Context: an optimization exercise on an open-source flow, tuned for small area. The choices shown serve that exercise and are no tape-out recipe. RTL that was checked went through simulation tests only; none was proved equivalent to the original. Some runs may be left out. An edit can pass the tests and still lose a function that they never use. No functional check of the RTL was part of runs 2 to 7, 13 and 14.

<file path="run.sh">
#!/bin/bash
# synth_recipe.tcl (not shown) runs the flow's synth.tcl, then flattens the netlist and writes it again
# the make line also repeats each setting of config.mk as NAME=value (left out here)
make -C /OpenROAD-flow-scripts/flow DESIGN_CONFIG=/design/flow/config.mk WORK_HOME=/design/flow/orfs CLKGATE_MAP_FILE= SYNTH_SCRIPT=/design/flow/synth_recipe.tcl finish
</file>
<file path="config.mk">
export PLATFORM = sky130hd
export DESIGN_NAME = eth_rmii
export DESIGN_NICKNAME = eth_rmii
export VERILOG_FILES = /design/flow/design.v
export SDC_FILE = /design/flow/constraint.sdc
export NUM_CORES = 4
export LEC_CHECK = 0
export CAP_MARGIN = 20
export CORE_MARGIN = 2
export CORE_UTILIZATION = 40
export CTS_BUF_LIST = sky130_fd_sc_hd__clkbuf_16
export CTS_CLUSTER_DIAMETER = 100
export CTS_CLUSTER_SIZE = 24
export SLEW_MARGIN = 20
</file>
<file path="constraint.sdc">
create_clock -name core_clock -period 10.0 [get_ports {rmii_clk}]
set_input_delay 2.0000 -clock core_clock [delete_from_list [all_inputs] [get_ports {rmii_clk}]]
set_output_delay 2.0000 -clock core_clock [all_outputs]
set_load 0.01 [all_outputs]
</file>
<file path="design.v">
module CRC32_D8(
	input	wire							sys_clk,
	input	wire	[7:0]					data,
	input	wire							crc_start,
	input	wire							crc_en,
	output	reg		[31:0]					crc_q,
	output	wire	[31:0]					crc_nx
);
	wire	[7:0]							d = { data[0], data[1], data[2], data[3], data[4], data[5], data[6], data[7] };
	wire	[31:0]							c = crc_start ? 32'hffff_ffff : crc_q;
assign crc_nx[0] = d[6] ^ d[0] ^ c[24] ^ c[30];
assign crc_nx[1] = d[7] ^ d[6] ^ d[1] ^ d[0] ^ c[24] ^ c[25] ^ c[30] ^ c[31];
assign crc_nx[2] = d[7] ^ d[6] ^ d[2] ^ d[1] ^ d[0] ^ c[24] ^ c[25] ^ c[26] ^ c[30] ^ c[31];
assign crc_nx[3] = d[7] ^ d[3] ^ d[2] ^ d[1] ^ c[25] ^ c[26] ^ c[27] ^ c[31];
assign crc_nx[4] = d[6] ^ d[4] ^ d[3] ^ d[2] ^ d[0] ^ c[24] ^ c[26] ^ c[27] ^ c[28] ^ c[30];
assign crc_nx[5] = d[7] ^ d[6] ^ d[5] ^ d[4] ^ d[3] ^ d[1] ^ d[0] ^ c[24] ^ c[25] ^ c[27] ^ c[28] ^ c[29] ^ c[30] ^ c[31];
assign crc_nx[6] = d[7] ^ d[6] ^ d[5] ^ d[4] ^ d[2] ^ d[1] ^ c[25] ^ c[26] ^ c[28] ^ c[29] ^ c[30] ^ c[31];
assign crc_nx[7] = d[7] ^ d[5] ^ d[3] ^ d[2] ^ d[0] ^ c[24] ^ c[26] ^ c[27] ^ c[29] ^ c[31];
assign crc_nx[8] = d[4] ^ d[3] ^ d[1] ^ d[0] ^ c[0] ^ c[24] ^ c[25] ^ c[27] ^ c[28];
assign crc_nx[9] = d[5] ^ d[4] ^ d[2] ^ d[1] ^ c[1] ^ c[25] ^ c[26] ^ c[28] ^ c[29];
assign crc_nx[10] = d[5] ^ d[3] ^ d[2] ^ d[0] ^ c[2] ^ c[24] ^ c[26] ^ c[27] ^ c[29];
assign crc_nx[11] = d[4] ^ d[3] ^ d[1] ^ d[0] ^ c[3] ^ c[24] ^ c[25] ^ c[27] ^ c[28];
assign crc_nx[12] = d[6] ^ d[5] ^ d[4] ^ d[2] ^ d[1] ^ d[0] ^ c[4] ^ c[24] ^ c[25] ^ c[26] ^ c[28] ^ c[29] ^ c[30];
assign crc_nx[13] = d[7] ^ d[6] ^ d[5] ^ d[3] ^ d[2] ^ d[1] ^ c[5] ^ c[25] ^ c[26] ^ c[27] ^ c[29] ^ c[30] ^ c[31];
assign crc_nx[14] = d[7] ^ d[6] ^ d[4] ^ d[3] ^ d[2] ^ c[6] ^ c[26] ^ c[27] ^ c[28] ^ c[30] ^ c[31];
assign crc_nx[15] = d[7] ^ d[5] ^ d[4] ^ d[3] ^ c[7] ^ c[27] ^ c[28] ^ c[29] ^ c[31];
assign crc_nx[16] = d[5] ^ d[4] ^ d[0] ^ c[8] ^ c[24] ^ c[28] ^ c[29];
assign crc_nx[17] = d[6] ^ d[5] ^ d[1] ^ c[9] ^ c[25] ^ c[29] ^ c[30];
assign crc_nx[18] = d[7] ^ d[6] ^ d[2] ^ c[10] ^ c[26] ^ c[30] ^ c[31];
assign crc_nx[19] = d[7] ^ d[3] ^ c[11] ^ c[27] ^ c[31];
assign crc_nx[20] = d[4] ^ c[12] ^ c[28];
assign crc_nx[21] = d[5] ^ c[13] ^ c[29];
assign crc_nx[22] = d[0] ^ c[14] ^ c[24];
assign crc_nx[23] = d[6] ^ d[1] ^ d[0] ^ c[15] ^ c[24] ^ c[25] ^ c[30];
assign crc_nx[24] = d[7] ^ d[2] ^ d[1] ^ c[16] ^ c[25] ^ c[26] ^ c[31];
assign crc_nx[25] = d[3] ^ d[2] ^ c[17] ^ c[26] ^ c[27];
assign crc_nx[26] = d[6] ^ d[4] ^ d[3] ^ d[0] ^ c[18] ^ c[24] ^ c[27] ^ c[28] ^ c[30];
assign crc_nx[27] = d[7] ^ d[5] ^ d[4] ^ d[1] ^ c[19] ^ c[25] ^ c[28] ^ c[29] ^ c[31];
assign crc_nx[28] = d[6] ^ d[5] ^ d[2] ^ c[20] ^ c[26] ^ c[29] ^ c[30];
assign crc_nx[29] = d[7] ^ d[6] ^ d[3] ^ c[21] ^ c[27] ^ c[30] ^ c[31];
assign crc_nx[30] = d[7] ^ d[4] ^ c[22] ^ c[28] ^ c[31];
assign crc_nx[31] = d[5] ^ c[23] ^ c[29];
always @ ( posedge sys_clk ) begin
	if ( crc_en ) begin
		crc_q <= crc_nx;
	end
end
endmodule
module CRC32_D2(
	input	wire							sys_clk,
	input	wire	[1:0]					dibit,
	input	wire							base_ff,
	input	wire							shift,
	input	wire							crc_en,
	output	reg		[31:0]					crc_q,
	output	wire	[31:0]					crc_nx
);
	function [31:0] step1;
		input [31:0] c;
		input b;
	begin
		step1 = { c[30:0], 1'b0 } ^ ( ( c[31] ^ b ) && !shift ? 32'h04C1_1DB7 : 32'h0 );
	end
	endfunction
	wire	[31:0]							c = base_ff ? 32'hffff_ffff : crc_q;
assign		crc_nx	=	step1( step1( c, dibit[0] ), dibit[1] );
always @ ( posedge sys_clk ) begin
	if ( crc_en ) begin
		crc_q <= crc_nx;
	end
end
endmodule
module	rmii2gmii (
	input	wire						sys_rst_n,
	input	wire						rmii_clk,
	input	wire						rmii_rxdv,
	input	wire	[1:0]				rmii_rxdata,
	output	reg							rmii_txen,
	output	wire	[1:0]				rmii_txdata,
	output	wire						rmii_rst,
	output	reg							gmii_rxdv,
	output	reg		[7:0]				gmii_rxdata,
	input	wire						gmii_txen,
	input	wire	[7:0]				gmii_txdata,
	output	wire						gmii_txbusy,
	output	wire	[1:0]				tx_phase
);
	reg									rmii_true_rxdv;
	reg		[1:0]						rmii_true_rxdata;
	reg		[1:0]						rx_data_cnt;
	reg		[1:0]						tx_data_cnt;
	reg		[7:0]						tx_data_r;
	wire								force0	= rmii_rxdv && !rmii_true_rxdv;
	wire								tx_go	= gmii_txen && !gmii_txbusy;
assign		rmii_rst		= 1'b1;
assign		gmii_txbusy		= |tx_data_cnt;
assign		tx_phase		= tx_data_cnt;
always @ ( posedge rmii_clk or negedge sys_rst_n ) begin
	if ( !sys_rst_n ) begin
		rmii_true_rxdv <= 1'b0;
	end else if ( !rmii_rxdv ) begin
		rmii_true_rxdv <= 1'b0;
	end else if ( rmii_rxdata != 2'b0 ) begin
		rmii_true_rxdv <= 1'b1;
	end
end
always @ ( posedge rmii_clk ) begin
	rmii_true_rxdata <= rmii_rxdata;
end
always @ ( posedge rmii_clk or negedge sys_rst_n ) begin
	if ( !sys_rst_n ) begin
		rx_data_cnt <= 2'd0;
	end else if ( rmii_true_rxdv ) begin
		rx_data_cnt <= rx_data_cnt + 2'd1;
	end
end
always @ ( posedge rmii_clk or negedge sys_rst_n ) begin
	if ( !sys_rst_n ) begin
		gmii_rxdv <= 1'b0;
	end else begin
		gmii_rxdv <= force0 || ( rx_data_cnt == 2'd3 );
	end
end
always @ ( posedge rmii_clk ) begin
	if ( force0 ) begin
		gmii_rxdata <= 8'h0;
	end else begin
		case ( rx_data_cnt )
			2'd0: gmii_rxdata[1:0] <= rmii_true_rxdata;
			2'd1: gmii_rxdata[3:2] <= rmii_true_rxdata;
			2'd2: gmii_rxdata[5:4] <= rmii_true_rxdata;
			2'd3: gmii_rxdata[7:6] <= rmii_true_rxdata;
		endcase
	end
end
always @ ( posedge rmii_clk or negedge sys_rst_n ) begin
	if ( !sys_rst_n ) begin
		tx_data_cnt <= 2'd0;
	end else if ( tx_go ) begin
		tx_data_cnt <= 2'd1;
	end else if ( gmii_txbusy ) begin
		tx_data_cnt <= tx_data_cnt + 2'd1;
	end
end
always @ ( posedge rmii_clk or negedge sys_rst_n ) begin
	if ( !sys_rst_n ) begin
		rmii_txen <= 1'b0;
	end else if ( !gmii_txbusy ) begin
		rmii_txen <= gmii_txen;
	end
end
always @ ( posedge rmii_clk or negedge sys_rst_n ) begin
	if ( !sys_rst_n ) begin
		tx_data_r <= 8'h0;
	end else if ( tx_go ) begin
		tx_data_r <= gmii_txdata;
	end
end
assign	rmii_txdata	=	( tx_data_cnt == 2'd1 ) ? tx_data_r[1:0] :
						( tx_data_cnt == 2'd2 ) ? tx_data_r[3:2] :
						( tx_data_cnt == 2'd3 ) ? tx_data_r[5:4] : tx_data_r[7:6];
endmodule
module eth_arp_gmii (
	input	wire							sys_clk,
	input	wire							sys_rst_n,
	input	wire							gmii_rxdv,
	input	wire	[7:0]					gmii_rxdata,
	input	wire							gmii_txbusy,
	input	wire	[1:0]					tx_phase,
	output	reg		[7:0]					gmii_txdata,
	output	reg								arp_working
);
	parameter		BOARD_MAC_ADDR			= 48'h00_11_22_33_44_55;
	parameter		BOARD_IP_ADDR			= 32'hA9_FE_01_17;
	localparam		IDLE		= 4'd0,
					SFD			= 4'd1,
					MAC_DES		= 4'd2,
					MAC_SRC		= 4'd3,
					TYPE		= 4'd4,
					ARP_TYPE	= 4'd5,
					ARP_OPCODE	= 4'd6,
					ARP_SRC_MAC	= 4'd7,
					ARP_SRC_IP	= 4'd8,
					ARP_DES_MAC	= 4'd9,
					ARP_DES_IP	= 4'd10,
					ARP_FILL	= 4'd11,
					CRC			= 4'd12;
	localparam	[47:0]	ARP_HEAD	= 48'h0001_0800_0604;
	reg		[3:0]							rx_state;
	reg		[3:0]							rx_next;
	reg		[4:0]							rx_cnt;
	reg										m1;						 
	reg										arp_req;				 
	reg										crc_last;				 
	reg										arp_req_true;
	reg										arp_resp;
	reg		[47:0]							mac_src;
	reg		[31:0]							ip_src;
	wire									rxdv = gmii_rxdv;
	wire	[7:0]							rxd = gmii_rxdata;
	wire									rx_cnt_first = ( rx_cnt == 5'd0 );
	reg		[7:0]							mac_byte;
	reg		[7:0]							head_byte;
	reg		[7:0]							ip_byte;
always @ ( * ) begin
	case ( rx_cnt[2:0] )
		3'd0: begin mac_byte = BOARD_MAC_ADDR[47:40]; head_byte = ARP_HEAD[47:40]; end
		3'd1: begin mac_byte = BOARD_MAC_ADDR[39:32]; head_byte = ARP_HEAD[39:32]; end
		3'd2: begin mac_byte = BOARD_MAC_ADDR[31:24]; head_byte = ARP_HEAD[31:24]; end
		3'd3: begin mac_byte = BOARD_MAC_ADDR[23:16]; head_byte = ARP_HEAD[23:16]; end
		3'd4: begin mac_byte = BOARD_MAC_ADDR[15:8];  head_byte = ARP_HEAD[15:8];  end
		default: begin mac_byte = BOARD_MAC_ADDR[7:0]; head_byte = ARP_HEAD[7:0];  end
	endcase
	case ( rx_cnt[1:0] )
		2'd0: ip_byte = BOARD_IP_ADDR[31:24];
		2'd1: ip_byte = BOARD_IP_ADDR[23:16];
		2'd2: ip_byte = BOARD_IP_ADDR[15:8];
		default: ip_byte = BOARD_IP_ADDR[7:0];
	endcase
end
always @ ( * ) begin
	rx_next = rx_state;
	case ( rx_state )
		IDLE:			if ( rx_cnt == 5'd6 && rxdv && rxd == 8'h55 ) rx_next = SFD;
		SFD:			if ( rxdv ) rx_next = ( rxd == 8'hD5 ) ? MAC_DES : IDLE;
		MAC_DES:		if ( rx_cnt == 5'd6 ) rx_next = ( m1 || arp_req ) ? MAC_SRC : IDLE;
		MAC_SRC:		if ( rx_cnt == 5'd5 && rxdv ) rx_next = TYPE;
		TYPE:			if ( rx_cnt[0] && rxdv ) rx_next = ( m1 && rxd == 8'h06 ) ? ARP_TYPE : IDLE;
		ARP_TYPE:		if ( rx_cnt == 5'd6 ) rx_next = m1 ? ARP_OPCODE : IDLE;
		ARP_OPCODE:		if ( rx_cnt[0] && rxdv ) rx_next = ( m1 && rxd == 8'h01 ) ? ARP_SRC_MAC : IDLE;
		ARP_SRC_MAC:	if ( rx_cnt == 5'd5 && rxdv ) rx_next = ARP_SRC_IP;
		ARP_SRC_IP:		if ( rx_cnt == 5'd3 && rxdv ) rx_next = ARP_DES_MAC;
		ARP_DES_MAC:	if ( rx_cnt == 5'd5 && rxdv ) rx_next = ARP_DES_IP;
		ARP_DES_IP:		if ( rx_cnt == 5'd3 && rxdv ) rx_next = ARP_FILL;
		ARP_FILL:		if ( rx_cnt == 5'd17 && rxdv ) rx_next = CRC;
		CRC:			if ( rx_cnt == 5'd3 && rxdv ) rx_next = IDLE;
		default:		rx_next = IDLE;
	endcase
end
always @ ( posedge sys_clk or negedge sys_rst_n ) begin
	if ( !sys_rst_n ) begin
		rx_state <= IDLE;
	end else begin
		rx_state <= rx_next;
	end
end
always @ ( posedge sys_clk or negedge sys_rst_n ) begin
	if ( !sys_rst_n ) begin
		rx_cnt <= 5'd0;
	end else if ( rx_next != rx_state ) begin
		rx_cnt <= 5'd0;
	end else if ( rx_state == IDLE && rxdv && rxd != 8'h55 ) begin
		rx_cnt <= 5'd0;
	end else if ( rxdv ) begin
		rx_cnt <= rx_cnt + 5'd1;
	end
end
always @ ( posedge sys_clk ) begin
	if ( rxdv ) begin
		case ( rx_state )
			MAC_DES: begin
				m1 <= ( rx_cnt_first || m1 ) && rxd == 8'hFF;
				arp_req <= ( rx_cnt_first || arp_req ) && rxd == mac_byte;
			end
			TYPE:		m1 <= rxd == 8'h08;
			ARP_TYPE:	m1 <= ( rx_cnt_first || m1 ) && rxd == head_byte;
			ARP_OPCODE:	m1 <= rxd == 8'h00;
			ARP_DES_IP:	arp_req <= ( rx_cnt_first || arp_req ) && rxd == ip_byte;
			default: ;
		endcase
	end
end
always @ ( posedge sys_clk ) begin
	if ( rx_state == MAC_SRC && rxdv ) begin
		mac_src <= { mac_src[39:0], rxd };
	end
	if ( rx_state == ARP_SRC_IP && rxdv ) begin
		ip_src <= { ip_src[23:0], rxd };
	end
end
	wire	[31:0]							rx_crc_q;
	wire	[31:0]							rx_crc_nx;
CRC32_D8									u1_rx_CRC32_D8 (
	.sys_clk								( sys_clk		),
	.data									( rxd			),
	.crc_start								( rx_state == MAC_DES && rx_cnt_first && rxdv ),
	.crc_en									( rx_state != IDLE && rx_state != SFD && rxdv ),
	.crc_q									( rx_crc_q		),
	.crc_nx									( rx_crc_nx		)
);
always @ ( posedge sys_clk or negedge sys_rst_n ) begin
	if ( !sys_rst_n ) begin
		crc_last <= 1'b0;
		arp_req_true <= 1'b0;
		arp_resp <= 1'b0;
	end else begin
		crc_last <= rx_state == CRC && rx_cnt == 5'd3 && rxdv && arp_req;
		arp_req_true <= crc_last && rx_crc_q == 32'hC704_DD7B;
		arp_resp <= arp_req_true;
	end
end
	reg		[3:0]							tx_state;
	reg		[3:0]							tx_next;
	reg		[4:0]							tx_cnt;
	reg		[47:0]							tx_des_mac;
	reg		[31:0]							tx_des_ip;
	wire									tx_go = arp_working && !gmii_txbusy;
always @ ( * ) begin
	tx_next = tx_state;
	case ( tx_state )
		IDLE:			if ( arp_resp ) tx_next = SFD;
		SFD:			if ( tx_cnt == 5'd7 && tx_go ) tx_next = MAC_DES;
		MAC_DES:		if ( tx_cnt == 5'd5 && tx_go ) tx_next = MAC_SRC;
		MAC_SRC:		if ( tx_cnt == 5'd5 && tx_go ) tx_next = TYPE;
		TYPE:			if ( tx_cnt[0] && tx_go ) tx_next = ARP_TYPE;
		ARP_TYPE:		if ( tx_cnt == 5'd5 && tx_go ) tx_next = ARP_OPCODE;
		ARP_OPCODE:		if ( tx_cnt[0] && tx_go ) tx_next = ARP_SRC_MAC;
		ARP_SRC_MAC:	if ( tx_cnt == 5'd5 && tx_go ) tx_next = ARP_SRC_IP;
		ARP_SRC_IP:		if ( tx_cnt == 5'd3 && tx_go ) tx_next = ARP_DES_MAC;
		ARP_DES_MAC:	if ( tx_cnt == 5'd5 && tx_go ) tx_next = ARP_DES_IP;
		ARP_DES_IP:		if ( tx_cnt == 5'd3 && tx_go ) tx_next = ARP_FILL;
		ARP_FILL:		if ( tx_cnt == 5'd17 && tx_go ) tx_next = CRC;
		CRC:			if ( tx_cnt == 5'd3 && tx_go ) tx_next = IDLE;
		default:		tx_next = IDLE;
	endcase
end
always @ ( posedge sys_clk or negedge sys_rst_n ) begin
	if ( !sys_rst_n ) begin
		tx_state <= IDLE;
		arp_working <= 1'b0;
	end else begin
		tx_state <= tx_next;
		arp_working <= tx_state != IDLE;
	end
end
always @ ( posedge sys_clk ) begin
	if ( tx_next != tx_state ) begin
		tx_cnt <= 5'd0;
	end else if ( tx_go ) begin
		tx_cnt <= tx_cnt + 5'd1;
	end
end
always @ ( posedge sys_clk ) begin
	if ( arp_resp ) begin
		tx_des_mac <= mac_src;
		tx_des_ip <= ip_src;
	end
end
	wire	[31:0]							tx_crc_q;
	wire	[31:0]							tx_crc_nx;
	wire									tx_crc_pend = tx_state != IDLE && tx_state != SFD;
CRC32_D2									u2_tx_CRC32_D2 (
	.sys_clk								( sys_clk		),
	.dibit									( tx_phase == 2'd1 ? gmii_txdata[1:0] : tx_phase == 2'd2 ? gmii_txdata[3:2] :
											  tx_phase == 2'd3 ? gmii_txdata[5:4] : gmii_txdata[7:6] ),
	.base_ff								( tx_state == MAC_DES && tx_cnt == 5'd0 && tx_phase == 2'd1 ),
	.shift									( tx_state == CRC	),
	.crc_en									( tx_crc_pend && ( tx_phase != 2'd0 || tx_go ) ),
	.crc_q									( tx_crc_q		),
	.crc_nx									( tx_crc_nx		)
);
	reg		[7:0]							tx_byte;
always @ ( * ) begin
	tx_byte = 8'h00;
	case ( tx_state )
		SFD:			tx_byte = tx_cnt[0] ? tx_des_mac[47:40] : 8'hD5;
		MAC_DES: begin
			case ( tx_cnt[2:0] )
				3'd0: tx_byte = tx_des_mac[39:32];
				3'd1: tx_byte = tx_des_mac[31:24];
				3'd2: tx_byte = tx_des_mac[23:16];
				3'd3: tx_byte = tx_des_mac[15:8];
				3'd4: tx_byte = tx_des_mac[7:0];
				default: tx_byte = BOARD_MAC_ADDR[47:40];
			endcase
		end
		MAC_SRC, ARP_SRC_MAC: begin
			case ( tx_cnt[2:0] )
				3'd0: tx_byte = BOARD_MAC_ADDR[39:32];
				3'd1: tx_byte = BOARD_MAC_ADDR[31:24];
				3'd2: tx_byte = BOARD_MAC_ADDR[23:16];
				3'd3: tx_byte = BOARD_MAC_ADDR[15:8];
				3'd4: tx_byte = BOARD_MAC_ADDR[7:0];
				default: tx_byte = ( tx_state == MAC_SRC ) ? 8'h08 : BOARD_IP_ADDR[31:24];
			endcase
		end
		TYPE:			tx_byte = tx_cnt[0] ? 8'h00 : 8'h06;
		ARP_TYPE: begin
			case ( tx_cnt[2:0] )
				3'd0: tx_byte = 8'h01;
				3'd1: tx_byte = 8'h08;
				3'd2: tx_byte = 8'h00;
				3'd3: tx_byte = 8'h06;
				3'd4: tx_byte = 8'h04;
				default: tx_byte = 8'h00;
			endcase
		end
		ARP_OPCODE:		tx_byte = tx_cnt[0] ? BOARD_MAC_ADDR[47:40] : 8'h02;
		ARP_SRC_IP: begin
			case ( tx_cnt[1:0] )
				2'd0: tx_byte = BOARD_IP_ADDR[23:16];
				2'd1: tx_byte = BOARD_IP_ADDR[15:8];
				2'd2: tx_byte = BOARD_IP_ADDR[7:0];
				default: tx_byte = tx_des_mac[47:40];
			endcase
		end
		ARP_DES_MAC: begin
			case ( tx_cnt[2:0] )
				3'd0: tx_byte = tx_des_mac[39:32];
				3'd1: tx_byte = tx_des_mac[31:24];
				3'd2: tx_byte = tx_des_mac[23:16];
				3'd3: tx_byte = tx_des_mac[15:8];
				3'd4: tx_byte = tx_des_mac[7:0];
				default: tx_byte = tx_des_ip[31:24];
			endcase
		end
		ARP_DES_IP: begin
			case ( tx_cnt[1:0] )
				2'd0: tx_byte = tx_des_ip[23:16];
				2'd1: tx_byte = tx_des_ip[15:8];
				2'd2: tx_byte = tx_des_ip[7:0];
				default: tx_byte = 8'h00;
			endcase
		end
		ARP_FILL, CRC:	tx_byte = ( tx_state == CRC && tx_cnt[1:0] == 2'd3 ) ? 8'h00 :
									  ~{ tx_crc_nx[24], tx_crc_nx[25], tx_crc_nx[26], tx_crc_nx[27], tx_crc_nx[28], tx_crc_nx[29], tx_crc_nx[30], tx_crc_nx[31] };
		default: ;
	endcase
end
	wire									tx_load = tx_go && ( tx_state == SFD ? tx_cnt[2:1] == 2'b11 :
														 tx_state == ARP_FILL ? tx_cnt == 5'd17 : 1'b1 );
always @ ( posedge sys_clk ) begin
	if ( tx_state == IDLE ) begin
		gmii_txdata <= arp_resp ? 8'h55 : 8'h00;
	end else if ( tx_load ) begin
		gmii_txdata <= tx_byte;
	end
end
endmodule
module udp_gmii_rx (
	input	wire							sys_clk,
	input	wire							sys_rst_n,
	input	wire							gmii_rxdv,
	input	wire	[7:0]					gmii_rxdata,
	output	reg								udp_rxstart,
	output	reg								udp_rxend,
	output	reg								udp_rxdv,
	output	reg		[7:0]					udp_rxdata,
	output	reg		[15:0]					udp_rxamount,
	output	reg		[15:0]					udp_rxnum,
	output	reg		[47:0]					pc_mac_addr,
	output	reg		[31:0]					pc_ip_addr,
	output	reg		[15:0]					pc_port,
	output	reg								pc_valid			 
);
	parameter		BOARD_MAC_ADDR			= 48'h00_11_22_33_44_55;
	parameter		BOARD_IP_ADDR			= 32'hA9_FE_01_17;
	localparam		IDLE		= 5'd0,
					SFD			= 5'd1,
					MAC_ADDR	= 5'd2,
					TYPE		= 5'd3,
					IP_TYPE		= 5'd4,
					IP_LEN		= 5'd5,
					IP_ID		= 5'd6,
					IP_SPLIT	= 5'd7,
					IP_TTL		= 5'd8,
					IP_PROTOCOL	= 5'd9,
					IP_CHECK	= 5'd10,
					IP_ADDR		= 5'd11,
					IP_FILL		= 5'd12,
					UDP_PORT	= 5'd13,
					UDP_LEN		= 5'd14,
					UDP_CHECK	= 5'd15,
					DATA		= 5'd16,
					CRC			= 5'd17;
	reg		[4:0]							state;
	reg		[4:0]							next;
	reg		[3:0]							cnt;				 
	reg		[5:0]							cnt_network;
	reg		[15:0]							cnt_data;
	reg										m;					 
	reg		[47:0]							src_mac;
	reg		[31:0]							src_ip;
	reg		[15:0]							port_len;			 
	reg		[3:0]							ihl;
	reg		[15:0]							ip_len;
	reg										mf;
	reg										udp_continue;
	wire									rxdv = gmii_rxdv;
	wire	[7:0]							rxd = gmii_rxdata;
	wire	[5:0]							ip_header_len = { ihl, 2'b00 };
	wire	[15:0]							data_len = ip_len - ip_header_len;
	wire	[15:0]							data_last = data_len - 16'd1;
	wire									num_ok = ( udp_rxamount >= 16'hFFF8 ) || ( udp_rxnum < udp_rxamount );
	reg		[7:0]							mac_byte;
	reg		[7:0]							ip_byte;
always @ ( * ) begin
	case ( cnt[2:0] )
		3'd0: mac_byte = BOARD_MAC_ADDR[47:40];
		3'd1: mac_byte = BOARD_MAC_ADDR[39:32];
		3'd2: mac_byte = BOARD_MAC_ADDR[31:24];
		3'd3: mac_byte = BOARD_MAC_ADDR[23:16];
		3'd4: mac_byte = BOARD_MAC_ADDR[15:8];
		default: mac_byte = BOARD_MAC_ADDR[7:0];
	endcase
	case ( cnt[1:0] )
		2'd0: ip_byte = BOARD_IP_ADDR[31:24];
		2'd1: ip_byte = BOARD_IP_ADDR[23:16];
		2'd2: ip_byte = BOARD_IP_ADDR[15:8];
		default: ip_byte = BOARD_IP_ADDR[7:0];
	endcase
end
always @ ( * ) begin
	next = state;
	case ( state )
		IDLE:			if ( cnt == 4'd6 && rxdv && rxd == 8'h55 ) next = SFD;
		SFD:			if ( rxdv ) next = ( rxd == 8'hD5 ) ? MAC_ADDR : IDLE;
		MAC_ADDR:		if ( cnt == 4'd11 && rxdv ) next = m ? TYPE : IDLE;
		TYPE:			if ( cnt[0] && rxdv ) next = ( m && rxd == 8'h00 ) ? IP_TYPE : IDLE;
		IP_TYPE:		if ( cnt[0] && rxdv ) next = m ? IP_LEN : IDLE;
		IP_LEN:			if ( cnt[0] && rxdv ) next = IP_ID;
		IP_ID:			if ( cnt[0] && rxdv ) next = IP_SPLIT;
		IP_SPLIT:		if ( cnt[0] && rxdv ) next = IP_TTL;
		IP_TTL:			if ( rxdv ) next = IP_PROTOCOL;
		IP_PROTOCOL:	if ( rxdv ) next = ( rxd == 8'd17 ) ? IP_CHECK : IDLE;
		IP_CHECK:		if ( cnt[0] && rxdv ) next = IP_ADDR;
		IP_ADDR:		if ( cnt == 4'd7 && rxdv ) next = !udp_continue ? UDP_PORT : ( cnt_network < ip_header_len - 1 ) ? IP_FILL : DATA;
		IP_FILL:		next = ( cnt_network >= ip_header_len - 1 && rxdv ) ? ( udp_continue ? DATA : UDP_PORT ) : IP_ADDR;
		UDP_PORT:		if ( !m ) next = IDLE; else if ( cnt[1:0] == 2'd3 && rxdv ) next = UDP_LEN;
		UDP_LEN:		if ( cnt[0] && rxdv ) next = UDP_CHECK;
		UDP_CHECK:		if ( cnt[0] && rxdv ) next = DATA;
		DATA:			if ( cnt_data >= data_last && rxdv && cnt_network >= 6'd45 ) next = CRC;
		CRC:			if ( cnt[1:0] == 2'd3 && rxdv ) next = IDLE;
		default:		next = IDLE;
	endcase
end
always @ ( posedge sys_clk or negedge sys_rst_n ) begin
	if ( !sys_rst_n ) begin
		state <= IDLE;
	end else begin
		state <= next;
	end
end
always @ ( posedge sys_clk or negedge sys_rst_n ) begin
	if ( !sys_rst_n ) begin
		cnt <= 4'd0;
	end else if ( next != state ) begin
		cnt <= 4'd0;
	end else if ( state == IDLE && rxdv && rxd != 8'h55 ) begin
		cnt <= 4'd0;
	end else if ( rxdv ) begin
		cnt <= cnt + 4'd1;
	end
end
always @ ( posedge sys_clk ) begin
	if ( state == IDLE || state == SFD || state == MAC_ADDR || state == TYPE || state == CRC ) begin
		cnt_network <= 6'd0;
	end else if ( cnt_network == 6'd63 ) begin
		cnt_network <= 6'd63;
	end else if ( rxdv ) begin
		cnt_network <= cnt_network + 6'd1;
	end
end
always @ ( posedge sys_clk ) begin
	if ( state == DATA || state == UDP_PORT || state == UDP_LEN || state == UDP_CHECK ) begin
		if ( rxdv ) begin
			cnt_data <= cnt_data + 16'd1;
		end
	end else begin
		cnt_data <= 16'd0;
	end
end
always @ ( posedge sys_clk ) begin
	if ( rxdv ) begin
		case ( state )
			MAC_ADDR:	if ( cnt < 4'd6 ) m <= ( cnt == 4'd0 || m ) && rxd == mac_byte;
			TYPE:		m <= rxd == 8'h08;
			IP_TYPE:	m <= rxd[7:4] == 4'h4;
			IP_ADDR:	if ( cnt[2] ) m <= ( cnt[1:0] == 2'd0 || m ) && rxd == ip_byte;
			default: ;
		endcase
	end
end
always @ ( posedge sys_clk ) begin
	if ( rxdv ) begin
		if ( state == MAC_ADDR && cnt >= 4'd6 ) begin
			src_mac <= { src_mac[39:0], rxd };
		end
		if ( state == IP_ADDR && !cnt[2] ) begin
			src_ip <= { src_ip[23:0], rxd };
		end
		if ( ( state == UDP_PORT && !cnt[1] ) || state == UDP_LEN ) begin
			port_len <= { port_len[7:0], rxd };
		end
		if ( state == IP_TYPE && !cnt[0] ) begin
			ihl <= rxd[3:0];
		end
		if ( state == IP_LEN ) begin
			ip_len <= { ip_len[7:0], rxd };
		end
		if ( state == IP_SPLIT && !cnt[0] ) begin
			mf <= rxd[5];
		end
	end
end
	wire									pc_refresh = state == UDP_LEN && !cnt[0] && rxdv;
always @ ( posedge sys_clk or negedge sys_rst_n ) begin
	if ( !sys_rst_n ) begin
		pc_valid <= 1'b0;
	end else if ( pc_refresh ) begin
		pc_valid <= 1'b1;
	end
end
always @ ( posedge sys_clk ) begin
	if ( pc_refresh ) begin
		pc_mac_addr <= src_mac;
		pc_ip_addr <= src_ip;
		pc_port <= port_len;
	end
end
always @ ( posedge sys_clk or negedge sys_rst_n ) begin
	if ( !sys_rst_n ) begin
		udp_rxdata <= 8'h0;
		udp_rxstart <= 1'b0;
		udp_rxend <= 1'b0;
		udp_rxdv <= 1'b0;
		udp_rxamount <= 16'd0;
		udp_rxnum <= 16'd0;
		udp_continue <= 1'b0;
	end else begin
		if ( state == DATA ) begin
			udp_rxdata <= rxd;
		end
		udp_rxstart <= !udp_continue && state == DATA && cnt_data == 16'd8 && rxdv;
		udp_rxend <= !mf && state == DATA && cnt_data == data_last && rxdv;
		udp_rxdv <= state == DATA && rxdv && num_ok;
		if ( state == UDP_CHECK ) begin
			udp_rxamount <= port_len - 16'd8;
		end
		if ( udp_rxstart ) begin
			udp_rxnum <= 16'd1;
		end else if ( state == CRC && !num_ok ) begin
			udp_rxnum <= 16'd0;
		end else if ( state == DATA && rxdv && num_ok ) begin
			udp_rxnum <= udp_rxnum + 16'd1;
		end
		if ( state == CRC ) begin
			udp_continue <= mf;
		end
	end
end
endmodule
module udp_gmii_tx(
	input	wire							sys_clk,
	input	wire							sys_rst_n,
	input	wire							gmii_txbusy,
	input	wire	[1:0]					tx_phase,
	output	wire							gmii_txen,
	output	reg		[7:0]					gmii_txdata,
	input	wire							udp_txstart,
	input	wire	[15:0]					udp_txamount,
	input	wire	[7:0]					udp_txdata,
	output	wire							udp_txreq,
	output	reg								udp_txbusy,
	input	wire	[47:0]					pc_mac_r,
	input	wire	[31:0]					pc_ip_r,
	input	wire	[15:0]					pc_port_r,
	input	wire							pc_valid
);
	wire	[47:0]							pc_mac_addr = pc_mac_r;
	wire	[31:0]							pc_ip_addr = pc_ip_r;
	wire	[15:0]							pc_port = pc_port_r;
	parameter		BOARD_MAC_ADDR			= 48'h00_11_22_33_44_55;
	parameter		BOARD_IP_ADDR			= 32'hA9_FE_01_17;
	localparam		IDLE		= 5'd0,
					HEAD		= 5'd1,
					MAC_ADDR	= 5'd2,
					TYPE		= 5'd3,
					IP_TYPE		= 5'd4,
					IP_LEN		= 5'd5,
					IP_ID		= 5'd6,
					IP_SPLIT	= 5'd7,
					IP_TTL		= 5'd8,
					IP_PROTOCOL	= 5'd9,
					IP_CHECK	= 5'd10,
					IP_ADDR		= 5'd11,
					UDP_PORT	= 5'd12,
					UDP_LEN		= 5'd13,
					UDP_CHECK	= 5'd14,
					DATA		= 5'd15,
					CRC			= 5'd16,
					WAIT		= 5'd17;
	reg		[4:0]							state;
	reg		[4:0]							next;
	reg		[10:0]							cnt;				 
	reg		[15:0]							ip_id;
	reg		[15:0]							ip_checksum;
	reg		[15:0]							udp_rest;
	reg										udp_continue;
	reg										mf;
	reg		[12:0]							offset;
	wire									go = gmii_txen && !gmii_txbusy;
	wire									start = udp_txstart && !udp_txbusy;
	wire									rest_big = udp_rest > 16'd1480;
	wire	[15:0]							data_len = ( udp_rest >= 16'd26 && udp_rest <= 16'd1480 ) ? udp_rest :
													( udp_rest < 16'd26 ) ? 16'd26 : 16'd1480;
	wire	[15:0]							ip_data_len = rest_big ? 16'd1500 : udp_rest + 16'd20;
	wire									data_end = cnt >= data_len - 1;
	wire									udp_hdr = state == UDP_PORT || state == UDP_LEN || state == UDP_CHECK;
assign		gmii_txen		=	state != IDLE && state != WAIT;
assign		udp_txreq		=	( ( state == IP_ADDR && cnt[2:0] == 3'd7 && udp_continue ) || ( state == UDP_CHECK && cnt[0] ) ||
								  ( state == DATA && cnt < udp_rest - 1 && cnt < 'd1479 ) ) && go;
always @ ( * ) begin
	next = state;
	case ( state )
		IDLE:			if ( start || udp_continue ) next = HEAD;
		HEAD:			if ( cnt[2:0] == 3'd7 && go ) next = MAC_ADDR;
		MAC_ADDR:		if ( cnt[3:0] == 4'd11 && go ) next = TYPE;
		TYPE:			if ( cnt[0] && go ) next = IP_TYPE;
		IP_TYPE:		if ( cnt[0] && go ) next = IP_LEN;
		IP_LEN:			if ( cnt[0] && go ) next = IP_ID;
		IP_ID:			if ( cnt[0] && go ) next = IP_SPLIT;
		IP_SPLIT:		if ( cnt[0] && go ) next = IP_TTL;
		IP_TTL:			if ( go ) next = IP_PROTOCOL;
		IP_PROTOCOL:	if ( go ) next = IP_CHECK;
		IP_CHECK:		if ( cnt[0] && go ) next = IP_ADDR;
		IP_ADDR:		if ( cnt[2:0] == 3'd7 && go ) next = udp_continue ? DATA : UDP_PORT;
		UDP_PORT:		if ( cnt[1:0] == 2'd3 && go ) next = UDP_LEN;
		UDP_LEN:		if ( cnt[0] && go ) next = UDP_CHECK;
		UDP_CHECK:		if ( cnt[0] && go ) next = DATA;
		DATA:			if ( data_end && go ) next = CRC;
		CRC:			if ( cnt[1:0] == 2'd3 && go ) next = WAIT;
		WAIT:			if ( cnt[4:0] == 5'd31 ) next = IDLE;
		default:		next = IDLE;
	endcase
end
always @ ( posedge sys_clk or negedge sys_rst_n ) begin
	if ( !sys_rst_n ) begin
		state <= IDLE;
	end else begin
		state <= next;
	end
end
always @ ( posedge sys_clk ) begin
	if ( next != state && !( udp_hdr && ( next == UDP_LEN || next == UDP_CHECK || next == DATA ) ) ) begin
		cnt <= 11'd0;
	end else if ( go || state == WAIT ) begin
		cnt <= cnt + 11'd1;
	end
end
always @ ( posedge sys_clk or negedge sys_rst_n ) begin
	if ( !sys_rst_n ) begin
		udp_txbusy <= 1'b0;
		ip_id <= 16'd0;
		udp_continue <= 1'b0;
	end else begin
		if ( udp_txstart ) begin
			udp_txbusy <= 1'b1;
		end else if ( state == IDLE && !udp_continue ) begin
			udp_txbusy <= 1'b0;
		end
		if ( start ) begin
			ip_id <= ip_id + 16'd1;
		end
		if ( state == DATA ) begin
			udp_continue <= rest_big;
		end
	end
end
	wire									sum_first = state == HEAD;
	wire	[17:0]							sum = ( sum_first ? 16'h3027 : ip_checksum ) + ( sum_first ? ip_data_len : pc_valid ? pc_ip_addr[31:16] : 16'h0 ) +
												  ( sum_first ? ip_id : pc_valid ? pc_ip_addr[15:0] : 16'h0 );
	wire	[16:0]							sum1 = sum[17:16] + sum[15:0];
always @ ( posedge sys_clk ) begin
	if ( start ) begin
		udp_rest <= udp_txamount + 16'd8;
	end else if ( state == CRC && cnt[1:0] == 2'd0 && go && rest_big ) begin
		udp_rest <= udp_rest - 16'd1480;
	end
	if ( state == TYPE && cnt[0] && go ) begin
		mf <= rest_big;
		offset <= udp_continue ? offset + 13'd185 : 13'd0;
	end
	if ( ( state == IP_SPLIT && cnt[0] || sum_first ) && go ) begin
		ip_checksum <= sum1[15:0] + sum1[16];
	end
end
	wire	[31:0]							crc_q;
	wire	[31:0]							crc_nx;
	wire									crc_pend = state != IDLE && state != HEAD && state != WAIT;
CRC32_D2									u1_CRC32_D2 (
	.sys_clk								( sys_clk		),
	.dibit									( tx_phase == 2'd1 ? gmii_txdata[1:0] : tx_phase == 2'd2 ? gmii_txdata[3:2] :
											  tx_phase == 2'd3 ? gmii_txdata[5:4] : gmii_txdata[7:6] ),
	.base_ff								( state == MAC_ADDR && cnt[3:0] == 4'd0 && tx_phase == 2'd1 ),
	.shift									( state == CRC	),
	.crc_en									( crc_pend && ( tx_phase != 2'd0 || go ) ),
	.crc_q									( crc_q			),
	.crc_nx									( crc_nx		)
);
	reg		[7:0]							tx_byte;
always @ ( * ) begin
	tx_byte = 8'h00;
	case ( state )
		HEAD:			tx_byte = cnt[0] ? pc_mac_addr[47:40] : 8'hD5;
		MAC_ADDR: begin
			case ( cnt[3:0] )
				4'd0: tx_byte = pc_mac_addr[39:32];
				4'd1: tx_byte = pc_mac_addr[31:24];
				4'd2: tx_byte = pc_mac_addr[23:16];
				4'd3: tx_byte = pc_mac_addr[15:8];
				4'd4: tx_byte = pc_mac_addr[7:0];
				4'd5: tx_byte = BOARD_MAC_ADDR[47:40];
				4'd6: tx_byte = BOARD_MAC_ADDR[39:32];
				4'd7: tx_byte = BOARD_MAC_ADDR[31:24];
				4'd8: tx_byte = BOARD_MAC_ADDR[23:16];
				4'd9: tx_byte = BOARD_MAC_ADDR[15:8];
				4'd10: tx_byte = BOARD_MAC_ADDR[7:0];
				default: tx_byte = 8'h08;
			endcase
		end
		TYPE:			tx_byte = cnt[0] ? 8'h45 : 8'h00;
		IP_TYPE:		tx_byte = cnt[0] ? ip_data_len[15:8] : 8'h00;
		IP_LEN:			tx_byte = cnt[0] ? ip_id[15:8] : ip_data_len[7:0];
		IP_ID:			tx_byte = cnt[0] ? { 2'b00, mf, offset[12:8] } : ip_id[7:0];
		IP_SPLIT:		tx_byte = cnt[0] ? 8'h40 : offset[7:0];
		IP_TTL:			tx_byte = 8'd17;
		IP_PROTOCOL:	tx_byte = ~ip_checksum[15:8];
		IP_CHECK:		tx_byte = cnt[0] ? BOARD_IP_ADDR[31:24] : ~ip_checksum[7:0];
		IP_ADDR: begin
			case ( cnt[2:0] )
				3'd0: tx_byte = BOARD_IP_ADDR[23:16];
				3'd1: tx_byte = BOARD_IP_ADDR[15:8];
				3'd2: tx_byte = BOARD_IP_ADDR[7:0];
				3'd3: tx_byte = pc_ip_addr[31:24];
				3'd4: tx_byte = pc_ip_addr[23:16];
				3'd5: tx_byte = pc_ip_addr[15:8];
				3'd6: tx_byte = pc_ip_addr[7:0];
				default: tx_byte = udp_continue ? udp_txdata : pc_port[15:8];
			endcase
		end
		UDP_PORT: begin
			case ( cnt[1:0] )
				2'd0: tx_byte = pc_port[7:0];
				2'd1: tx_byte = pc_port[15:8];
				2'd2: tx_byte = pc_port[7:0];
				default: tx_byte = udp_rest[15:8];
			endcase
		end
		UDP_LEN:		tx_byte = cnt[0] ? 8'h00 : udp_rest[7:0];
		UDP_CHECK:		tx_byte = cnt[0] ? udp_txdata : 8'h00;
		DATA, CRC:		tx_byte = ( state == DATA && !data_end ) ? udp_txdata : ( state == CRC && cnt[1:0] == 2'd3 ) ? 8'h00 :
									  ~{ crc_nx[24], crc_nx[25], crc_nx[26], crc_nx[27], crc_nx[28], crc_nx[29], crc_nx[30], crc_nx[31] };
		default: ;
	endcase
end
	wire									pc_sel = ( state == HEAD && cnt[0] ) || ( state == MAC_ADDR && cnt[3:0] < 4'd5 ) ||
													 ( state == IP_ADDR && ( cnt[2:0] == 3'd7 ? !udp_continue : cnt[2:0] >= 3'd3 ) ) ||
													 ( state == UDP_PORT && cnt[1:0] != 2'd3 );
	wire	[7:0]							tx_byte_v = ( pc_sel && !pc_valid ) ? 8'h00 : tx_byte;
	wire									tx_load = go && ( state != HEAD || cnt[2:1] == 2'b11 );
always @ ( posedge sys_clk ) begin
	if ( state == IDLE ) begin
		gmii_txdata <= ( udp_txstart || udp_continue ) ? 8'h55 : 8'h00;
	end else if ( state == WAIT ) begin
		gmii_txdata <= 8'h00;
	end else if ( tx_load ) begin
		gmii_txdata <= tx_byte_v;
	end
end
endmodule
module eth_rmii(
	input	wire						sys_rst_n,
	input	wire						rmii_clk,
	input	wire						rmii_rxdv,
	input	wire	[1:0]				rmii_rxdata,
	output	wire						rmii_txen,
	output	wire	[1:0]				rmii_txdata,
	output	wire						rmii_rst,
	output	wire						udp_rxstart,
	output	wire						udp_rxend,
	output	wire						udp_rxdv,
	output	wire	[7:0]				udp_rxdata,
	output	wire	[15:0]				udp_rxamount,
	output	wire	[15:0]				udp_rxnum,
	input	wire						udp_txstart,
	input	wire	[15:0]				udp_txamount,
	input	wire	[7:0]				udp_txdata,
	output	wire						udp_txreq,
	output	wire						udp_txbusy
);
	wire								gmii_rxdv;
	wire	[7:0]						gmii_rxdata;
	wire								gmii_txen;
	wire	[7:0]						gmii_txdata;
	wire								gmii_txbusy;
	wire	[1:0]						tx_phase;
	wire	[7:0]						arp_gmii_txdata;
	wire								arp_working;
	wire								udp_gmii_txen;
	wire	[7:0]						udp_gmii_txdata;
	wire	[47:0]						pc_mac_addr;
	wire	[31:0]						pc_ip_addr;
	wire	[15:0]						pc_port;
	wire								pc_valid;
rmii2gmii								u1_rmii2gmii (
	.sys_rst_n							( sys_rst_n			),
	.rmii_clk							( rmii_clk			),
	.rmii_rxdv							( rmii_rxdv			),
	.rmii_rxdata						( rmii_rxdata		),
	.rmii_txen							( rmii_txen			),
	.rmii_txdata						( rmii_txdata		),
	.rmii_rst							( rmii_rst			),
	.gmii_rxdv							( gmii_rxdv			),
	.gmii_rxdata						( gmii_rxdata		),
	.gmii_txen							( gmii_txen			),
	.gmii_txdata						( gmii_txdata		),
	.gmii_txbusy						( gmii_txbusy		),
	.tx_phase							( tx_phase			)
);
eth_arp_gmii							u2_eth_arp_gmii (
	.sys_clk							( rmii_clk			),
	.sys_rst_n							( sys_rst_n			),
	.gmii_rxdv							( gmii_rxdv			),
	.gmii_rxdata						( gmii_rxdata		),
	.gmii_txbusy						( gmii_txbusy		),
	.tx_phase							( tx_phase			),
	.gmii_txdata						( arp_gmii_txdata	),
	.arp_working						( arp_working		)
);
udp_gmii_rx								u3_udp_gmii_rx (
	.sys_clk							( rmii_clk			),
	.sys_rst_n							( sys_rst_n			),
	.gmii_rxdv							( gmii_rxdv			),
	.gmii_rxdata						( gmii_rxdata		),
	.udp_rxstart						( udp_rxstart		),
	.udp_rxend							( udp_rxend			),
	.udp_rxdv							( udp_rxdv			),
	.udp_rxdata							( udp_rxdata		),
	.udp_rxamount						( udp_rxamount		),
	.udp_rxnum							( udp_rxnum			),
	.pc_mac_addr						( pc_mac_addr		),
	.pc_ip_addr							( pc_ip_addr		),
	.pc_port							( pc_port			),
	.pc_valid							( pc_valid			)
);
udp_gmii_tx								u4_udp_gmii_tx (
	.sys_clk							( rmii_clk			),
	.sys_rst_n							( sys_rst_n			),
	.gmii_txbusy						( gmii_txbusy		),
	.tx_phase							( tx_phase			),
	.gmii_txen							( udp_gmii_txen		),
	.gmii_txdata						( udp_gmii_txdata	),
	.udp_txstart						( udp_txstart		),
	.udp_txamount						( udp_txamount		),
	.udp_txdata							( udp_txdata		),
	.udp_txreq							( udp_txreq			),
	.udp_txbusy							( udp_txbusy		),
	.pc_mac_r							( pc_mac_addr		),
	.pc_ip_r							( pc_ip_addr		),
	.pc_port_r							( pc_port			),
	.pc_valid							( pc_valid			)
);
assign		gmii_txdata		=	arp_working ? arp_gmii_txdata :
								udp_txbusy ? udp_gmii_txdata : 8'h0;
assign		gmii_txen		=	arp_working || ( udp_txbusy && udp_gmii_txen );
endmodule
</file>
run_1/placement_by_type.png
Bar = 100 um. Fill, decap, tap and diode cells in gray.
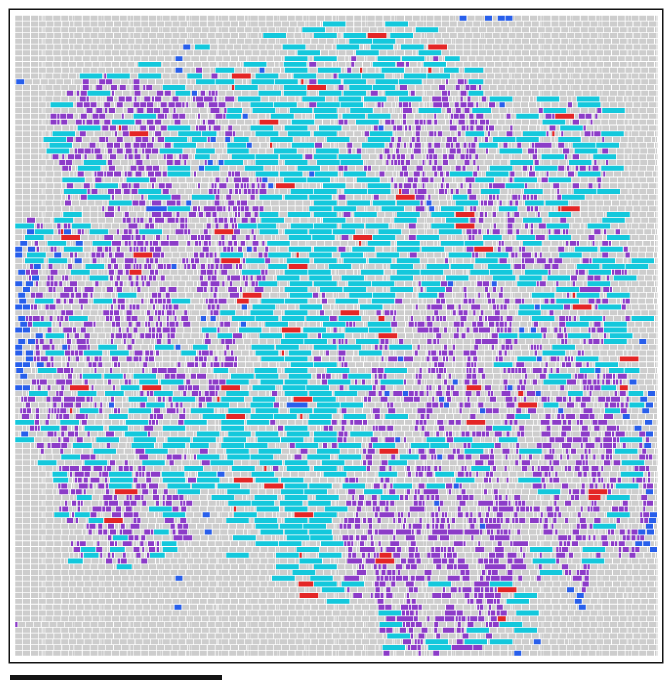
combinational and other logic: drawn in purple, cells 2499, share of their area 43%. flops: drawn in cyan, cells 691, share of their area 51%. clock drivers and dummy loads: drawn in red, cells 72, share of their area 3.3%. other buffers and delay cells: drawn in blue, cells 127, share of their area 3.1%.

run_1/sizes.png
Bar = 100 um.
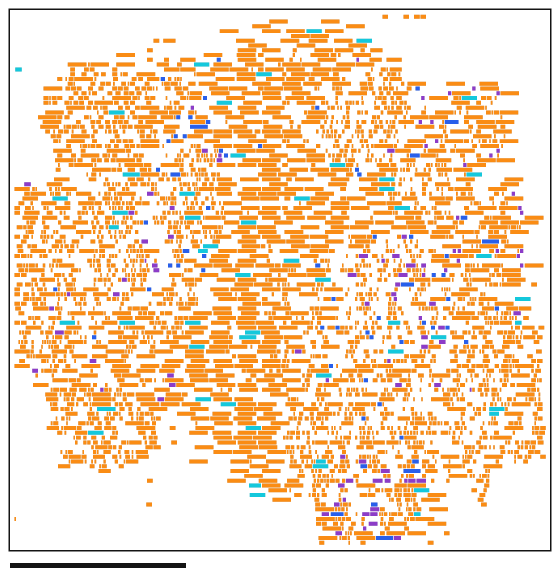
_0 and _1 cells: drawn in orange, cells 3177, share 94%. _2 cells: drawn in purple, cells 95, share 2.8%. _6 and larger: drawn in cyan, cells 53, share 1.6%. _3 and _4 cells: drawn in blue, cells 64, share 1.9%.

==> impl_metrics.yaml, run 1 <==
setup_path:
  critical_path_required_ns: 10.34
  crit_type: "register to register"
  cpMaxStageDelayCell: "or4_1"
  cp_max_fo: 18
  endpoint_kind: "register"
yosys:
  synth.largest_area_cell: "edfxtp_1"
  synth.yosys.warnings: 6
  synth_cell_type_count: 107
  synth_edf_count: 534
  ys_seq_elements: 691
cts:
  clkSlewWorstSetupHoldPaths_ns: 0.11
  number_of_buffers_created_by_cts: 39
  cts_h_tree_lvls: 2
  clock_insertion_delay_worst_skew_ns: 0.61
  clock_sinks: 691
timing:
  setup-tns-final_ns: 0
  timing_hold_violations_final: 0
  finalSetupViolations: 0
  tightest_slew_ns: 1.06
  timing.final.ws_setup_ns: 1.16
  min_period_ns: 8.84
  finalMaxSlewViolations: 0
route:
  drt.antenna.violating_nets: 0
  viasPerCell: 5.70
  dr.pass1.iters: 8
  routed-wl-met3_mm: 6.87
  top_layer_used: "met4"
  post-route-drc-count: 0
place:
  pre_cts_ws_ns: 1.28
  place_area_sq_um: 38800
floorplan:
  core_area_sq_um: 91400
  floorplan.initialDensity: 0.402
flow_run:
  max_cap_violations: 0
run_status:
  result_of_the_run: "complete, no violations"
grt:
  grt_antenna_before_repair: 4
  globalRouteTotalUtil: 0.203
  global_route.overflow_total: 0
finish:
  layout.cells.most_common: "edfxtp_1"
run_1/layer_met1.png
Bar = 100 um. Supply wires on this layer in gray.
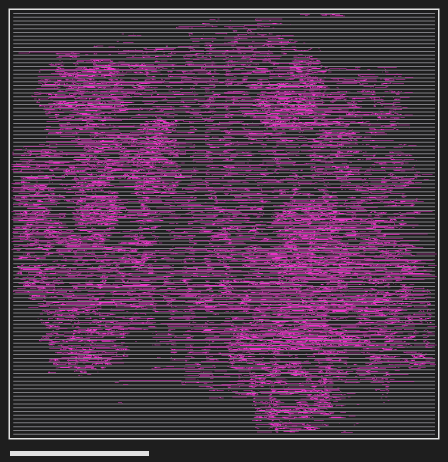
The longest straight run is 90.8 um. 3335 nets have wire on it. The layer carries 44.1 mm of wire. The wires run mostly horizontal. The layer holds 45% of the routed length.

run_1/layer_met2.png
Bar = 100 um.
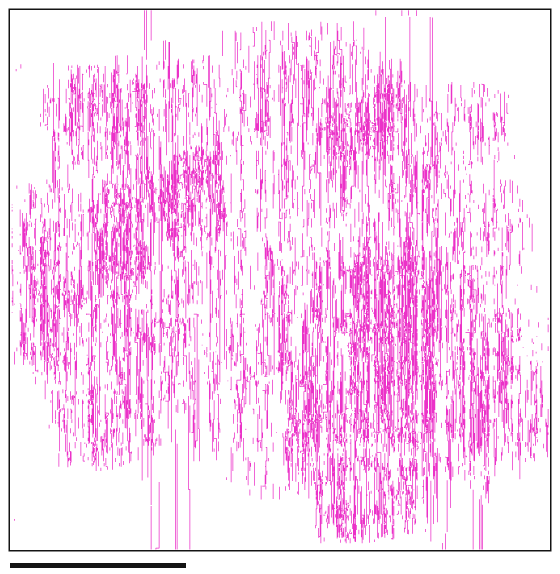
The longest straight run is 89.1 um. The layer holds 45% of the routed length. The wires run mostly vertical. 2880 nets have wire on it. The layer carries 44.2 mm of wire.

## run 1: path summary, 6_finish.rpt
path | slack, ns | depth (start not counted) | end | start
worst min register to register | 0.38 | 0 | u2_eth_arp_gmii.arp_resp | u2_eth_arp_gmii.arp_req_true
max in group asynchronous | 7.34 | 2 | u4_udp_gmii_tx.ip_id[15] | sys_rst_n
worst max register to register | 1.16 | 33 | u4_udp_gmii_tx.ip_checksum[14] | u4_udp_gmii_tx.udp_rest[2]
min in group asynchronous | 1.38 | 1 | u3_udp_gmii_rx.udp_rxdata[5] | sys_rst_n
worst min-delay path | 0.38 | 0 | u2_eth_arp_gmii.arp_resp | u2_eth_arp_gmii.arp_req_true
worst max-delay path | 1.16 | 33 | u4_udp_gmii_tx.ip_checksum[14] | u4_udp_gmii_tx.udp_rest[2]
## run 1: layer usage
layer	vias to the layer above	global-route usage
met3	147	0.0347
li1	12307	-
met1	12706	0.292
met2	935	0.315
met4	0	0.0611
met5	-	0
## run 1: flip-flops by register name (all words and copies together), names as in the netlist, 13 cells and up
signal and count:
u3_udp_gmii_rx.pc_mac_addr 48, u2_eth_arp_gmii.tx_des_mac 48, u3_udp_gmii_rx.udp_rxnum 16, u3_udp_gmii_rx.src_mac 48, u4_udp_gmii_tx.ip_checksum 16, u3_udp_gmii_rx.pc_port 16
u4_udp_gmii_tx.u1_CRC32_D2.crc_q 32, u3_udp_gmii_rx.pc_ip_addr 32, u4_udp_gmii_tx.ip_id 16, u4_udp_gmii_tx.offset 13, u2_eth_arp_gmii.mac_src 48, u3_udp_gmii_rx.cnt_data 16
u2_eth_arp_gmii.ip_src 32, u2_eth_arp_gmii.u1_rx_CRC32_D8.crc_q 32, u3_udp_gmii_rx.ip_len 16, u3_udp_gmii_rx.udp_rxamount 16, u3_udp_gmii_rx.port_len 16, u2_eth_arp_gmii.u2_tx_CRC32_D2.crc_q 32
u2_eth_arp_gmii.tx_des_ip 32, u4_udp_gmii_tx.udp_rest 16, u3_udp_gmii_rx.src_ip 32
## run 1: through the flow
stage / instances / hold slack, ns / utilization
2_1_floorplan: 3364 / 0.331 / -
3_3_place_gp: 4500 / 0.333 / 0.424
3_5_place_dp: 4501 / 0.344 / 0.424
4_1_cts: 4573 / 0.384 / 0.438
5_1_grt: 4575 / 0.416 / 0.439
6_report: 4576 / 0.382 / 0.439
## run 1: worst max-delay path: cells and delay by family (launching register included)
family | cells | cell delay (ns)
adders and majority gates | 5 | 1.60
and+or+nand+nor | 16 | 4.36
AOI/OAI and AO/OA | 10 | 1.62
xor gates and xnor gates | 1 | 0.18
buffers and inverters | 1 | 0.25
DFF | 1 | 0.55
## run 1: Yosys cell counts, drive strengths merged, types with 18 or more instances
master	number
a211oi	31
a21o	32
a21oi	176
a222oi	20
a22oi	50
a31oi	33
and2	35
and3	44
buf	46
clkbuf	128
dfrtp	109
dfxtp	48
edfxtp	534
fa	18
ha	140
inv	116
mux2i	46
nand2	261
nand2b	24
nand3	113
nand4	54
nor2	330
nor2b	26
nor3	81
nor4	35
o21a	21
o21ai	177
o22ai	22
or2	33
or3	21
xnor2	208
xor2	120
## run 1: layout make-up
class / count / area (sq um)
diodes: 1 / 2.50
clock buffers: 41 / 1030
clock inverters: 31 / 250
fillers: 8661 / 51300
inverters: 119 / 447
multi-input cells: 2380 / 16000
flip-flops and latches: 691 / 19700
well taps: 1186 / 1480
repair buffers: 127 / 1190
## run 1: cells by family (layout without fill, tap and decap cells)
logic type | after synthesis | in the layout | share of synthesized area
AND/OR/NAND/NOR | 1124 | 1124 | 0.151
flip-flops | 691 | 691 | 0.537
buffers and inverters | 293 | 318 | 0.0311
multiplexers | 62 | 62 | 0.0178
other | 1 | 2 | 0.000102
XOR/XNOR | 328 | 328 | 0.0793
adder cells (fa/ha/maj) | 158 | 158 | 0.0575
AO/OA/AOI/OAI | 707 | 707 | 0.127
run_1/routing.png
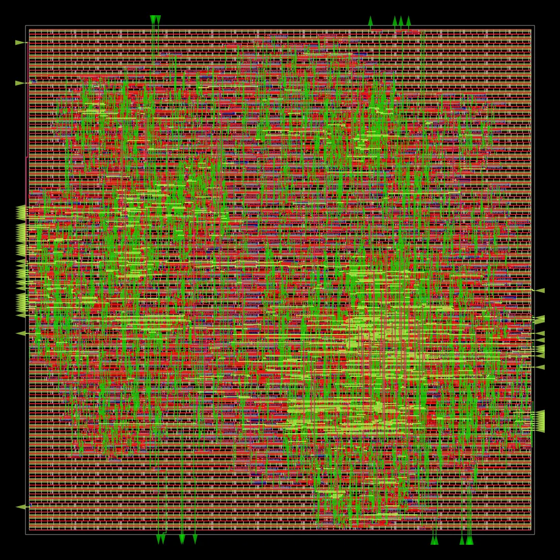

==> run 2, diff against run 1 <==
--- a/design.v
+++ b/design.v
@@ -50,7 +50,6 @@
 	input	wire							sys_clk,
 	input	wire	[1:0]					dibit,
 	input	wire							base_ff,
-	input	wire							shift,
 	input	wire							crc_en,
 	output	reg		[31:0]					crc_q,
 	output	wire	[31:0]					crc_nx
@@ -59,7 +58,7 @@
 		input [31:0] c;
 		input b;
 	begin
-		step1 = { c[30:0], 1'b0 } ^ ( ( c[31] ^ b ) && !shift ? 32'h04C1_1DB7 : 32'h0 );
+		step1 = { c[30:0], 1'b0 } ^ ( ( c[31] ^ b ) ? 32'h04C1_1DB7 : 32'h0 );
 	end
 	endfunction
 	wire	[31:0]							c = base_ff ? 32'hffff_ffff : crc_q;
@@ -121,8 +120,10 @@
 		gmii_rxdv <= force0 || ( rx_data_cnt == 2'd3 );
 	end
 end
-always @ ( posedge rmii_clk ) begin
-	if ( force0 ) begin
+always @ ( posedge rmii_clk or negedge sys_rst_n ) begin
+	if ( !sys_rst_n ) begin
+		gmii_rxdata <= 8'h0;
+	end else if ( force0 ) begin
 		gmii_rxdata <= 8'h0;
 	end else begin
 		case ( rx_data_cnt )
@@ -348,13 +349,12 @@
 end
 	wire	[31:0]							tx_crc_q;
 	wire	[31:0]							tx_crc_nx;
-	wire									tx_crc_pend = tx_state != IDLE && tx_state != SFD;
+	wire									tx_crc_pend = tx_state != IDLE && tx_state != SFD && tx_state != CRC;
 CRC32_D2									u2_tx_CRC32_D2 (
 	.sys_clk								( sys_clk		),
 	.dibit									( tx_phase == 2'd1 ? gmii_txdata[1:0] : tx_phase == 2'd2 ? gmii_txdata[3:2] :
 											  tx_phase == 2'd3 ? gmii_txdata[5:4] : gmii_txdata[7:6] ),
 	.base_ff								( tx_state == MAC_DES && tx_cnt == 5'd0 && tx_phase == 2'd1 ),
-	.shift									( tx_state == CRC	),
 	.crc_en									( tx_crc_pend && ( tx_phase != 2'd0 || tx_go ) ),
 	.crc_q									( tx_crc_q		),
 	.crc_nx									( tx_crc_nx		)
@@ -422,15 +422,24 @@
 				default: tx_byte = 8'h00;
 			endcase
 		end
-		ARP_FILL, CRC:	tx_byte = ( tx_state == CRC && tx_cnt[1:0] == 2'd3 ) ? 8'h00 :
-									  ~{ tx_crc_nx[24], tx_crc_nx[25], tx_crc_nx[26], tx_crc_nx[27], tx_crc_nx[28], tx_crc_nx[29], tx_crc_nx[30], tx_crc_nx[31] };
+		ARP_FILL:		tx_byte = ~{ tx_crc_nx[24], tx_crc_nx[25], tx_crc_nx[26], tx_crc_nx[27], tx_crc_nx[28], tx_crc_nx[29], tx_crc_nx[30], tx_crc_nx[31] };
+		CRC: begin
+			case ( tx_cnt[1:0] )
+				2'd0: tx_byte = ~{ tx_crc_q[16], tx_crc_q[17], tx_crc_q[18], tx_crc_q[19], tx_crc_q[20], tx_crc_q[21], tx_crc_q[22], tx_crc_q[23] };
+				2'd1: tx_byte = ~{ tx_crc_q[8], tx_crc_q[9], tx_crc_q[10], tx_crc_q[11], tx_crc_q[12], tx_crc_q[13], tx_crc_q[14], tx_crc_q[15] };
+				2'd2: tx_byte = ~{ tx_crc_q[0], tx_crc_q[1], tx_crc_q[2], tx_crc_q[3], tx_crc_q[4], tx_crc_q[5], tx_crc_q[6], tx_crc_q[7] };
+				default: tx_byte = 8'h00;
+			endcase
+		end
 		default: ;
 	endcase
 end
 	wire									tx_load = tx_go && ( tx_state == SFD ? tx_cnt[2:1] == 2'b11 :
 														 tx_state == ARP_FILL ? tx_cnt == 5'd17 : 1'b1 );
-always @ ( posedge sys_clk ) begin
-	if ( tx_state == IDLE ) begin
+always @ ( posedge sys_clk or negedge sys_rst_n ) begin
+	if ( !sys_rst_n ) begin
+		gmii_txdata <= 8'h0;
+	end else if ( tx_state == IDLE ) begin
 		gmii_txdata <= arp_resp ? 8'h55 : 8'h00;
 	end else if ( tx_load ) begin
 		gmii_txdata <= tx_byte;
@@ -450,8 +459,7 @@
 	output	reg		[15:0]					udp_rxnum,
 	output	reg		[47:0]					pc_mac_addr,
 	output	reg		[31:0]					pc_ip_addr,
-	output	reg		[15:0]					pc_port,
-	output	reg								pc_valid			 
+	output	reg		[15:0]					pc_port
 );
 	parameter		BOARD_MAC_ADDR			= 48'h00_11_22_33_44_55;
 	parameter		BOARD_IP_ADDR			= 32'hA9_FE_01_17;
@@ -606,13 +614,10 @@
 	wire									pc_refresh = state == UDP_LEN && !cnt[0] && rxdv;
 always @ ( posedge sys_clk or negedge sys_rst_n ) begin
 	if ( !sys_rst_n ) begin
-		pc_valid <= 1'b0;
+		pc_mac_addr <= 48'h0;
+		pc_ip_addr <= 32'h0;
+		pc_port <= 16'h0;
 	end else if ( pc_refresh ) begin
-		pc_valid <= 1'b1;
-	end
-end
-always @ ( posedge sys_clk ) begin
-	if ( pc_refresh ) begin
 		pc_mac_addr <= src_mac;
 		pc_ip_addr <= src_ip;
 		pc_port <= port_len;
@@ -662,14 +667,10 @@
 	input	wire	[7:0]					udp_txdata,
 	output	wire							udp_txreq,
 	output	reg								udp_txbusy,
-	input	wire	[47:0]					pc_mac_r,
-	input	wire	[31:0]					pc_ip_r,
-	input	wire	[15:0]					pc_port_r,
-	input	wire							pc_valid
-);
-	wire	[47:0]							pc_mac_addr = pc_mac_r;
-	wire	[31:0]							pc_ip_addr = pc_ip_r;
-	wire	[15:0]							pc_port = pc_port_r;
+	input	wire	[47:0]					pc_mac_addr,
+	input	wire	[31:0]					pc_ip_addr,
+	input	wire	[15:0]					pc_port
+);
 	parameter		BOARD_MAC_ADDR			= 48'h00_11_22_33_44_55;
 	parameter		BOARD_IP_ADDR			= 32'hA9_FE_01_17;
 	localparam		IDLE		= 5'd0,
@@ -767,10 +768,8 @@
 		end
 	end
 end
-	wire									sum_first = state == HEAD;
-	wire	[17:0]							sum = ( sum_first ? 16'h3027 : ip_checksum ) + ( sum_first ? ip_data_len : pc_valid ? pc_ip_addr[31:16] : 16'h0 ) +
-												  ( sum_first ? ip_id : pc_valid ? pc_ip_addr[15:0] : 16'h0 );
-	wire	[16:0]							sum1 = sum[17:16] + sum[15:0];
+	wire	[19:0]							sum = 20'h1_3026 + ip_data_len + ip_id + pc_ip_addr[31:16] + pc_ip_addr[15:0];
+	wire	[16:0]							sum1 = sum[19:16] + sum[15:0];
 always @ ( posedge sys_clk ) begin
 	if ( start ) begin
 		udp_rest <= udp_txamount + 16'd8;
@@ -781,19 +780,18 @@
 		mf <= rest_big;
 		offset <= udp_continue ? offset + 13'd185 : 13'd0;
 	end
-	if ( ( state == IP_SPLIT && cnt[0] || sum_first ) && go ) begin
+	if ( state == IP_SPLIT && cnt[0] && go ) begin
 		ip_checksum <= sum1[15:0] + sum1[16];
 	end
 end
 	wire	[31:0]							crc_q;
 	wire	[31:0]							crc_nx;
-	wire									crc_pend = state != IDLE && state != HEAD && state != WAIT;
+	wire									crc_pend = state != IDLE && state != HEAD && state != CRC && state != WAIT;
 CRC32_D2									u1_CRC32_D2 (
 	.sys_clk								( sys_clk		),
 	.dibit									( tx_phase == 2'd1 ? gmii_txdata[1:0] : tx_phase == 2'd2 ? gmii_txdata[3:2] :
 											  tx_phase == 2'd3 ? gmii_txdata[5:4] : gmii_txdata[7:6] ),
 	.base_ff								( state == MAC_ADDR && cnt[3:0] == 4'd0 && tx_phase == 2'd1 ),
-	.shift									( state == CRC	),
 	.crc_en									( crc_pend && ( tx_phase != 2'd0 || go ) ),
 	.crc_q									( crc_q			),
 	.crc_nx									( crc_nx		)
@@ -849,23 +847,28 @@
 		end
 		UDP_LEN:		tx_byte = cnt[0] ? 8'h00 : udp_rest[7:0];
 		UDP_CHECK:		tx_byte = cnt[0] ? udp_txdata : 8'h00;
-		DATA, CRC:		tx_byte = ( state == DATA && !data_end ) ? udp_txdata : ( state == CRC && cnt[1:0] == 2'd3 ) ? 8'h00 :
-									  ~{ crc_nx[24], crc_nx[25], crc_nx[26], crc_nx[27], crc_nx[28], crc_nx[29], crc_nx[30], crc_nx[31] };
+		DATA:			tx_byte = data_end ? ~{ crc_nx[24], crc_nx[25], crc_nx[26], crc_nx[27], crc_nx[28], crc_nx[29], crc_nx[30], crc_nx[31] } : udp_txdata;
+		CRC: begin
+			case ( cnt[1:0] )
+				2'd0: tx_byte = ~{ crc_q[16], crc_q[17], crc_q[18], crc_q[19], crc_q[20], crc_q[21], crc_q[22], crc_q[23] };
+				2'd1: tx_byte = ~{ crc_q[8], crc_q[9], crc_q[10], crc_q[11], crc_q[12], crc_q[13], crc_q[14], crc_q[15] };
+				2'd2: tx_byte = ~{ crc_q[0], crc_q[1], crc_q[2], crc_q[3], crc_q[4], crc_q[5], crc_q[6], crc_q[7] };
+				default: tx_byte = 8'h00;
+			endcase
+		end
 		default: ;
 	endcase
 end
-	wire									pc_sel = ( state == HEAD && cnt[0] ) || ( state == MAC_ADDR && cnt[3:0] < 4'd5 ) ||
-													 ( state == IP_ADDR && ( cnt[2:0] == 3'd7 ? !udp_continue : cnt[2:0] >= 3'd3 ) ) ||
-													 ( state == UDP_PORT && cnt[1:0] != 2'd3 );
-	wire	[7:0]							tx_byte_v = ( pc_sel && !pc_valid ) ? 8'h00 : tx_byte;
 	wire									tx_load = go && ( state != HEAD || cnt[2:1] == 2'b11 );
-always @ ( posedge sys_clk ) begin
-	if ( state == IDLE ) begin
+always @ ( posedge sys_clk or negedge sys_rst_n ) begin
+	if ( !sys_rst_n ) begin
+		gmii_txdata <= 8'h0;
+	end else if ( state == IDLE ) begin
 		gmii_txdata <= ( udp_txstart || udp_continue ) ? 8'h55 : 8'h00;
 	end else if ( state == WAIT ) begin
 		gmii_txdata <= 8'h00;
 	end else if ( tx_load ) begin
-		gmii_txdata <= tx_byte_v;
+		gmii_txdata <= tx_byte;
 	end
 end
 endmodule
@@ -902,7 +905,6 @@
 	wire	[47:0]						pc_mac_addr;
 	wire	[31:0]						pc_ip_addr;
 	wire	[15:0]						pc_port;
-	wire								pc_valid;
 rmii2gmii								u1_rmii2gmii (
 	.sys_rst_n							( sys_rst_n			),
 	.rmii_clk							( rmii_clk			),
@@ -941,8 +943,7 @@
 	.udp_rxnum							( udp_rxnum			),
 	.pc_mac_addr						( pc_mac_addr		),
 	.pc_ip_addr							( pc_ip_addr		),
-	.pc_port							( pc_port			),
-	.pc_valid							( pc_valid			)
+	.pc_port							( pc_port			)
 );
 udp_gmii_tx								u4_udp_gmii_tx (
 	.sys_clk							( rmii_clk			),
@@ -956,10 +957,9 @@
 	.udp_txdata							( udp_txdata		),
 	.udp_txreq							( udp_txreq			),
 	.udp_txbusy							( udp_txbusy		),
-	.pc_mac_r							( pc_mac_addr		),
-	.pc_ip_r							( pc_ip_addr		),
-	.pc_port_r							( pc_port			),
-	.pc_valid							( pc_valid			)
+	.pc_mac_addr						( pc_mac_addr		),
+	.pc_ip_addr							( pc_ip_addr		),
+	.pc_port							( pc_port			)
 );
 assign		gmii_txdata		=	arp_working ? arp_gmii_txdata :
 								udp_txbusy ? udp_gmii_txdata : 8'h0;
--- a/config.mk
+++ b/config.mk
@@ -8,7 +8,4 @@
 export CAP_MARGIN = 20
 export CORE_MARGIN = 2
 export CORE_UTILIZATION = 40
-export CTS_BUF_LIST = sky130_fd_sc_hd__clkbuf_16
-export CTS_CLUSTER_DIAMETER = 100
-export CTS_CLUSTER_SIZE = 24
 export SLEW_MARGIN = 20
run_2/routing.png
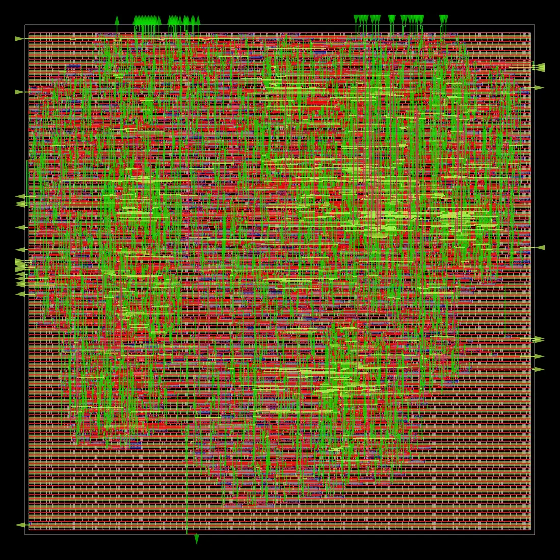
aggregate routed wire length: 106 mm
via count: 27.9k
detailed-routing wirelength on met1: 47.3 mm
uppermost routed layer: met4

run_2/placement_by_type.png
Bar = 100 um. Fill, decap, tap and diode cells in gray.
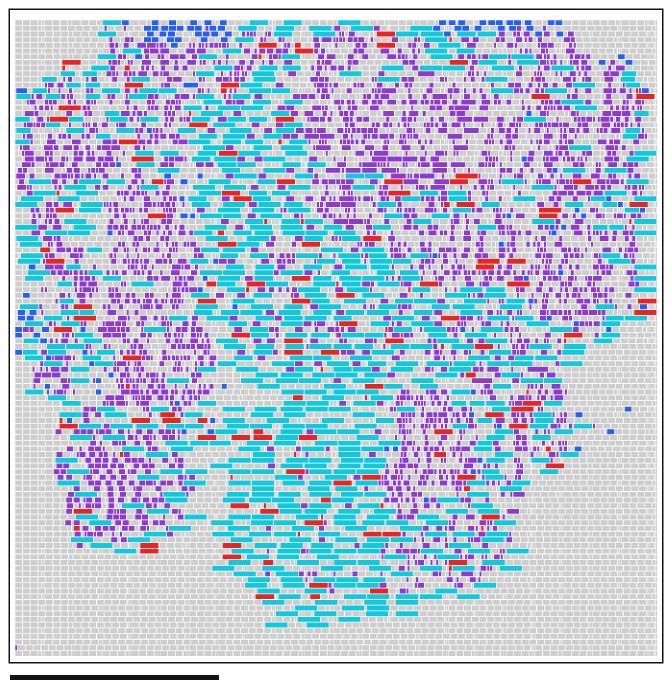
clock drivers and dummy loads: drawn in red, cells 143, share of their area 6.7%. flops: drawn in cyan, cells 690, share of their area 46%. other buffers and delay cells: drawn in blue, cells 130, share of their area 2.9%. combinational and other logic: drawn in purple, cells 2722, share of their area 44%.

==> impl_metrics.yaml, run 2 <==
run_status:
  result_of_the_run: "complete, no violations"
setup_path:
  endpoint_kind: "register"
  crit_type: "register to register"
  worstReg2RegEnd: "u4_udp_gmii_tx.ip_checksum[14]"
  cp_max_fo: 11
  cp-startpoint: "u4_udp_gmii_tx.udp_rest[4]"
  worstRegToRegCells: 42
  r2r_setup_slack_ns: 0.66
  cpMaxStageDelayCell: "edfxtp_1"
  critical_path_required_ns: 10.38
finish:
  layoutNonFillerInstCount: 4939
  diodes: 0
  fillCellCount: 8854
  postLayoutCoreUtil: 0.458
yosys:
  synth_common_cells: "422 x edfxtp_1, 300 x nor2_1, 291 x nand2_1, 238 x xnor2_1, 228 x dfrtp_1"
place:
  place_inst: 4796
grt:
  global_route.overflow_total: 0
floorplan:
  floorplan.initialDensity: 0.405
  core_area_sq_um: 93600
timing:
  finalSetupViolations: 0
min_path:
  min_from: "u2_eth_arp_gmii.arp_req_true"
cts:
  cts_h_tree_lvls: 3
  clock_insertion_delay_worst_skew_ns: 0.64
  number_of_buffers_created_by_cts: 78
  clock_sinks: 690
  clkSlewWorstSetupHoldPaths_ns: 0.06
route:
  viasPerCell: 5.66
run_2/layer_met1.png
Bar = 100 um. Supply wires on this layer in gray.
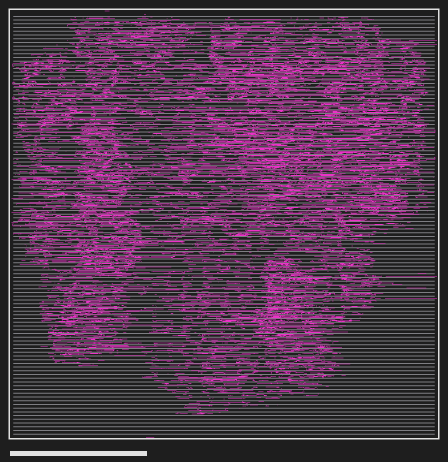
The longest straight run is 64.9 um. The layer holds 45% of the routed length. The wires run mostly horizontal. The layer carries 47.3 mm of wire.

==> run 2: worst min-delay path by stage <==
stage / to / slack (ns) / depth (start not counted)
finish: u2_eth_arp_gmii.arp_resp / 0.34 / 0
global route: u2_eth_arp_gmii.arp_resp / 0.36 / 0
CTS: u2_eth_arp_gmii.arp_resp / 0.34 / 0
detailed placement: u2_eth_arp_gmii.arp_resp / 0.33 / 0
global placement: u2_eth_arp_gmii.arp_resp / 0.33 / 0
floorplan: u2_eth_arp_gmii.arp_resp / 0.33 / 0
==> run 2: through the flow <==
| step | hold slack, ns | worst slack [ns] | setup TNS [ns] |
|---|---|---|---|
| floorplan | 0.331 | 1.69 | 0 |
| global placement | 0.334 | 0.409 | 0 |
| detailed placement | 0.335 | 0.284 | 0 |
| CTS | 0.336 | 0.241 | 0 |
| global route | 0.363 | -0.0850 | -0.142 |
| finish | 0.340 | 0.661 | 0 |
==> run 2: metal layers <==
layer,global-route usage,up-vias,part of all wire
li1,-,13033,-
met1,0.299,13819,0.45
met2,0.341,904,0.46
met3,0.0289,187,0.060
met4,0.0681,0,0.033
met5,0,-,0
==> run 2: final cells by class <==
class	instances	area, sq um	share of cell area
tap	1254	1570	0.0366
inverter	201	754	0.0176
timing repair buffer	130	1190	0.0277
clock inverter	37	498	0.0116
multi-input combinational	2521	17400	0.406
sequential	690	19200	0.448
clock buffer	106	2250	0.0526
==> run 2: worst max-delay path: cells and delay by family (launching register included) <==
family	cells	cell delay [ns]
xor+xnor	3	0.48
flops	1	0.56
compound gates	11	2.25
buf+inv	4	0.39
simple gates	16	3.02
fa+ha+maj	8	2.37
==> run 2: cell families (layout without fill, tap and decap cells) <==
logic type	after synthesis	after routing	share of synthesized area
and+or+nand+nor	1116	1116	0.143
AOI/OAI and AO/OA	746	746	0.129
DFF	690	690	0.505
buffers and inverters	377	474	0.0382
xor gates and xnor gates	347	347	0.0822
adders and majority gates	177	177	0.0649
muxes	127	127	0.0367
other	2	8	0.000198
==> run 2: what timing repair did <==
action | 4_1_cts | 5_1_grt
endpoints found under the hold margin | 0 | 0
resized for setup | 0 | 5
buffers inserted | 0 | 0
endpoints found under the setup margin | 0 | 10
run_2/layer_met2.png
Bar = 100 um.
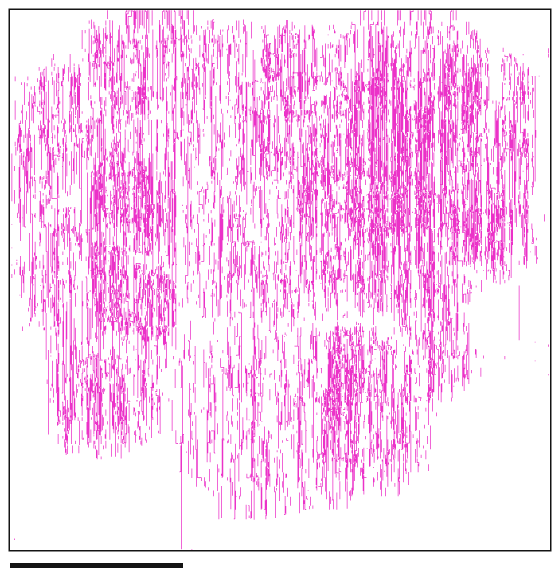

==> run 3, diff against run 2 <==
--- a/design.v
+++ b/design.v
@@ -120,10 +120,8 @@
 		gmii_rxdv <= force0 || ( rx_data_cnt == 2'd3 );
 	end
 end
-always @ ( posedge rmii_clk or negedge sys_rst_n ) begin
-	if ( !sys_rst_n ) begin
-		gmii_rxdata <= 8'h0;
-	end else if ( force0 ) begin
+always @ ( posedge rmii_clk ) begin
+	if ( force0 ) begin
 		gmii_rxdata <= 8'h0;
 	end else begin
 		case ( rx_data_cnt )
@@ -436,10 +434,8 @@
 end
 	wire									tx_load = tx_go && ( tx_state == SFD ? tx_cnt[2:1] == 2'b11 :
 														 tx_state == ARP_FILL ? tx_cnt == 5'd17 : 1'b1 );
-always @ ( posedge sys_clk or negedge sys_rst_n ) begin
-	if ( !sys_rst_n ) begin
-		gmii_txdata <= 8'h0;
-	end else if ( tx_state == IDLE ) begin
+always @ ( posedge sys_clk ) begin
+	if ( tx_state == IDLE ) begin
 		gmii_txdata <= arp_resp ? 8'h55 : 8'h00;
 	end else if ( tx_load ) begin
 		gmii_txdata <= tx_byte;
@@ -860,10 +856,8 @@
 	endcase
 end
 	wire									tx_load = go && ( state != HEAD || cnt[2:1] == 2'b11 );
-always @ ( posedge sys_clk or negedge sys_rst_n ) begin
-	if ( !sys_rst_n ) begin
-		gmii_txdata <= 8'h0;
-	end else if ( state == IDLE ) begin
+always @ ( posedge sys_clk ) begin
+	if ( state == IDLE ) begin
 		gmii_txdata <= ( udp_txstart || udp_continue ) ? 8'h55 : 8'h00;
 	end else if ( state == WAIT ) begin
 		gmii_txdata <= 8'h00;
--- a/config.mk
+++ b/config.mk
@@ -8,4 +8,7 @@
 export CAP_MARGIN = 20
 export CORE_MARGIN = 2
 export CORE_UTILIZATION = 40
+export CTS_BUF_LIST = sky130_fd_sc_hd__clkbuf_16
+export CTS_CLUSTER_DIAMETER = 120
+export CTS_CLUSTER_SIZE = 30
 export SLEW_MARGIN = 20
run_3/layer_met2.png
Bar = 100 um.
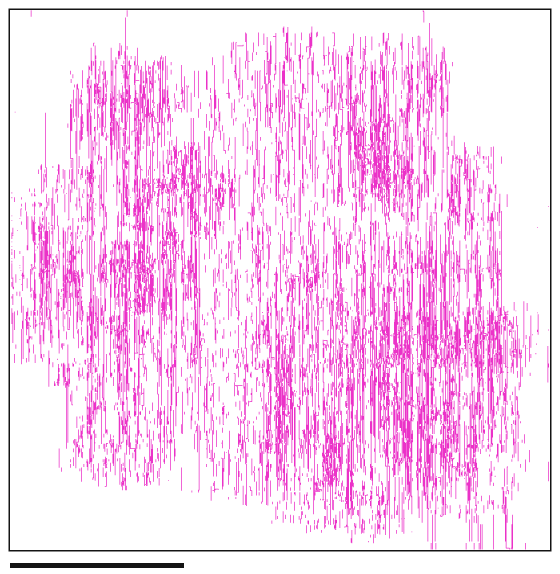
The longest straight run is 76.7 um. The layer carries 44.7 mm of wire. The layer holds 45% of the routed length. 2985 nets have wire on it. The wires run mostly vertical.

run_3/layer_met1.png
Bar = 100 um. Supply wires on this layer in gray.
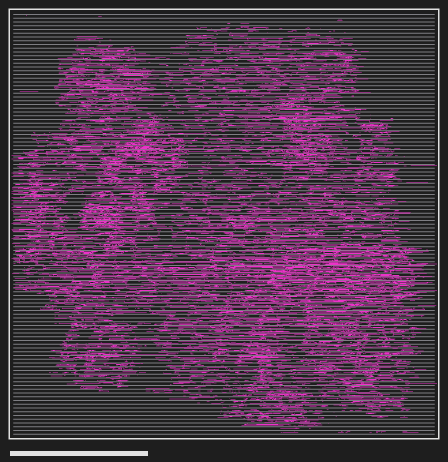
The layer holds 47% of the routed length. The longest straight run is 88.3 um. The wires run mostly horizontal. 3479 nets have wire on it.

run_3/placement_by_type.png
Bar = 100 um. Fill, decap, tap and diode cells in gray.
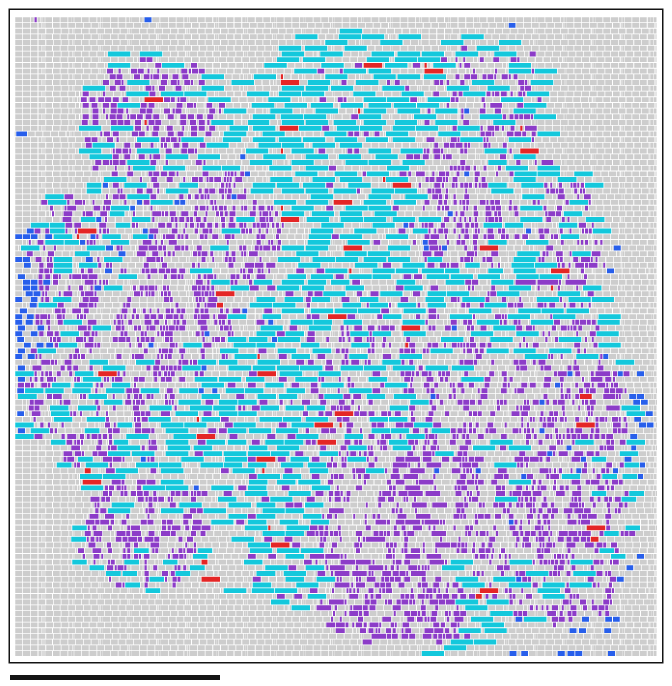
flops: drawn in cyan, cells 690, share of their area 49%. clock drivers and dummy loads: drawn in red, cells 52, share of their area 2.2%. other buffers and delay cells: drawn in blue, cells 129, share of their area 3.0%. combinational and other logic: drawn in purple, cells 2624, share of their area 46%.

==> impl_metrics.yaml, run 3 <==
cts:
  clock_insertion_delay_worst_skew_ns: 0.65
  cts_h_tree_lvls: 1
  number_of_buffers_created_by_cts: 28
  clock_sinks: 690
  clkSlewWorstSetupHoldPaths_ns: 0.12
route:
  drt.antenna.violating_nets: 0
  aggregate_routed_wire_length_mm: 99.7
  viasPerCell: 5.56
  dr.pass1.iters: 6
  post-route-drc-count: 0
grt:
  grt_antenna_before_repair: 1
  globalRouteTotalUtil: 0.201
  number_of_global_route_vias_before_repair: 25388
  global_route.overflow_total: 0
timing:
  timing_hold_violations_final: 0
  finalSetupViolations: 0
  tightest_slew_ns: 1.07
  setup-tns-final_ns: 0
  timing.final.ws_setup_ns: 0.794
  min_period_ns: 9.21
  holdWs_ns: 0.376
  finalMaxSlewViolations: 0
setup_path:
  endpoint_kind: "register"
  critical_path_required_ns: 10.39
  crit_type: "register to register"
  cpMaxStageDelayCell: "edfxtp_1"
  cp_max_fo: 9
finish:
  postLayoutCoreUtil: 0.436
  syn_to_final_growth_pct: 8.07
  layout.cells.most_common: "edfxtp_1"
  fillCellCount: 8805
yosys:
  synth_cell_type_count: 97
  synth_edf_count: 438
  synth.yosys.warnings: 6
  synth_xor_area_frac: 0.0854
  postSynthAreaPerCell_sq_um: 10.8
  synth_adder_area_share: 0.0658
  fraction_of_the_mapped_netlist_area_in_compound_gates: 0.124
  yosys-mux-area-fraction: 0.0425
  ys_async_sr_fraction: 0.296
  yosysMostFrequentCell: "edfxtp_1"
  ys_seq_elements: 690
  synth.largest_area_cell: "edfxtp_1"
flow_run:
  max_cap_violations: 0
place:
  place_area_sq_um: 39800
  pre_cts_ws_ns: 0.418
floorplan:
  core_area_sq_um: 93200
run_status:
  result_of_the_run: "complete, no violations"
## run 3: cell types whose count changed in the layout (fill, tap and decap cells not counted), moves of 13 or more
cell       previous run  this run
inv_1               197       184
clkbuf_1             14         0
nor3_1               87        74
o22ai_1              39        26
nand2_1             291       227
mux2i_1              31        46
o31ai_1              22         6
dfrtp_1             227       203
and3_1               47        30
edfxtp_1            422       438
nor2_1              297       332
clkbuf_16            83        29
## run 3: path summary, 6_finish.rpt
path	startpoint	to	slack, ns	cells after the start
worst max-delay path	u4_udp_gmii_tx.udp_rest[4]	u4_udp_gmii_tx.ip_checksum[14]	0.79	43
worst min-delay path	u2_eth_arp_gmii.arp_req_true	u2_eth_arp_gmii.arp_resp	0.38	0
worst max register to register	u4_udp_gmii_tx.udp_rest[4]	u4_udp_gmii_tx.ip_checksum[14]	0.79	43
worst min register to register	u2_eth_arp_gmii.arp_req_true	u2_eth_arp_gmii.arp_resp	0.38	0
max in group asynchronous	sys_rst_n	u3_udp_gmii_rx.pc_ip_addr[7]	6.51	3
min in group asynchronous	sys_rst_n	u1_rmii2gmii.rx_data_cnt[0]	1.35	1
## run 3: layout make-up
type	instances	area (sq um)	share of cell area
antenna	1	2.50	0.0000616
clock buffer	29	726	0.0179
clock inverter	23	128	0.00314
inverter	179	672	0.0165
multi-input combinational	2445	17200	0.422
sequential	690	19200	0.473
tap	1254	1570	0.0386
timing repair buffer	129	1170	0.0287
## run 3: metal layers
layer	routed length, um	vias up	track usage	share of wire
li1	-	12512	-	-
met1	46900	12981	0.298	0.47
met2	44700	778	0.311	0.45
met3	5840	116	0.0264	0.059
met4	2240	0	0.0467	0.022
met5	0	-	0	0
## run 3: critical path, delay by kind of cell, from the launching register on
family,cells,cell delay [ns]
DFF,1,0.53
xor gates and xnor gates,2,0.24
adders and majority gates,8,2.44
buffers and inverters,5,0.47
muxes,1,0.35
and+or+nand+nor,13,2.42
AOI/OAI and AO/OA,14,2.49
## run 3: per-stage QoR
step | instances
finish | 4750
global placement | 4697
global route | 4749
detailed placement | 4697
floorplan | 3481
CTS | 4749
## run 3: cell families (layout without fill, tap and decap cells)
group / after synthesis / in the layout
xor+xnor: 357 / 357
buf+inv: 346 / 360
simple gates: 1048 / 1048
flops: 690 / 690
compound gates: 707 / 707
fa+ha+maj: 178 / 178
other cells: 2 / 9
mux: 147 / 147
## run 3: what timing repair did
item,in CTS,in global routing
endpoints found under the setup margin,0,7
gates resized for setup,0,5
setup buffers,0,0
==> run 4, diff against run 3 <==
--- a/design.v
+++ b/design.v
@@ -46,29 +46,6 @@
 	end
 end
 endmodule
-module CRC32_D2(
-	input	wire							sys_clk,
-	input	wire	[1:0]					dibit,
-	input	wire							base_ff,
-	input	wire							crc_en,
-	output	reg		[31:0]					crc_q,
-	output	wire	[31:0]					crc_nx
-);
-	function [31:0] step1;
-		input [31:0] c;
-		input b;
-	begin
-		step1 = { c[30:0], 1'b0 } ^ ( ( c[31] ^ b ) ? 32'h04C1_1DB7 : 32'h0 );
-	end
-	endfunction
-	wire	[31:0]							c = base_ff ? 32'hffff_ffff : crc_q;
-assign		crc_nx	=	step1( step1( c, dibit[0] ), dibit[1] );
-always @ ( posedge sys_clk ) begin
-	if ( crc_en ) begin
-		crc_q <= crc_nx;
-	end
-end
-endmodule
 module	rmii2gmii (
 	input	wire						sys_rst_n,
 	input	wire						rmii_clk,
@@ -120,8 +97,10 @@
 		gmii_rxdv <= force0 || ( rx_data_cnt == 2'd3 );
 	end
 end
-always @ ( posedge rmii_clk ) begin
-	if ( force0 ) begin
+always @ ( posedge rmii_clk or negedge sys_rst_n ) begin
+	if ( !sys_rst_n ) begin
+		gmii_rxdata <= 8'h0;
+	end else if ( force0 ) begin
 		gmii_rxdata <= 8'h0;
 	end else begin
 		case ( rx_data_cnt )
@@ -165,7 +144,6 @@
 	input	wire							gmii_rxdv,
 	input	wire	[7:0]					gmii_rxdata,
 	input	wire							gmii_txbusy,
-	input	wire	[1:0]					tx_phase,
 	output	reg		[7:0]					gmii_txdata,
 	output	reg								arp_working
 );
@@ -332,8 +310,10 @@
 		arp_working <= tx_state != IDLE;
 	end
 end
-always @ ( posedge sys_clk ) begin
-	if ( tx_next != tx_state ) begin
+always @ ( posedge sys_clk or negedge sys_rst_n ) begin
+	if ( !sys_rst_n ) begin
+		tx_cnt <= 5'd0;
+	end else if ( tx_next != tx_state ) begin
 		tx_cnt <= 5'd0;
 	end else if ( tx_go ) begin
 		tx_cnt <= tx_cnt + 5'd1;
@@ -347,13 +327,11 @@
 end
 	wire	[31:0]							tx_crc_q;
 	wire	[31:0]							tx_crc_nx;
-	wire									tx_crc_pend = tx_state != IDLE && tx_state != SFD && tx_state != CRC;
-CRC32_D2									u2_tx_CRC32_D2 (
+CRC32_D8									u2_tx_CRC32_D8 (
 	.sys_clk								( sys_clk		),
-	.dibit									( tx_phase == 2'd1 ? gmii_txdata[1:0] : tx_phase == 2'd2 ? gmii_txdata[3:2] :
-											  tx_phase == 2'd3 ? gmii_txdata[5:4] : gmii_txdata[7:6] ),
-	.base_ff								( tx_state == MAC_DES && tx_cnt == 5'd0 && tx_phase == 2'd1 ),
-	.crc_en									( tx_crc_pend && ( tx_phase != 2'd0 || tx_go ) ),
+	.data									( gmii_txdata	),
+	.crc_start								( tx_state == MAC_DES && tx_cnt == 5'd0 && tx_go ),
+	.crc_en									( tx_state != IDLE && tx_state != SFD && tx_state != CRC && tx_go ),
 	.crc_q									( tx_crc_q		),
 	.crc_nx									( tx_crc_nx		)
 );
@@ -434,8 +412,10 @@
 end
 	wire									tx_load = tx_go && ( tx_state == SFD ? tx_cnt[2:1] == 2'b11 :
 														 tx_state == ARP_FILL ? tx_cnt == 5'd17 : 1'b1 );
-always @ ( posedge sys_clk ) begin
-	if ( tx_state == IDLE ) begin
+always @ ( posedge sys_clk or negedge sys_rst_n ) begin
+	if ( !sys_rst_n ) begin
+		gmii_txdata <= 8'h0;
+	end else if ( tx_state == IDLE ) begin
 		gmii_txdata <= arp_resp ? 8'h55 : 8'h00;
 	end else if ( tx_load ) begin
 		gmii_txdata <= tx_byte;
@@ -556,8 +536,10 @@
 		cnt <= cnt + 4'd1;
 	end
 end
-always @ ( posedge sys_clk ) begin
-	if ( state == IDLE || state == SFD || state == MAC_ADDR || state == TYPE || state == CRC ) begin
+always @ ( posedge sys_clk or negedge sys_rst_n ) begin
+	if ( !sys_rst_n ) begin
+		cnt_network <= 6'd0;
+	end else if ( state == IDLE || state == SFD || state == MAC_ADDR || state == TYPE || state == CRC ) begin
 		cnt_network <= 6'd0;
 	end else if ( cnt_network == 6'd63 ) begin
 		cnt_network <= 6'd63;
@@ -565,8 +547,10 @@
 		cnt_network <= cnt_network + 6'd1;
 	end
 end
-always @ ( posedge sys_clk ) begin
-	if ( state == DATA || state == UDP_PORT || state == UDP_LEN || state == UDP_CHECK ) begin
+always @ ( posedge sys_clk or negedge sys_rst_n ) begin
+	if ( !sys_rst_n ) begin
+		cnt_data <= 16'd0;
+	end else if ( state == DATA || state == UDP_PORT || state == UDP_LEN || state == UDP_CHECK ) begin
 		if ( rxdv ) begin
 			cnt_data <= cnt_data + 16'd1;
 		end
@@ -655,7 +639,6 @@
 	input	wire							sys_clk,
 	input	wire							sys_rst_n,
 	input	wire							gmii_txbusy,
-	input	wire	[1:0]					tx_phase,
 	output	wire							gmii_txen,
 	output	reg		[7:0]					gmii_txdata,
 	input	wire							udp_txstart,
@@ -738,8 +721,10 @@
 		state <= next;
 	end
 end
-always @ ( posedge sys_clk ) begin
-	if ( next != state && !( udp_hdr && ( next == UDP_LEN || next == UDP_CHECK || next == DATA ) ) ) begin
+always @ ( posedge sys_clk or negedge sys_rst_n ) begin
+	if ( !sys_rst_n ) begin
+		cnt <= 11'd0;
+	end else if ( next != state && !( udp_hdr && ( next == UDP_LEN || next == UDP_CHECK || next == DATA ) ) ) begin
 		cnt <= 11'd0;
 	end else if ( go || state == WAIT ) begin
 		cnt <= cnt + 11'd1;
@@ -782,13 +767,11 @@
 end
 	wire	[31:0]							crc_q;
 	wire	[31:0]							crc_nx;
-	wire									crc_pend = state != IDLE && state != HEAD && state != CRC && state != WAIT;
-CRC32_D2									u1_CRC32_D2 (
+CRC32_D8									u1_CRC32_D8 (
 	.sys_clk								( sys_clk		),
-	.dibit									( tx_phase == 2'd1 ? gmii_txdata[1:0] : tx_phase == 2'd2 ? gmii_txdata[3:2] :
-											  tx_phase == 2'd3 ? gmii_txdata[5:4] : gmii_txdata[7:6] ),
-	.base_ff								( state == MAC_ADDR && cnt[3:0] == 4'd0 && tx_phase == 2'd1 ),
-	.crc_en									( crc_pend && ( tx_phase != 2'd0 || go ) ),
+	.data									( gmii_txdata	),
+	.crc_start								( state == MAC_ADDR && cnt[3:0] == 4'd0 && go ),
+	.crc_en									( state != IDLE && state != HEAD && state != CRC && go ),
 	.crc_q									( crc_q			),
 	.crc_nx									( crc_nx		)
 );
@@ -856,8 +839,10 @@
 	endcase
 end
 	wire									tx_load = go && ( state != HEAD || cnt[2:1] == 2'b11 );
-always @ ( posedge sys_clk ) begin
-	if ( state == IDLE ) begin
+always @ ( posedge sys_clk or negedge sys_rst_n ) begin
+	if ( !sys_rst_n ) begin
+		gmii_txdata <= 8'h0;
+	end else if ( state == IDLE ) begin
 		gmii_txdata <= ( udp_txstart || udp_continue ) ? 8'h55 : 8'h00;
 	end else if ( state == WAIT ) begin
 		gmii_txdata <= 8'h00;
@@ -920,7 +905,6 @@
 	.gmii_rxdv							( gmii_rxdv			),
 	.gmii_rxdata						( gmii_rxdata		),
 	.gmii_txbusy						( gmii_txbusy		),
-	.tx_phase							( tx_phase			),
 	.gmii_txdata						( arp_gmii_txdata	),
 	.arp_working						( arp_working		)
 );
@@ -943,7 +927,6 @@
 	.sys_clk							( rmii_clk			),
 	.sys_rst_n							( sys_rst_n			),
 	.gmii_txbusy						( gmii_txbusy		),
-	.tx_phase							( tx_phase			),
 	.gmii_txen							( udp_gmii_txen		),
 	.gmii_txdata						( udp_gmii_txdata	),
 	.udp_txstart						( udp_txstart		),
--- a/config.mk
+++ b/config.mk
@@ -8,7 +8,4 @@
 export CAP_MARGIN = 20
 export CORE_MARGIN = 2
 export CORE_UTILIZATION = 40
-export CTS_BUF_LIST = sky130_fd_sc_hd__clkbuf_16
-export CTS_CLUSTER_DIAMETER = 120
-export CTS_CLUSTER_SIZE = 30
 export SLEW_MARGIN = 20
run_4/placement_by_type.png
Bar = 100 um. Fill, decap, tap and diode cells in gray.
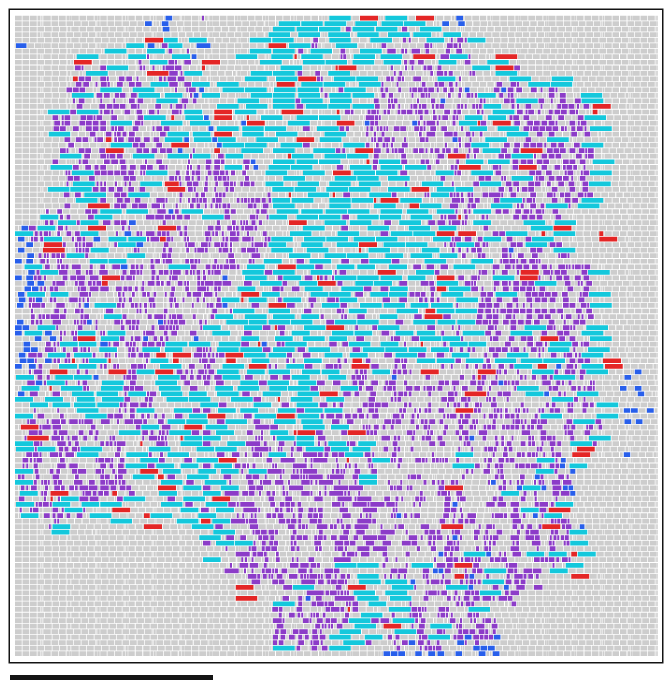
combinational and other logic: drawn in purple, cells 2917, share of their area 46%. clock drivers and dummy loads: drawn in red, cells 150, share of their area 6.6%. other buffers and delay cells: drawn in blue, cells 137, share of their area 2.9%. flops: drawn in cyan, cells 690, share of their area 44%.

run_4/layer_met2.png
Bar = 100 um.
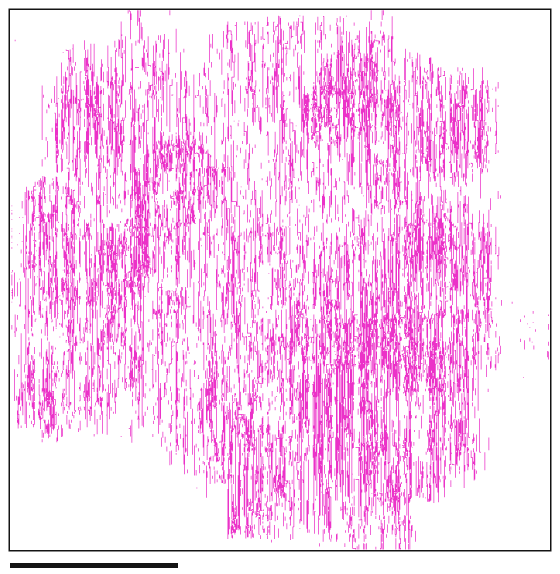
The layer holds 45% of the routed length. The layer carries 49.2 mm of wire. The longest straight run is 102 um. 3354 nets have wire on it. The wires run mostly vertical.

==> impl_metrics.yaml, run 4 <==
run_status:
  result_of_the_run: "complete, no violations"
yosys:
  synth.largest_area_cell: "edfxtp_1"
  synth.yosys.warnings: 5
  ys_async_sr_fraction: 0.386
  synth_edf_count: 422
  postSynthAreaPerCell_sq_um: 10.6
  synth_common_cells: "422 x edfxtp_1, 398 x xnor2_1, 288 x nand2_1, 273 x nor2_1, 266 x dfrtp_1"
  synth_cell_type_count: 102
  yosysMostFrequentCell: "edfxtp_1"
finish:
  layout_cells_sized_above_1: 0.0914
  fillCellCount: 9381
  syn_to_final_growth_pct: 12.5
  layout.cells.most_common: "edfxtp_1"
  register_area_sq_um: 19400
  design.final.nets: 4034
  diodes: 0
  multiInputGateArea_sq_um: 19300
setup_path:
  cpMaxStageDelayCell: "edfxtp_1"
  crit_type: "register to register"
  critPathTopFamily: "compound AO/OA/AOI/OAI gates"
  worst_ep_arrival_time_ns: 9.83
  critical_path_required_ns: 10.39
  endpoint_kind: "register"
  cp_max_fo: 12
grt:
  grt_antenna_before_repair: 0
  global_route.overflow_total: 0
  number_of_global_route_vias_before_repair: 28081
floorplan:
  core_area_sq_um: 99900
cts:
  cts_h_tree_lvls: 3
  clock_sinks: 690
  clock_insertion_delay_worst_skew_ns: 0.65
timing:
  min_period_ns: 9.45
  tightest_slew_ns: 1.09
  finalSetupViolations: 0
  finalMaxSlewViolations: 0
  setup-tns-final_ns: 0
route:
  aggregate_routed_wire_length_mm: 110
  viasPerCell: 5.59
  drt.antenna.violating_nets: 0
  via_count: 29013
  post-route-drc-count: 0
flow_run:
  max_cap_violations: 0
run_4/layer_met1.png
Bar = 100 um. Supply wires on this layer in gray.
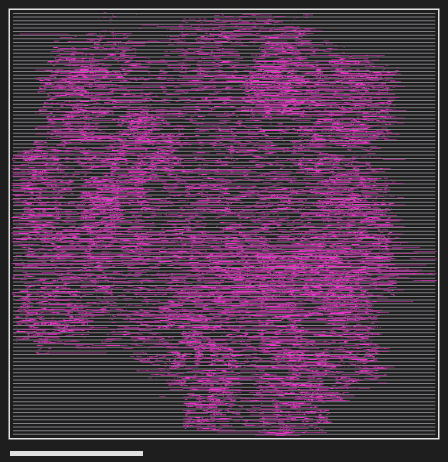
The layer holds 46% of the routed length. The longest straight run is 111 um. The layer carries 51.1 mm of wire.

-- run 4: what timing repair did --
item / in CTS / in global routing
resized for setup: 0 / 3
buffers inserted: 0 / 7
setup endpoints to repair: 0 / 5
endpoints found under the hold margin: 0 / 0
-- run 4: area by class of cell --
class | instances | share of cell area
Clock buffer | 109 | 0.0506
Clock inverter | 41 | 0.0128
Inverter | 213 | 0.0178
Multi-Input combinational cell | 2704 | 0.427
Sequential cell | 690 | 0.429
Tap cell | 1298 | 0.0359
Timing Repair Buffer | 137 | 0.0275
-- run 4: routing by layer --
layer  global-route usage  wire length, um
met1                0.304            51100
met2                0.328            49200
met3               0.0398             7160
met4               0.0579             2630
met5                    0                0
-- run 4: kinds of logic (layout without fill, tap and decap cells) --
kind of cell | after synthesis | after routing | share of synthesized area
AO/OA/AOI/OAI | 735 | 735 | 0.122
XOR/XNOR | 574 | 574 | 0.126
adder cells (fa/ha/maj) | 178 | 178 | 0.0616
buffers and inverters | 415 | 500 | 0.0396
flip-flops | 690 | 690 | 0.482
multiplexers | 138 | 138 | 0.0377
other | 2 | 8 | 0.000187
AND/OR/NAND/NOR | 1071 | 1071 | 0.130
-- run 4: final timing paths --
check | from | end | slack [ns] | cells past startpoint
setup / recovery | u4_udp_gmii_tx.udp_rest[7] | u4_udp_gmii_tx.ip_checksum[15] | 0.55 | 39
setup reg to reg | u4_udp_gmii_tx.udp_rest[7] | u4_udp_gmii_tx.ip_checksum[15] | 0.55 | 39
min in group asynchronous | sys_rst_n | u1_rmii2gmii.gmii_rxdata[3] | 1.29 | 1
hold / removal | u2_eth_arp_gmii.arp_req_true | u2_eth_arp_gmii.arp_resp | 0.37 | 0
max in group asynchronous | sys_rst_n | u4_udp_gmii_tx.ip_id[0] | 7.32 | 2
hold reg to reg | u2_eth_arp_gmii.arp_req_true | u2_eth_arp_gmii.arp_resp | 0.37 | 0
-- run 4: per-stage QoR --
| step | std cells | setup slack, ns | utilization | hold slack, ns |
|---|---|---|---|---|
| 6_report | 5192 | 0.553 | 0.453 | 0.366 |
| 5_1_grt | 5192 | 0.00585 | 0.453 | 0.379 |
| 4_1_cts | 5184 | 0.448 | 0.452 | 0.368 |
| 3_5_place_dp | 5034 | 0.441 | 0.423 | 0.352 |
| 3_3_place_gp | 5034 | 0.556 | 0.423 | 0.339 |
| 2_1_floorplan | 3809 | 1.22 | - | 0.331 |
run_4/sizes.png
Bar = 100 um.
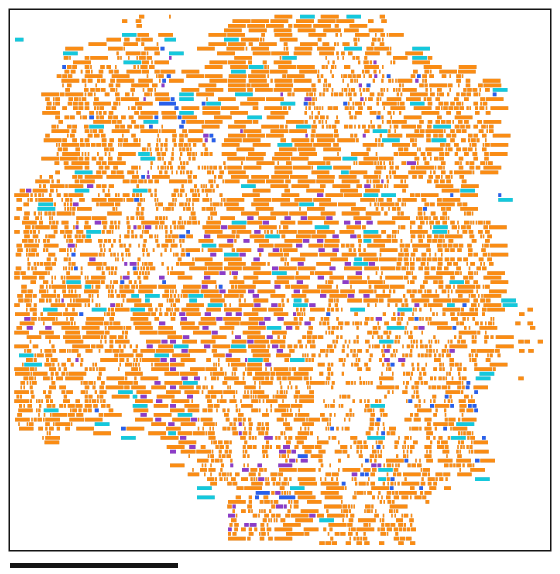

==> run 5, diff against run 4 <==
--- a/config.mk
+++ b/config.mk
@@ -8,4 +8,6 @@
 export CAP_MARGIN = 20
 export CORE_MARGIN = 2
 export CORE_UTILIZATION = 40
+export CTS_BUF_LIST = sky130_fd_sc_hd__clkbuf_4
+export CTS_CLUSTER_SIZE = 30
 export SLEW_MARGIN = 20
run_5/sizes.png
Bar = 100 um.
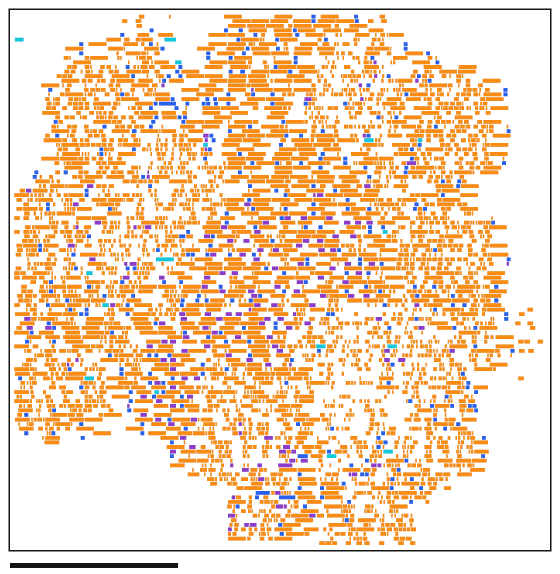
_0 and _1 cells: drawn in orange, cells 3574, share 87%. _3 and _4 cells: drawn in blue, cells 341, share 8.3%. _6 and larger: drawn in cyan, cells 16, share 0.39%. _2 cells: drawn in purple, cells 169, share 4.1%.

run_5/layer_met2.png
Bar = 100 um.
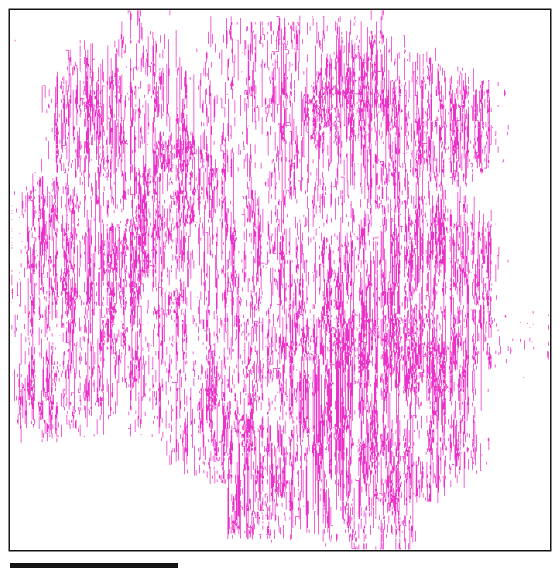
3460 nets have wire on it. The wires run mostly vertical. The layer carries 49.4 mm of wire. The layer holds 45% of the routed length. The longest straight run is 108 um.

==> impl_metrics.yaml, run 5 <==
run_status:
  result_of_the_run: "complete, no violations"
route:
  m1WireLength_mm: 50.8
  via_count: 29731
  aggregate_routed_wire_length_mm: 111
  top_layer_used: "met5"
  viasPerCell: 5.51
  dr.pass1.iters: 8
cts:
  number_of_buffers_created_by_cts: 187
  clock_insertion_delay_worst_skew_ns: 1.11
  clkSlewWorstSetupHoldPaths_ns: 0.08
  clock_sinks: 690
place:
  pre_cts_ws_ns: 0.441
min_path:
  worstHoldPathCells: 0
  min_from: "u2_eth_arp_gmii.arp_req_true"
setup_path:
  worstRegToRegCells: 39
  cpMaxStageDelayCell: "edfxtp_1"
  worst_ep_arrival_time_ns: 10.21
  crit_type: "register to register"
  endpoint_kind: "register"
  cp_max_fo: 12
  critical_path_required_ns: 10.78
  r2r_setup_slack_ns: 0.56
  worstReg2RegEnd: "u4_udp_gmii_tx.ip_checksum[15]"
timing:
  timing.final.ws_setup_ns: 0.561
  setup-tns-final_ns: 0
  finalSetupViolations: 0
  holdWs_ns: 0.359
  min_period_ns: 9.44
  timing_hold_violations_final: 0
grt:
  grt_antenna_before_repair: 2
  number_of_global_route_vias_before_repair: 29141
  global_route.overflow_total: 0
yosys:
  postSynthAreaPerCell_sq_um: 10.6
  synth_edf_count: 422
  synth_common_cells: "422 x edfxtp_1, 398 x xnor2_1, 288 x nand2_1, 273 x nor2_1, 266 x dfrtp_1"
finish:
  syn_to_final_growth_pct: 11.7
  layout.cells.most_common: "edfxtp_1"
  layout_cells_sized_above_1: 0.128
  fillCellCount: 9542
  design.final.nets: 4141
floorplan:
  floorplan.initialDensity: 0.402
flow_run:
  max_cap_violations: 0
run_5/layer_met1.png
Bar = 100 um. Supply wires on this layer in gray.
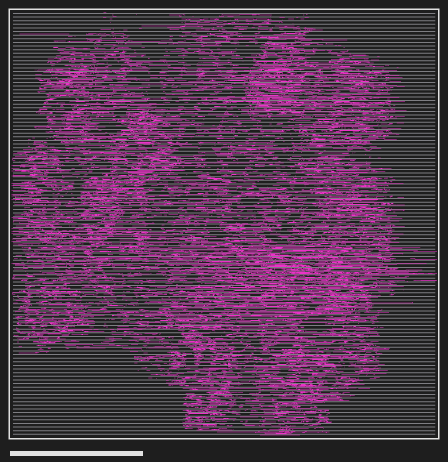
The longest straight run is 111 um. 3942 nets have wire on it. The layer carries 50.8 mm of wire.

[run 5: per-stage QoR]
stage,cell area (sq um),util,cells
floorplan,40200,-,3809
global placement,42200,0.423,5034
detailed placement,42200,0.423,5034
CTS,44800,0.448,5390
global route,44800,0.449,5399
finish,44800,0.449,5399
[run 5: worst max-delay path: cells and delay by family, from the launching register on]
kind	cells	cell delay [ns]
compound gates	15	3.26
simple gates	12	2.46
fa+ha+maj	7	2.44
flops	1	0.64
buf+inv	4	0.24
xor+xnor	1	0.15
[run 5: routing by layer]
| layer | track usage | vias to the layer above |
|---|---|---|
| li1 | - | 13955 |
| met5 | 0 | - |
| met4 | 0.0711 | 2 |
| met3 | 0.0462 | 200 |
| met1 | 0.301 | 14604 |
| met2 | 0.329 | 970 |
[run 5: cell type report]
| cell class | count | area (sq um) | share of cell area |
|---|---|---|---|
| well taps | 1298 | 1620 | 0.0362 |
| multi-input cells | 2704 | 19300 | 0.430 |
| flip-flops and latches | 690 | 19400 | 0.432 |
| clock buffers | 274 | 2060 | 0.0459 |
| diodes | 1 | 2.50 | 0.0000558 |
| inverters | 213 | 803 | 0.0179 |
| repair buffers | 137 | 1240 | 0.0277 |
| clock inverters | 82 | 469 | 0.0105 |
[run 5: worst max-delay path by stage]
| stage | cells past startpoint | startpoint | endpoint |
|---|---|---|---|
| 2_1_floorplan | 42 | u4_udp_gmii_tx.udp_rest[4] | u4_udp_gmii_tx.ip_checksum[15] |
| 3_3_place_gp | 40 | u4_udp_gmii_tx.udp_rest[5] | u4_udp_gmii_tx.ip_checksum[15] |
| 3_5_place_dp | 40 | u4_udp_gmii_tx.udp_rest[5] | u4_udp_gmii_tx.ip_checksum[15] |
| 4_1_cts | 40 | u4_udp_gmii_tx.udp_rest[5] | u4_udp_gmii_tx.ip_checksum[15] |
| 5_1_grt | 39 | u4_udp_gmii_tx.udp_rest[7] | u4_udp_gmii_tx.ip_checksum[15] |
| 6_report | 39 | u4_udp_gmii_tx.udp_rest[7] | u4_udp_gmii_tx.ip_checksum[15] |
[run 5: what timing repair did]
item                                    in CTS  in global routing
resized for setup                            0                  3
setup buffers                                0                  7
hold buffers                                 0                  0
endpoints found under the setup margin       0                  5
[run 5: cells by family (layout without fill, tap and decap cells)]
kind of cell             after synthesis  count (layout)  synth area share
AO/OA/AOI/OAI                        735             735             0.122
multiplexers                         138             138            0.0377
flip-flops                           690             690             0.482
buffers and inverters                415             706            0.0396
AND/OR/NAND/NOR                     1071            1071             0.130
XOR/XNOR                             574             574             0.126
other                                  2               9          0.000187
adder cells (fa/ha/maj)              178             178            0.0616
run_5/placement_by_type.png
Bar = 100 um. Fill, decap, tap and diode cells in gray.
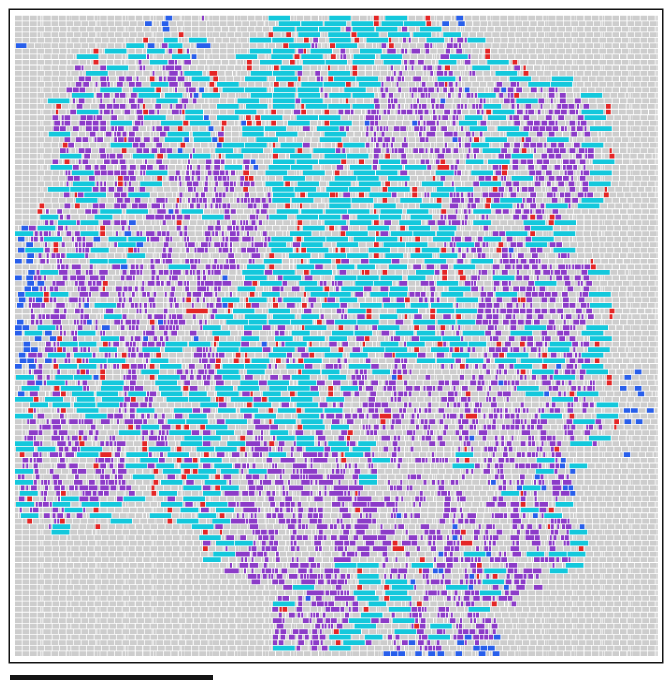

==> run 6, diff against run 5 <==
--- a/design.v
+++ b/design.v
@@ -6,40 +6,41 @@
 	output	reg		[31:0]					crc_q,
 	output	wire	[31:0]					crc_nx
 );
-	wire	[7:0]							d = { data[0], data[1], data[2], data[3], data[4], data[5], data[6], data[7] };
+	function [31:0] step1;
+		input [31:0] c;
+		input b;
+	begin
+		step1 = { c[30:0], 1'b0 } ^ ( ( c[31] ^ b ) ? 32'h04C1_1DB7 : 32'h0 );
+	end
+	endfunction
 	wire	[31:0]							c = crc_start ? 32'hffff_ffff : crc_q;
-assign crc_nx[0] = d[6] ^ d[0] ^ c[24] ^ c[30];
-assign crc_nx[1] = d[7] ^ d[6] ^ d[1] ^ d[0] ^ c[24] ^ c[25] ^ c[30] ^ c[31];
-assign crc_nx[2] = d[7] ^ d[6] ^ d[2] ^ d[1] ^ d[0] ^ c[24] ^ c[25] ^ c[26] ^ c[30] ^ c[31];
-assign crc_nx[3] = d[7] ^ d[3] ^ d[2] ^ d[1] ^ c[25] ^ c[26] ^ c[27] ^ c[31];
-assign crc_nx[4] = d[6] ^ d[4] ^ d[3] ^ d[2] ^ d[0] ^ c[24] ^ c[26] ^ c[27] ^ c[28] ^ c[30];
-assign crc_nx[5] = d[7] ^ d[6] ^ d[5] ^ d[4] ^ d[3] ^ d[1] ^ d[0] ^ c[24] ^ c[25] ^ c[27] ^ c[28] ^ c[29] ^ c[30] ^ c[31];
-assign crc_nx[6] = d[7] ^ d[6] ^ d[5] ^ d[4] ^ d[2] ^ d[1] ^ c[25] ^ c[26] ^ c[28] ^ c[29] ^ c[30] ^ c[31];
-assign crc_nx[7] = d[7] ^ d[5] ^ d[3] ^ d[2] ^ d[0] ^ c[24] ^ c[26] ^ c[27] ^ c[29] ^ c[31];
-assign crc_nx[8] = d[4] ^ d[3] ^ d[1] ^ d[0] ^ c[0] ^ c[24] ^ c[25] ^ c[27] ^ c[28];
-assign crc_nx[9] = d[5] ^ d[4] ^ d[2] ^ d[1] ^ c[1] ^ c[25] ^ c[26] ^ c[28] ^ c[29];
-assign crc_nx[10] = d[5] ^ d[3] ^ d[2] ^ d[0] ^ c[2] ^ c[24] ^ c[26] ^ c[27] ^ c[29];
-assign crc_nx[11] = d[4] ^ d[3] ^ d[1] ^ d[0] ^ c[3] ^ c[24] ^ c[25] ^ c[27] ^ c[28];
-assign crc_nx[12] = d[6] ^ d[5] ^ d[4] ^ d[2] ^ d[1] ^ d[0] ^ c[4] ^ c[24] ^ c[25] ^ c[26] ^ c[28] ^ c[29] ^ c[30];
-assign crc_nx[13] = d[7] ^ d[6] ^ d[5] ^ d[3] ^ d[2] ^ d[1] ^ c[5] ^ c[25] ^ c[26] ^ c[27] ^ c[29] ^ c[30] ^ c[31];
-assign crc_nx[14] = d[7] ^ d[6] ^ d[4] ^ d[3] ^ d[2] ^ c[6] ^ c[26] ^ c[27] ^ c[28] ^ c[30] ^ c[31];
-assign crc_nx[15] = d[7] ^ d[5] ^ d[4] ^ d[3] ^ c[7] ^ c[27] ^ c[28] ^ c[29] ^ c[31];
-assign crc_nx[16] = d[5] ^ d[4] ^ d[0] ^ c[8] ^ c[24] ^ c[28] ^ c[29];
-assign crc_nx[17] = d[6] ^ d[5] ^ d[1] ^ c[9] ^ c[25] ^ c[29] ^ c[30];
-assign crc_nx[18] = d[7] ^ d[6] ^ d[2] ^ c[10] ^ c[26] ^ c[30] ^ c[31];
-assign crc_nx[19] = d[7] ^ d[3] ^ c[11] ^ c[27] ^ c[31];
-assign crc_nx[20] = d[4] ^ c[12] ^ c[28];
-assign crc_nx[21] = d[5] ^ c[13] ^ c[29];
-assign crc_nx[22] = d[0] ^ c[14] ^ c[24];
-assign crc_nx[23] = d[6] ^ d[1] ^ d[0] ^ c[15] ^ c[24] ^ c[25] ^ c[30];
-assign crc_nx[24] = d[7] ^ d[2] ^ d[1] ^ c[16] ^ c[25] ^ c[26] ^ c[31];
-assign crc_nx[25] = d[3] ^ d[2] ^ c[17] ^ c[26] ^ c[27];
-assign crc_nx[26] = d[6] ^ d[4] ^ d[3] ^ d[0] ^ c[18] ^ c[24] ^ c[27] ^ c[28] ^ c[30];
-assign crc_nx[27] = d[7] ^ d[5] ^ d[4] ^ d[1] ^ c[19] ^ c[25] ^ c[28] ^ c[29] ^ c[31];
-assign crc_nx[28] = d[6] ^ d[5] ^ d[2] ^ c[20] ^ c[26] ^ c[29] ^ c[30];
-assign crc_nx[29] = d[7] ^ d[6] ^ d[3] ^ c[21] ^ c[27] ^ c[30] ^ c[31];
-assign crc_nx[30] = d[7] ^ d[4] ^ c[22] ^ c[28] ^ c[31];
-assign crc_nx[31] = d[5] ^ c[23] ^ c[29];
+	wire	[7:0]							x = c[31:24] ^ { data[0], data[1], data[2], data[3], data[4], data[5], data[6], data[7] };
+	wire	[31:0]							t = step1( step1( step1( step1( step1( step1( step1( step1( { x, 24'h0 }, 1'b0 ), 1'b0 ), 1'b0 ), 1'b0 ), 1'b0 ), 1'b0 ), 1'b0 ), 1'b0 );
+assign		crc_nx	=	{ c[23:0], 8'h00 } ^ t;
+always @ ( posedge sys_clk ) begin
+	if ( crc_en ) begin
+		crc_q <= crc_nx;
+	end
+end
+endmodule
+module CRC32_D2(
+	input	wire							sys_clk,
+	input	wire	[1:0]					dibit,
+	input	wire							shift,
+	input	wire							crc_en,
+	output	reg		[31:0]					crc_q,
+	output	wire	[31:0]					crc_nx
+);
+	function [31:0] step1;
+		input [31:0] c;
+		input b;
+	begin
+		step1 = { c[30:0], 1'b0 } ^ ( ( c[31] ^ b ) ? 32'h04C1_1DB7 : 32'h0 );
+	end
+	endfunction
+	wire	[1:0]							x = shift ? 2'b00 : crc_q[31:30] ^ { dibit[0], dibit[1] };
+	wire	[31:0]							t = step1( step1( { x, 30'h0 }, 1'b0 ), 1'b0 );
+assign		crc_nx	=	{ crc_q[29:0], shift, shift } ^ t;
 always @ ( posedge sys_clk ) begin
 	if ( crc_en ) begin
 		crc_q <= crc_nx;
@@ -97,10 +98,8 @@
 		gmii_rxdv <= force0 || ( rx_data_cnt == 2'd3 );
 	end
 end
-always @ ( posedge rmii_clk or negedge sys_rst_n ) begin
-	if ( !sys_rst_n ) begin
-		gmii_rxdata <= 8'h0;
-	end else if ( force0 ) begin
+always @ ( posedge rmii_clk ) begin
+	if ( force0 ) begin
 		gmii_rxdata <= 8'h0;
 	end else begin
 		case ( rx_data_cnt )
@@ -144,6 +143,7 @@
 	input	wire							gmii_rxdv,
 	input	wire	[7:0]					gmii_rxdata,
 	input	wire							gmii_txbusy,
+	input	wire	[1:0]					tx_phase,
 	output	reg		[7:0]					gmii_txdata,
 	output	reg								arp_working
 );
@@ -310,10 +310,8 @@
 		arp_working <= tx_state != IDLE;
 	end
 end
-always @ ( posedge sys_clk or negedge sys_rst_n ) begin
-	if ( !sys_rst_n ) begin
-		tx_cnt <= 5'd0;
-	end else if ( tx_next != tx_state ) begin
+always @ ( posedge sys_clk ) begin
+	if ( tx_next != tx_state ) begin
 		tx_cnt <= 5'd0;
 	end else if ( tx_go ) begin
 		tx_cnt <= tx_cnt + 5'd1;
@@ -327,11 +325,13 @@
 end
 	wire	[31:0]							tx_crc_q;
 	wire	[31:0]							tx_crc_nx;
-CRC32_D8									u2_tx_CRC32_D8 (
+	wire									tx_crc_pend = tx_state != IDLE;
+CRC32_D2									u2_tx_CRC32_D2 (
 	.sys_clk								( sys_clk		),
-	.data									( gmii_txdata	),
-	.crc_start								( tx_state == MAC_DES && tx_cnt == 5'd0 && tx_go ),
-	.crc_en									( tx_state != IDLE && tx_state != SFD && tx_state != CRC && tx_go ),
+	.dibit									( tx_phase == 2'd1 ? gmii_txdata[1:0] : tx_phase == 2'd2 ? gmii_txdata[3:2] :
+											  tx_phase == 2'd3 ? gmii_txdata[5:4] : gmii_txdata[7:6] ),
+	.shift									( tx_state == SFD || tx_state == CRC	),
+	.crc_en									( tx_crc_pend && ( tx_phase != 2'd0 || tx_go ) ),
 	.crc_q									( tx_crc_q		),
 	.crc_nx									( tx_crc_nx		)
 );
@@ -398,24 +398,15 @@
 				default: tx_byte = 8'h00;
 			endcase
 		end
-		ARP_FILL:		tx_byte = ~{ tx_crc_nx[24], tx_crc_nx[25], tx_crc_nx[26], tx_crc_nx[27], tx_crc_nx[28], tx_crc_nx[29], tx_crc_nx[30], tx_crc_nx[31] };
-		CRC: begin
-			case ( tx_cnt[1:0] )
-				2'd0: tx_byte = ~{ tx_crc_q[16], tx_crc_q[17], tx_crc_q[18], tx_crc_q[19], tx_crc_q[20], tx_crc_q[21], tx_crc_q[22], tx_crc_q[23] };
-				2'd1: tx_byte = ~{ tx_crc_q[8], tx_crc_q[9], tx_crc_q[10], tx_crc_q[11], tx_crc_q[12], tx_crc_q[13], tx_crc_q[14], tx_crc_q[15] };
-				2'd2: tx_byte = ~{ tx_crc_q[0], tx_crc_q[1], tx_crc_q[2], tx_crc_q[3], tx_crc_q[4], tx_crc_q[5], tx_crc_q[6], tx_crc_q[7] };
-				default: tx_byte = 8'h00;
-			endcase
-		end
+		ARP_FILL, CRC:	tx_byte = ( tx_state == CRC && tx_cnt[1:0] == 2'd3 ) ? 8'h00 :
+									  ~{ tx_crc_nx[24], tx_crc_nx[25], tx_crc_nx[26], tx_crc_nx[27], tx_crc_nx[28], tx_crc_nx[29], tx_crc_nx[30], tx_crc_nx[31] };
 		default: ;
 	endcase
 end
 	wire									tx_load = tx_go && ( tx_state == SFD ? tx_cnt[2:1] == 2'b11 :
 														 tx_state == ARP_FILL ? tx_cnt == 5'd17 : 1'b1 );
-always @ ( posedge sys_clk or negedge sys_rst_n ) begin
-	if ( !sys_rst_n ) begin
-		gmii_txdata <= 8'h0;
-	end else if ( tx_state == IDLE ) begin
+always @ ( posedge sys_clk ) begin
+	if ( tx_state == IDLE ) begin
 		gmii_txdata <= arp_resp ? 8'h55 : 8'h00;
 	end else if ( tx_load ) begin
 		gmii_txdata <= tx_byte;
@@ -435,7 +426,8 @@
 	output	reg		[15:0]					udp_rxnum,
 	output	reg		[47:0]					pc_mac_addr,
 	output	reg		[31:0]					pc_ip_addr,
-	output	reg		[15:0]					pc_port
+	output	reg		[15:0]					pc_port,
+	output	reg								pc_valid			 
 );
 	parameter		BOARD_MAC_ADDR			= 48'h00_11_22_33_44_55;
 	parameter		BOARD_IP_ADDR			= 32'hA9_FE_01_17;
@@ -536,10 +528,8 @@
 		cnt <= cnt + 4'd1;
 	end
 end
-always @ ( posedge sys_clk or negedge sys_rst_n ) begin
-	if ( !sys_rst_n ) begin
-		cnt_network <= 6'd0;
-	end else if ( state == IDLE || state == SFD || state == MAC_ADDR || state == TYPE || state == CRC ) begin
+always @ ( posedge sys_clk ) begin
+	if ( state == IDLE || state == SFD || state == MAC_ADDR || state == TYPE || state == CRC ) begin
 		cnt_network <= 6'd0;
 	end else if ( cnt_network == 6'd63 ) begin
 		cnt_network <= 6'd63;
@@ -547,10 +537,8 @@
 		cnt_network <= cnt_network + 6'd1;
 	end
 end
-always @ ( posedge sys_clk or negedge sys_rst_n ) begin
-	if ( !sys_rst_n ) begin
-		cnt_data <= 16'd0;
-	end else if ( state == DATA || state == UDP_PORT || state == UDP_LEN || state == UDP_CHECK ) begin
+always @ ( posedge sys_clk ) begin
+	if ( state == DATA || state == UDP_PORT || state == UDP_LEN || state == UDP_CHECK ) begin
 		if ( rxdv ) begin
 			cnt_data <= cnt_data + 16'd1;
 		end
@@ -594,10 +582,13 @@
 	wire									pc_refresh = state == UDP_LEN && !cnt[0] && rxdv;
 always @ ( posedge sys_clk or negedge sys_rst_n ) begin
 	if ( !sys_rst_n ) begin
-		pc_mac_addr <= 48'h0;
-		pc_ip_addr <= 32'h0;
-		pc_port <= 16'h0;
+		pc_valid <= 1'b0;
 	end else if ( pc_refresh ) begin
+		pc_valid <= 1'b1;
+	end
+end
+always @ ( posedge sys_clk ) begin
+	if ( pc_refresh ) begin
 		pc_mac_addr <= src_mac;
 		pc_ip_addr <= src_ip;
 		pc_port <= port_len;
@@ -639,6 +630,7 @@
 	input	wire							sys_clk,
 	input	wire							sys_rst_n,
 	input	wire							gmii_txbusy,
+	input	wire	[1:0]					tx_phase,
 	output	wire							gmii_txen,
 	output	reg		[7:0]					gmii_txdata,
 	input	wire							udp_txstart,
@@ -646,10 +638,14 @@
 	input	wire	[7:0]					udp_txdata,
 	output	wire							udp_txreq,
 	output	reg								udp_txbusy,
-	input	wire	[47:0]					pc_mac_addr,
-	input	wire	[31:0]					pc_ip_addr,
-	input	wire	[15:0]					pc_port
-);
+	input	wire	[47:0]					pc_mac_r,
+	input	wire	[31:0]					pc_ip_r,
+	input	wire	[15:0]					pc_port_r,
+	input	wire							pc_valid
+);
+	wire	[47:0]							pc_mac_addr = pc_mac_r;
+	wire	[31:0]							pc_ip_addr = pc_ip_r;
+	wire	[15:0]							pc_port = pc_port_r;
 	parameter		BOARD_MAC_ADDR			= 48'h00_11_22_33_44_55;
 	parameter		BOARD_IP_ADDR			= 32'hA9_FE_01_17;
 	localparam		IDLE		= 5'd0,
@@ -682,14 +678,14 @@
 	wire									go = gmii_txen && !gmii_txbusy;
 	wire									start = udp_txstart && !udp_txbusy;
 	wire									rest_big = udp_rest > 16'd1480;
-	wire	[15:0]							data_len = ( udp_rest >= 16'd26 && udp_rest <= 16'd1480 ) ? udp_rest :
-													( udp_rest < 16'd26 ) ? 16'd26 : 16'd1480;
 	wire	[15:0]							ip_data_len = rest_big ? 16'd1500 : udp_rest + 16'd20;
-	wire									data_end = cnt >= data_len - 1;
+	wire	[15:0]							cnt_next = { 5'd0, cnt } + 16'd1;
+	wire									rest_reached = cnt_next >= udp_rest;
+	wire									data_end = rest_big ? ( cnt >= 11'd1479 ) : ( udp_rest < 16'd26 ) ? ( cnt >= 11'd25 ) : rest_reached;
 	wire									udp_hdr = state == UDP_PORT || state == UDP_LEN || state == UDP_CHECK;
 assign		gmii_txen		=	state != IDLE && state != WAIT;
 assign		udp_txreq		=	( ( state == IP_ADDR && cnt[2:0] == 3'd7 && udp_continue ) || ( state == UDP_CHECK && cnt[0] ) ||
-								  ( state == DATA && cnt < udp_rest - 1 && cnt < 'd1479 ) ) && go;
+								  ( state == DATA && ( udp_rest == 16'd0 || !rest_reached ) && cnt < 11'd1479 ) ) && go;
 always @ ( * ) begin
 	next = state;
 	case ( state )
@@ -721,10 +717,8 @@
 		state <= next;
 	end
 end
-always @ ( posedge sys_clk or negedge sys_rst_n ) begin
-	if ( !sys_rst_n ) begin
-		cnt <= 11'd0;
-	end else if ( next != state && !( udp_hdr && ( next == UDP_LEN || next == UDP_CHECK || next == DATA ) ) ) begin
+always @ ( posedge sys_clk ) begin
+	if ( next != state && !( udp_hdr && ( next == UDP_LEN || next == UDP_CHECK || next == DATA ) ) ) begin
 		cnt <= 11'd0;
 	end else if ( go || state == WAIT ) begin
 		cnt <= cnt + 11'd1;
@@ -749,8 +743,10 @@
 		end
 	end
 end
-	wire	[19:0]							sum = 20'h1_3026 + ip_data_len + ip_id + pc_ip_addr[31:16] + pc_ip_addr[15:0];
-	wire	[16:0]							sum1 = sum[19:16] + sum[15:0];
+	wire									sum_first = state == HEAD;
+	wire	[17:0]							sum = ( sum_first ? 16'h3027 : ip_checksum ) + ( sum_first ? ip_data_len : pc_valid ? pc_ip_addr[31:16] : 16'h0 ) +
+												  ( sum_first ? ip_id : pc_valid ? pc_ip_addr[15:0] : 16'h0 );
+	wire	[16:0]							sum1 = sum[17:16] + sum[15:0];
 always @ ( posedge sys_clk ) begin
 	if ( start ) begin
 		udp_rest <= udp_txamount + 16'd8;
@@ -761,17 +757,19 @@
 		mf <= rest_big;
 		offset <= udp_continue ? offset + 13'd185 : 13'd0;
 	end
-	if ( state == IP_SPLIT && cnt[0] && go ) begin
+	if ( ( state == IP_SPLIT && cnt[0] || sum_first ) && go ) begin
 		ip_checksum <= sum1[15:0] + sum1[16];
 	end
 end
 	wire	[31:0]							crc_q;
 	wire	[31:0]							crc_nx;
-CRC32_D8									u1_CRC32_D8 (
+	wire									crc_pend = state != IDLE && state != WAIT;
+CRC32_D2									u1_CRC32_D2 (
 	.sys_clk								( sys_clk		),
-	.data									( gmii_txdata	),
-	.crc_start								( state == MAC_ADDR && cnt[3:0] == 4'd0 && go ),
-	.crc_en									( state != IDLE && state != HEAD && state != CRC && go ),
+	.dibit									( tx_phase == 2'd1 ? gmii_txdata[1:0] : tx_phase == 2'd2 ? gmii_txdata[3:2] :
+											  tx_phase == 2'd3 ? gmii_txdata[5:4] : gmii_txdata[7:6] ),
+	.shift									( state == HEAD || state == CRC	),
+	.crc_en									( crc_pend && ( tx_phase != 2'd0 || go ) ),
 	.crc_q									( crc_q			),
 	.crc_nx									( crc_nx		)
 );
@@ -826,28 +824,23 @@
 		end
 		UDP_LEN:		tx_byte = cnt[0] ? 8'h00 : udp_rest[7:0];
 		UDP_CHECK:		tx_byte = cnt[0] ? udp_txdata : 8'h00;
-		DATA:			tx_byte = data_end ? ~{ crc_nx[24], crc_nx[25], crc_nx[26], crc_nx[27], crc_nx[28], crc_nx[29], crc_nx[30], crc_nx[31] } : udp_txdata;
-		CRC: begin
-			case ( cnt[1:0] )
-				2'd0: tx_byte = ~{ crc_q[16], crc_q[17], crc_q[18], crc_q[19], crc_q[20], crc_q[21], crc_q[22], crc_q[23] };
-				2'd1: tx_byte = ~{ crc_q[8], crc_q[9], crc_q[10], crc_q[11], crc_q[12], crc_q[13], crc_q[14], crc_q[15] };
-				2'd2: tx_byte = ~{ crc_q[0], crc_q[1], crc_q[2], crc_q[3], crc_q[4], crc_q[5], crc_q[6], crc_q[7] };
-				default: tx_byte = 8'h00;
-			endcase
-		end
+		DATA, CRC:		tx_byte = ( state == DATA && !data_end ) ? udp_txdata : ( state == CRC && cnt[1:0] == 2'd3 ) ? 8'h00 :
+									  ~{ crc_nx[24], crc_nx[25], crc_nx[26], crc_nx[27], crc_nx[28], crc_nx[29], crc_nx[30], crc_nx[31] };
 		default: ;
 	endcase
 end
+	wire									pc_sel = ( state == HEAD && cnt[0] ) || ( state == MAC_ADDR && cnt[3:0] < 4'd5 ) ||
+													 ( state == IP_ADDR && ( cnt[2:0] == 3'd7 ? !udp_continue : cnt[2:0] >= 3'd3 ) ) ||
+													 ( state == UDP_PORT && cnt[1:0] != 2'd3 );
+	wire	[7:0]							tx_byte_v = ( pc_sel && !pc_valid ) ? 8'h00 : tx_byte;
 	wire									tx_load = go && ( state != HEAD || cnt[2:1] == 2'b11 );
-always @ ( posedge sys_clk or negedge sys_rst_n ) begin
-	if ( !sys_rst_n ) begin
-		gmii_txdata <= 8'h0;
-	end else if ( state == IDLE ) begin
+always @ ( posedge sys_clk ) begin
+	if ( state == IDLE ) begin
 		gmii_txdata <= ( udp_txstart || udp_continue ) ? 8'h55 : 8'h00;
 	end else if ( state == WAIT ) begin
 		gmii_txdata <= 8'h00;
 	end else if ( tx_load ) begin
-		gmii_txdata <= tx_byte;
+		gmii_txdata <= tx_byte_v;
 	end
 end
 endmodule
@@ -884,6 +877,7 @@
 	wire	[47:0]						pc_mac_addr;
 	wire	[31:0]						pc_ip_addr;
 	wire	[15:0]						pc_port;
+	wire								pc_valid;
 rmii2gmii								u1_rmii2gmii (
 	.sys_rst_n							( sys_rst_n			),
 	.rmii_clk							( rmii_clk			),
@@ -905,6 +899,7 @@
 	.gmii_rxdv							( gmii_rxdv			),
 	.gmii_rxdata						( gmii_rxdata		),
 	.gmii_txbusy						( gmii_txbusy		),
+	.tx_phase							( tx_phase			),
 	.gmii_txdata						( arp_gmii_txdata	),
 	.arp_working						( arp_working		)
 );
@@ -921,12 +916,14 @@
 	.udp_rxnum							( udp_rxnum			),
 	.pc_mac_addr						( pc_mac_addr		),
 	.pc_ip_addr							( pc_ip_addr		),
-	.pc_port							( pc_port			)
+	.pc_port							( pc_port			),
+	.pc_valid							( pc_valid			)
 );
 udp_gmii_tx								u4_udp_gmii_tx (
 	.sys_clk							( rmii_clk			),
 	.sys_rst_n							( sys_rst_n			),
 	.gmii_txbusy						( gmii_txbusy		),
+	.tx_phase							( tx_phase			),
 	.gmii_txen							( udp_gmii_txen		),
 	.gmii_txdata						( udp_gmii_txdata	),
 	.udp_txstart						( udp_txstart		),
@@ -934,9 +931,10 @@
 	.udp_txdata							( udp_txdata		),
 	.udp_txreq							( udp_txreq			),
 	.udp_txbusy							( udp_txbusy		),
-	.pc_mac_addr						( pc_mac_addr		),
-	.pc_ip_addr							( pc_ip_addr		),
-	.pc_port							( pc_port			)
+	.pc_mac_r							( pc_mac_addr		),
+	.pc_ip_r							( pc_ip_addr		),
+	.pc_port_r							( pc_port			),
+	.pc_valid							( pc_valid			)
 );
 assign		gmii_txdata		=	arp_working ? arp_gmii_txdata :
 								udp_txbusy ? udp_gmii_txdata : 8'h0;
==> flow/run.sh (new file) <==
#!/bin/bash
export BUFFER_PORTS_ARGS="-buffer_cell sky130_fd_sc_hd__buf_1"
bash standard.sh > standard.log 2>&1
==> standard.sh (new file) <==
#!/bin/bash
# synth_recipe.tcl (not shown) runs the flow's synth.tcl, then flattens the netlist and writes it again
# the make line also repeats each setting of config.mk as NAME=value (left out here)
make -C /OpenROAD-flow-scripts/flow DESIGN_CONFIG=/design/flow/config.mk WORK_HOME=/design/flow/orfs CLKGATE_MAP_FILE= SYNTH_SCRIPT=/design/flow/synth_recipe.tcl "${@:-finish}"
--- a/config.mk
+++ b/config.mk
@@ -8,6 +8,7 @@
 export CAP_MARGIN = 20
 export CORE_MARGIN = 2
 export CORE_UTILIZATION = 40
-export CTS_BUF_LIST = sky130_fd_sc_hd__clkbuf_4
-export CTS_CLUSTER_SIZE = 30
+export CTS_BUF_LIST = sky130_fd_sc_hd__clkbuf_16
+export CTS_CLUSTER_DIAMETER = 100
+export CTS_CLUSTER_SIZE = 24
 export SLEW_MARGIN = 20
removed: run.sh
run_6/placement_by_type.png
Bar = 100 um. Fill, decap, tap and diode cells in gray.
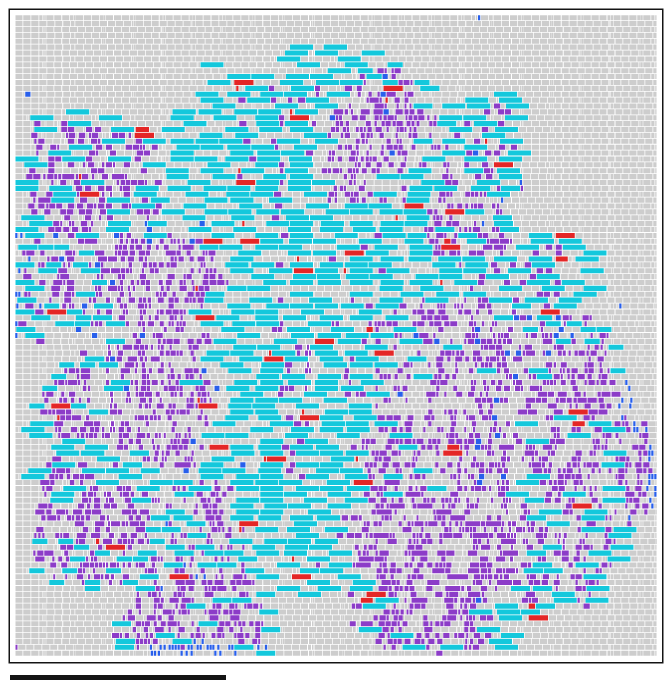
other buffers and delay cells: drawn in blue, cells 127, share of their area 1.8%. combinational and other logic: drawn in purple, cells 2313, share of their area 41%. flops: drawn in cyan, cells 691, share of their area 54%. clock drivers and dummy loads: drawn in red, cells 65, share of their area 3.0%.

run_6/layer_met1.png
Bar = 100 um. Supply wires on this layer in gray.
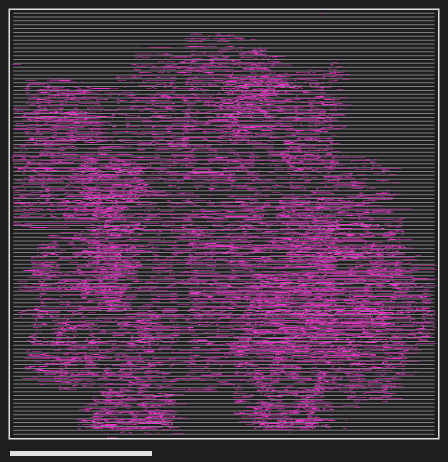
The longest straight run is 70.8 um. The layer carries 41.0 mm of wire. 3129 nets have wire on it. The layer holds 45% of the routed length. The wires run mostly horizontal.

==> impl_metrics.yaml, run 6 <==
run_status:
  result_of_the_run: "complete, no violations"
yosys:
  synth.largest_area_cell: "edfxtp_1"
  ys_seq_elements: 691
  synth_common_cells: "534 x edfxtp_1, 274 x nor2_1, 268 x nand2_1, 185 x xnor2_1, 160 x a21oi_1"
  synth_cell_type_count: 102
  synth.yosys.warnings: 6
finish:
  syn_to_final_growth_pct: 7.59
  fillCellCount: 8318
  layout.cells.most_common: "edfxtp_1"
cts:
  number_of_buffers_created_by_cts: 36
  clock_sinks: 691
  clkSlewWorstSetupHoldPaths_ns: 0.10
  cts_hold_repair.buffers: 0
  cts_resized: 0
timing:
  finalMaxSlewViolations: 0
  min_period_ns: 8.45
  finalSetupViolations: 0
  timing.final.ws_setup_ns: 1.55
place:
  pre_cts_ws_ns: 1.70
grt:
  number_of_global_route_vias_before_repair: 23456
  grt_antenna_before_repair: 2
floorplan:
  core_area_sq_um: 88000
  floorplan.initialDensity: 0.402
route:
  dr.pass1.iters: 6
  via_count: 24631
setup_path:
  critPathTopFamily: "simple AND/OR/NAND/NOR gates"
  worst_ep_arrival_time_ns: 8.79
run_6/sizes.png
Bar = 100 um.
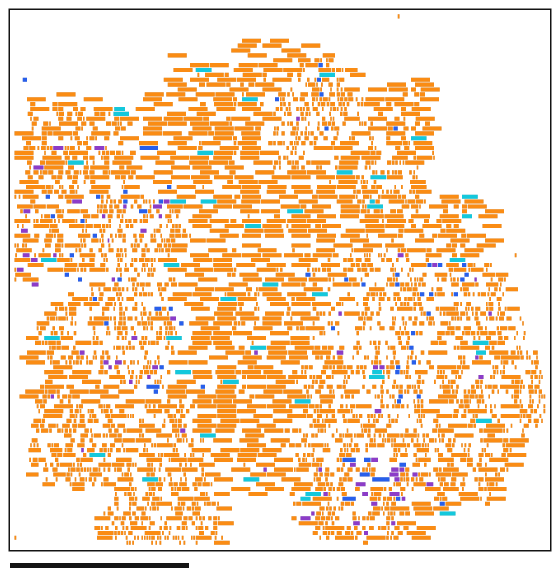
_3 and _4 cells: drawn in blue, cells 62, share 1.9%. _6 and larger: drawn in cyan, cells 42, share 1.3%. _2 cells: drawn in purple, cells 65, share 2.0%. _0 and _1 cells: drawn in orange, cells 3027, share 95%.

run 6: changes by cell type in the layout (fill, tap and decap cells not counted), sizes merged, moves of 76 or more:
cell | before | now
clkbuf | 274 | 38
xnor2 | 399 | 192
dfrtp | 266 | 109
edfxtp | 422 | 534
mux2 | 105 | 9
clkdlybuf4s50 | 76 | 0
run 6: cell type report:
type / count / area [sq um] / share of cell area
Tap cell: 1165 / 1460 / 0.0383
Sequential cell: 691 / 19700 / 0.518
Clock buffer: 36 / 901 / 0.0237
Clock inverter: 29 / 189 / 0.00496
Multi-Input combinational cell: 2191 / 14700 / 0.385
Timing Repair Buffer: 127 / 666 / 0.0175
Inverter: 122 / 458 / 0.0120
run 6: metrics by stage:
stage | util | instances
after global routing | 0.433 | 4361
final | 0.433 | 4361
after CTS | 0.433 | 4360
after floorplan | - | 3155
after detailed placement | 0.420 | 4295
after global placement | 0.420 | 4295
run 6: worst reg2reg max path: cells and delay by family, from the launching register on:
kind	cells	cell delay (ns)
xor gates and xnor gates	2	0.31
DFF	1	0.52
buffers and inverters	2	0.31
and+or+nand+nor	16	3.43
adders and majority gates	5	1.64
AOI/OAI and AO/OA	9	2.00
run 6: cells by family after synthesis:
group / synth area share
AO/OA/AOI/OAI: 0.123
XOR/XNOR: 0.0768
adder cells (fa/ha/maj): 0.0526
buffers and inverters: 0.0294
flip-flops: 0.557
multiplexers: 0.0167
other: 0.000106
AND/OR/NAND/NOR: 0.144
run 6: final timing paths:
check,start,end,slack (ns),depth (start not counted)
max,u4_udp_gmii_tx.udp_rest[5],u4_udp_gmii_tx.ip_checksum[13],1.55,34
min,u2_eth_arp_gmii.arp_req_true,u2_eth_arp_gmii.arp_resp,0.37,0
max reg2reg,u4_udp_gmii_tx.udp_rest[5],u4_udp_gmii_tx.ip_checksum[13],1.55,34
min reg2reg,u2_eth_arp_gmii.arp_req_true,u2_eth_arp_gmii.arp_resp,0.37,0
max in group asynchronous,sys_rst_n,u3_udp_gmii_rx.udp_rxnum[15],7.01,3
min in group asynchronous,sys_rst_n,u2_eth_arp_gmii.crc_last,1.22,1
run 6: layer usage:
metal	GRT usage	vias up	part of all wire
met5	0	-	0.00014
met4	0.0539	2	0.025
met3	0.0263	138	0.065
met2	0.307	807	0.45
met1	0.285	12064	0.45
li1	-	11620	-
run_6/routing.png
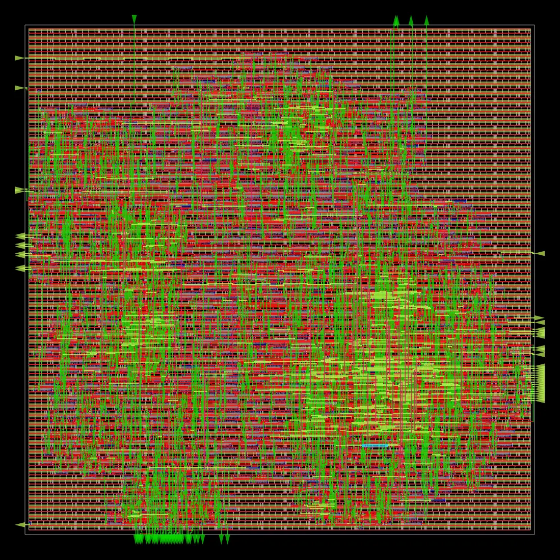

==> run 7, diff against run 6 <==
==> config.mk (replaced) <==
export PLATFORM = sky130hd
export DESIGN_NAME = eth_rmii
export DESIGN_NICKNAME = eth_rmii
export VERILOG_FILES = /design/flow/design.v
export SDC_FILE = /design/flow/constraint.sdc
export NUM_CORES = 4
export LEC_CHECK = 0
export CAP_MARGIN = 10
export CORE_MARGIN = 2
export CORE_UTILIZATION = 60
export CTS_BUF_LIST = sky130_fd_sc_hd__clkbuf_16
export CTS_CLUSTER_DIAMETER = 100
export CTS_CLUSTER_SIZE = 30
export SLEW_MARGIN = 10
run_7/routing.png
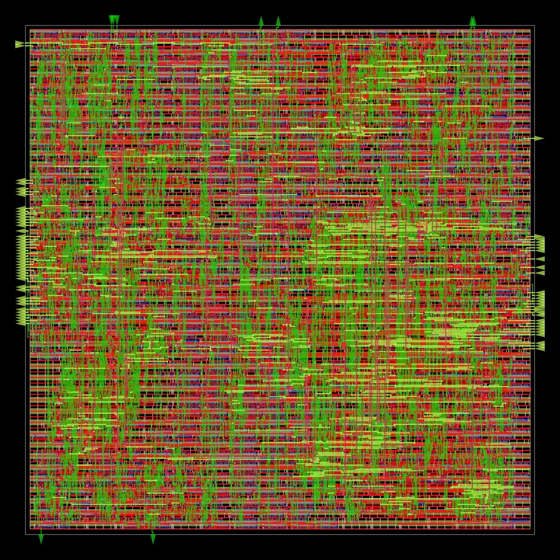
aggregate routed wire length: 92.3 mm
total met2 wirelength after detailed routing: 41.5 mm
via count: 25.4k

run_7/layer_met2.png
Bar = 50 um.
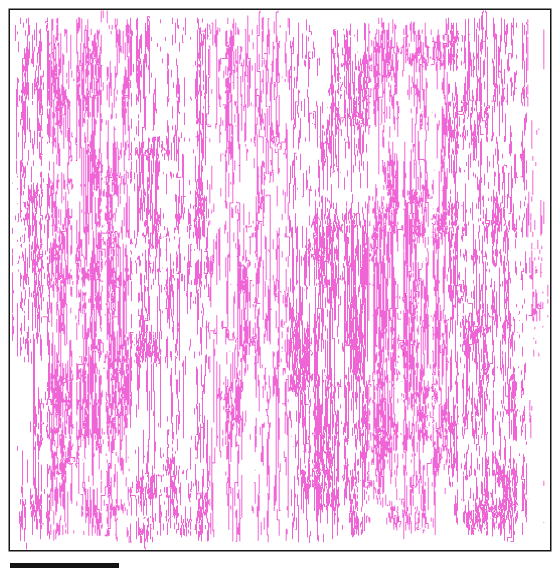
The layer carries 41.5 mm of wire. The wires run mostly vertical. 2832 nets have wire on it. The layer holds 45% of the routed length.

run_7/placement_by_type.png
Bar = 50 um. Fill, decap, tap and diode cells in gray.
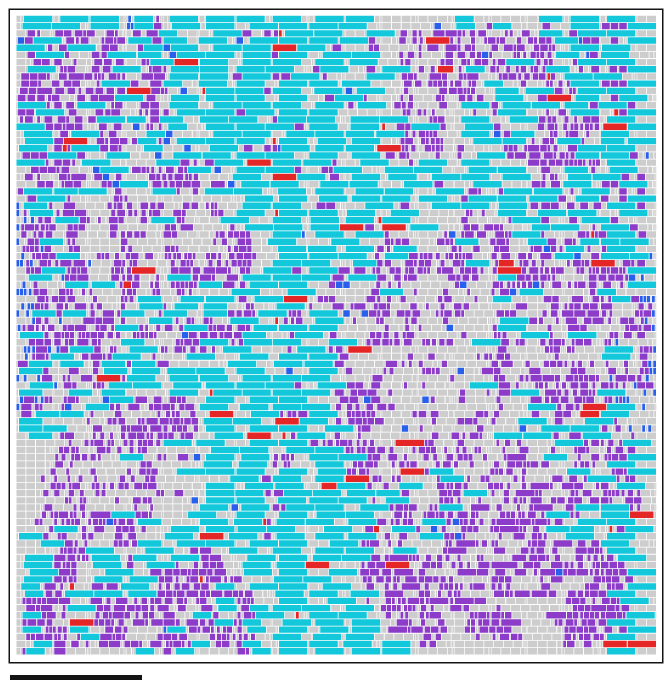
other buffers and delay cells: drawn in blue, cells 124, share of their area 1.8%. clock drivers and dummy loads: drawn in red, cells 56, share of their area 2.6%. flops: drawn in cyan, cells 691, share of their area 54%. combinational and other logic: drawn in purple, cells 2313, share of their area 41%.

==> impl_metrics.yaml, run 7 <==
finish:
  diodes: 0
  design.final.nets: 3328
  stdcell_area_sq_um: 37400
  syn_to_final_growth_pct: 5.81
  register_area_sq_um: 19700
  layout_cells_sized_above_1: 0.0512
route:
  post-route-drc-count: 0
  viasPerCell: 6.42
setup_path:
  crit_type: "register to register"
  endpoint_kind: "register"
  critical_path_required_ns: 10.36
  worst_r2r_startpoint: "u4_udp_gmii_tx.state[0]"
  critical_path_depth: 31
  cp_max_fo: 31
  cpMaxStageDelayCell: "dfrtp_1"
  r2r_setup_slack_ns: 1.06
  worst_ep_arrival_time_ns: 9.30
yosys:
  fraction_of_the_mapped_netlist_area_in_compound_gates: 0.123
  synth_top_family_by_area: "simple AND/OR/NAND/NOR gates"
  synth_common_cells: "534 x edfxtp_1, 274 x nor2_1, 268 x nand2_1, 185 x xnor2_1, 160 x a21oi_1"
  synth_simple_gate_area_frac: 0.144
  synth_edf_count: 534
  synth.largest_area_cell: "edfxtp_1"
  synth_xor_area_frac: 0.0768
  synth.yosys.warnings: 6
  postSynthAreaPerCell_sq_um: 11.2
  yosys-mux-area-fraction: 0.0167
min_path:
  worstHoldPathCells: 0
  min_delay_worst_endpoint: "u2_eth_arp_gmii.arp_resp"
run_status:
  result_of_the_run: "complete, no violations"
timing:
  min_period_ns: 8.94
  timing.final.ws_setup_ns: 1.06
  tightest_slew_ns: 1.29
grt:
  global_route.overflow_total: 0
  number_of_global_route_vias_before_repair: 24349
  use_met3: 0.0387
  groute.layer.met1.usage: 0.442
  busiest_layer: "met2"
  use_met2: 0.466
  globalRouteTotalUtil: 0.300
cts:
  cts_hold_repair.buffers: 0
  cts_setup_buffers: 0
  clock_insertion_delay_worst_skew_ns: 0.65
  cts_resized: 0
  clock_sinks: 691
place:
  pre_cts_ws_ns: 1.29
-- run 7: cell count changes in the layout (fill, tap and decap cells not counted), moves of 2 or more --
cell and change:
buf_4 -2, clkbuf_16 -6, clkinv_16 +2, clkinv_2 +2
clkinv_8 -2, inv_1 -6
-- run 7: worst max path at each step --
stage / from / endpoint / slack [ns]
after floorplan: u4_udp_gmii_tx.udp_rest[11] / u4_udp_gmii_tx.ip_checksum[13] / 2.62
after global placement: u4_udp_gmii_tx.state[0] / u4_udp_gmii_tx.ip_checksum[13] / 1.63
after detailed placement: u4_udp_gmii_tx.state[0] / u4_udp_gmii_tx.ip_checksum[13] / 1.29
after CTS: u4_udp_gmii_tx.state[0] / u4_udp_gmii_tx.ip_checksum[13] / 1.21
after global routing: u4_udp_gmii_tx.state[0] / u4_udp_gmii_tx.ip_checksum[13] / 0.46
final: u4_udp_gmii_tx.state[0] / u4_udp_gmii_tx.ip_checksum[13] / 1.06
-- run 7: stage by stage --
| stage | hold slack [ns] | instances | utilization |
|---|---|---|---|
| final | 0.368 | 3957 | 0.638 |
| after global routing | 0.375 | 3957 | 0.638 |
| after CTS | 0.369 | 3957 | 0.638 |
| after detailed placement | 0.343 | 3901 | 0.621 |
| after global placement | 0.335 | 3901 | 0.621 |
| after floorplan | 0.331 | 3155 | - |
-- run 7: cells by family after synthesis --
group,count (synthesis)
xor gates and xnor gates,303
and+or+nand+nor,1033
muxes,58
other,1
DFF,691
adders and majority gates,138
AOI/OAI and AO/OA,658
buffers and inverters,273
-- run 7: final cells by class --
class	count	share of cell area
sequential	691	0.527
timing repair buffer	124	0.0172
inverter	122	0.0122
clock buffer	30	0.0201
clock inverter	26	0.00575
tap	773	0.0258
multi-input combinational	2191	0.392
-- run 7: per-layer routing --
metal | share of wire | vias to the layer above
met4 | 0.033 | 0
li1 | - | 11595
met2 | 0.45 | 1111
met5 | 0 | -
met3 | 0.077 | 172
met1 | 0.44 | 12525
==> run 8, diff against run 7 <==
--- a/design.v
+++ b/design.v
@@ -149,23 +149,9 @@
 );
 	parameter		BOARD_MAC_ADDR			= 48'h00_11_22_33_44_55;
 	parameter		BOARD_IP_ADDR			= 32'hA9_FE_01_17;
-	localparam		IDLE		= 4'd0,
-					SFD			= 4'd1,
-					MAC_DES		= 4'd2,
-					MAC_SRC		= 4'd3,
-					TYPE		= 4'd4,
-					ARP_TYPE	= 4'd5,
-					ARP_OPCODE	= 4'd6,
-					ARP_SRC_MAC	= 4'd7,
-					ARP_SRC_IP	= 4'd8,
-					ARP_DES_MAC	= 4'd9,
-					ARP_DES_IP	= 4'd10,
-					ARP_FILL	= 4'd11,
-					CRC			= 4'd12;
 	localparam	[47:0]	ARP_HEAD	= 48'h0001_0800_0604;
-	reg		[3:0]							rx_state;
-	reg		[3:0]							rx_next;
-	reg		[4:0]							rx_cnt;
+	reg		[6:0]							rx_pos;
+	reg		[6:0]							rx_pos_next;
 	reg										m1;						 
 	reg										arp_req;				 
 	reg										crc_last;				 
@@ -175,83 +161,58 @@
 	reg		[31:0]							ip_src;
 	wire									rxdv = gmii_rxdv;
 	wire	[7:0]							rxd = gmii_rxdata;
-	wire									rx_cnt_first = ( rx_cnt == 5'd0 );
-	reg		[7:0]							mac_byte;
-	reg		[7:0]							head_byte;
-	reg		[7:0]							ip_byte;
 always @ ( * ) begin
-	case ( rx_cnt[2:0] )
-		3'd0: begin mac_byte = BOARD_MAC_ADDR[47:40]; head_byte = ARP_HEAD[47:40]; end
-		3'd1: begin mac_byte = BOARD_MAC_ADDR[39:32]; head_byte = ARP_HEAD[39:32]; end
-		3'd2: begin mac_byte = BOARD_MAC_ADDR[31:24]; head_byte = ARP_HEAD[31:24]; end
-		3'd3: begin mac_byte = BOARD_MAC_ADDR[23:16]; head_byte = ARP_HEAD[23:16]; end
-		3'd4: begin mac_byte = BOARD_MAC_ADDR[15:8];  head_byte = ARP_HEAD[15:8];  end
-		default: begin mac_byte = BOARD_MAC_ADDR[7:0]; head_byte = ARP_HEAD[7:0];  end
-	endcase
-	case ( rx_cnt[1:0] )
-		2'd0: ip_byte = BOARD_IP_ADDR[31:24];
-		2'd1: ip_byte = BOARD_IP_ADDR[23:16];
-		2'd2: ip_byte = BOARD_IP_ADDR[15:8];
-		default: ip_byte = BOARD_IP_ADDR[7:0];
-	endcase
-end
-always @ ( * ) begin
-	rx_next = rx_state;
-	case ( rx_state )
-		IDLE:			if ( rx_cnt == 5'd6 && rxdv && rxd == 8'h55 ) rx_next = SFD;
-		SFD:			if ( rxdv ) rx_next = ( rxd == 8'hD5 ) ? MAC_DES : IDLE;
-		MAC_DES:		if ( rx_cnt == 5'd6 ) rx_next = ( m1 || arp_req ) ? MAC_SRC : IDLE;
-		MAC_SRC:		if ( rx_cnt == 5'd5 && rxdv ) rx_next = TYPE;
-		TYPE:			if ( rx_cnt[0] && rxdv ) rx_next = ( m1 && rxd == 8'h06 ) ? ARP_TYPE : IDLE;
-		ARP_TYPE:		if ( rx_cnt == 5'd6 ) rx_next = m1 ? ARP_OPCODE : IDLE;
-		ARP_OPCODE:		if ( rx_cnt[0] && rxdv ) rx_next = ( m1 && rxd == 8'h01 ) ? ARP_SRC_MAC : IDLE;
-		ARP_SRC_MAC:	if ( rx_cnt == 5'd5 && rxdv ) rx_next = ARP_SRC_IP;
-		ARP_SRC_IP:		if ( rx_cnt == 5'd3 && rxdv ) rx_next = ARP_DES_MAC;
-		ARP_DES_MAC:	if ( rx_cnt == 5'd5 && rxdv ) rx_next = ARP_DES_IP;
-		ARP_DES_IP:		if ( rx_cnt == 5'd3 && rxdv ) rx_next = ARP_FILL;
-		ARP_FILL:		if ( rx_cnt == 5'd17 && rxdv ) rx_next = CRC;
-		CRC:			if ( rx_cnt == 5'd3 && rxdv ) rx_next = IDLE;
-		default:		rx_next = IDLE;
-	endcase
-end
-always @ ( posedge sys_clk or negedge sys_rst_n ) begin
-	if ( !sys_rst_n ) begin
-		rx_state <= IDLE;
+	if ( rx_pos <= 7'd6 ) begin
+		rx_pos_next = !rxdv ? rx_pos : ( rxd == 8'h55 ) ? rx_pos + 7'd1 : 7'd0;
 	end else begin
-		rx_state <= rx_next;
+		case ( rx_pos )
+			7'd7:	rx_pos_next = !rxdv ? rx_pos : ( rxd == 8'hD5 ) ? 7'd8 : 7'd0;
+			7'd14:	rx_pos_next = ( m1 || arp_req ) ? 7'd15 : 7'd0;
+			7'd22:	rx_pos_next = !rxdv ? rx_pos : ( m1 && rxd == 8'h06 ) ? 7'd23 : 7'd0;
+			7'd29:	rx_pos_next = m1 ? 7'd30 : 7'd0;
+			7'd31:	rx_pos_next = !rxdv ? rx_pos : ( m1 && rxd == 8'h01 ) ? 7'd32 : 7'd0;
+			7'd73:	rx_pos_next = !rxdv ? rx_pos : 7'd0;
+			default:	rx_pos_next = ( rx_pos > 7'd73 ) ? 7'd0 : !rxdv ? rx_pos : rx_pos + 7'd1;
+		endcase
 	end
 end
 always @ ( posedge sys_clk or negedge sys_rst_n ) begin
 	if ( !sys_rst_n ) begin
-		rx_cnt <= 5'd0;
-	end else if ( rx_next != rx_state ) begin
-		rx_cnt <= 5'd0;
-	end else if ( rx_state == IDLE && rxdv && rxd != 8'h55 ) begin
-		rx_cnt <= 5'd0;
-	end else if ( rxdv ) begin
-		rx_cnt <= rx_cnt + 5'd1;
+		rx_pos <= 7'd0;
+	end else begin
+		rx_pos <= rx_pos_next;
 	end
 end
 always @ ( posedge sys_clk ) begin
 	if ( rxdv ) begin
-		case ( rx_state )
-			MAC_DES: begin
-				m1 <= ( rx_cnt_first || m1 ) && rxd == 8'hFF;
-				arp_req <= ( rx_cnt_first || arp_req ) && rxd == mac_byte;
-			end
-			TYPE:		m1 <= rxd == 8'h08;
-			ARP_TYPE:	m1 <= ( rx_cnt_first || m1 ) && rxd == head_byte;
-			ARP_OPCODE:	m1 <= rxd == 8'h00;
-			ARP_DES_IP:	arp_req <= ( rx_cnt_first || arp_req ) && rxd == ip_byte;
+		case ( rx_pos )
+			7'd8:	begin m1 <= rxd == 8'hFF; arp_req <= rxd == BOARD_MAC_ADDR[47:40]; end
+			7'd9:	begin m1 <= m1 && rxd == 8'hFF; arp_req <= arp_req && rxd == BOARD_MAC_ADDR[39:32]; end
+			7'd10:	begin m1 <= m1 && rxd == 8'hFF; arp_req <= arp_req && rxd == BOARD_MAC_ADDR[31:24]; end
+			7'd11:	begin m1 <= m1 && rxd == 8'hFF; arp_req <= arp_req && rxd == BOARD_MAC_ADDR[23:16]; end
+			7'd12:	begin m1 <= m1 && rxd == 8'hFF; arp_req <= arp_req && rxd == BOARD_MAC_ADDR[15:8]; end
+			7'd13:	begin m1 <= m1 && rxd == 8'hFF; arp_req <= arp_req && rxd == BOARD_MAC_ADDR[7:0]; end
+			7'd21:	m1 <= rxd == 8'h08;
+			7'd23:	m1 <= rxd == 8'h00;
+			7'd24:	m1 <= m1 && rxd == 8'h01;
+			7'd25:	m1 <= m1 && rxd == 8'h08;
+			7'd26:	m1 <= m1 && rxd == 8'h00;
+			7'd27:	m1 <= m1 && rxd == 8'h06;
+			7'd28:	m1 <= m1 && rxd == 8'h04;
+			7'd30:	m1 <= rxd == 8'h00;
+			7'd48:	arp_req <= rxd == BOARD_IP_ADDR[31:24];
+			7'd49:	arp_req <= arp_req && rxd == BOARD_IP_ADDR[23:16];
+			7'd50:	arp_req <= arp_req && rxd == BOARD_IP_ADDR[15:8];
+			7'd51:	arp_req <= arp_req && rxd == BOARD_IP_ADDR[7:0];
 			default: ;
 		endcase
 	end
 end
 always @ ( posedge sys_clk ) begin
-	if ( rx_state == MAC_SRC && rxdv ) begin
+	if ( rx_pos >= 7'd15 && rx_pos <= 7'd20 && rxdv ) begin
 		mac_src <= { mac_src[39:0], rxd };
 	end
-	if ( rx_state == ARP_SRC_IP && rxdv ) begin
+	if ( rx_pos >= 7'd38 && rx_pos <= 7'd41 && rxdv ) begin
 		ip_src <= { ip_src[23:0], rxd };
 	end
 end
@@ -260,8 +221,8 @@
 CRC32_D8									u1_rx_CRC32_D8 (
 	.sys_clk								( sys_clk		),
 	.data									( rxd			),
-	.crc_start								( rx_state == MAC_DES && rx_cnt_first && rxdv ),
-	.crc_en									( rx_state != IDLE && rx_state != SFD && rxdv ),
+	.crc_start								( rx_pos == 7'd8 && rxdv ),
+	.crc_en									( rx_pos >= 7'd8 && rxdv ),
 	.crc_q									( rx_crc_q		),
 	.crc_nx									( rx_crc_nx		)
 );
@@ -271,50 +232,34 @@
 		arp_req_true <= 1'b0;
 		arp_resp <= 1'b0;
 	end else begin
-		crc_last <= rx_state == CRC && rx_cnt == 5'd3 && rxdv && arp_req;
+		crc_last <= rx_pos == 7'd73 && rxdv && arp_req;
 		arp_req_true <= crc_last && rx_crc_q == 32'hC704_DD7B;
 		arp_resp <= arp_req_true;
 	end
 end
-	reg		[3:0]							tx_state;
-	reg		[3:0]							tx_next;
-	reg		[4:0]							tx_cnt;
+	reg										tx_act;
+	reg		[6:0]							tx_pos;
 	reg		[47:0]							tx_des_mac;
 	reg		[31:0]							tx_des_ip;
 	wire									tx_go = arp_working && !gmii_txbusy;
-always @ ( * ) begin
-	tx_next = tx_state;
-	case ( tx_state )
-		IDLE:			if ( arp_resp ) tx_next = SFD;
-		SFD:			if ( tx_cnt == 5'd7 && tx_go ) tx_next = MAC_DES;
-		MAC_DES:		if ( tx_cnt == 5'd5 && tx_go ) tx_next = MAC_SRC;
-		MAC_SRC:		if ( tx_cnt == 5'd5 && tx_go ) tx_next = TYPE;
-		TYPE:			if ( tx_cnt[0] && tx_go ) tx_next = ARP_TYPE;
-		ARP_TYPE:		if ( tx_cnt == 5'd5 && tx_go ) tx_next = ARP_OPCODE;
-		ARP_OPCODE:		if ( tx_cnt[0] && tx_go ) tx_next = ARP_SRC_MAC;
-		ARP_SRC_MAC:	if ( tx_cnt == 5'd5 && tx_go ) tx_next = ARP_SRC_IP;
-		ARP_SRC_IP:		if ( tx_cnt == 5'd3 && tx_go ) tx_next = ARP_DES_MAC;
-		ARP_DES_MAC:	if ( tx_cnt == 5'd5 && tx_go ) tx_next = ARP_DES_IP;
-		ARP_DES_IP:		if ( tx_cnt == 5'd3 && tx_go ) tx_next = ARP_FILL;
-		ARP_FILL:		if ( tx_cnt == 5'd17 && tx_go ) tx_next = CRC;
-		CRC:			if ( tx_cnt == 5'd3 && tx_go ) tx_next = IDLE;
-		default:		tx_next = IDLE;
-	endcase
-end
 always @ ( posedge sys_clk or negedge sys_rst_n ) begin
 	if ( !sys_rst_n ) begin
-		tx_state <= IDLE;
+		tx_act <= 1'b0;
 		arp_working <= 1'b0;
 	end else begin
-		tx_state <= tx_next;
-		arp_working <= tx_state != IDLE;
+		if ( !tx_act ) begin
+			tx_act <= arp_resp;
+		end else if ( tx_pos == 7'd71 && tx_go ) begin
+			tx_act <= 1'b0;
+		end
+		arp_working <= tx_act;
 	end
 end
 always @ ( posedge sys_clk ) begin
-	if ( tx_next != tx_state ) begin
-		tx_cnt <= 5'd0;
+	if ( !tx_act ) begin
+		tx_pos <= 7'd0;
 	end else if ( tx_go ) begin
-		tx_cnt <= tx_cnt + 5'd1;
+		tx_pos <= tx_pos + 7'd1;
 	end
 end
 always @ ( posedge sys_clk ) begin
@@ -325,88 +270,54 @@
 end
 	wire	[31:0]							tx_crc_q;
 	wire	[31:0]							tx_crc_nx;
-	wire									tx_crc_pend = tx_state != IDLE;
+	wire									tx_crc_shift = tx_pos < 7'd8 || tx_pos >= 7'd68;
 CRC32_D2									u2_tx_CRC32_D2 (
 	.sys_clk								( sys_clk		),
 	.dibit									( tx_phase == 2'd1 ? gmii_txdata[1:0] : tx_phase == 2'd2 ? gmii_txdata[3:2] :
 											  tx_phase == 2'd3 ? gmii_txdata[5:4] : gmii_txdata[7:6] ),
-	.shift									( tx_state == SFD || tx_state == CRC	),
-	.crc_en									( tx_crc_pend && ( tx_phase != 2'd0 || tx_go ) ),
+	.shift									( tx_crc_shift	),
+	.crc_en									( tx_act && ( tx_phase != 2'd0 || tx_go ) ),
 	.crc_q									( tx_crc_q		),
 	.crc_nx									( tx_crc_nx		)
 );
+	wire	[7:0]							tx_crc_byte = ~{ tx_crc_nx[24], tx_crc_nx[25], tx_crc_nx[26], tx_crc_nx[27],
+															 tx_crc_nx[28], tx_crc_nx[29], tx_crc_nx[30], tx_crc_nx[31] };
 	reg		[7:0]							tx_byte;
 always @ ( * ) begin
-	tx_byte = 8'h00;
-	case ( tx_state )
-		SFD:			tx_byte = tx_cnt[0] ? tx_des_mac[47:40] : 8'hD5;
-		MAC_DES: begin
-			case ( tx_cnt[2:0] )
-				3'd0: tx_byte = tx_des_mac[39:32];
-				3'd1: tx_byte = tx_des_mac[31:24];
-				3'd2: tx_byte = tx_des_mac[23:16];
-				3'd3: tx_byte = tx_des_mac[15:8];
-				3'd4: tx_byte = tx_des_mac[7:0];
-				default: tx_byte = BOARD_MAC_ADDR[47:40];
-			endcase
-		end
-		MAC_SRC, ARP_SRC_MAC: begin
-			case ( tx_cnt[2:0] )
-				3'd0: tx_byte = BOARD_MAC_ADDR[39:32];
-				3'd1: tx_byte = BOARD_MAC_ADDR[31:24];
-				3'd2: tx_byte = BOARD_MAC_ADDR[23:16];
-				3'd3: tx_byte = BOARD_MAC_ADDR[15:8];
-				3'd4: tx_byte = BOARD_MAC_ADDR[7:0];
-				default: tx_byte = ( tx_state == MAC_SRC ) ? 8'h08 : BOARD_IP_ADDR[31:24];
-			endcase
-		end
-		TYPE:			tx_byte = tx_cnt[0] ? 8'h00 : 8'h06;
-		ARP_TYPE: begin
-			case ( tx_cnt[2:0] )
-				3'd0: tx_byte = 8'h01;
-				3'd1: tx_byte = 8'h08;
-				3'd2: tx_byte = 8'h00;
-				3'd3: tx_byte = 8'h06;
-				3'd4: tx_byte = 8'h04;
-				default: tx_byte = 8'h00;
-			endcase
-		end
-		ARP_OPCODE:		tx_byte = tx_cnt[0] ? BOARD_MAC_ADDR[47:40] : 8'h02;
-		ARP_SRC_IP: begin
-			case ( tx_cnt[1:0] )
-				2'd0: tx_byte = BOARD_IP_ADDR[23:16];
-				2'd1: tx_byte = BOARD_IP_ADDR[15:8];
-				2'd2: tx_byte = BOARD_IP_ADDR[7:0];
-				default: tx_byte = tx_des_mac[47:40];
-			endcase
-		end
-		ARP_DES_MAC: begin
-			case ( tx_cnt[2:0] )
-				3'd0: tx_byte = tx_des_mac[39:32];
-				3'd1: tx_byte = tx_des_mac[31:24];
-				3'd2: tx_byte = tx_des_mac[23:16];
-				3'd3: tx_byte = tx_des_mac[15:8];
-				3'd4: tx_byte = tx_des_mac[7:0];
-				default: tx_byte = tx_des_ip[31:24];
-			endcase
-		end
-		ARP_DES_IP: begin
-			case ( tx_cnt[1:0] )
-				2'd0: tx_byte = tx_des_ip[23:16];
-				2'd1: tx_byte = tx_des_ip[15:8];
-				2'd2: tx_byte = tx_des_ip[7:0];
-				default: tx_byte = 8'h00;
-			endcase
-		end
-		ARP_FILL, CRC:	tx_byte = ( tx_state == CRC && tx_cnt[1:0] == 2'd3 ) ? 8'h00 :
-									  ~{ tx_crc_nx[24], tx_crc_nx[25], tx_crc_nx[26], tx_crc_nx[27], tx_crc_nx[28], tx_crc_nx[29], tx_crc_nx[30], tx_crc_nx[31] };
-		default: ;
+	case ( tx_pos )
+		7'd6:	tx_byte = 8'hD5;
+		7'd7, 7'd39:	tx_byte = tx_des_mac[47:40];
+		7'd8, 7'd40:	tx_byte = tx_des_mac[39:32];
+		7'd9, 7'd41:	tx_byte = tx_des_mac[31:24];
+		7'd10, 7'd42:	tx_byte = tx_des_mac[23:16];
+		7'd11, 7'd43:	tx_byte = tx_des_mac[15:8];
+		7'd12, 7'd44:	tx_byte = tx_des_mac[7:0];
+		7'd13, 7'd29:	tx_byte = BOARD_MAC_ADDR[47:40];
+		7'd14, 7'd30:	tx_byte = BOARD_MAC_ADDR[39:32];
+		7'd15, 7'd31:	tx_byte = BOARD_MAC_ADDR[31:24];
+		7'd16, 7'd32:	tx_byte = BOARD_MAC_ADDR[23:16];
+		7'd17, 7'd33:	tx_byte = BOARD_MAC_ADDR[15:8];
+		7'd18, 7'd34:	tx_byte = BOARD_MAC_ADDR[7:0];
+		7'd19, 7'd23:	tx_byte = 8'h08;
+		7'd20, 7'd25:	tx_byte = 8'h06;
+		7'd22:	tx_byte = 8'h01;
+		7'd26:	tx_byte = 8'h04;
+		7'd28:	tx_byte = 8'h02;
+		7'd35:	tx_byte = BOARD_IP_ADDR[31:24];
+		7'd36:	tx_byte = BOARD_IP_ADDR[23:16];
+		7'd37:	tx_byte = BOARD_IP_ADDR[15:8];
+		7'd38:	tx_byte = BOARD_IP_ADDR[7:0];
+		7'd45:	tx_byte = tx_des_ip[31:24];
+		7'd46:	tx_byte = tx_des_ip[23:16];
+		7'd47:	tx_byte = tx_des_ip[15:8];
+		7'd48:	tx_byte = tx_des_ip[7:0];
+		7'd67, 7'd68, 7'd69, 7'd70:	tx_byte = tx_crc_byte;
+		default:	tx_byte = 8'h00;
 	endcase
 end
-	wire									tx_load = tx_go && ( tx_state == SFD ? tx_cnt[2:1] == 2'b11 :
-														 tx_state == ARP_FILL ? tx_cnt == 5'd17 : 1'b1 );
+	wire									tx_load = tx_go && !( tx_pos < 7'd6 || ( tx_pos >= 7'd50 && tx_pos < 7'd67 ) );
 always @ ( posedge sys_clk ) begin
-	if ( tx_state == IDLE ) begin
+	if ( !tx_act ) begin
 		gmii_txdata <= arp_resp ? 8'h55 : 8'h00;
 	end else if ( tx_load ) begin
 		gmii_txdata <= tx_byte;
==> config.mk (replaced) <==
export PLATFORM = sky130hd
export DESIGN_NAME = eth_rmii
export DESIGN_NICKNAME = eth_rmii
export VERILOG_FILES = /design/flow/design.v
export SDC_FILE = /design/flow/constraint.sdc
export NUM_CORES = 4
export LEC_CHECK = 0
export CAP_MARGIN = 20
export CORE_MARGIN = 2
export CORE_UTILIZATION = 50
export CTS_BUF_LIST = sky130_fd_sc_hd__clkbuf_16
export CTS_CLUSTER_DIAMETER = 100
export CTS_CLUSTER_SIZE = 24
export GPL_TIMING_DRIVEN = 0
export SLEW_MARGIN = 20
==> impl_metrics.yaml, run 8 <==
setup_path:
  cp-startpoint: "u4_udp_gmii_tx.udp_rest[7]"
  worst_ep_arrival_time_ns: 9.89
  endpoint_kind: "register"
  cp_max_fo: 8
  worst_r2r_startpoint: "u4_udp_gmii_tx.udp_rest[7]"
  worstReg2RegEnd: "u4_udp_gmii_tx.ip_checksum[15]"
  worstRegToRegCells: 37
  critical_path_required_ns: 10.33
  cpMaxStageDelayCell: "edfxtp_1"
yosys:
  synth.yosys.warnings: 6
  ys_seq_elements: 688
  yosysMostFrequentCell: "edfxtp_1"
  synth_common_cells: "534 x edfxtp_1, 281 x nor2_1, 231 x nand2_1, 191 x a21oi_1, 182 x xnor2_1"
  synth-seq-area-share: 0.560
  postSynthAreaPerCell_sq_um: 11.2
  synth_edf_count: 534
  synth_cell_type_count: 96
run_status:
  result_of_the_run: "complete, no violations"
flow_run:
  max_cap_violations: 0
finish:
  layout.cells.most_common: "edfxtp_1"
  layoutNonFillerInstCount: 4267
  layout_cells_sized_above_1: 0.0622
  syn_to_final_growth_pct: 9.48
min_path:
  worstHoldPathCells: 0
  min_delay_worst_endpoint: "u2_eth_arp_gmii.arp_resp"
  min_from: "u2_eth_arp_gmii.arp_req_true"
grt:
  number_of_global_route_vias_before_repair: 24699
  grt_antenna_before_repair: 0
cts:
  clock_insertion_delay_worst_skew_ns: 0.59
  cts_hold_repair.buffers: 0
  clock_sinks: 688
  clkSlewWorstSetupHoldPaths_ns: 0.10
  number_of_buffers_created_by_cts: 37
  cts_h_tree_lvls: 2
route:
  dr.pass1.iters: 8
  via_count: 25762
  aggregate_routed_wire_length_mm: 99.0
  post-route-drc-count: 0
  viasPerCell: 6.04
timing:
  finalSetupViolations: 0
  min_period_ns: 9.56
  max_slew_margin: 0.267
  finalMaxSlewViolations: 0
  tightest_slew_ns: 1.09
  holdWs_ns: 0.360
floorplan:
  core_area_sq_um: 69700
  floorplan.initialDensity: 0.503
==> run 8: cell count changes in the layout (fill, tap and decap cells not counted), sizes merged, moves of 22 or more <==
cell | previous run | this run
nand2 | 268 | 231
a21oi | 163 | 192
mux2i | 49 | 27
clkbuf | 31 | 155
buf | 123 | 161
==> run 8: how the worst max path moves through the flow <==
stage	end	slack, ns
after global routing	u4_udp_gmii_tx.ip_checksum[14]	-0.02
after detailed placement	u4_udp_gmii_tx.ip_checksum[15]	-0.95
after floorplan	u3_udp_gmii_rx.src_mac[0]	0.83
final	u4_udp_gmii_tx.ip_checksum[15]	0.44
after global placement	u3_udp_gmii_rx.src_mac[33]	-3.34
after CTS	u4_udp_gmii_tx.ip_checksum[15]	0.0009
==> run 8: area by class of cell <==
| type | instances | area (sq um) |
|---|---|---|
| Antenna cell | 1 | 2.50 |
| Inverter | 127 | 477 |
| Sequential cell | 688 | 19600 |
| Tap cell | 940 | 1180 |
| Buffer | 143 | 567 |
| Timing Repair Buffer | 134 | 818 |
| Clock inverter | 28 | 183 |
| Clock buffer | 39 | 976 |
| Multi-Input combinational cell | 2167 | 14500 |
| Fill cell | 6145 | 31300 |
==> run 8: timing repair <==
item / 4_1_cts / 5_1_grt
pin swaps: 0 / 1
setup endpoints to repair: 10 / 7
setup buffers: 0 / 12
resized for setup: 9 / 17
==> run 8: cells by family after synthesis <==
logic type,count (synthesis),share of synthesized area
DFF,688,0.560
adders and majority gates,135,0.0520
other,1,0.000107
xor gates and xnor gates,308,0.0774
buffers and inverters,278,0.0303
and+or+nand+nor,1019,0.144
muxes,39,0.0116
AOI/OAI and AO/OA,665,0.125
==> run 8: layer usage <==
| layer | routed length, um | vias up | track usage |
|---|---|---|---|
| met5 | 0 | - | 0 |
| met4 | 3210 | 0 | 0.0782 |
| met3 | 5900 | 188 | 0.0323 |
| met2 | 45600 | 963 | 0.437 |
| met1 | 44300 | 12791 | 0.394 |
| li1 | - | 11820 | - |
==> run 8: metrics by stage <==
| step | cell area (sq um) | TNS, ns | setup slack, ns | utilization |
|---|---|---|---|---|
| after floorplan | 35100 | 0 | 0.831 | - |
| after global placement | 36500 | -333.65 | -3.34 | 0.524 |
| after detailed placement | 37100 | -5.26 | -0.949 | 0.532 |
| after CTS | 38200 | 0 | 0.000901 | 0.549 |
| after global routing | 38400 | -0.0153 | -0.0151 | 0.551 |
| final | 38400 | 0 | 0.444 | 0.551 |
==> run 8: worst max-delay path: cells and delay by family, from the launching register on <==
family          cells  cell delay, ns
simple gates       15            3.88
compound gates     11            2.38
fa+ha+maj           5            1.75
flops               1            0.58
buf+inv             4            0.46
xor+xnor            2            0.27
run_8/placement_by_type.png
Bar = 100 um. Fill, decap, tap and diode cells in gray.
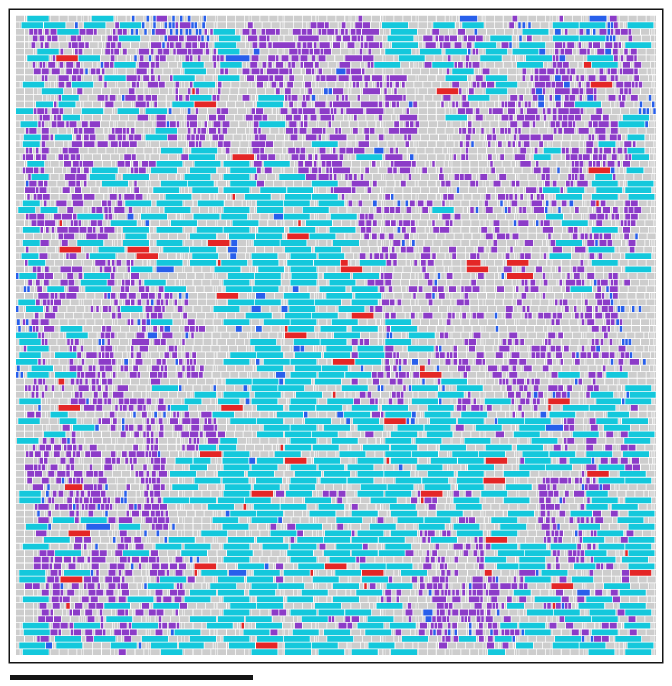
other buffers and delay cells: drawn in blue, cells 277, share of their area 3.7%. combinational and other logic: drawn in purple, cells 2294, share of their area 40%. clock drivers and dummy loads: drawn in red, cells 67, share of their area 3.1%. flops: drawn in cyan, cells 688, share of their area 53%.

run_8/layer_met1.png
Bar = 100 um. Supply wires on this layer in gray.
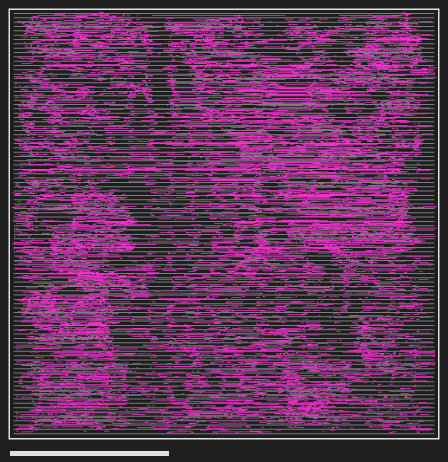
The layer carries 44.3 mm of wire. 3289 nets have wire on it.

run_8/sizes.png
Bar = 100 um.
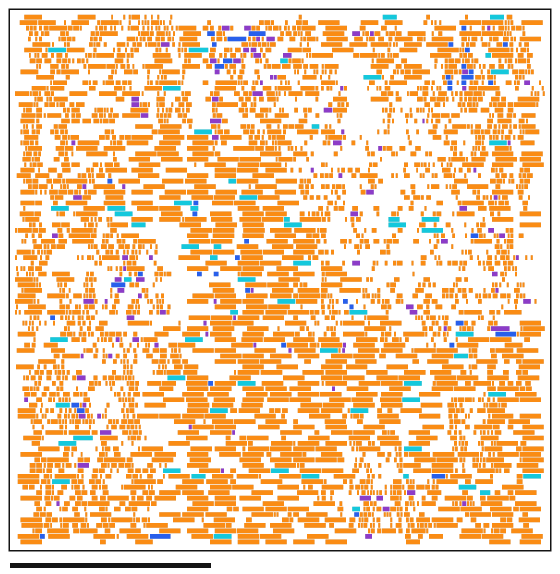
_3 and _4 cells: drawn in blue, cells 43, share 1.3%. _6 and larger: drawn in cyan, cells 62, share 1.9%. _0 and _1 cells: drawn in orange, cells 3119, share 94%. _2 cells: drawn in purple, cells 102, share 3.1%.

==> run 9, diff against run 8 <==
--- a/config.mk
+++ b/config.mk
@@ -11,5 +11,4 @@
 export CTS_BUF_LIST = sky130_fd_sc_hd__clkbuf_16
 export CTS_CLUSTER_DIAMETER = 100
 export CTS_CLUSTER_SIZE = 24
-export GPL_TIMING_DRIVEN = 0
 export SLEW_MARGIN = 20
run_9/routing.png
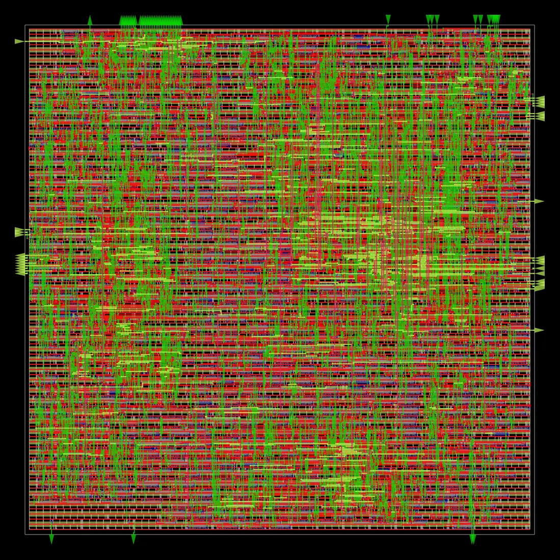
via count: 25.0k
detail-routed net length per standard cell: 22.7 um
aggregate routed wire length: 93.8 mm
total met2 wirelength after detailed routing: 43.4 mm

run_9/layer_met2.png
Bar = 100 um.
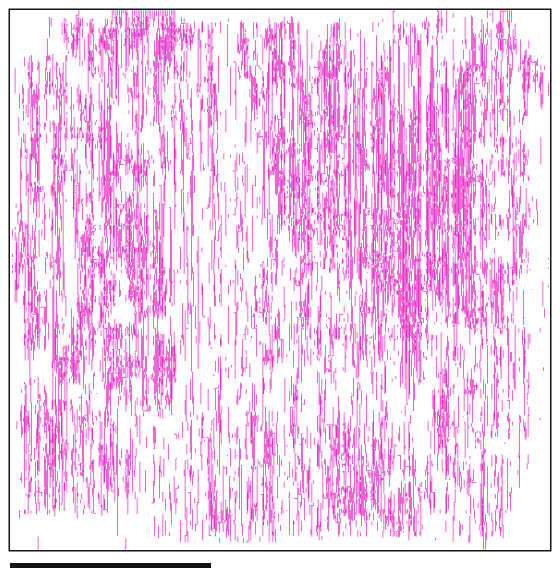
The layer holds 46% of the routed length. The wires run mostly vertical. The layer carries 43.4 mm of wire. The longest straight run is 86.5 um.

==> impl_metrics.yaml, run 9 <==
run_status:
  result_of_the_run: "complete, no violations"
timing:
  max_slew_margin: 0.249
  holdWs_ns: 0.360
  finalSetupViolations: 0
  tightest_slew_ns: 1.12
  timing.final.ws_setup_ns: 0.686
  finalMaxSlewViolations: 0
  setup-tns-final_ns: 0
yosys:
  postSynthAreaPerCell_sq_um: 11.2
  synth-seq-area-share: 0.560
  synth_edf_count: 534
  synth_cell_type_count: 96
  ys_async_sr_fraction: 0.151
  ys_seq_elements: 688
  synth_common_cells: "534 x edfxtp_1, 281 x nor2_1, 231 x nand2_1, 191 x a21oi_1, 182 x xnor2_1"
  synth.yosys.warnings: 6
  synth.largest_area_cell: "edfxtp_1"
route:
  viasPerCell: 6.05
  dr.pass1.iters: 6
floorplan:
  core_area_sq_um: 69700
setup_path:
  endpoint_kind: "register"
  cpMaxStageDelayCell: "or4_4"
  worst_r2r_startpoint: "u4_udp_gmii_tx.udp_rest[4]"
  cp-startpoint: "u4_udp_gmii_tx.udp_rest[4]"
  critical_path_required_ns: 10.35
  cp_max_fo: 8
place:
  pre_cts_ws_ns: 0.627
cts:
  number_of_buffers_created_by_cts: 39
  cts_h_tree_lvls: 2
  clock_sinks: 688
  cts_hold_repair.buffers: 0
finish:
  design.final.nets: 3323
  layout_cells_sized_above_1: 0.0602
  syn_to_final_growth_pct: 7.83
  layout.cells.most_common: "edfxtp_1"
  postLayoutCoreUtil: 0.543
flow_run:
  max_cap_violations: 0
grt:
  grt_antenna_before_repair: 0
  number_of_global_route_vias_before_repair: 24136
run_9/layer_met1.png
Bar = 100 um. Supply wires on this layer in gray.
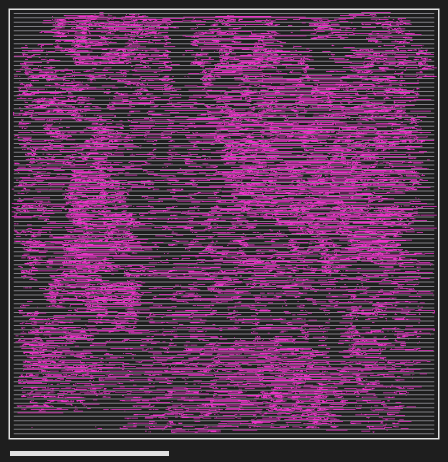
The layer holds 45% of the routed length. 3136 nets have wire on it. The wires run mostly horizontal. The longest straight run is 76.8 um. The layer carries 41.8 mm of wire.

run 9: cell counts after synthesis:
No cell type changed its count.
run 9: kinds of logic (layout without fill, tap and decap cells):
| logic type | count (synthesis) | after routing | share of synthesized area |
|---|---|---|---|
| other | 1 | 2 | 0.000107 |
| multiplexers | 39 | 39 | 0.0116 |
| adder cells (fa/ha/maj) | 135 | 135 | 0.0520 |
| AO/OA/AOI/OAI | 665 | 665 | 0.125 |
| buffers and inverters | 278 | 334 | 0.0303 |
| XOR/XNOR | 308 | 308 | 0.0774 |
| AND/OR/NAND/NOR | 1019 | 1019 | 0.144 |
| flip-flops | 688 | 688 | 0.560 |
run 9: worst paths after layout:
| path | to | slack, ns | cells after the start |
|---|---|---|---|
| worst max-delay path | u4_udp_gmii_tx.ip_checksum[14] | 0.69 | 37 |
| worst min-delay path | u2_eth_arp_gmii.arp_resp | 0.36 | 0 |
| worst max register to register | u4_udp_gmii_tx.ip_checksum[14] | 0.69 | 37 |
| worst min register to register | u2_eth_arp_gmii.arp_resp | 0.36 | 0 |
| max in group asynchronous | u2_eth_arp_gmii.arp_resp | 7.03 | 2 |
| min in group asynchronous | u3_udp_gmii_rx.udp_rxnum[13] | 1.45 | 1 |
run 9: worst max-delay path, delay by kind of cell (launching register included):
family | cells | cell delay, ns
AND/OR/NAND/NOR | 16 | 3.85
AO/OA/AOI/OAI | 10 | 2.42
adder cells (fa/ha/maj) | 6 | 1.83
flip-flops | 1 | 0.48
buffers and inverters | 3 | 0.23
XOR/XNOR | 2 | 0.22
run 9: area by class of cell:
cell class / instances / area (sq um)
Inverter: 127 / 477
Tap cell: 940 / 1180
Clock buffer: 41 / 1030
Fill cell: 6179 / 31900
Timing Repair Buffer: 135 / 741
Sequential cell: 688 / 19600
Antenna cell: 1 / 2.50
Clock inverter: 31 / 260
Multi-Input combinational cell: 2167 / 14500
run 9: metal layers:
layer | vias to the layer above | GRT usage | part of all wire
li1 | 11528 | - | -
met1 | 12395 | 0.362 | 0.45
met2 | 873 | 0.411 | 0.46
met3 | 179 | 0.0380 | 0.061
met4 | 0 | 0.0809 | 0.031
met5 | - | 0 | 0
run 9: repair_timing:
action,in CTS,in global routing
resized for setup,0,3
setup endpoints to repair,0,5
setup buffers,0,6
run 9: metrics by stage:
step           cell area (sq um)  std cells
2_1_floorplan              35100       3133
3_3_place_gp               36400       4050
3_5_place_dp               36400       4050
4_1_cts                    37700       4122
5_1_grt                    37800       4129
6_report                   37800       4130
==> run 10, diff against run 9 <==
--- a/config.mk
+++ b/config.mk
@@ -5,10 +5,11 @@
 export SDC_FILE = /design/flow/constraint.sdc
 export NUM_CORES = 4
 export LEC_CHECK = 0
-export CAP_MARGIN = 20
+export CAP_MARGIN = 0
 export CORE_MARGIN = 2
 export CORE_UTILIZATION = 50
 export CTS_BUF_LIST = sky130_fd_sc_hd__clkbuf_16
 export CTS_CLUSTER_DIAMETER = 100
 export CTS_CLUSTER_SIZE = 24
-export SLEW_MARGIN = 20
+export GPL_TIMING_DRIVEN = 0
+export SLEW_MARGIN = 0
run_10/routing.png
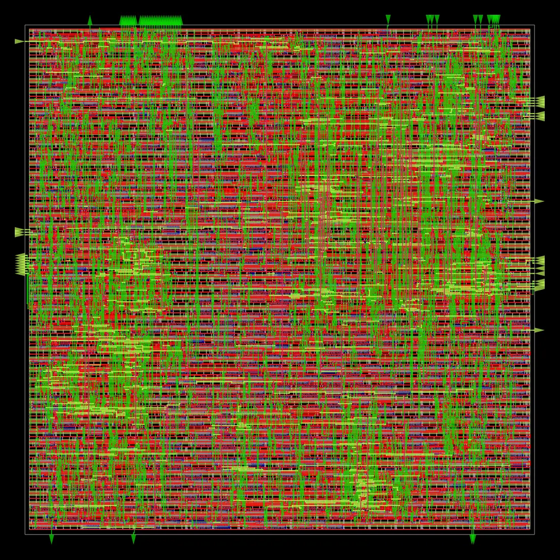
total met2 wirelength after detailed routing: 45.3 mm
detail-routed net length per standard cell: 23.3 um
WL met3: 5.87 mm
GRT Total Usage: 0.273
aggregate routed wire length: 99.1 mm

run_10/sizes.png
Bar = 100 um.
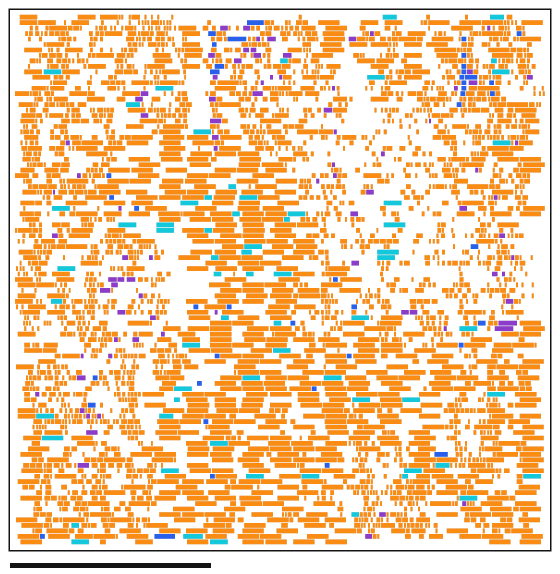
_6 and larger: drawn in cyan, cells 65, share 2.0%. _2 cells: drawn in purple, cells 85, share 2.6%. _0 and _1 cells: drawn in orange, cells 3125, share 94%. _3 and _4 cells: drawn in blue, cells 42, share 1.3%.

run_10/layer_met2.png
Bar = 100 um.
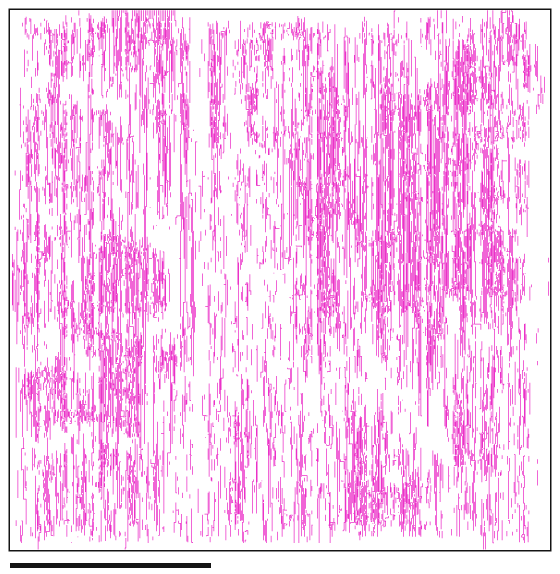
The layer carries 45.3 mm of wire. The longest straight run is 79.6 um. The layer holds 46% of the routed length.

==> impl_metrics.yaml, run 10 <==
yosys:
  synth-seq-area-share: 0.560
  postSynthAreaPerCell_sq_um: 11.2
  synth_cell_type_count: 96
  yosysMostFrequentCell: "edfxtp_1"
  ys_seq_elements: 688
  synth_common_cells: "534 x edfxtp_1, 281 x nor2_1, 231 x nand2_1, 191 x a21oi_1, 182 x xnor2_1"
  synth.yosys.warnings: 6
setup_path:
  cp_max_fo: 8
  critical_path_required_ns: 10.33
  endpoint_kind: "register"
  worst_r2r_startpoint: "u4_udp_gmii_tx.udp_rest[5]"
  crit_type: "register to register"
timing:
  finalMaxSlewViolations: 0
finish:
  layout_cells_sized_above_1: 0.0579
  design.final.nets: 3453
  register_area_sq_um: 19600
run_status:
  result_of_the_run: "complete, no violations"
route:
  viasPerCell: 6.04
  drt.antenna.violating_nets: 0
  dr.pass1.iters: 6
  post-route-drc-count: 0
floorplan:
  core_area_sq_um: 69700
cts:
  clock_insertion_delay_worst_skew_ns: 0.60
  clkSlewWorstSetupHoldPaths_ns: 0.10
  number_of_buffers_created_by_cts: 37
place:
  pre_cts_ws_ns: -0.964
flow_run:
  max_cap_violations: 0
min_path:
  min_delay_worst_endpoint: "u2_eth_arp_gmii.arp_resp"
grt:
  global_route.overflow_total: 0
-- run 10: repair_timing --
action,in CTS,in global routing
buffers inserted,0,13
gates resized for setup,10,18
setup endpoints to repair,10,7
pin swaps,0,1
-- run 10: cell type report --
cell class | count | share of cell area
Clock buffer | 38 | 0.0248
Clock inverter | 30 | 0.00621
Tap cell | 940 | 0.0307
Sequential cell | 688 | 0.513
Multi-Input combinational cell | 2167 | 0.378
Buffer | 144 | 0.0149
Timing Repair Buffer | 123 | 0.0199
Inverter | 127 | 0.0124
-- run 10: routing by layer --
layer / up-vias / wire length (um) / global-route usage
met1: 12790 / 44700 / 0.396
li1: 11800 / - / -
met4: 0 / 3210 / 0.0808
met3: 173 / 5870 / 0.0339
met2: 935 / 45300 / 0.431
met5: - / 0 / 0
-- run 10: how the worst max path moves through the flow --
stage	to	slack (ns)	startpoint	cells after the start
global route	u4_udp_gmii_tx.ip_checksum[14]	0.02	u4_udp_gmii_tx.udp_rest[4]	40
CTS	u4_udp_gmii_tx.ip_checksum[15]	0.09	u4_udp_gmii_tx.udp_rest[5]	38
floorplan	u3_udp_gmii_rx.src_mac[0]	0.83	u3_udp_gmii_rx.state[2]	2
detailed placement	u4_udp_gmii_tx.ip_checksum[15]	-0.96	u4_udp_gmii_tx.state[1]	35
global placement	u3_udp_gmii_rx.src_mac[33]	-3.34	u1_rmii2gmii.gmii_rxdv	4
finish	u4_udp_gmii_tx.ip_checksum[15]	0.54	u4_udp_gmii_tx.udp_rest[5]	37
-- run 10: metrics by stage --
step | area, sq um | util
2_1_floorplan | 35100 | -
3_3_place_gp | 36500 | 0.524
3_5_place_dp | 37000 | 0.531
4_1_cts | 38200 | 0.548
5_1_grt | 38300 | 0.550
6_report | 38300 | 0.550
-- run 10: critical path: cells and delay by family (launching register included) --
family	cells	cell delay (ns)
AOI/OAI and AO/OA	11	2.64
xor gates and xnor gates	2	0.26
adders and majority gates	5	1.52
buffers and inverters	4	0.41
DFF	1	0.52
and+or+nand+nor	15	3.84
-- run 10: logic make-up (layout without fill, tap and decap cells) --
family,Yosys count,count (layout),share of synthesized area
compound gates,665,665,0.125
xor+xnor,308,308,0.0774
fa+ha+maj,135,135,0.0520
buf+inv,278,462,0.0303
flops,688,688,0.560
mux,39,39,0.0116
other cells,1,1,0.000107
simple gates,1019,1019,0.144
==> run 11, diff against run 10 <==
--- a/design.v
+++ b/design.v
@@ -378,6 +378,9 @@
 	wire	[5:0]							ip_header_len = { ihl, 2'b00 };
 	wire	[15:0]							data_len = ip_len - ip_header_len;
 	wire	[15:0]							data_last = data_len - 16'd1;
+	reg										data_passed;
+	wire									data_at_last = cnt_data == data_last;
+	wire									data_reached = data_at_last || data_passed;
 	wire									num_ok = ( udp_rxamount >= 16'hFFF8 ) || ( udp_rxnum < udp_rxamount );
 	reg		[7:0]							mac_byte;
 	reg		[7:0]							ip_byte;
@@ -416,7 +419,7 @@
 		UDP_PORT:		if ( !m ) next = IDLE; else if ( cnt[1:0] == 2'd3 && rxdv ) next = UDP_LEN;
 		UDP_LEN:		if ( cnt[0] && rxdv ) next = UDP_CHECK;
 		UDP_CHECK:		if ( cnt[0] && rxdv ) next = DATA;
-		DATA:			if ( cnt_data >= data_last && rxdv && cnt_network >= 6'd45 ) next = CRC;
+		DATA:			if ( data_reached && rxdv && cnt_network >= 6'd45 ) next = CRC;
 		CRC:			if ( cnt[1:0] == 2'd3 && rxdv ) next = IDLE;
 		default:		next = IDLE;
 	endcase
@@ -453,8 +456,12 @@
 		if ( rxdv ) begin
 			cnt_data <= cnt_data + 16'd1;
 		end
+		if ( rxdv && data_at_last ) begin
+			data_passed <= 1'b1;
+		end
 	end else begin
 		cnt_data <= 16'd0;
+		data_passed <= 1'b0;
 	end
 end
 always @ ( posedge sys_clk ) begin
@@ -519,7 +526,7 @@
 			udp_rxdata <= rxd;
 		end
 		udp_rxstart <= !udp_continue && state == DATA && cnt_data == 16'd8 && rxdv;
-		udp_rxend <= !mf && state == DATA && cnt_data == data_last && rxdv;
+		udp_rxend <= !mf && state == DATA && data_at_last && rxdv;
 		udp_rxdv <= state == DATA && rxdv && num_ok;
 		if ( state == UDP_CHECK ) begin
 			udp_rxamount <= port_len - 16'd8;
==> flow/run.sh (replaced) <==
#!/bin/bash
# Layout flow: the standard flow (standard.sh) with three changes.
#  1. Synthesis maps the logic for area: no full/half adder cell extraction
#     (ADDER_MAP_FILE empty) and ABC's default mapping script instead of the
#     ORFS speed script. Every step before ABC is the standard one, so the
#     registers are the standard synthesis's, with the same names and cells.
#  2. The port buffers use the smallest buffer cell.
# Each tool's full output goes to standard.log in this folder (plus ORFS's own logs).
set -euo pipefail
HERE=$(pwd)
sed -e 's#^\(\s*\)log_cmd abc {\*}$abc_args#\1log_cmd abc {*}$lib_args {*}$lib_dont_use_args#' \
  "$FLOW_HOME/scripts/synth.tcl" > "$HERE/synth_area.tcl"
grep -q 'log_cmd abc {\*}$lib_args {\*}$lib_dont_use_args' "$HERE/synth_area.tcl"
sed -e "s#source \$::env(SCRIPTS_DIR)/synth.tcl#source $HERE/synth_area.tcl#" synth_recipe.tcl > "$HERE/synth_recipe_area.tcl"
grep -q "source $HERE/synth_area.tcl" "$HERE/synth_recipe_area.tcl"
sed -e "s#SYNTH_SCRIPT=[^ ]*#SYNTH_SCRIPT=$HERE/synth_recipe_area.tcl#" standard.sh > "$HERE/standard_area.sh"
grep -q "SYNTH_SCRIPT=$HERE/synth_recipe_area.tcl" "$HERE/standard_area.sh"
export ADDER_MAP_FILE=
export BUFFER_PORTS_ARGS="-buffer_cell sky130_fd_sc_hd__buf_1"
bash "$HERE/standard_area.sh" > standard.log 2>&1
==> config.mk (replaced) <==
export PLATFORM = sky130hd
export DESIGN_NAME = eth_rmii
export DESIGN_NICKNAME = eth_rmii
export VERILOG_FILES = /design/flow/design.v
export SDC_FILE = /design/flow/constraint.sdc
export NUM_CORES = 4
export LEC_CHECK = 0
export CAP_MARGIN = 20
export CORE_MARGIN = 2
export CORE_UTILIZATION = 60
export CTS_BUF_LIST = sky130_fd_sc_hd__clkbuf_16
export CTS_CLUSTER_DIAMETER = 100
export CTS_CLUSTER_SIZE = 30
export SLEW_MARGIN = 20
run_11/layer_met2.png
Bar = 50 um.
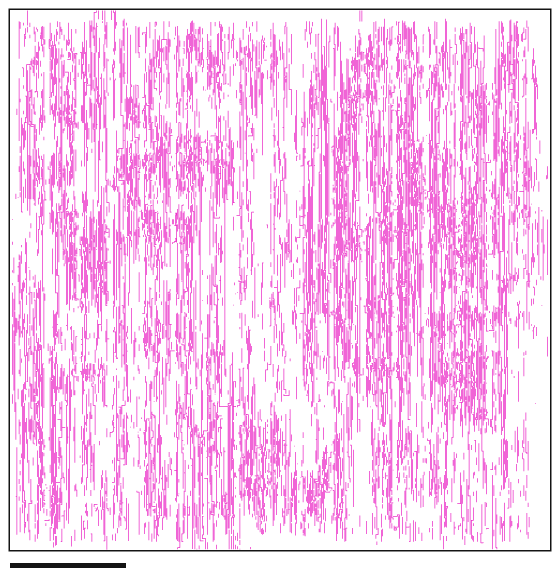
2391 nets have wire on it. The longest straight run is 88.7 um. The layer carries 38.5 mm of wire. The layer holds 46% of the routed length.

run_11/layer_met1.png
Bar = 50 um. Supply wires on this layer in gray.
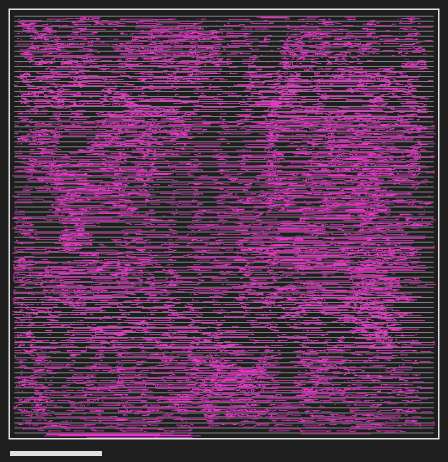
2642 nets have wire on it. The longest straight run is 84.6 um.

run_11/sizes.png
Bar = 50 um.
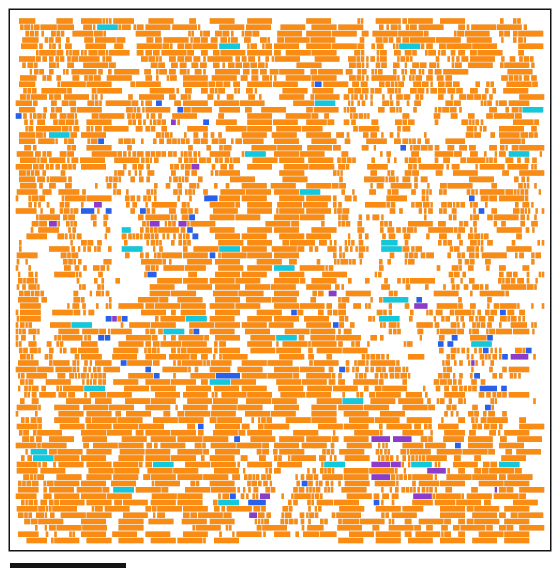
_3 and _4 cells: drawn in blue, cells 50, share 1.8%. _6 and larger: drawn in cyan, cells 33, share 1.2%. _0 and _1 cells: drawn in orange, cells 2642, share 96%. _2 cells: drawn in purple, cells 21, share 0.76%.

==> impl_metrics.yaml, run 11 <==
route:
  routed_wire_length_per_instance_um: 24.3
  aggregate_routed_wire_length_mm: 83.2
  viasPerCell: 6.48
  post-route-drc-count: 0
  via_count: 22217
  drt.antenna.violating_nets: 0
  dr.pass1.iters: 9
timing:
  max_slew_margin: 0.291
  tightest_slew_ns: 1.06
  timing_hold_violations_final: 0
  holdWs_ns: 0.417
  min_period_ns: 8.70
  setup-tns-final_ns: 0
  finalMaxSlewViolations: 0
  finalSetupViolations: 0
  fin_skew_ns: 0.0423
setup_path:
  crit_type: "register to register"
  critPathTopFamily: "simple AND/OR/NAND/NOR gates"
  cpMaxStageDelayCell: "dfrtp_1"
  worst_ep_arrival_time_ns: 9.09
  critical_path_required_ns: 10.38
  cp_max_fo: 27
  crit_buf_inv: 1
  endpoint_kind: "register"
finish:
  layout_cells_sized_above_1: 0.0379
  diodes: 0
  stdcell_area_sq_um: 33600
  syn_to_final_growth_pct: 7.91
  design.final.nets: 2754
  layout.cells.most_common: "edfxtp_1"
cts:
  clock_sinks: 689
  cts_h_tree_lvls: 1
  clock_insertion_delay_worst_skew_ns: 0.66
  cts_hold_repair.buffers: 0
  number_of_buffers_created_by_cts: 28
  clk_root_buffer_cell: "clkbuf_16"
  cts_resized: 0
  cts_setup_buffers: 0
  clkSlewWorstSetupHoldPaths_ns: 0.13
place:
  place_area_sq_um: 32700
  place.detailed.hpwl_mm: 59.6
floorplan:
  core_area_sq_um: 51300
grt:
  global_route.overflow_total: 0
  grt_antenna_before_repair: 0
  number_of_global_route_vias_before_repair: 21107
yosys:
  synth.yosys.warnings: 6
  synth-seq-area-share: 0.631
  synth.largest_area_cell: "edfxtp_1"
  yosysMostFrequentCell: "edfxtp_1"
  ys_seq_elements: 689
  postSynthAreaPerCell_sq_um: 12.1
  synth_edf_count: 534
  ys_async_sr_fraction: 0.151
  synth_cell_type_count: 70
  synth_common_cells: "534 x edfxtp_1, 263 x nor2_1, 201 x nand2_1, 171 x a21oi_1, 154 x xnor2_1"
flow_run:
  max_cap_violations: 0
min_path:
  worst_hold_path_type: "register to register"
run_status:
  result_of_the_run: "complete, no violations"
==> run 11: cells by family (layout without fill, tap and decap cells) <==
logic type,Yosys count,after routing,synth area share
AND/OR/NAND/NOR,931,931,0.146
flip-flops,689,689,0.631
AO/OA/AOI/OAI,582,582,0.120
XOR/XNOR,262,262,0.0750
buffers and inverters,51,221,0.00627
multiplexers,37,37,0.0148
adder cells (fa/ha/maj),23,23,0.00739
other,1,1,0.000120
==> run 11: through the flow <==
stage | util | cells | setup slack [ns]
floorplan | - | 2576 | 1.90
global placement | 0.637 | 3371 | 1.68
detailed placement | 0.637 | 3372 | 1.53
CTS | 0.654 | 3424 | 1.42
global route | 0.655 | 3426 | 0.706
finish | 0.655 | 3426 | 1.30
==> run 11: area by class of cell <==
type | instances | area, sq um
Clock buffer | 29 | 726
Clock inverter | 23 | 159
Fill cell | 3876 | 17700
Inverter | 50 | 188
Multi-Input combinational cell | 1836 | 11400
Sequential cell | 689 | 19700
Tap cell | 680 | 851
Timing Repair Buffer | 119 | 608
==> run 11: worst register-to-register path: stages (launching register included) <==
cell and delay, ns:
dfrtp_1 0.57, nor2b_1 0.33, nor2b_1 0.42, nand2_1 0.11, buf_4 0.28, and2_0 0.41
a32o_1 0.33, maj3_1 0.38, nor2b_1 0.18, maj3_1 0.39, maj3_1 0.41, maj3_1 0.41
maj3_1 0.40, maj3_1 0.42, a221oi_1 0.38, o31ai_1 0.18, a41oi_1 0.31, o211ai_1 0.14
a31oi_1 0.36, xor2_1 0.28, a31o_1 0.27, nand4b_1 0.20, nor4_1 0.49, and4b_1 0.40
nand4_1 0.19, xor2_1 0.20
==> run 11: final timing paths <==
check | start | slack (ns) | end | cells past startpoint
max in group asynchronous | sys_rst_n | 7.19 | u1_rmii2gmii.tx_data_r[3] | 2
min in group asynchronous | sys_rst_n | 1.43 | u3_udp_gmii_rx.udp_rxend | 1
setup reg to reg | u4_udp_gmii_tx.state[0] | 1.30 | u4_udp_gmii_tx.ip_checksum[15] | 25
setup / recovery | u4_udp_gmii_tx.state[0] | 1.30 | u4_udp_gmii_tx.ip_checksum[15] | 25
hold reg to reg | u2_eth_arp_gmii.ip_src[29] | 0.42 | u2_eth_arp_gmii.tx_des_ip[29] | 0
hold / removal | u2_eth_arp_gmii.ip_src[29] | 0.42 | u2_eth_arp_gmii.tx_des_ip[29] | 0
==> run 11: layer usage <==
metal | up-vias | GRT usage | wire length, um
met1 | 10903 | 0.443 | 35000
met3 | 199 | 0.0437 | 6370
met4 | 0 | 0.105 | 3320
li1 | 10065 | - | -
met2 | 1050 | 0.491 | 38500
met5 | - | 0 | 0
==> run 12, diff against run 11 <==
--- a/config.mk
+++ b/config.mk
@@ -7,8 +7,8 @@
 export LEC_CHECK = 0
 export CAP_MARGIN = 20
 export CORE_MARGIN = 2
-export CORE_UTILIZATION = 60
+export CORE_UTILIZATION = 50
 export CTS_BUF_LIST = sky130_fd_sc_hd__clkbuf_16
 export CTS_CLUSTER_DIAMETER = 100
-export CTS_CLUSTER_SIZE = 30
+export CTS_CLUSTER_SIZE = 24
 export SLEW_MARGIN = 20
==> impl_metrics.yaml, run 12 <==
yosys:
  synth_xor_area_frac: 0.0750
  synth_edf_count: 534
  synth_cell_type_count: 70
  synth_common_cells: "534 x edfxtp_1, 263 x nor2_1, 201 x nand2_1, 171 x a21oi_1, 154 x xnor2_1"
  synth.yosys.warnings: 6
  synth_simple_gate_area_frac: 0.146
route:
  via_count: 22247
timing:
  tightest_slew_ns: 1.09
  setup-tns-final_ns: 0
  finalSetupViolations: 0
  finalMaxSlewViolations: 0
  min_period_ns: 8.80
  fin_skew_ns: 0.0259
flow_run:
  max_cap_violations: 0
cts:
  cts_hold_repair.buffers: 0
  number_of_buffers_created_by_cts: 35
finish:
  stdcell_area_sq_um: 34100
  layout.cells.most_common: "edfxtp_1"
  design.final.nets: 2773
setup_path:
  worst_ep_arrival_time_ns: 9.15
  crit_type: "register to register"
min_path:
  worst_hold_path_type: "register to register"
run_status:
  result_of_the_run: "complete, no violations"
place:
  place_area_sq_um: 33000
  place.detailed.hpwl_mm: 62.8
floorplan:
  core_area_sq_um: 61600
## run 12: cell types whose count changed in the layout (fill, tap and decap cells not counted), moves of 2 or more
cell | previous run | this run
buf_4 | 41 | 51
clkbuf_16 | 29 | 36
inv_1 | 16 | 22
inv_6 | 0 | 2
nor3_1 | 100 | 102
nor3_2 | 6 | 4
## run 12: final cells by class
| class | count | area [sq um] | share of cell area |
|---|---|---|---|
| sequential | 689 | 19700 | 0.577 |
| inverter | 50 | 188 | 0.00550 |
| antenna | 1 | 2.50 | 0.0000734 |
| multi-input combinational | 1836 | 11400 | 0.334 |
| tap | 837 | 1050 | 0.0307 |
| timing repair buffer | 131 | 716 | 0.0210 |
| clock inverter | 28 | 186 | 0.00547 |
| clock buffer | 36 | 901 | 0.0264 |
## run 12: kinds of logic (layout without fill, tap and decap cells)
group                      count (synthesis)  after routing
AOI/OAI and AO/OA                        582            582
xor gates and xnor gates                 262            262
adders and majority gates                 23             23
buffers and inverters                     51            245
DFF                                      689            689
muxes                                     37             37
other                                      1              2
and+or+nand+nor                          931            931
## run 12: worst max-delay path: stages, from the launching register on
cell and delay [ns]:
edfxtp_1 0.58, nor3_1 0.40, o21bai_1 0.25, a211oi_1 0.60, o21bai_1 0.53, a21oi_1 0.16
a21o_1 0.22, xnor3_1 0.37, maj3_1 0.39, maj3_1 0.41, maj3_1 0.41, maj3_1 0.41
maj3_1 0.42, a221oi_1 0.36, o31ai_1 0.18, a41oi_1 0.32, o211ai_1 0.15, a31oi_1 0.32
xor2_1 0.26, a31o_1 0.25, nand4b_1 0.20, nor4_1 0.52, and4b_1 0.41, nand4_1 0.19
xor2_1 0.21
## run 12: metrics by stage
stage | utilization
after floorplan | -
after global placement | 0.535
after detailed placement | 0.536
after CTS | 0.553
after global routing | 0.553
final | 0.554
## run 12: routing by layer
layer  track usage  part of all wire  vias up
met5             0                 0        -
met4        0.0916             0.034        0
met3        0.0299             0.058      155
met2         0.435              0.46      866
met1         0.391              0.45    11088
li1              -                 -    10138
## run 12: path summary, 6_finish.rpt
check	from	endpoint	slack, ns	cells after the start
max in group asynchronous	sys_rst_n	u2_eth_arp_gmii.arp_resp	7.09	2
min in group asynchronous	sys_rst_n	u2_eth_arp_gmii.rx_pos[2]	1.55	1
min reg2reg	u3_udp_gmii_rx.src_ip[28]	u3_udp_gmii_rx.pc_ip_addr[28]	0.41	0
max reg2reg	u4_udp_gmii_tx.udp_rest[5]	u4_udp_gmii_tx.ip_checksum[15]	1.20	24
max	u4_udp_gmii_tx.udp_rest[5]	u4_udp_gmii_tx.ip_checksum[15]	1.20	24
min	u3_udp_gmii_rx.src_ip[28]	u3_udp_gmii_rx.pc_ip_addr[28]	0.41	0
run_12/layer_met1.png
Bar = 100 um. Supply wires on this layer in gray.
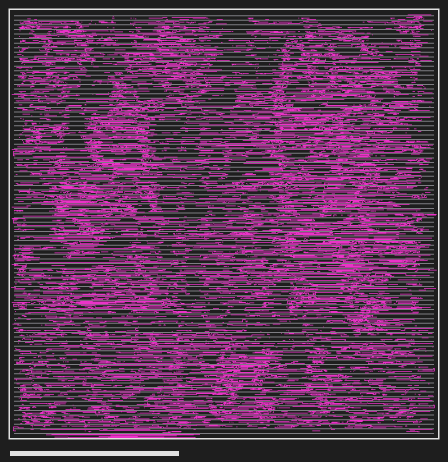
The longest straight run is 87.9 um. The wires run mostly horizontal. The layer holds 45% of the routed length.

run_12/routing.png
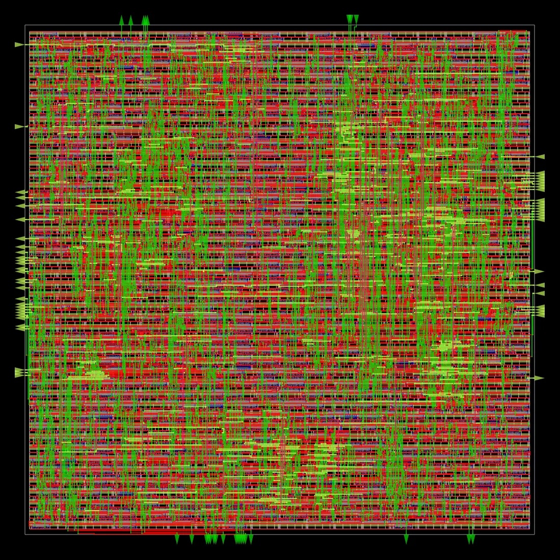
detail-routed net length per standard cell: 24.3 um
detailed-routing wirelength on met1: 39.1 mm

run_12/layer_met2.png
Bar = 100 um.
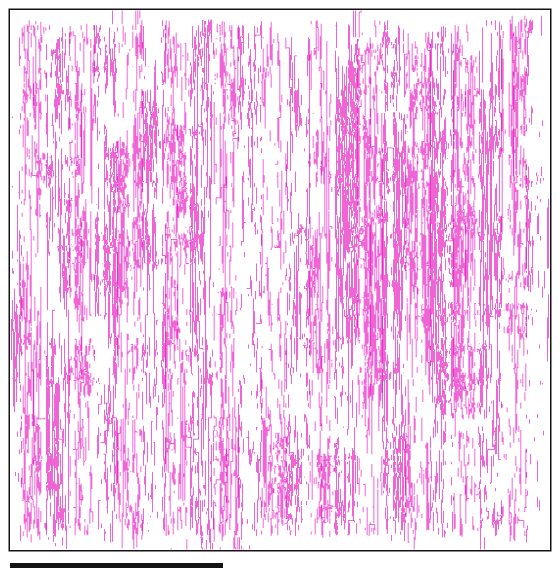
The layer holds 46% of the routed length. The longest straight run is 104 um. The layer carries 40.7 mm of wire.

==> run 13, diff against run 12 <==
--- a/design.v
+++ b/design.v
@@ -364,23 +364,21 @@
 	reg		[4:0]							next;
 	reg		[3:0]							cnt;				 
 	reg		[5:0]							cnt_network;
-	reg		[15:0]							cnt_data;
 	reg										m;					 
 	reg		[47:0]							src_mac;
 	reg		[31:0]							src_ip;
 	reg		[15:0]							port_len;			 
 	reg		[3:0]							ihl;
-	reg		[15:0]							ip_len;
+	reg		[15:0]							data_rem;			 
 	reg										mf;
 	reg										udp_continue;
 	wire									rxdv = gmii_rxdv;
 	wire	[7:0]							rxd = gmii_rxdata;
 	wire	[5:0]							ip_header_len = { ihl, 2'b00 };
-	wire	[15:0]							data_len = ip_len - ip_header_len;
-	wire	[15:0]							data_last = data_len - 16'd1;
 	reg										data_passed;
-	wire									data_at_last = cnt_data == data_last;
+	wire									data_at_last = data_rem == 16'd0;
 	wire									data_reached = data_at_last || data_passed;
+	wire									in_payload = state == DATA || state == UDP_PORT || state == UDP_LEN || state == UDP_CHECK;
 	wire									num_ok = ( udp_rxamount >= 16'hFFF8 ) || ( udp_rxnum < udp_rxamount );
 	reg		[7:0]							mac_byte;
 	reg		[7:0]							ip_byte;
@@ -438,8 +436,8 @@
 		cnt <= 4'd0;
 	end else if ( state == IDLE && rxdv && rxd != 8'h55 ) begin
 		cnt <= 4'd0;
-	end else if ( rxdv ) begin
-		cnt <= cnt + 4'd1;
+	end else if ( rxdv && !( state == DATA && cnt[0] ) ) begin
+		cnt <= cnt + 4'd1;				 
 	end
 end
 always @ ( posedge sys_clk ) begin
@@ -452,19 +450,26 @@
 	end
 end
 always @ ( posedge sys_clk ) begin
-	if ( state == DATA || state == UDP_PORT || state == UDP_LEN || state == UDP_CHECK ) begin
-		if ( rxdv ) begin
-			cnt_data <= cnt_data + 16'd1;
-		end
+	if ( in_payload ) begin
 		if ( rxdv && data_at_last ) begin
 			data_passed <= 1'b1;
 		end
 	end else begin
-		cnt_data <= 16'd0;
 		data_passed <= 1'b0;
 	end
 end
 always @ ( posedge sys_clk ) begin
+	if ( state == IP_LEN && rxdv ) begin
+		if ( !cnt[0] ) begin
+			data_rem[15:8] <= rxd;
+		end else begin
+			data_rem <= { data_rem[15:8], rxd } - ip_header_len - 16'd1;
+		end
+	end else if ( in_payload && rxdv ) begin
+		data_rem <= data_rem - 16'd1;
+	end
+end
+always @ ( posedge sys_clk ) begin
 	if ( rxdv ) begin
 		case ( state )
 			MAC_ADDR:	if ( cnt < 4'd6 ) m <= ( cnt == 4'd0 || m ) && rxd == mac_byte;
@@ -489,9 +494,6 @@
 		if ( state == IP_TYPE && !cnt[0] ) begin
 			ihl <= rxd[3:0];
 		end
-		if ( state == IP_LEN ) begin
-			ip_len <= { ip_len[7:0], rxd };
-		end
 		if ( state == IP_SPLIT && !cnt[0] ) begin
 			mf <= rxd[5];
 		end
@@ -525,7 +527,7 @@
 		if ( state == DATA ) begin
 			udp_rxdata <= rxd;
 		end
-		udp_rxstart <= !udp_continue && state == DATA && cnt_data == 16'd8 && rxdv;
+		udp_rxstart <= !udp_continue && state == DATA && !cnt[0] && rxdv;
 		udp_rxend <= !mf && state == DATA && data_at_last && rxdv;
 		udp_rxdv <= state == DATA && rxdv && num_ok;
 		if ( state == UDP_CHECK ) begin
--- a/config.mk
+++ b/config.mk
@@ -7,7 +7,7 @@
 export LEC_CHECK = 0
 export CAP_MARGIN = 20
 export CORE_MARGIN = 2
-export CORE_UTILIZATION = 50
+export CORE_UTILIZATION = 60
 export CTS_BUF_LIST = sky130_fd_sc_hd__clkbuf_16
 export CTS_CLUSTER_DIAMETER = 100
 export CTS_CLUSTER_SIZE = 24
==> impl_metrics.yaml, run 13 <==
finish:
  multiInputGateArea_sq_um: 11500
  layout_cells_sized_above_1: 0.0489
  syn_to_final_growth_pct: 9.29
  fillCellCount: 3890
  design.final.nets: 2805
setup_path:
  cp_max_fo: 5
  crit_path_frequent_cell: "maj3_1"
  worst_ep_arrival_time_ns: 9.86
  critical_path_required_ns: 10.33
  critPathTopFamily: "adder cells"
  cpMaxStageDelayCell: "or4_1"
  endpoint_kind: "register"
flow_run:
  max_cap_violations: 0
grt:
  grt_antenna_before_repair: 0
  number_of_global_route_vias_before_repair: 21877
cts:
  clk_root_buffer_cell: "clkbuf_16"
  clock_insertion_delay_worst_skew_ns: 0.60
  cts_setup_buffers: 0
  clock_sinks: 673
  cts_resized: 0
yosys:
  yosysMostFrequentCell: "edfxtp_1"
  ys_seq_elements: 673
  synth_cell_type_count: 72
  postSynthAreaPerCell_sq_um: 11.9
min_path:
  worst_hold_path_type: "register to register"
run_status:
  result_of_the_run: "complete, no violations"
timing:
  setup-tns-final_ns: 0
  min_period_ns: 9.54
route:
  drt.antenna.violating_nets: 0
run 13: cell families after synthesis:
family / share of synthesized area
XOR/XNOR: 0.0758
buffers and inverters: 0.00679
AO/OA/AOI/OAI: 0.127
multiplexers: 0.0110
flip-flops: 0.625
AND/OR/NAND/NOR: 0.147
other: 0.000121
adder cells (fa/ha/maj): 0.00776
run 13: per-layer routing:
| layer | vias to the layer above | track usage |
|---|---|---|
| li1 | 10217 | - |
| met1 | 11295 | 0.461 |
| met2 | 1111 | 0.518 |
| met3 | 191 | 0.0545 |
| met4 | 0 | 0.125 |
| met5 | - | 0 |
run 13: final timing paths:
path	depth (start not counted)	end	slack, ns	startpoint
min in group asynchronous	1	u4_udp_gmii_tx.ip_id[13]	1.54	sys_rst_n
worst max register to register	25	u4_udp_gmii_tx.ip_checksum[15]	0.46	u4_udp_gmii_tx.udp_rest[14]
max in group asynchronous	2	u2_eth_arp_gmii.arp_resp	6.93	sys_rst_n
worst min register to register	0	u2_eth_arp_gmii.tx_des_mac[40]	0.42	u2_eth_arp_gmii.mac_src[40]
worst max-delay path	25	u4_udp_gmii_tx.ip_checksum[15]	0.46	u4_udp_gmii_tx.udp_rest[14]
worst min-delay path	0	u2_eth_arp_gmii.tx_des_mac[40]	0.42	u2_eth_arp_gmii.mac_src[40]
run 13: area by class of cell:
type                            instances  share of cell area
Tap cell                              680              0.0252
Inverter                               54             0.00599
Clock inverter                         28             0.00518
Sequential cell                       673               0.572
Timing Repair Buffer                  145              0.0241
Clock buffer                           38              0.0281
Multi-Input combinational cell       1865               0.339
run 13: worst register-to-register path, stage by stage, from the launching register on:
cell and delay, ns:
edfxtp_1 0.50, or4_1 0.61, a211oi_1 0.49, a32o_1 0.30, xnor3_1 0.46, a31o_1 0.26
maj3_1 0.42, maj3_1 0.44, maj3_1 0.42, maj3_1 0.41, maj3_1 0.41, maj3_1 0.41
maj3_1 0.42, maj3_1 0.41, maj3_1 0.40, maj3_1 0.42, or4b_1 0.22, a21boi_0 0.16
nand4bb_1 0.30, a2111oi_2 0.42, buf_4 0.19, and4_1 0.25, nor4b_2 0.26, nor4b_2 0.37
nand2b_1 0.14, xor2_1 0.18
run 13: through the flow:
step	setup WS (ns)	util	instances
after floorplan	0.119	-	2593
after global placement	0.247	0.637	3415
after detailed placement	0.172	0.637	3415
after CTS	0.111	0.659	3481
after global routing	0.0565	0.661	3483
final	0.462	0.661	3483
run_13/layer_met2.png
Bar = 50 um.
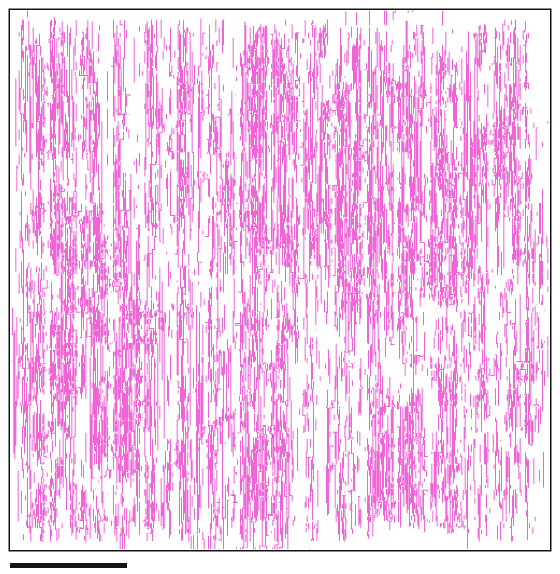
The longest straight run is 72.1 um. The layer carries 40.2 mm of wire. 2482 nets have wire on it. The layer holds 46% of the routed length. The wires run mostly vertical.

run_13/routing.png
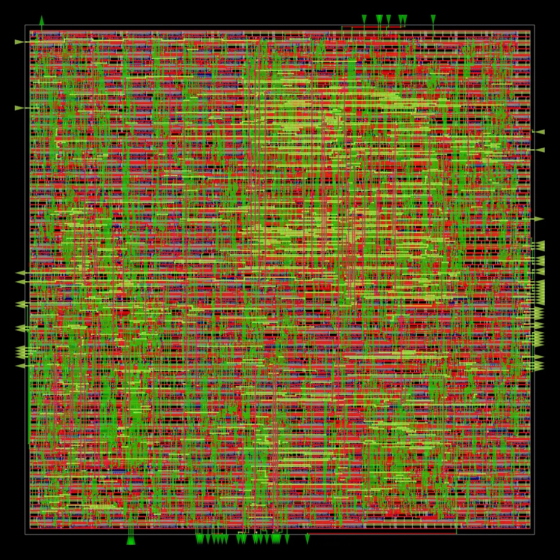
total met2 wirelength after detailed routing: 40.2 mm
WL met3: 7.47 mm
via count: 22.8k
GRT Total Usage: 0.328
aggregate routed wire length: 87.0 mm

run_13/placement_by_type.png
Bar = 50 um. Fill, decap, tap and diode cells in gray.
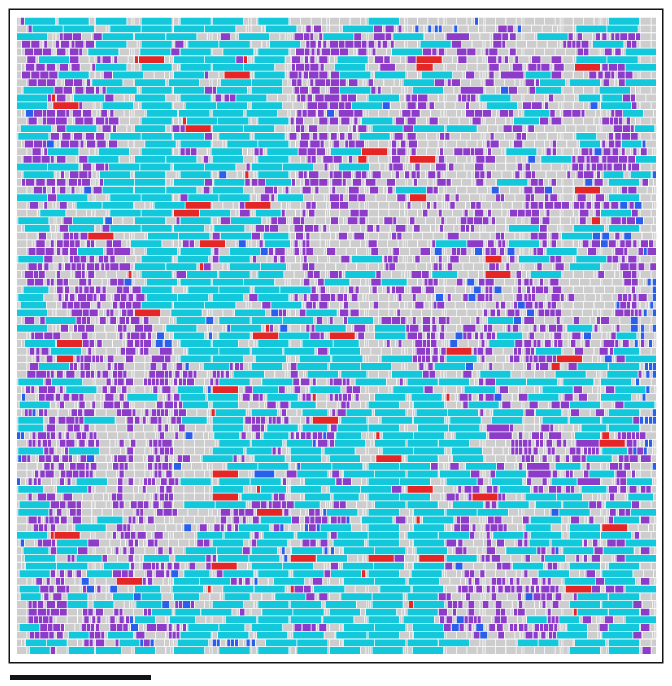
combinational and other logic: drawn in purple, cells 1919, share of their area 35%. other buffers and delay cells: drawn in blue, cells 145, share of their area 2.5%. flops: drawn in cyan, cells 673, share of their area 59%. clock drivers and dummy loads: drawn in red, cells 66, share of their area 3.4%.

==> run 14, diff against run 13 <==
--- a/config.mk
+++ b/config.mk
@@ -7,7 +7,7 @@
 export LEC_CHECK = 0
 export CAP_MARGIN = 20
 export CORE_MARGIN = 2
-export CORE_UTILIZATION = 60
+export CORE_UTILIZATION = 70
 export CTS_BUF_LIST = sky130_fd_sc_hd__clkbuf_16
 export CTS_CLUSTER_DIAMETER = 100
 export CTS_CLUSTER_SIZE = 24
run_14/layer_met2.png
Bar = 50 um.
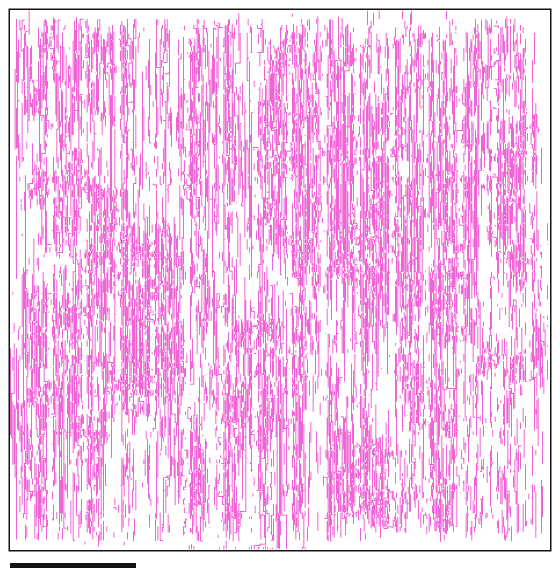
The longest straight run is 68.0 um. The layer holds 47% of the routed length. 2500 nets have wire on it.

run_14/sizes.png
Bar = 50 um.
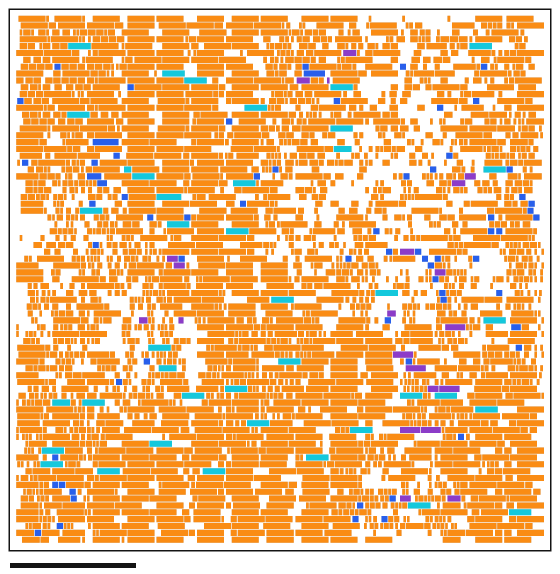
_2 cells: drawn in purple, cells 21, share 0.75%. _3 and _4 cells: drawn in blue, cells 67, share 2.4%. _0 and _1 cells: drawn in orange, cells 2666, share 95%. _6 and larger: drawn in cyan, cells 40, share 1.4%.

run_14/placement_by_type.png
Bar = 50 um. Fill, decap, tap and diode cells in gray.
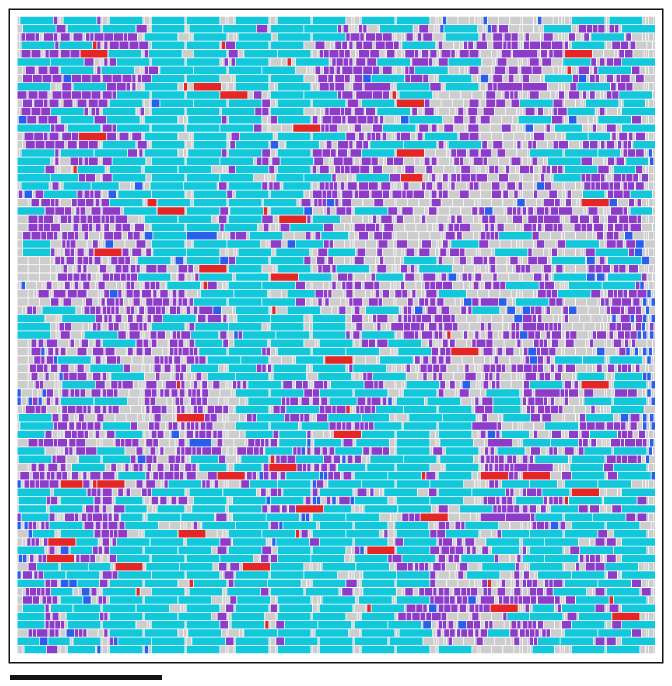
flops: drawn in cyan, cells 673, share of their area 59%. other buffers and delay cells: drawn in blue, cells 140, share of their area 2.4%. combinational and other logic: drawn in purple, cells 1919, share of their area 36%. clock drivers and dummy loads: drawn in red, cells 62, share of their area 3.1%.

==> impl_metrics.yaml, run 14 <==
yosys:
  synth.yosys.warnings: 6
  synth-seq-area-share: 0.625
  postSynthAreaPerCell_sq_um: 11.9
  ys_seq_elements: 673
  synth_edf_count: 534
  synth_cell_type_count: 72
  ys_async_sr_fraction: 0.155
  synth.largest_area_cell: "edfxtp_1"
route:
  drt.antenna.violating_nets: 0
  post-route-drc-count: 0
  viasPerCell: 6.90
  via_count: 23396
  routed_wire_length_per_instance_um: 25.5
timing:
  setup-tns-final_ns: 0
  min_period_ns: 9.53
  finalSetupViolations: 0
  timing_hold_violations_final: 0
  fin_skew_ns: 0.0372
place:
  place.detailed.hpwl_mm: 61.0
cts:
  number_of_buffers_created_by_cts: 34
  clkSlewWorstSetupHoldPaths_ns: 0.11
  cts_h_tree_lvls: 2
  clock_insertion_delay_worst_skew_ns: 0.60
  cts_hold_repair.buffers: 0
finish:
  layout_cells_sized_above_1: 0.0458
  layout.cells.most_common: "edfxtp_1"
run_status:
  result_of_the_run: "complete, no violations"
flow_run:
  max_cap_violations: 0
setup_path:
  worst_ep_arrival_time_ns: 9.88
  critical_path_required_ns: 10.34
  endpoint_kind: "register"
  cp_slowest_stage_delay_ns: 0.65
  crit_type: "register to register"
grt:
  global_route.overflow_total: 0
  globalRouteTotalUtil: 0.376
min_path:
  worstHoldPathCells: 0
run 14: cell count changes in the layout (fill, tap and decap cells not counted), sizes merged:
cell	delta
clkbuf	-3
clkinvlp	-1
diode	+3
inv	+4
clkinv	-4
buf	-5
run 14: area by class of cell:
cell class | instances | area [sq um]
fill | 2751 | 10300
multi-input combinational | 1865 | 11500
clock buffer | 35 | 876
clock inverter | 27 | 139
timing repair buffer | 140 | 798
antenna | 3 | 7.51
inverter | 54 | 203
tap | 592 | 741
sequential | 673 | 19300
run 14: metrics by stage:
step,cells,utilization,area [sq um],setup slack [ns]
2_1_floorplan,2593,-,30900,0.119
3_3_place_gp,3321,0.740,32500,0.279
3_5_place_dp,3322,0.740,32500,0.132
4_1_cts,3384,0.764,33500,0.134
5_1_grt,3386,0.765,33600,0.0379
6_report,3389,0.765,33600,0.466
run 14: final timing paths:
kind	from	slack [ns]	endpoint
setup reg to reg	u4_udp_gmii_tx.udp_rest[14]	0.47	u4_udp_gmii_tx.ip_checksum[13]
max in group asynchronous	sys_rst_n	7.20	u3_udp_gmii_rx.udp_rxnum[9]
hold reg to reg	u2_eth_arp_gmii.arp_req_true	0.36	u2_eth_arp_gmii.arp_resp
min in group asynchronous	sys_rst_n	1.50	u2_eth_arp_gmii.rx_pos[6]
setup / recovery	u4_udp_gmii_tx.udp_rest[14]	0.47	u4_udp_gmii_tx.ip_checksum[13]
hold / removal	u2_eth_arp_gmii.arp_req_true	0.36	u2_eth_arp_gmii.arp_resp
run 14: cells by family after synthesis:
kind of cell,share of synthesized area
AOI/OAI and AO/OA,0.127
other,0.000121
xor gates and xnor gates,0.0758
muxes,0.0110
and+or+nand+nor,0.147
buffers and inverters,0.00679
adders and majority gates,0.00776
DFF,0.625
run 14: timing repair:
action / 4_1_cts / 5_1_grt
gates resized for setup: 1 / 7
setup buffers: 0 / 0
setup endpoints to repair: 1 / 5
run 14: metal layers:
| metal | share of wire | vias up | track usage |
|---|---|---|---|
| li1 | - | 10195 | - |
| met1 | 0.38 | 11347 | 0.515 |
| met2 | 0.47 | 1555 | 0.592 |
| met3 | 0.11 | 299 | 0.0706 |
| met4 | 0.051 | 0 | 0.174 |
| met5 | 0 | - | 0 |
run 14: worst max-delay path: cells and delay by family, from the launching register on:
kind	cells	cell delay, ns
fa+ha+maj	10	4.14
simple gates	8	2.16
compound gates	5	1.40
buf+inv	3	0.57
xor+xnor	2	0.50
flops	1	0.49
==> run 15, diff against run 14 <==
--- a/design.v
+++ b/design.v
@@ -664,7 +664,8 @@
 	end
 end
 	wire									sum_first = state == HEAD;
-	wire	[17:0]							sum = ( sum_first ? 16'h3027 : ip_checksum ) + ( sum_first ? ip_data_len : pc_valid ? pc_ip_addr[31:16] : 16'h0 ) +
+	wire	[17:0]							sum = ( sum_first ? ( rest_big ? 16'h3603 : 16'h303B ) : ip_checksum ) +
+												  ( sum_first ? ( rest_big ? 16'h0 : udp_rest ) : pc_valid ? pc_ip_addr[31:16] : 16'h0 ) +
 												  ( sum_first ? ip_id : pc_valid ? pc_ip_addr[15:0] : 16'h0 );
 	wire	[16:0]							sum1 = sum[17:16] + sum[15:0];
 always @ ( posedge sys_clk ) begin
--- a/config.mk
+++ b/config.mk
@@ -7,7 +7,7 @@
 export LEC_CHECK = 0
 export CAP_MARGIN = 20
 export CORE_MARGIN = 2
-export CORE_UTILIZATION = 70
+export CORE_UTILIZATION = 60
 export CTS_BUF_LIST = sky130_fd_sc_hd__clkbuf_16
 export CTS_CLUSTER_DIAMETER = 100
 export CTS_CLUSTER_SIZE = 24
run_15/routing.png
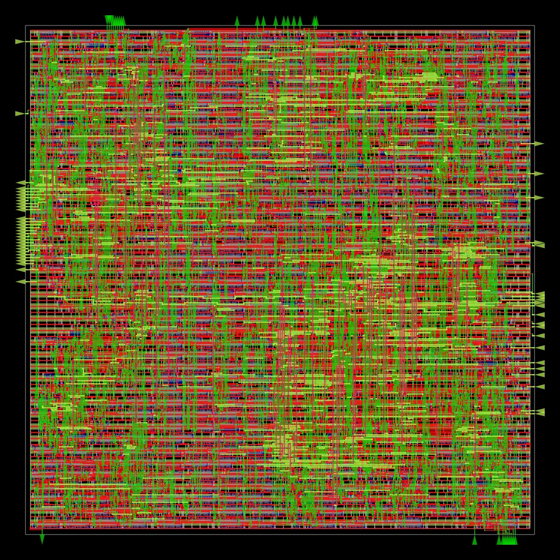
aggregate routed wire length: 85.9 mm
detail-routed net length per standard cell: 24.6 um

run_15/layer_met2.png
Bar = 50 um.
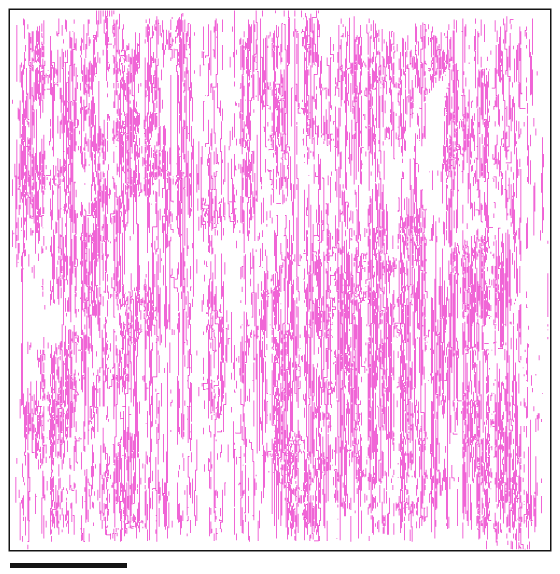
The longest straight run is 112 um. The layer carries 40.0 mm of wire.

run_15/placement_by_type.png
Bar = 50 um. Fill, decap, tap and diode cells in gray.
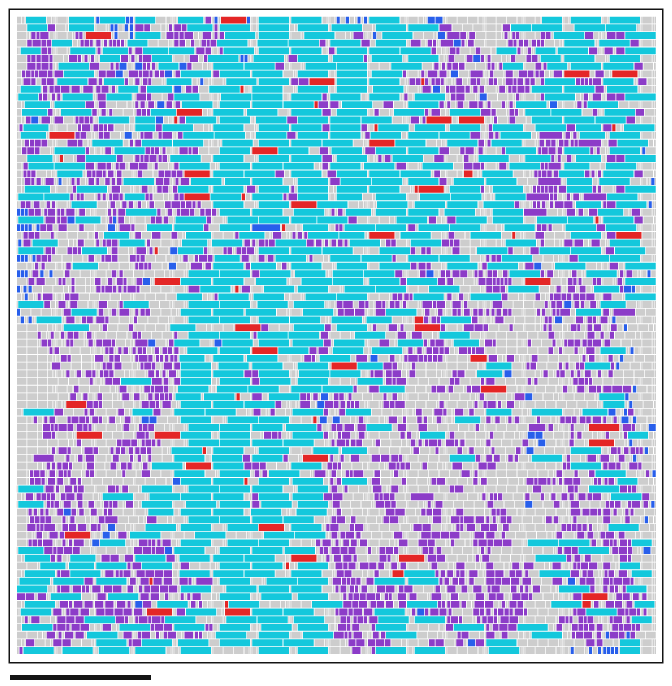
flops: drawn in cyan, cells 673, share of their area 59%. combinational and other logic: drawn in purple, cells 1931, share of their area 35%. clock drivers and dummy loads: drawn in red, cells 64, share of their area 3.3%. other buffers and delay cells: drawn in blue, cells 136, share of their area 2.3%.

==> impl_metrics.yaml, run 15 <==
min_path:
  worst_hold_path_type: "register to register"
  min_from: "u3_udp_gmii_rx.src_mac[42]"
setup_path:
  endpoint_kind: "register"
  crit_buf_inv: 3
  crit_type: "register to register"
  worst_r2r_startpoint: "u4_udp_gmii_tx.udp_rest[5]"
  critical_path_required_ns: 10.34
  worst_ep_arrival_time_ns: 8.88
  crit_path_frequent_cell: "maj3_1"
  critPathTopFamily: "compound AO/OA/AOI/OAI gates"
  cp_max_fo: 14
cts:
  cts_setup_buffers: 0
  cts_h_tree_lvls: 2
  cts_hold_repair.buffers: 0
  clkSlewWorstSetupHoldPaths_ns: 0.10
yosys:
  synth_cell_type_count: 67
  synth.largest_area_cell: "edfxtp_1"
  ys_seq_elements: 673
  synth_common_cells: "534 x edfxtp_1, 271 x nor2_1, 262 x nand2_1, 154 x xnor2_1"
grt:
  globalRouteTotalUtil: 0.324
  busiest_layer: "met2"
  use_met3: 0.0482
  grt_antenna_before_repair: 0
  global_route.overflow_total: 0
  number_of_global_route_vias_before_repair: 22238
timing:
  timing_hold_violations_final: 0
  finalMaxSlewViolations: 0
  min_period_ns: 8.53
  tightest_slew_ns: 1.04
  setup-tns-final_ns: 0
  holdWs_ns: 0.423
  finalSetupViolations: 0
  fin_skew_ns: 0.0227
place:
  place_inst: 3419
finish:
  design.final.nets: 2807
  syn_to_final_growth_pct: 9.09
  multiInputGateArea_sq_um: 11400
  fillCellCount: 3868
  layout.cells.most_common: "edfxtp_1"
  postLayoutCoreUtil: 0.658
route:
  post-route-drc-count: 0
  drt.antenna.violating_nets: 0
  via_count: 22987
  viasPerCell: 6.60
run_status:
  result_of_the_run: "complete, no violations"
flow_run:
  max_cap_violations: 0
floorplan:
  floorplan.initialDensity: 0.604
run 15: metrics by stage:
| stage | instance area, sq um | setup slack, ns |
|---|---|---|
| floorplan | 30800 | 1.20 |
| global placement | 32500 | 1.92 |
| detailed placement | 32500 | 1.63 |
| CTS | 33600 | 1.56 |
| global route | 33600 | 1.01 |
| finish | 33600 | 1.47 |
run 15: kinds of logic (layout without fill, tap and decap cells):
| kind of cell | Yosys count | in the layout | synth area share |
|---|---|---|---|
| other | 1 | 1 | 0.000122 |
| buffers and inverters | 57 | 256 | 0.00706 |
| AOI/OAI and AO/OA | 649 | 649 | 0.136 |
| DFF | 673 | 673 | 0.627 |
| muxes | 29 | 29 | 0.0121 |
| and+or+nand+nor | 947 | 947 | 0.146 |
| xor gates and xnor gates | 240 | 240 | 0.0686 |
| adders and majority gates | 9 | 9 | 0.00292 |
run 15: path summary, 6_finish.rpt:
| kind | endpoint | slack [ns] | cells past startpoint |
|---|---|---|---|
| max in group asynchronous | u2_eth_arp_gmii.arp_resp | 7.14 | 2 |
| hold reg to reg | u3_udp_gmii_rx.pc_mac_addr[42] | 0.42 | 0 |
| setup reg to reg | u4_udp_gmii_tx.ip_checksum[15] | 1.47 | 24 |
| hold / removal | u3_udp_gmii_rx.pc_mac_addr[42] | 0.42 | 0 |
| min in group asynchronous | u3_udp_gmii_rx.state[2] | 1.47 | 1 |
| setup / recovery | u4_udp_gmii_tx.ip_checksum[15] | 1.47 | 24 |
run 15: metal layers:
| layer | routed length [um] | vias up | part of all wire |
|---|---|---|---|
| li1 | - | 10305 | - |
| met1 | 35100 | 11224 | 0.41 |
| met2 | 40000 | 1221 | 0.47 |
| met3 | 6860 | 237 | 0.080 |
| met4 | 3970 | 0 | 0.046 |
| met5 | 0 | - | 0 |
run 15: final cells by class:
class | count | area share
Clock buffer | 36 | 0.0268
Sequential cell | 673 | 0.575
Multi-Input combinational cell | 1875 | 0.339
Tap cell | 680 | 0.0253
Inverter | 56 | 0.00625
Timing Repair Buffer | 136 | 0.0225
Clock inverter | 28 | 0.00543
run 15: worst reg2reg max path: cells and delay by family (launching register included):
family / cells / cell delay [ns]
buffers and inverters: 3 / 0.64
and+or+nand+nor: 5 / 1.79
AOI/OAI and AO/OA: 10 / 2.98
adders and majority gates: 4 / 1.64
xor gates and xnor gates: 2 / 0.61
DFF: 1 / 0.62
==> run 16, diff against run 15 <==
--- a/config.mk
+++ b/config.mk
@@ -7,7 +7,7 @@
 export LEC_CHECK = 0
 export CAP_MARGIN = 20
 export CORE_MARGIN = 2
-export CORE_UTILIZATION = 60
+export CORE_UTILIZATION = 70
 export CTS_BUF_LIST = sky130_fd_sc_hd__clkbuf_16
 export CTS_CLUSTER_DIAMETER = 100
 export CTS_CLUSTER_SIZE = 24
==> impl_metrics.yaml, run 16 <==
setup_path:
  crit_type: "register to register"
  crit_buf_inv: 2
  crit_path_frequent_cell: "maj3_1"
  worstReg2RegEnd: "u4_udp_gmii_tx.ip_checksum[15]"
  critical_path_required_ns: 10.35
  cp-startpoint: "u4_udp_gmii_tx.udp_rest[4]"
  endpoint_kind: "register"
  r2r_setup_slack_ns: 0.97
  worst_r2r_startpoint: "u4_udp_gmii_tx.udp_rest[4]"
  cp_max_fo: 14
  worst_ep_arrival_time_ns: 9.37
  cp_slowest_stage_delay_ns: 0.67
route:
  drt.antenna.violating_nets: 0
  post-route-drc-count: 0
  dr.pass1.iters: 9
  viasPerCell: 7.17
timing:
  timing_hold_violations_final: 0
  tightest_slew_ns: 1.15
  min_period_ns: 9.03
  finalMaxSlewViolations: 0
  setup-tns-final_ns: 0
yosys:
  yosysMostFrequentCell: "edfxtp_1"
  synth_xor_area_frac: 0.0686
  synth.yosys.warnings: 6
  synth-seq-area-share: 0.627
  synth_common_cells: "534 x edfxtp_1, 271 x nor2_1, 262 x nand2_1, 154 x xnor2_1"
cts:
  clk_root_buffer_cell: "clkbuf_16"
  number_of_buffers_created_by_cts: 34
  cts_setup_buffers: 0
  cts_hold_repair.buffers: 0
  clock_insertion_delay_worst_skew_ns: 0.60
  clock_sinks: 673
grt:
  globalRouteTotalUtil: 0.394
  global_route.overflow_total: 0
finish:
  layoutNonFillerInstCount: 3384
  syn_to_final_growth_pct: 8.54
  multiInputGateArea_sq_um: 11400
  register_area_sq_um: 19300
  fillCellCount: 2546
min_path:
  worst_hold_path_type: "register to register"
run_status:
  result_of_the_run: "complete, no violations"
flow_run:
  max_cap_violations: 0
floorplan:
  floorplan.initialDensity: 0.713
run 16: cell counts after synthesis:
No cell type changed its count.
run 16: worst min path at each step:
stage	startpoint	to	slack, ns	cells after the start
detailed placement	u2_eth_arp_gmii.ip_src[29]	u2_eth_arp_gmii.tx_des_ip[29]	0.40	0
floorplan	u2_eth_arp_gmii.arp_req_true	u2_eth_arp_gmii.arp_resp	0.33	0
global route	u3_udp_gmii_rx.src_mac[46]	u3_udp_gmii_rx.pc_mac_addr[46]	0.43	0
finish	u2_eth_arp_gmii.mac_src[43]	u2_eth_arp_gmii.tx_des_mac[43]	0.43	0
CTS	u2_eth_arp_gmii.mac_src[43]	u2_eth_arp_gmii.tx_des_mac[43]	0.43	0
global placement	u3_udp_gmii_rx.src_ip[31]	u3_udp_gmii_rx.pc_ip_addr[31]	0.40	0
run 16: cell type report:
| class | instances | area share |
|---|---|---|
| flip-flops and latches | 673 | 0.578 |
| multi-input cells | 1875 | 0.342 |
| clock buffers | 35 | 0.0262 |
| repair buffers | 133 | 0.0219 |
| well taps | 585 | 0.0219 |
| inverters | 56 | 0.00628 |
| clock inverters | 26 | 0.00422 |
| diodes | 1 | 0.0000748 |
run 16: layer usage:
layer | share of wire | wire length (um) | global-route usage
met5 | 0.00014 | 13 | 0
met4 | 0.057 | 5130 | 0.194
met1 | 0.36 | 32600 | 0.518
met2 | 0.47 | 42300 | 0.637
met3 | 0.11 | 10300 | 0.0756
run 16: kinds of logic after synthesis:
logic type | after synthesis
buf+inv | 57
flops | 673
fa+ha+maj | 9
simple gates | 947
xor+xnor | 240
other cells | 1
mux | 29
compound gates | 649
run 16: stage by stage:
step	hold WS [ns]	worst slack [ns]	area (sq um)	utilization
floorplan	0.331	1.20	30800	-
global placement	0.400	1.54	32400	0.748
detailed placement	0.405	1.21	32400	0.748
CTS	0.426	1.14	33400	0.772
global route	0.430	0.599	33500	0.774
finish	0.426	0.974	33500	0.774
run_16/sizes.png
Bar = 50 um.
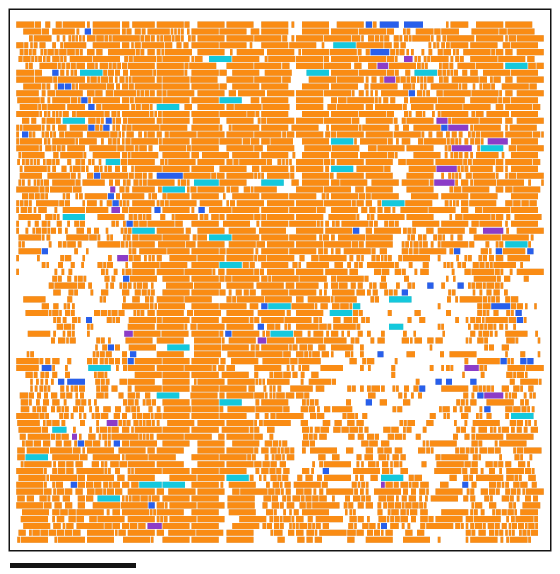
_0 and _1 cells: drawn in orange, cells 2674, share 96%. _2 cells: drawn in purple, cells 21, share 0.75%. _6 and larger: drawn in cyan, cells 40, share 1.4%. _3 and _4 cells: drawn in blue, cells 63, share 2.3%.

run_16/placement_by_type.png
Bar = 50 um. Fill, decap, tap and diode cells in gray.
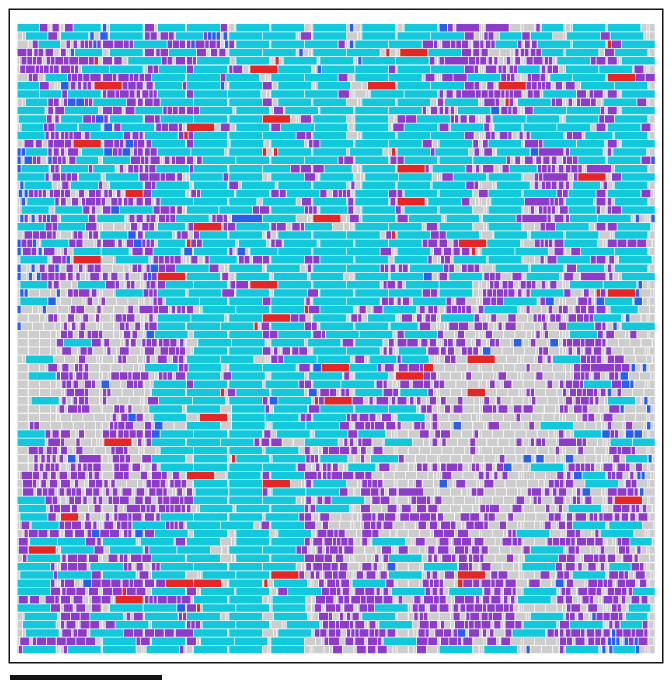
other buffers and delay cells: drawn in blue, cells 133, share of their area 2.2%. flops: drawn in cyan, cells 673, share of their area 59%. clock drivers and dummy loads: drawn in red, cells 61, share of their area 3.1%. combinational and other logic: drawn in purple, cells 1931, share of their area 36%.

run_16/routing.png
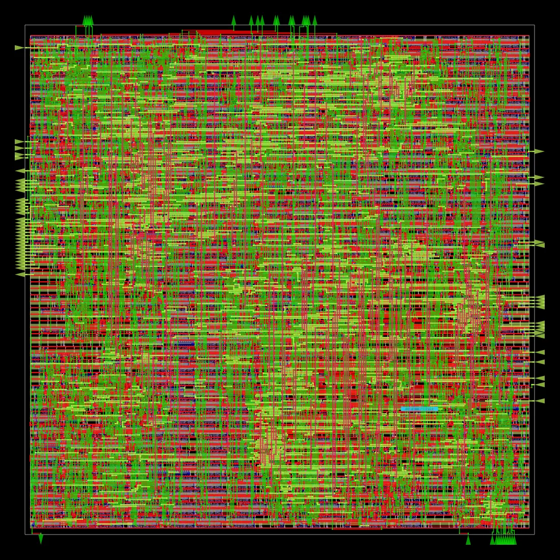
aggregate routed wire length: 90.4 mm
via count: 24.3k
detailed-routing wirelength on met1: 32.6 mm

==> run 17, diff against run 16 <==
--- a/design.v
+++ b/design.v
@@ -27,7 +27,6 @@
 	input	wire							sys_clk,
 	input	wire	[1:0]					dibit,
 	input	wire							shift,
-	input	wire							crc_en,
 	output	reg		[31:0]					crc_q,
 	output	wire	[31:0]					crc_nx
 );
@@ -42,9 +41,7 @@
 	wire	[31:0]							t = step1( step1( { x, 30'h0 }, 1'b0 ), 1'b0 );
 assign		crc_nx	=	{ crc_q[29:0], shift, shift } ^ t;
 always @ ( posedge sys_clk ) begin
-	if ( crc_en ) begin
-		crc_q <= crc_nx;
-	end
+	crc_q <= crc_nx;
 end
 endmodule
 module	rmii2gmii (
@@ -276,7 +273,6 @@
 	.dibit									( tx_phase == 2'd1 ? gmii_txdata[1:0] : tx_phase == 2'd2 ? gmii_txdata[3:2] :
 											  tx_phase == 2'd3 ? gmii_txdata[5:4] : gmii_txdata[7:6] ),
 	.shift									( tx_crc_shift	),
-	.crc_en									( tx_act && ( tx_phase != 2'd0 || tx_go ) ),
 	.crc_q									( tx_crc_q		),
 	.crc_nx									( tx_crc_nx		)
 );
@@ -684,13 +680,11 @@
 end
 	wire	[31:0]							crc_q;
 	wire	[31:0]							crc_nx;
-	wire									crc_pend = state != IDLE && state != WAIT;
 CRC32_D2									u1_CRC32_D2 (
 	.sys_clk								( sys_clk		),
 	.dibit									( tx_phase == 2'd1 ? gmii_txdata[1:0] : tx_phase == 2'd2 ? gmii_txdata[3:2] :
 											  tx_phase == 2'd3 ? gmii_txdata[5:4] : gmii_txdata[7:6] ),
 	.shift									( state == HEAD || state == CRC	),
-	.crc_en									( crc_pend && ( tx_phase != 2'd0 || go ) ),
 	.crc_q									( crc_q			),
 	.crc_nx									( crc_nx		)
 );
==> impl_metrics.yaml, run 17 <==
run_status:
  result_of_the_run: "complete, no violations"
finish:
  layout.cells.most_common: "edfxtp_1"
  layout_cells_sized_above_1: 0.0428
route:
  drt.antenna.violating_nets: 0
  routed_wire_length_per_instance_um: 25.5
  post-route-drc-count: 0
  viasPerCell: 6.93
  via_count: 23357
  dr.pass1.iters: 6
floorplan:
  floorplan.initialDensity: 0.705
  core_area_sq_um: 42900
timing:
  timing.final.ws_setup_ns: 0.686
  max_slew_margin: 0.239
  timing_hold_violations_final: 0
  min_period_ns: 9.31
  tightest_slew_ns: 1.14
  setup-tns-final_ns: 0
  fin_skew_ns: 0.0185
yosys:
  yosysMostFrequentCell: "edfxtp_1"
  synth-seq-area-share: 0.618
  synth_cell_type_count: 71
  synth_common_cells: "470 x edfxtp_1, 259 x nor2_1, 250 x nand2_1, 148 x a21oi_1, 146 x xnor2_1"
  ys_seq_elements: 673
cts:
  clock_sinks: 673
  clkSlewWorstSetupHoldPaths_ns: 0.10
  number_of_buffers_created_by_cts: 34
  clock_insertion_delay_worst_skew_ns: 0.59
  cts_h_tree_lvls: 2
  cts_resized: 0
  cts_setup_buffers: 0
flow_run:
  max_cap_violations: 0
setup_path:
  endpoint_kind: "register"
  cpMaxStageDelayCell: "edfxtp_1"
  crit_type: "register to register"
  cp_max_fo: 13
  critical_path_required_ns: 10.35
  critPathTopFamily: "adder cells"
grt:
  grt_antenna_before_repair: 3
  global_route.overflow_total: 0
place:
  place.detailed.hpwl_mm: 59.6
-- run 17: cell types whose count changed after synthesis, sizes merged, moves of 14 or more --
cell / delta
dfxtp: +64
edfxtp: -64
o21ai: -18
nand3: +16
nor4: +16
xor2: +15
nand2b: -14
-- run 17: through the flow --
step | utilization | std cells | area (sq um) | hold slack, ns
6_report | 0.764 | 3368 | 32800 | 0.336
5_1_grt | 0.764 | 3367 | 32800 | 0.351
4_1_cts | 0.763 | 3367 | 32700 | 0.339
3_5_place_dp | 0.740 | 3305 | 31700 | 0.315
3_3_place_gp | 0.740 | 3305 | 31700 | 0.314
2_1_floorplan | - | 2592 | 30200 | 0.310
-- run 17: cell type report --
class	instances	area (sq um)
Multi-Input combinational cell	1865	11400
Fill cell	2630	10100
Clock inverter	27	136
Antenna cell	1	2.50
Sequential cell	673	18700
Clock buffer	35	876
Inverter	53	199
Tap cell	585	732
Timing Repair Buffer	129	683
-- run 17: per-layer routing --
metal / up-vias / part of all wire / global-route usage / wire length, um
li1: 10184 / - / - / -
met1: 11311 / 0.38 / 0.507 / 32600
met2: 1577 / 0.48 / 0.629 / 41400
met3: 281 / 0.095 / 0.0681 / 8170
met4: 4 / 0.045 / 0.166 / 3890
met5: - / 0.00030 / 0 / 26
-- run 17: final timing paths --
kind	end	cells past startpoint	from	slack [ns]
min in group asynchronous	u4_udp_gmii_tx.ip_id[5]	1	sys_rst_n	1.44
worst min register to register	u2_eth_arp_gmii.u2_tx_CRC32_D2.crc_q[21]	0	u2_eth_arp_gmii.u2_tx_CRC32_D2.crc_q[19]	0.34
worst max-delay path	u4_udp_gmii_tx.ip_checksum[15]	25	u4_udp_gmii_tx.udp_rest[4]	0.69
max in group asynchronous	u2_eth_arp_gmii.arp_resp	2	sys_rst_n	7.06
worst min-delay path	u2_eth_arp_gmii.u2_tx_CRC32_D2.crc_q[21]	0	u2_eth_arp_gmii.u2_tx_CRC32_D2.crc_q[19]	0.34
worst max register to register	u4_udp_gmii_tx.ip_checksum[15]	25	u4_udp_gmii_tx.udp_rest[4]	0.69
-- run 17: kinds of logic (layout without fill, tap and decap cells) --
family                     after synthesis  after routing  share of synthesized area
muxes                                   26             26                     0.0113
buffers and inverters                   54            244                    0.00683
adders and majority gates               19             19                    0.00629
other                                    1              2                   0.000124
xor gates and xnor gates               248            248                     0.0727
AOI/OAI and AO/OA                      619            619                      0.133
and+or+nand+nor                        952            952                      0.151
DFF                                    673            673                      0.618
run_17/layer_met2.png
Bar = 50 um.
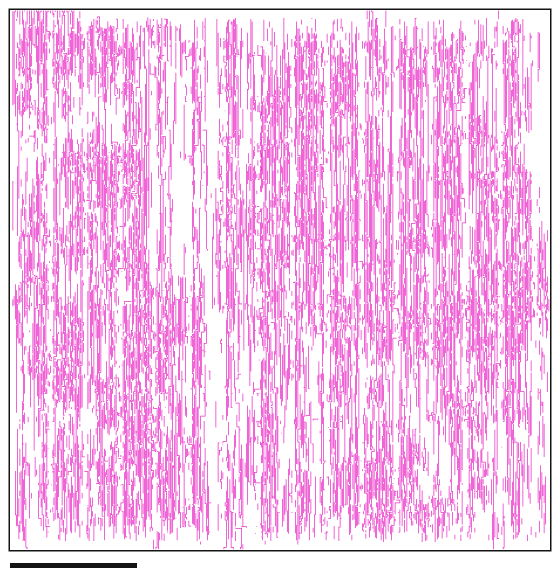
The longest straight run is 75.1 um. 2491 nets have wire on it. The wires run mostly vertical. The layer carries 41.4 mm of wire. The layer holds 48% of the routed length.

run_17/layer_met1.png
Bar = 50 um. Supply wires on this layer in gray.
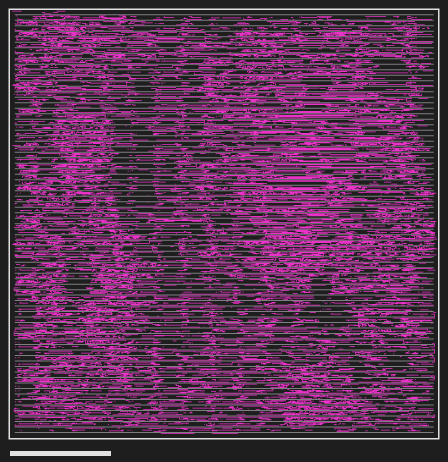
The layer holds 38% of the routed length. The longest straight run is 55.2 um. The layer carries 32.6 mm of wire. 2665 nets have wire on it. The wires run mostly horizontal.

run_17/placement_by_type.png
Bar = 50 um. Fill, decap, tap and diode cells in gray.
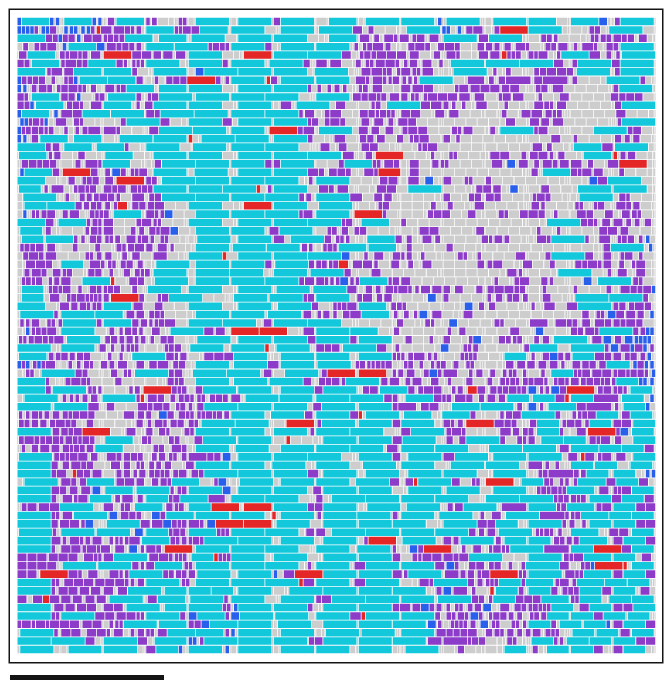
other buffers and delay cells: drawn in blue, cells 129, share of their area 2.1%. combinational and other logic: drawn in purple, cells 1918, share of their area 36%. clock drivers and dummy loads: drawn in red, cells 62, share of their area 3.2%. flops: drawn in cyan, cells 673, share of their area 58%.

[separate check: timing with driven ports]
No port has a modelled driver above. Below, the same layouts with a new extraction and two added sets of constraints. Step 1 assumes that a clkbuf_16 drives the clock port and a buf_2 every other input. Step 2 times the ports against the registers' clock, not the clock port: input delays grow and output delays shrink by t, the midpoint of the rising clock arrivals with the driver on. a / b / c = no drivers / after step 1 / after step 2; a / b = the first two.
run | shift t [ns] | slack for setup (ns) | hold WS [ns] | worst data-port slew with drivers (ns)
run 1 | 0.661 | 1.162 / 1.162 / 1.162 | 0.382 / 0.382 / 0.382 | 0.04
run 2 | 0.700 | 0.661 / 0.661 / 0.661 | 0.340 / 0.340 / 0.340 | 0.05
run 3 | 0.695 | 0.794 / 0.794 / 0.794 | 0.376 / 0.376 / 0.376 | 0.05
run 4 | 0.704 | 0.553 / 0.553 / 0.553 | 0.366 / 0.366 / 0.366 | 0.05
run 5 | 1.114 | 0.561 / 0.561 / 0.561 | 0.359 / 0.359 / 0.359 | 0.05
run 6 | 0.651 | 1.553 / 1.553 / 1.553 | 0.372 / 0.372 / 0.372 | 0.08
run 7 | 0.693 | 1.059 / 1.059 / 1.059 | 0.368 / 0.368 / 0.368 | 0.04
run 8 | 0.652 | 0.444 / 0.444 / 0.444 | 0.360 / 0.360 / 0.360 | 0.04
run 9 | 0.663 | 0.686 / 0.686 / 0.686 | 0.360 / 0.360 / 0.360 | 0.04
run 10 | 0.657 | 0.544 / 0.544 / 0.544 | 0.359 / 0.359 / 0.359 | 0.04
run 11 | 0.700 | 1.299 / 1.299 / 1.299 | 0.417 / 0.417 / 0.417 | 0.04
run 12 | 0.659 | 1.199 / 1.199 / 1.199 | 0.410 / 0.410 / 0.410 | 0.05
run 13 | 0.649 | 0.462 / 0.462 / 0.462 | 0.424 / 0.424 / 0.424 | 0.05
run 14 | 0.634 | 0.466 / 0.466 / 0.466 | 0.358 / 0.358 / 0.358 | 0.04
run 15 | 0.653 | 1.465 / 1.465 / 1.465 | 0.423 / 0.423 / 0.423 | 0.04
run 16 | 0.647 | 0.974 / 0.974 / 0.974 | 0.426 / 0.426 / 0.426 | 0.04
run 17 | 0.639 | 0.686 / 0.686 / 0.686 | 0.336 / 0.336 / 0.336 | 0.03
After both steps every run listed still meets setup and hold.
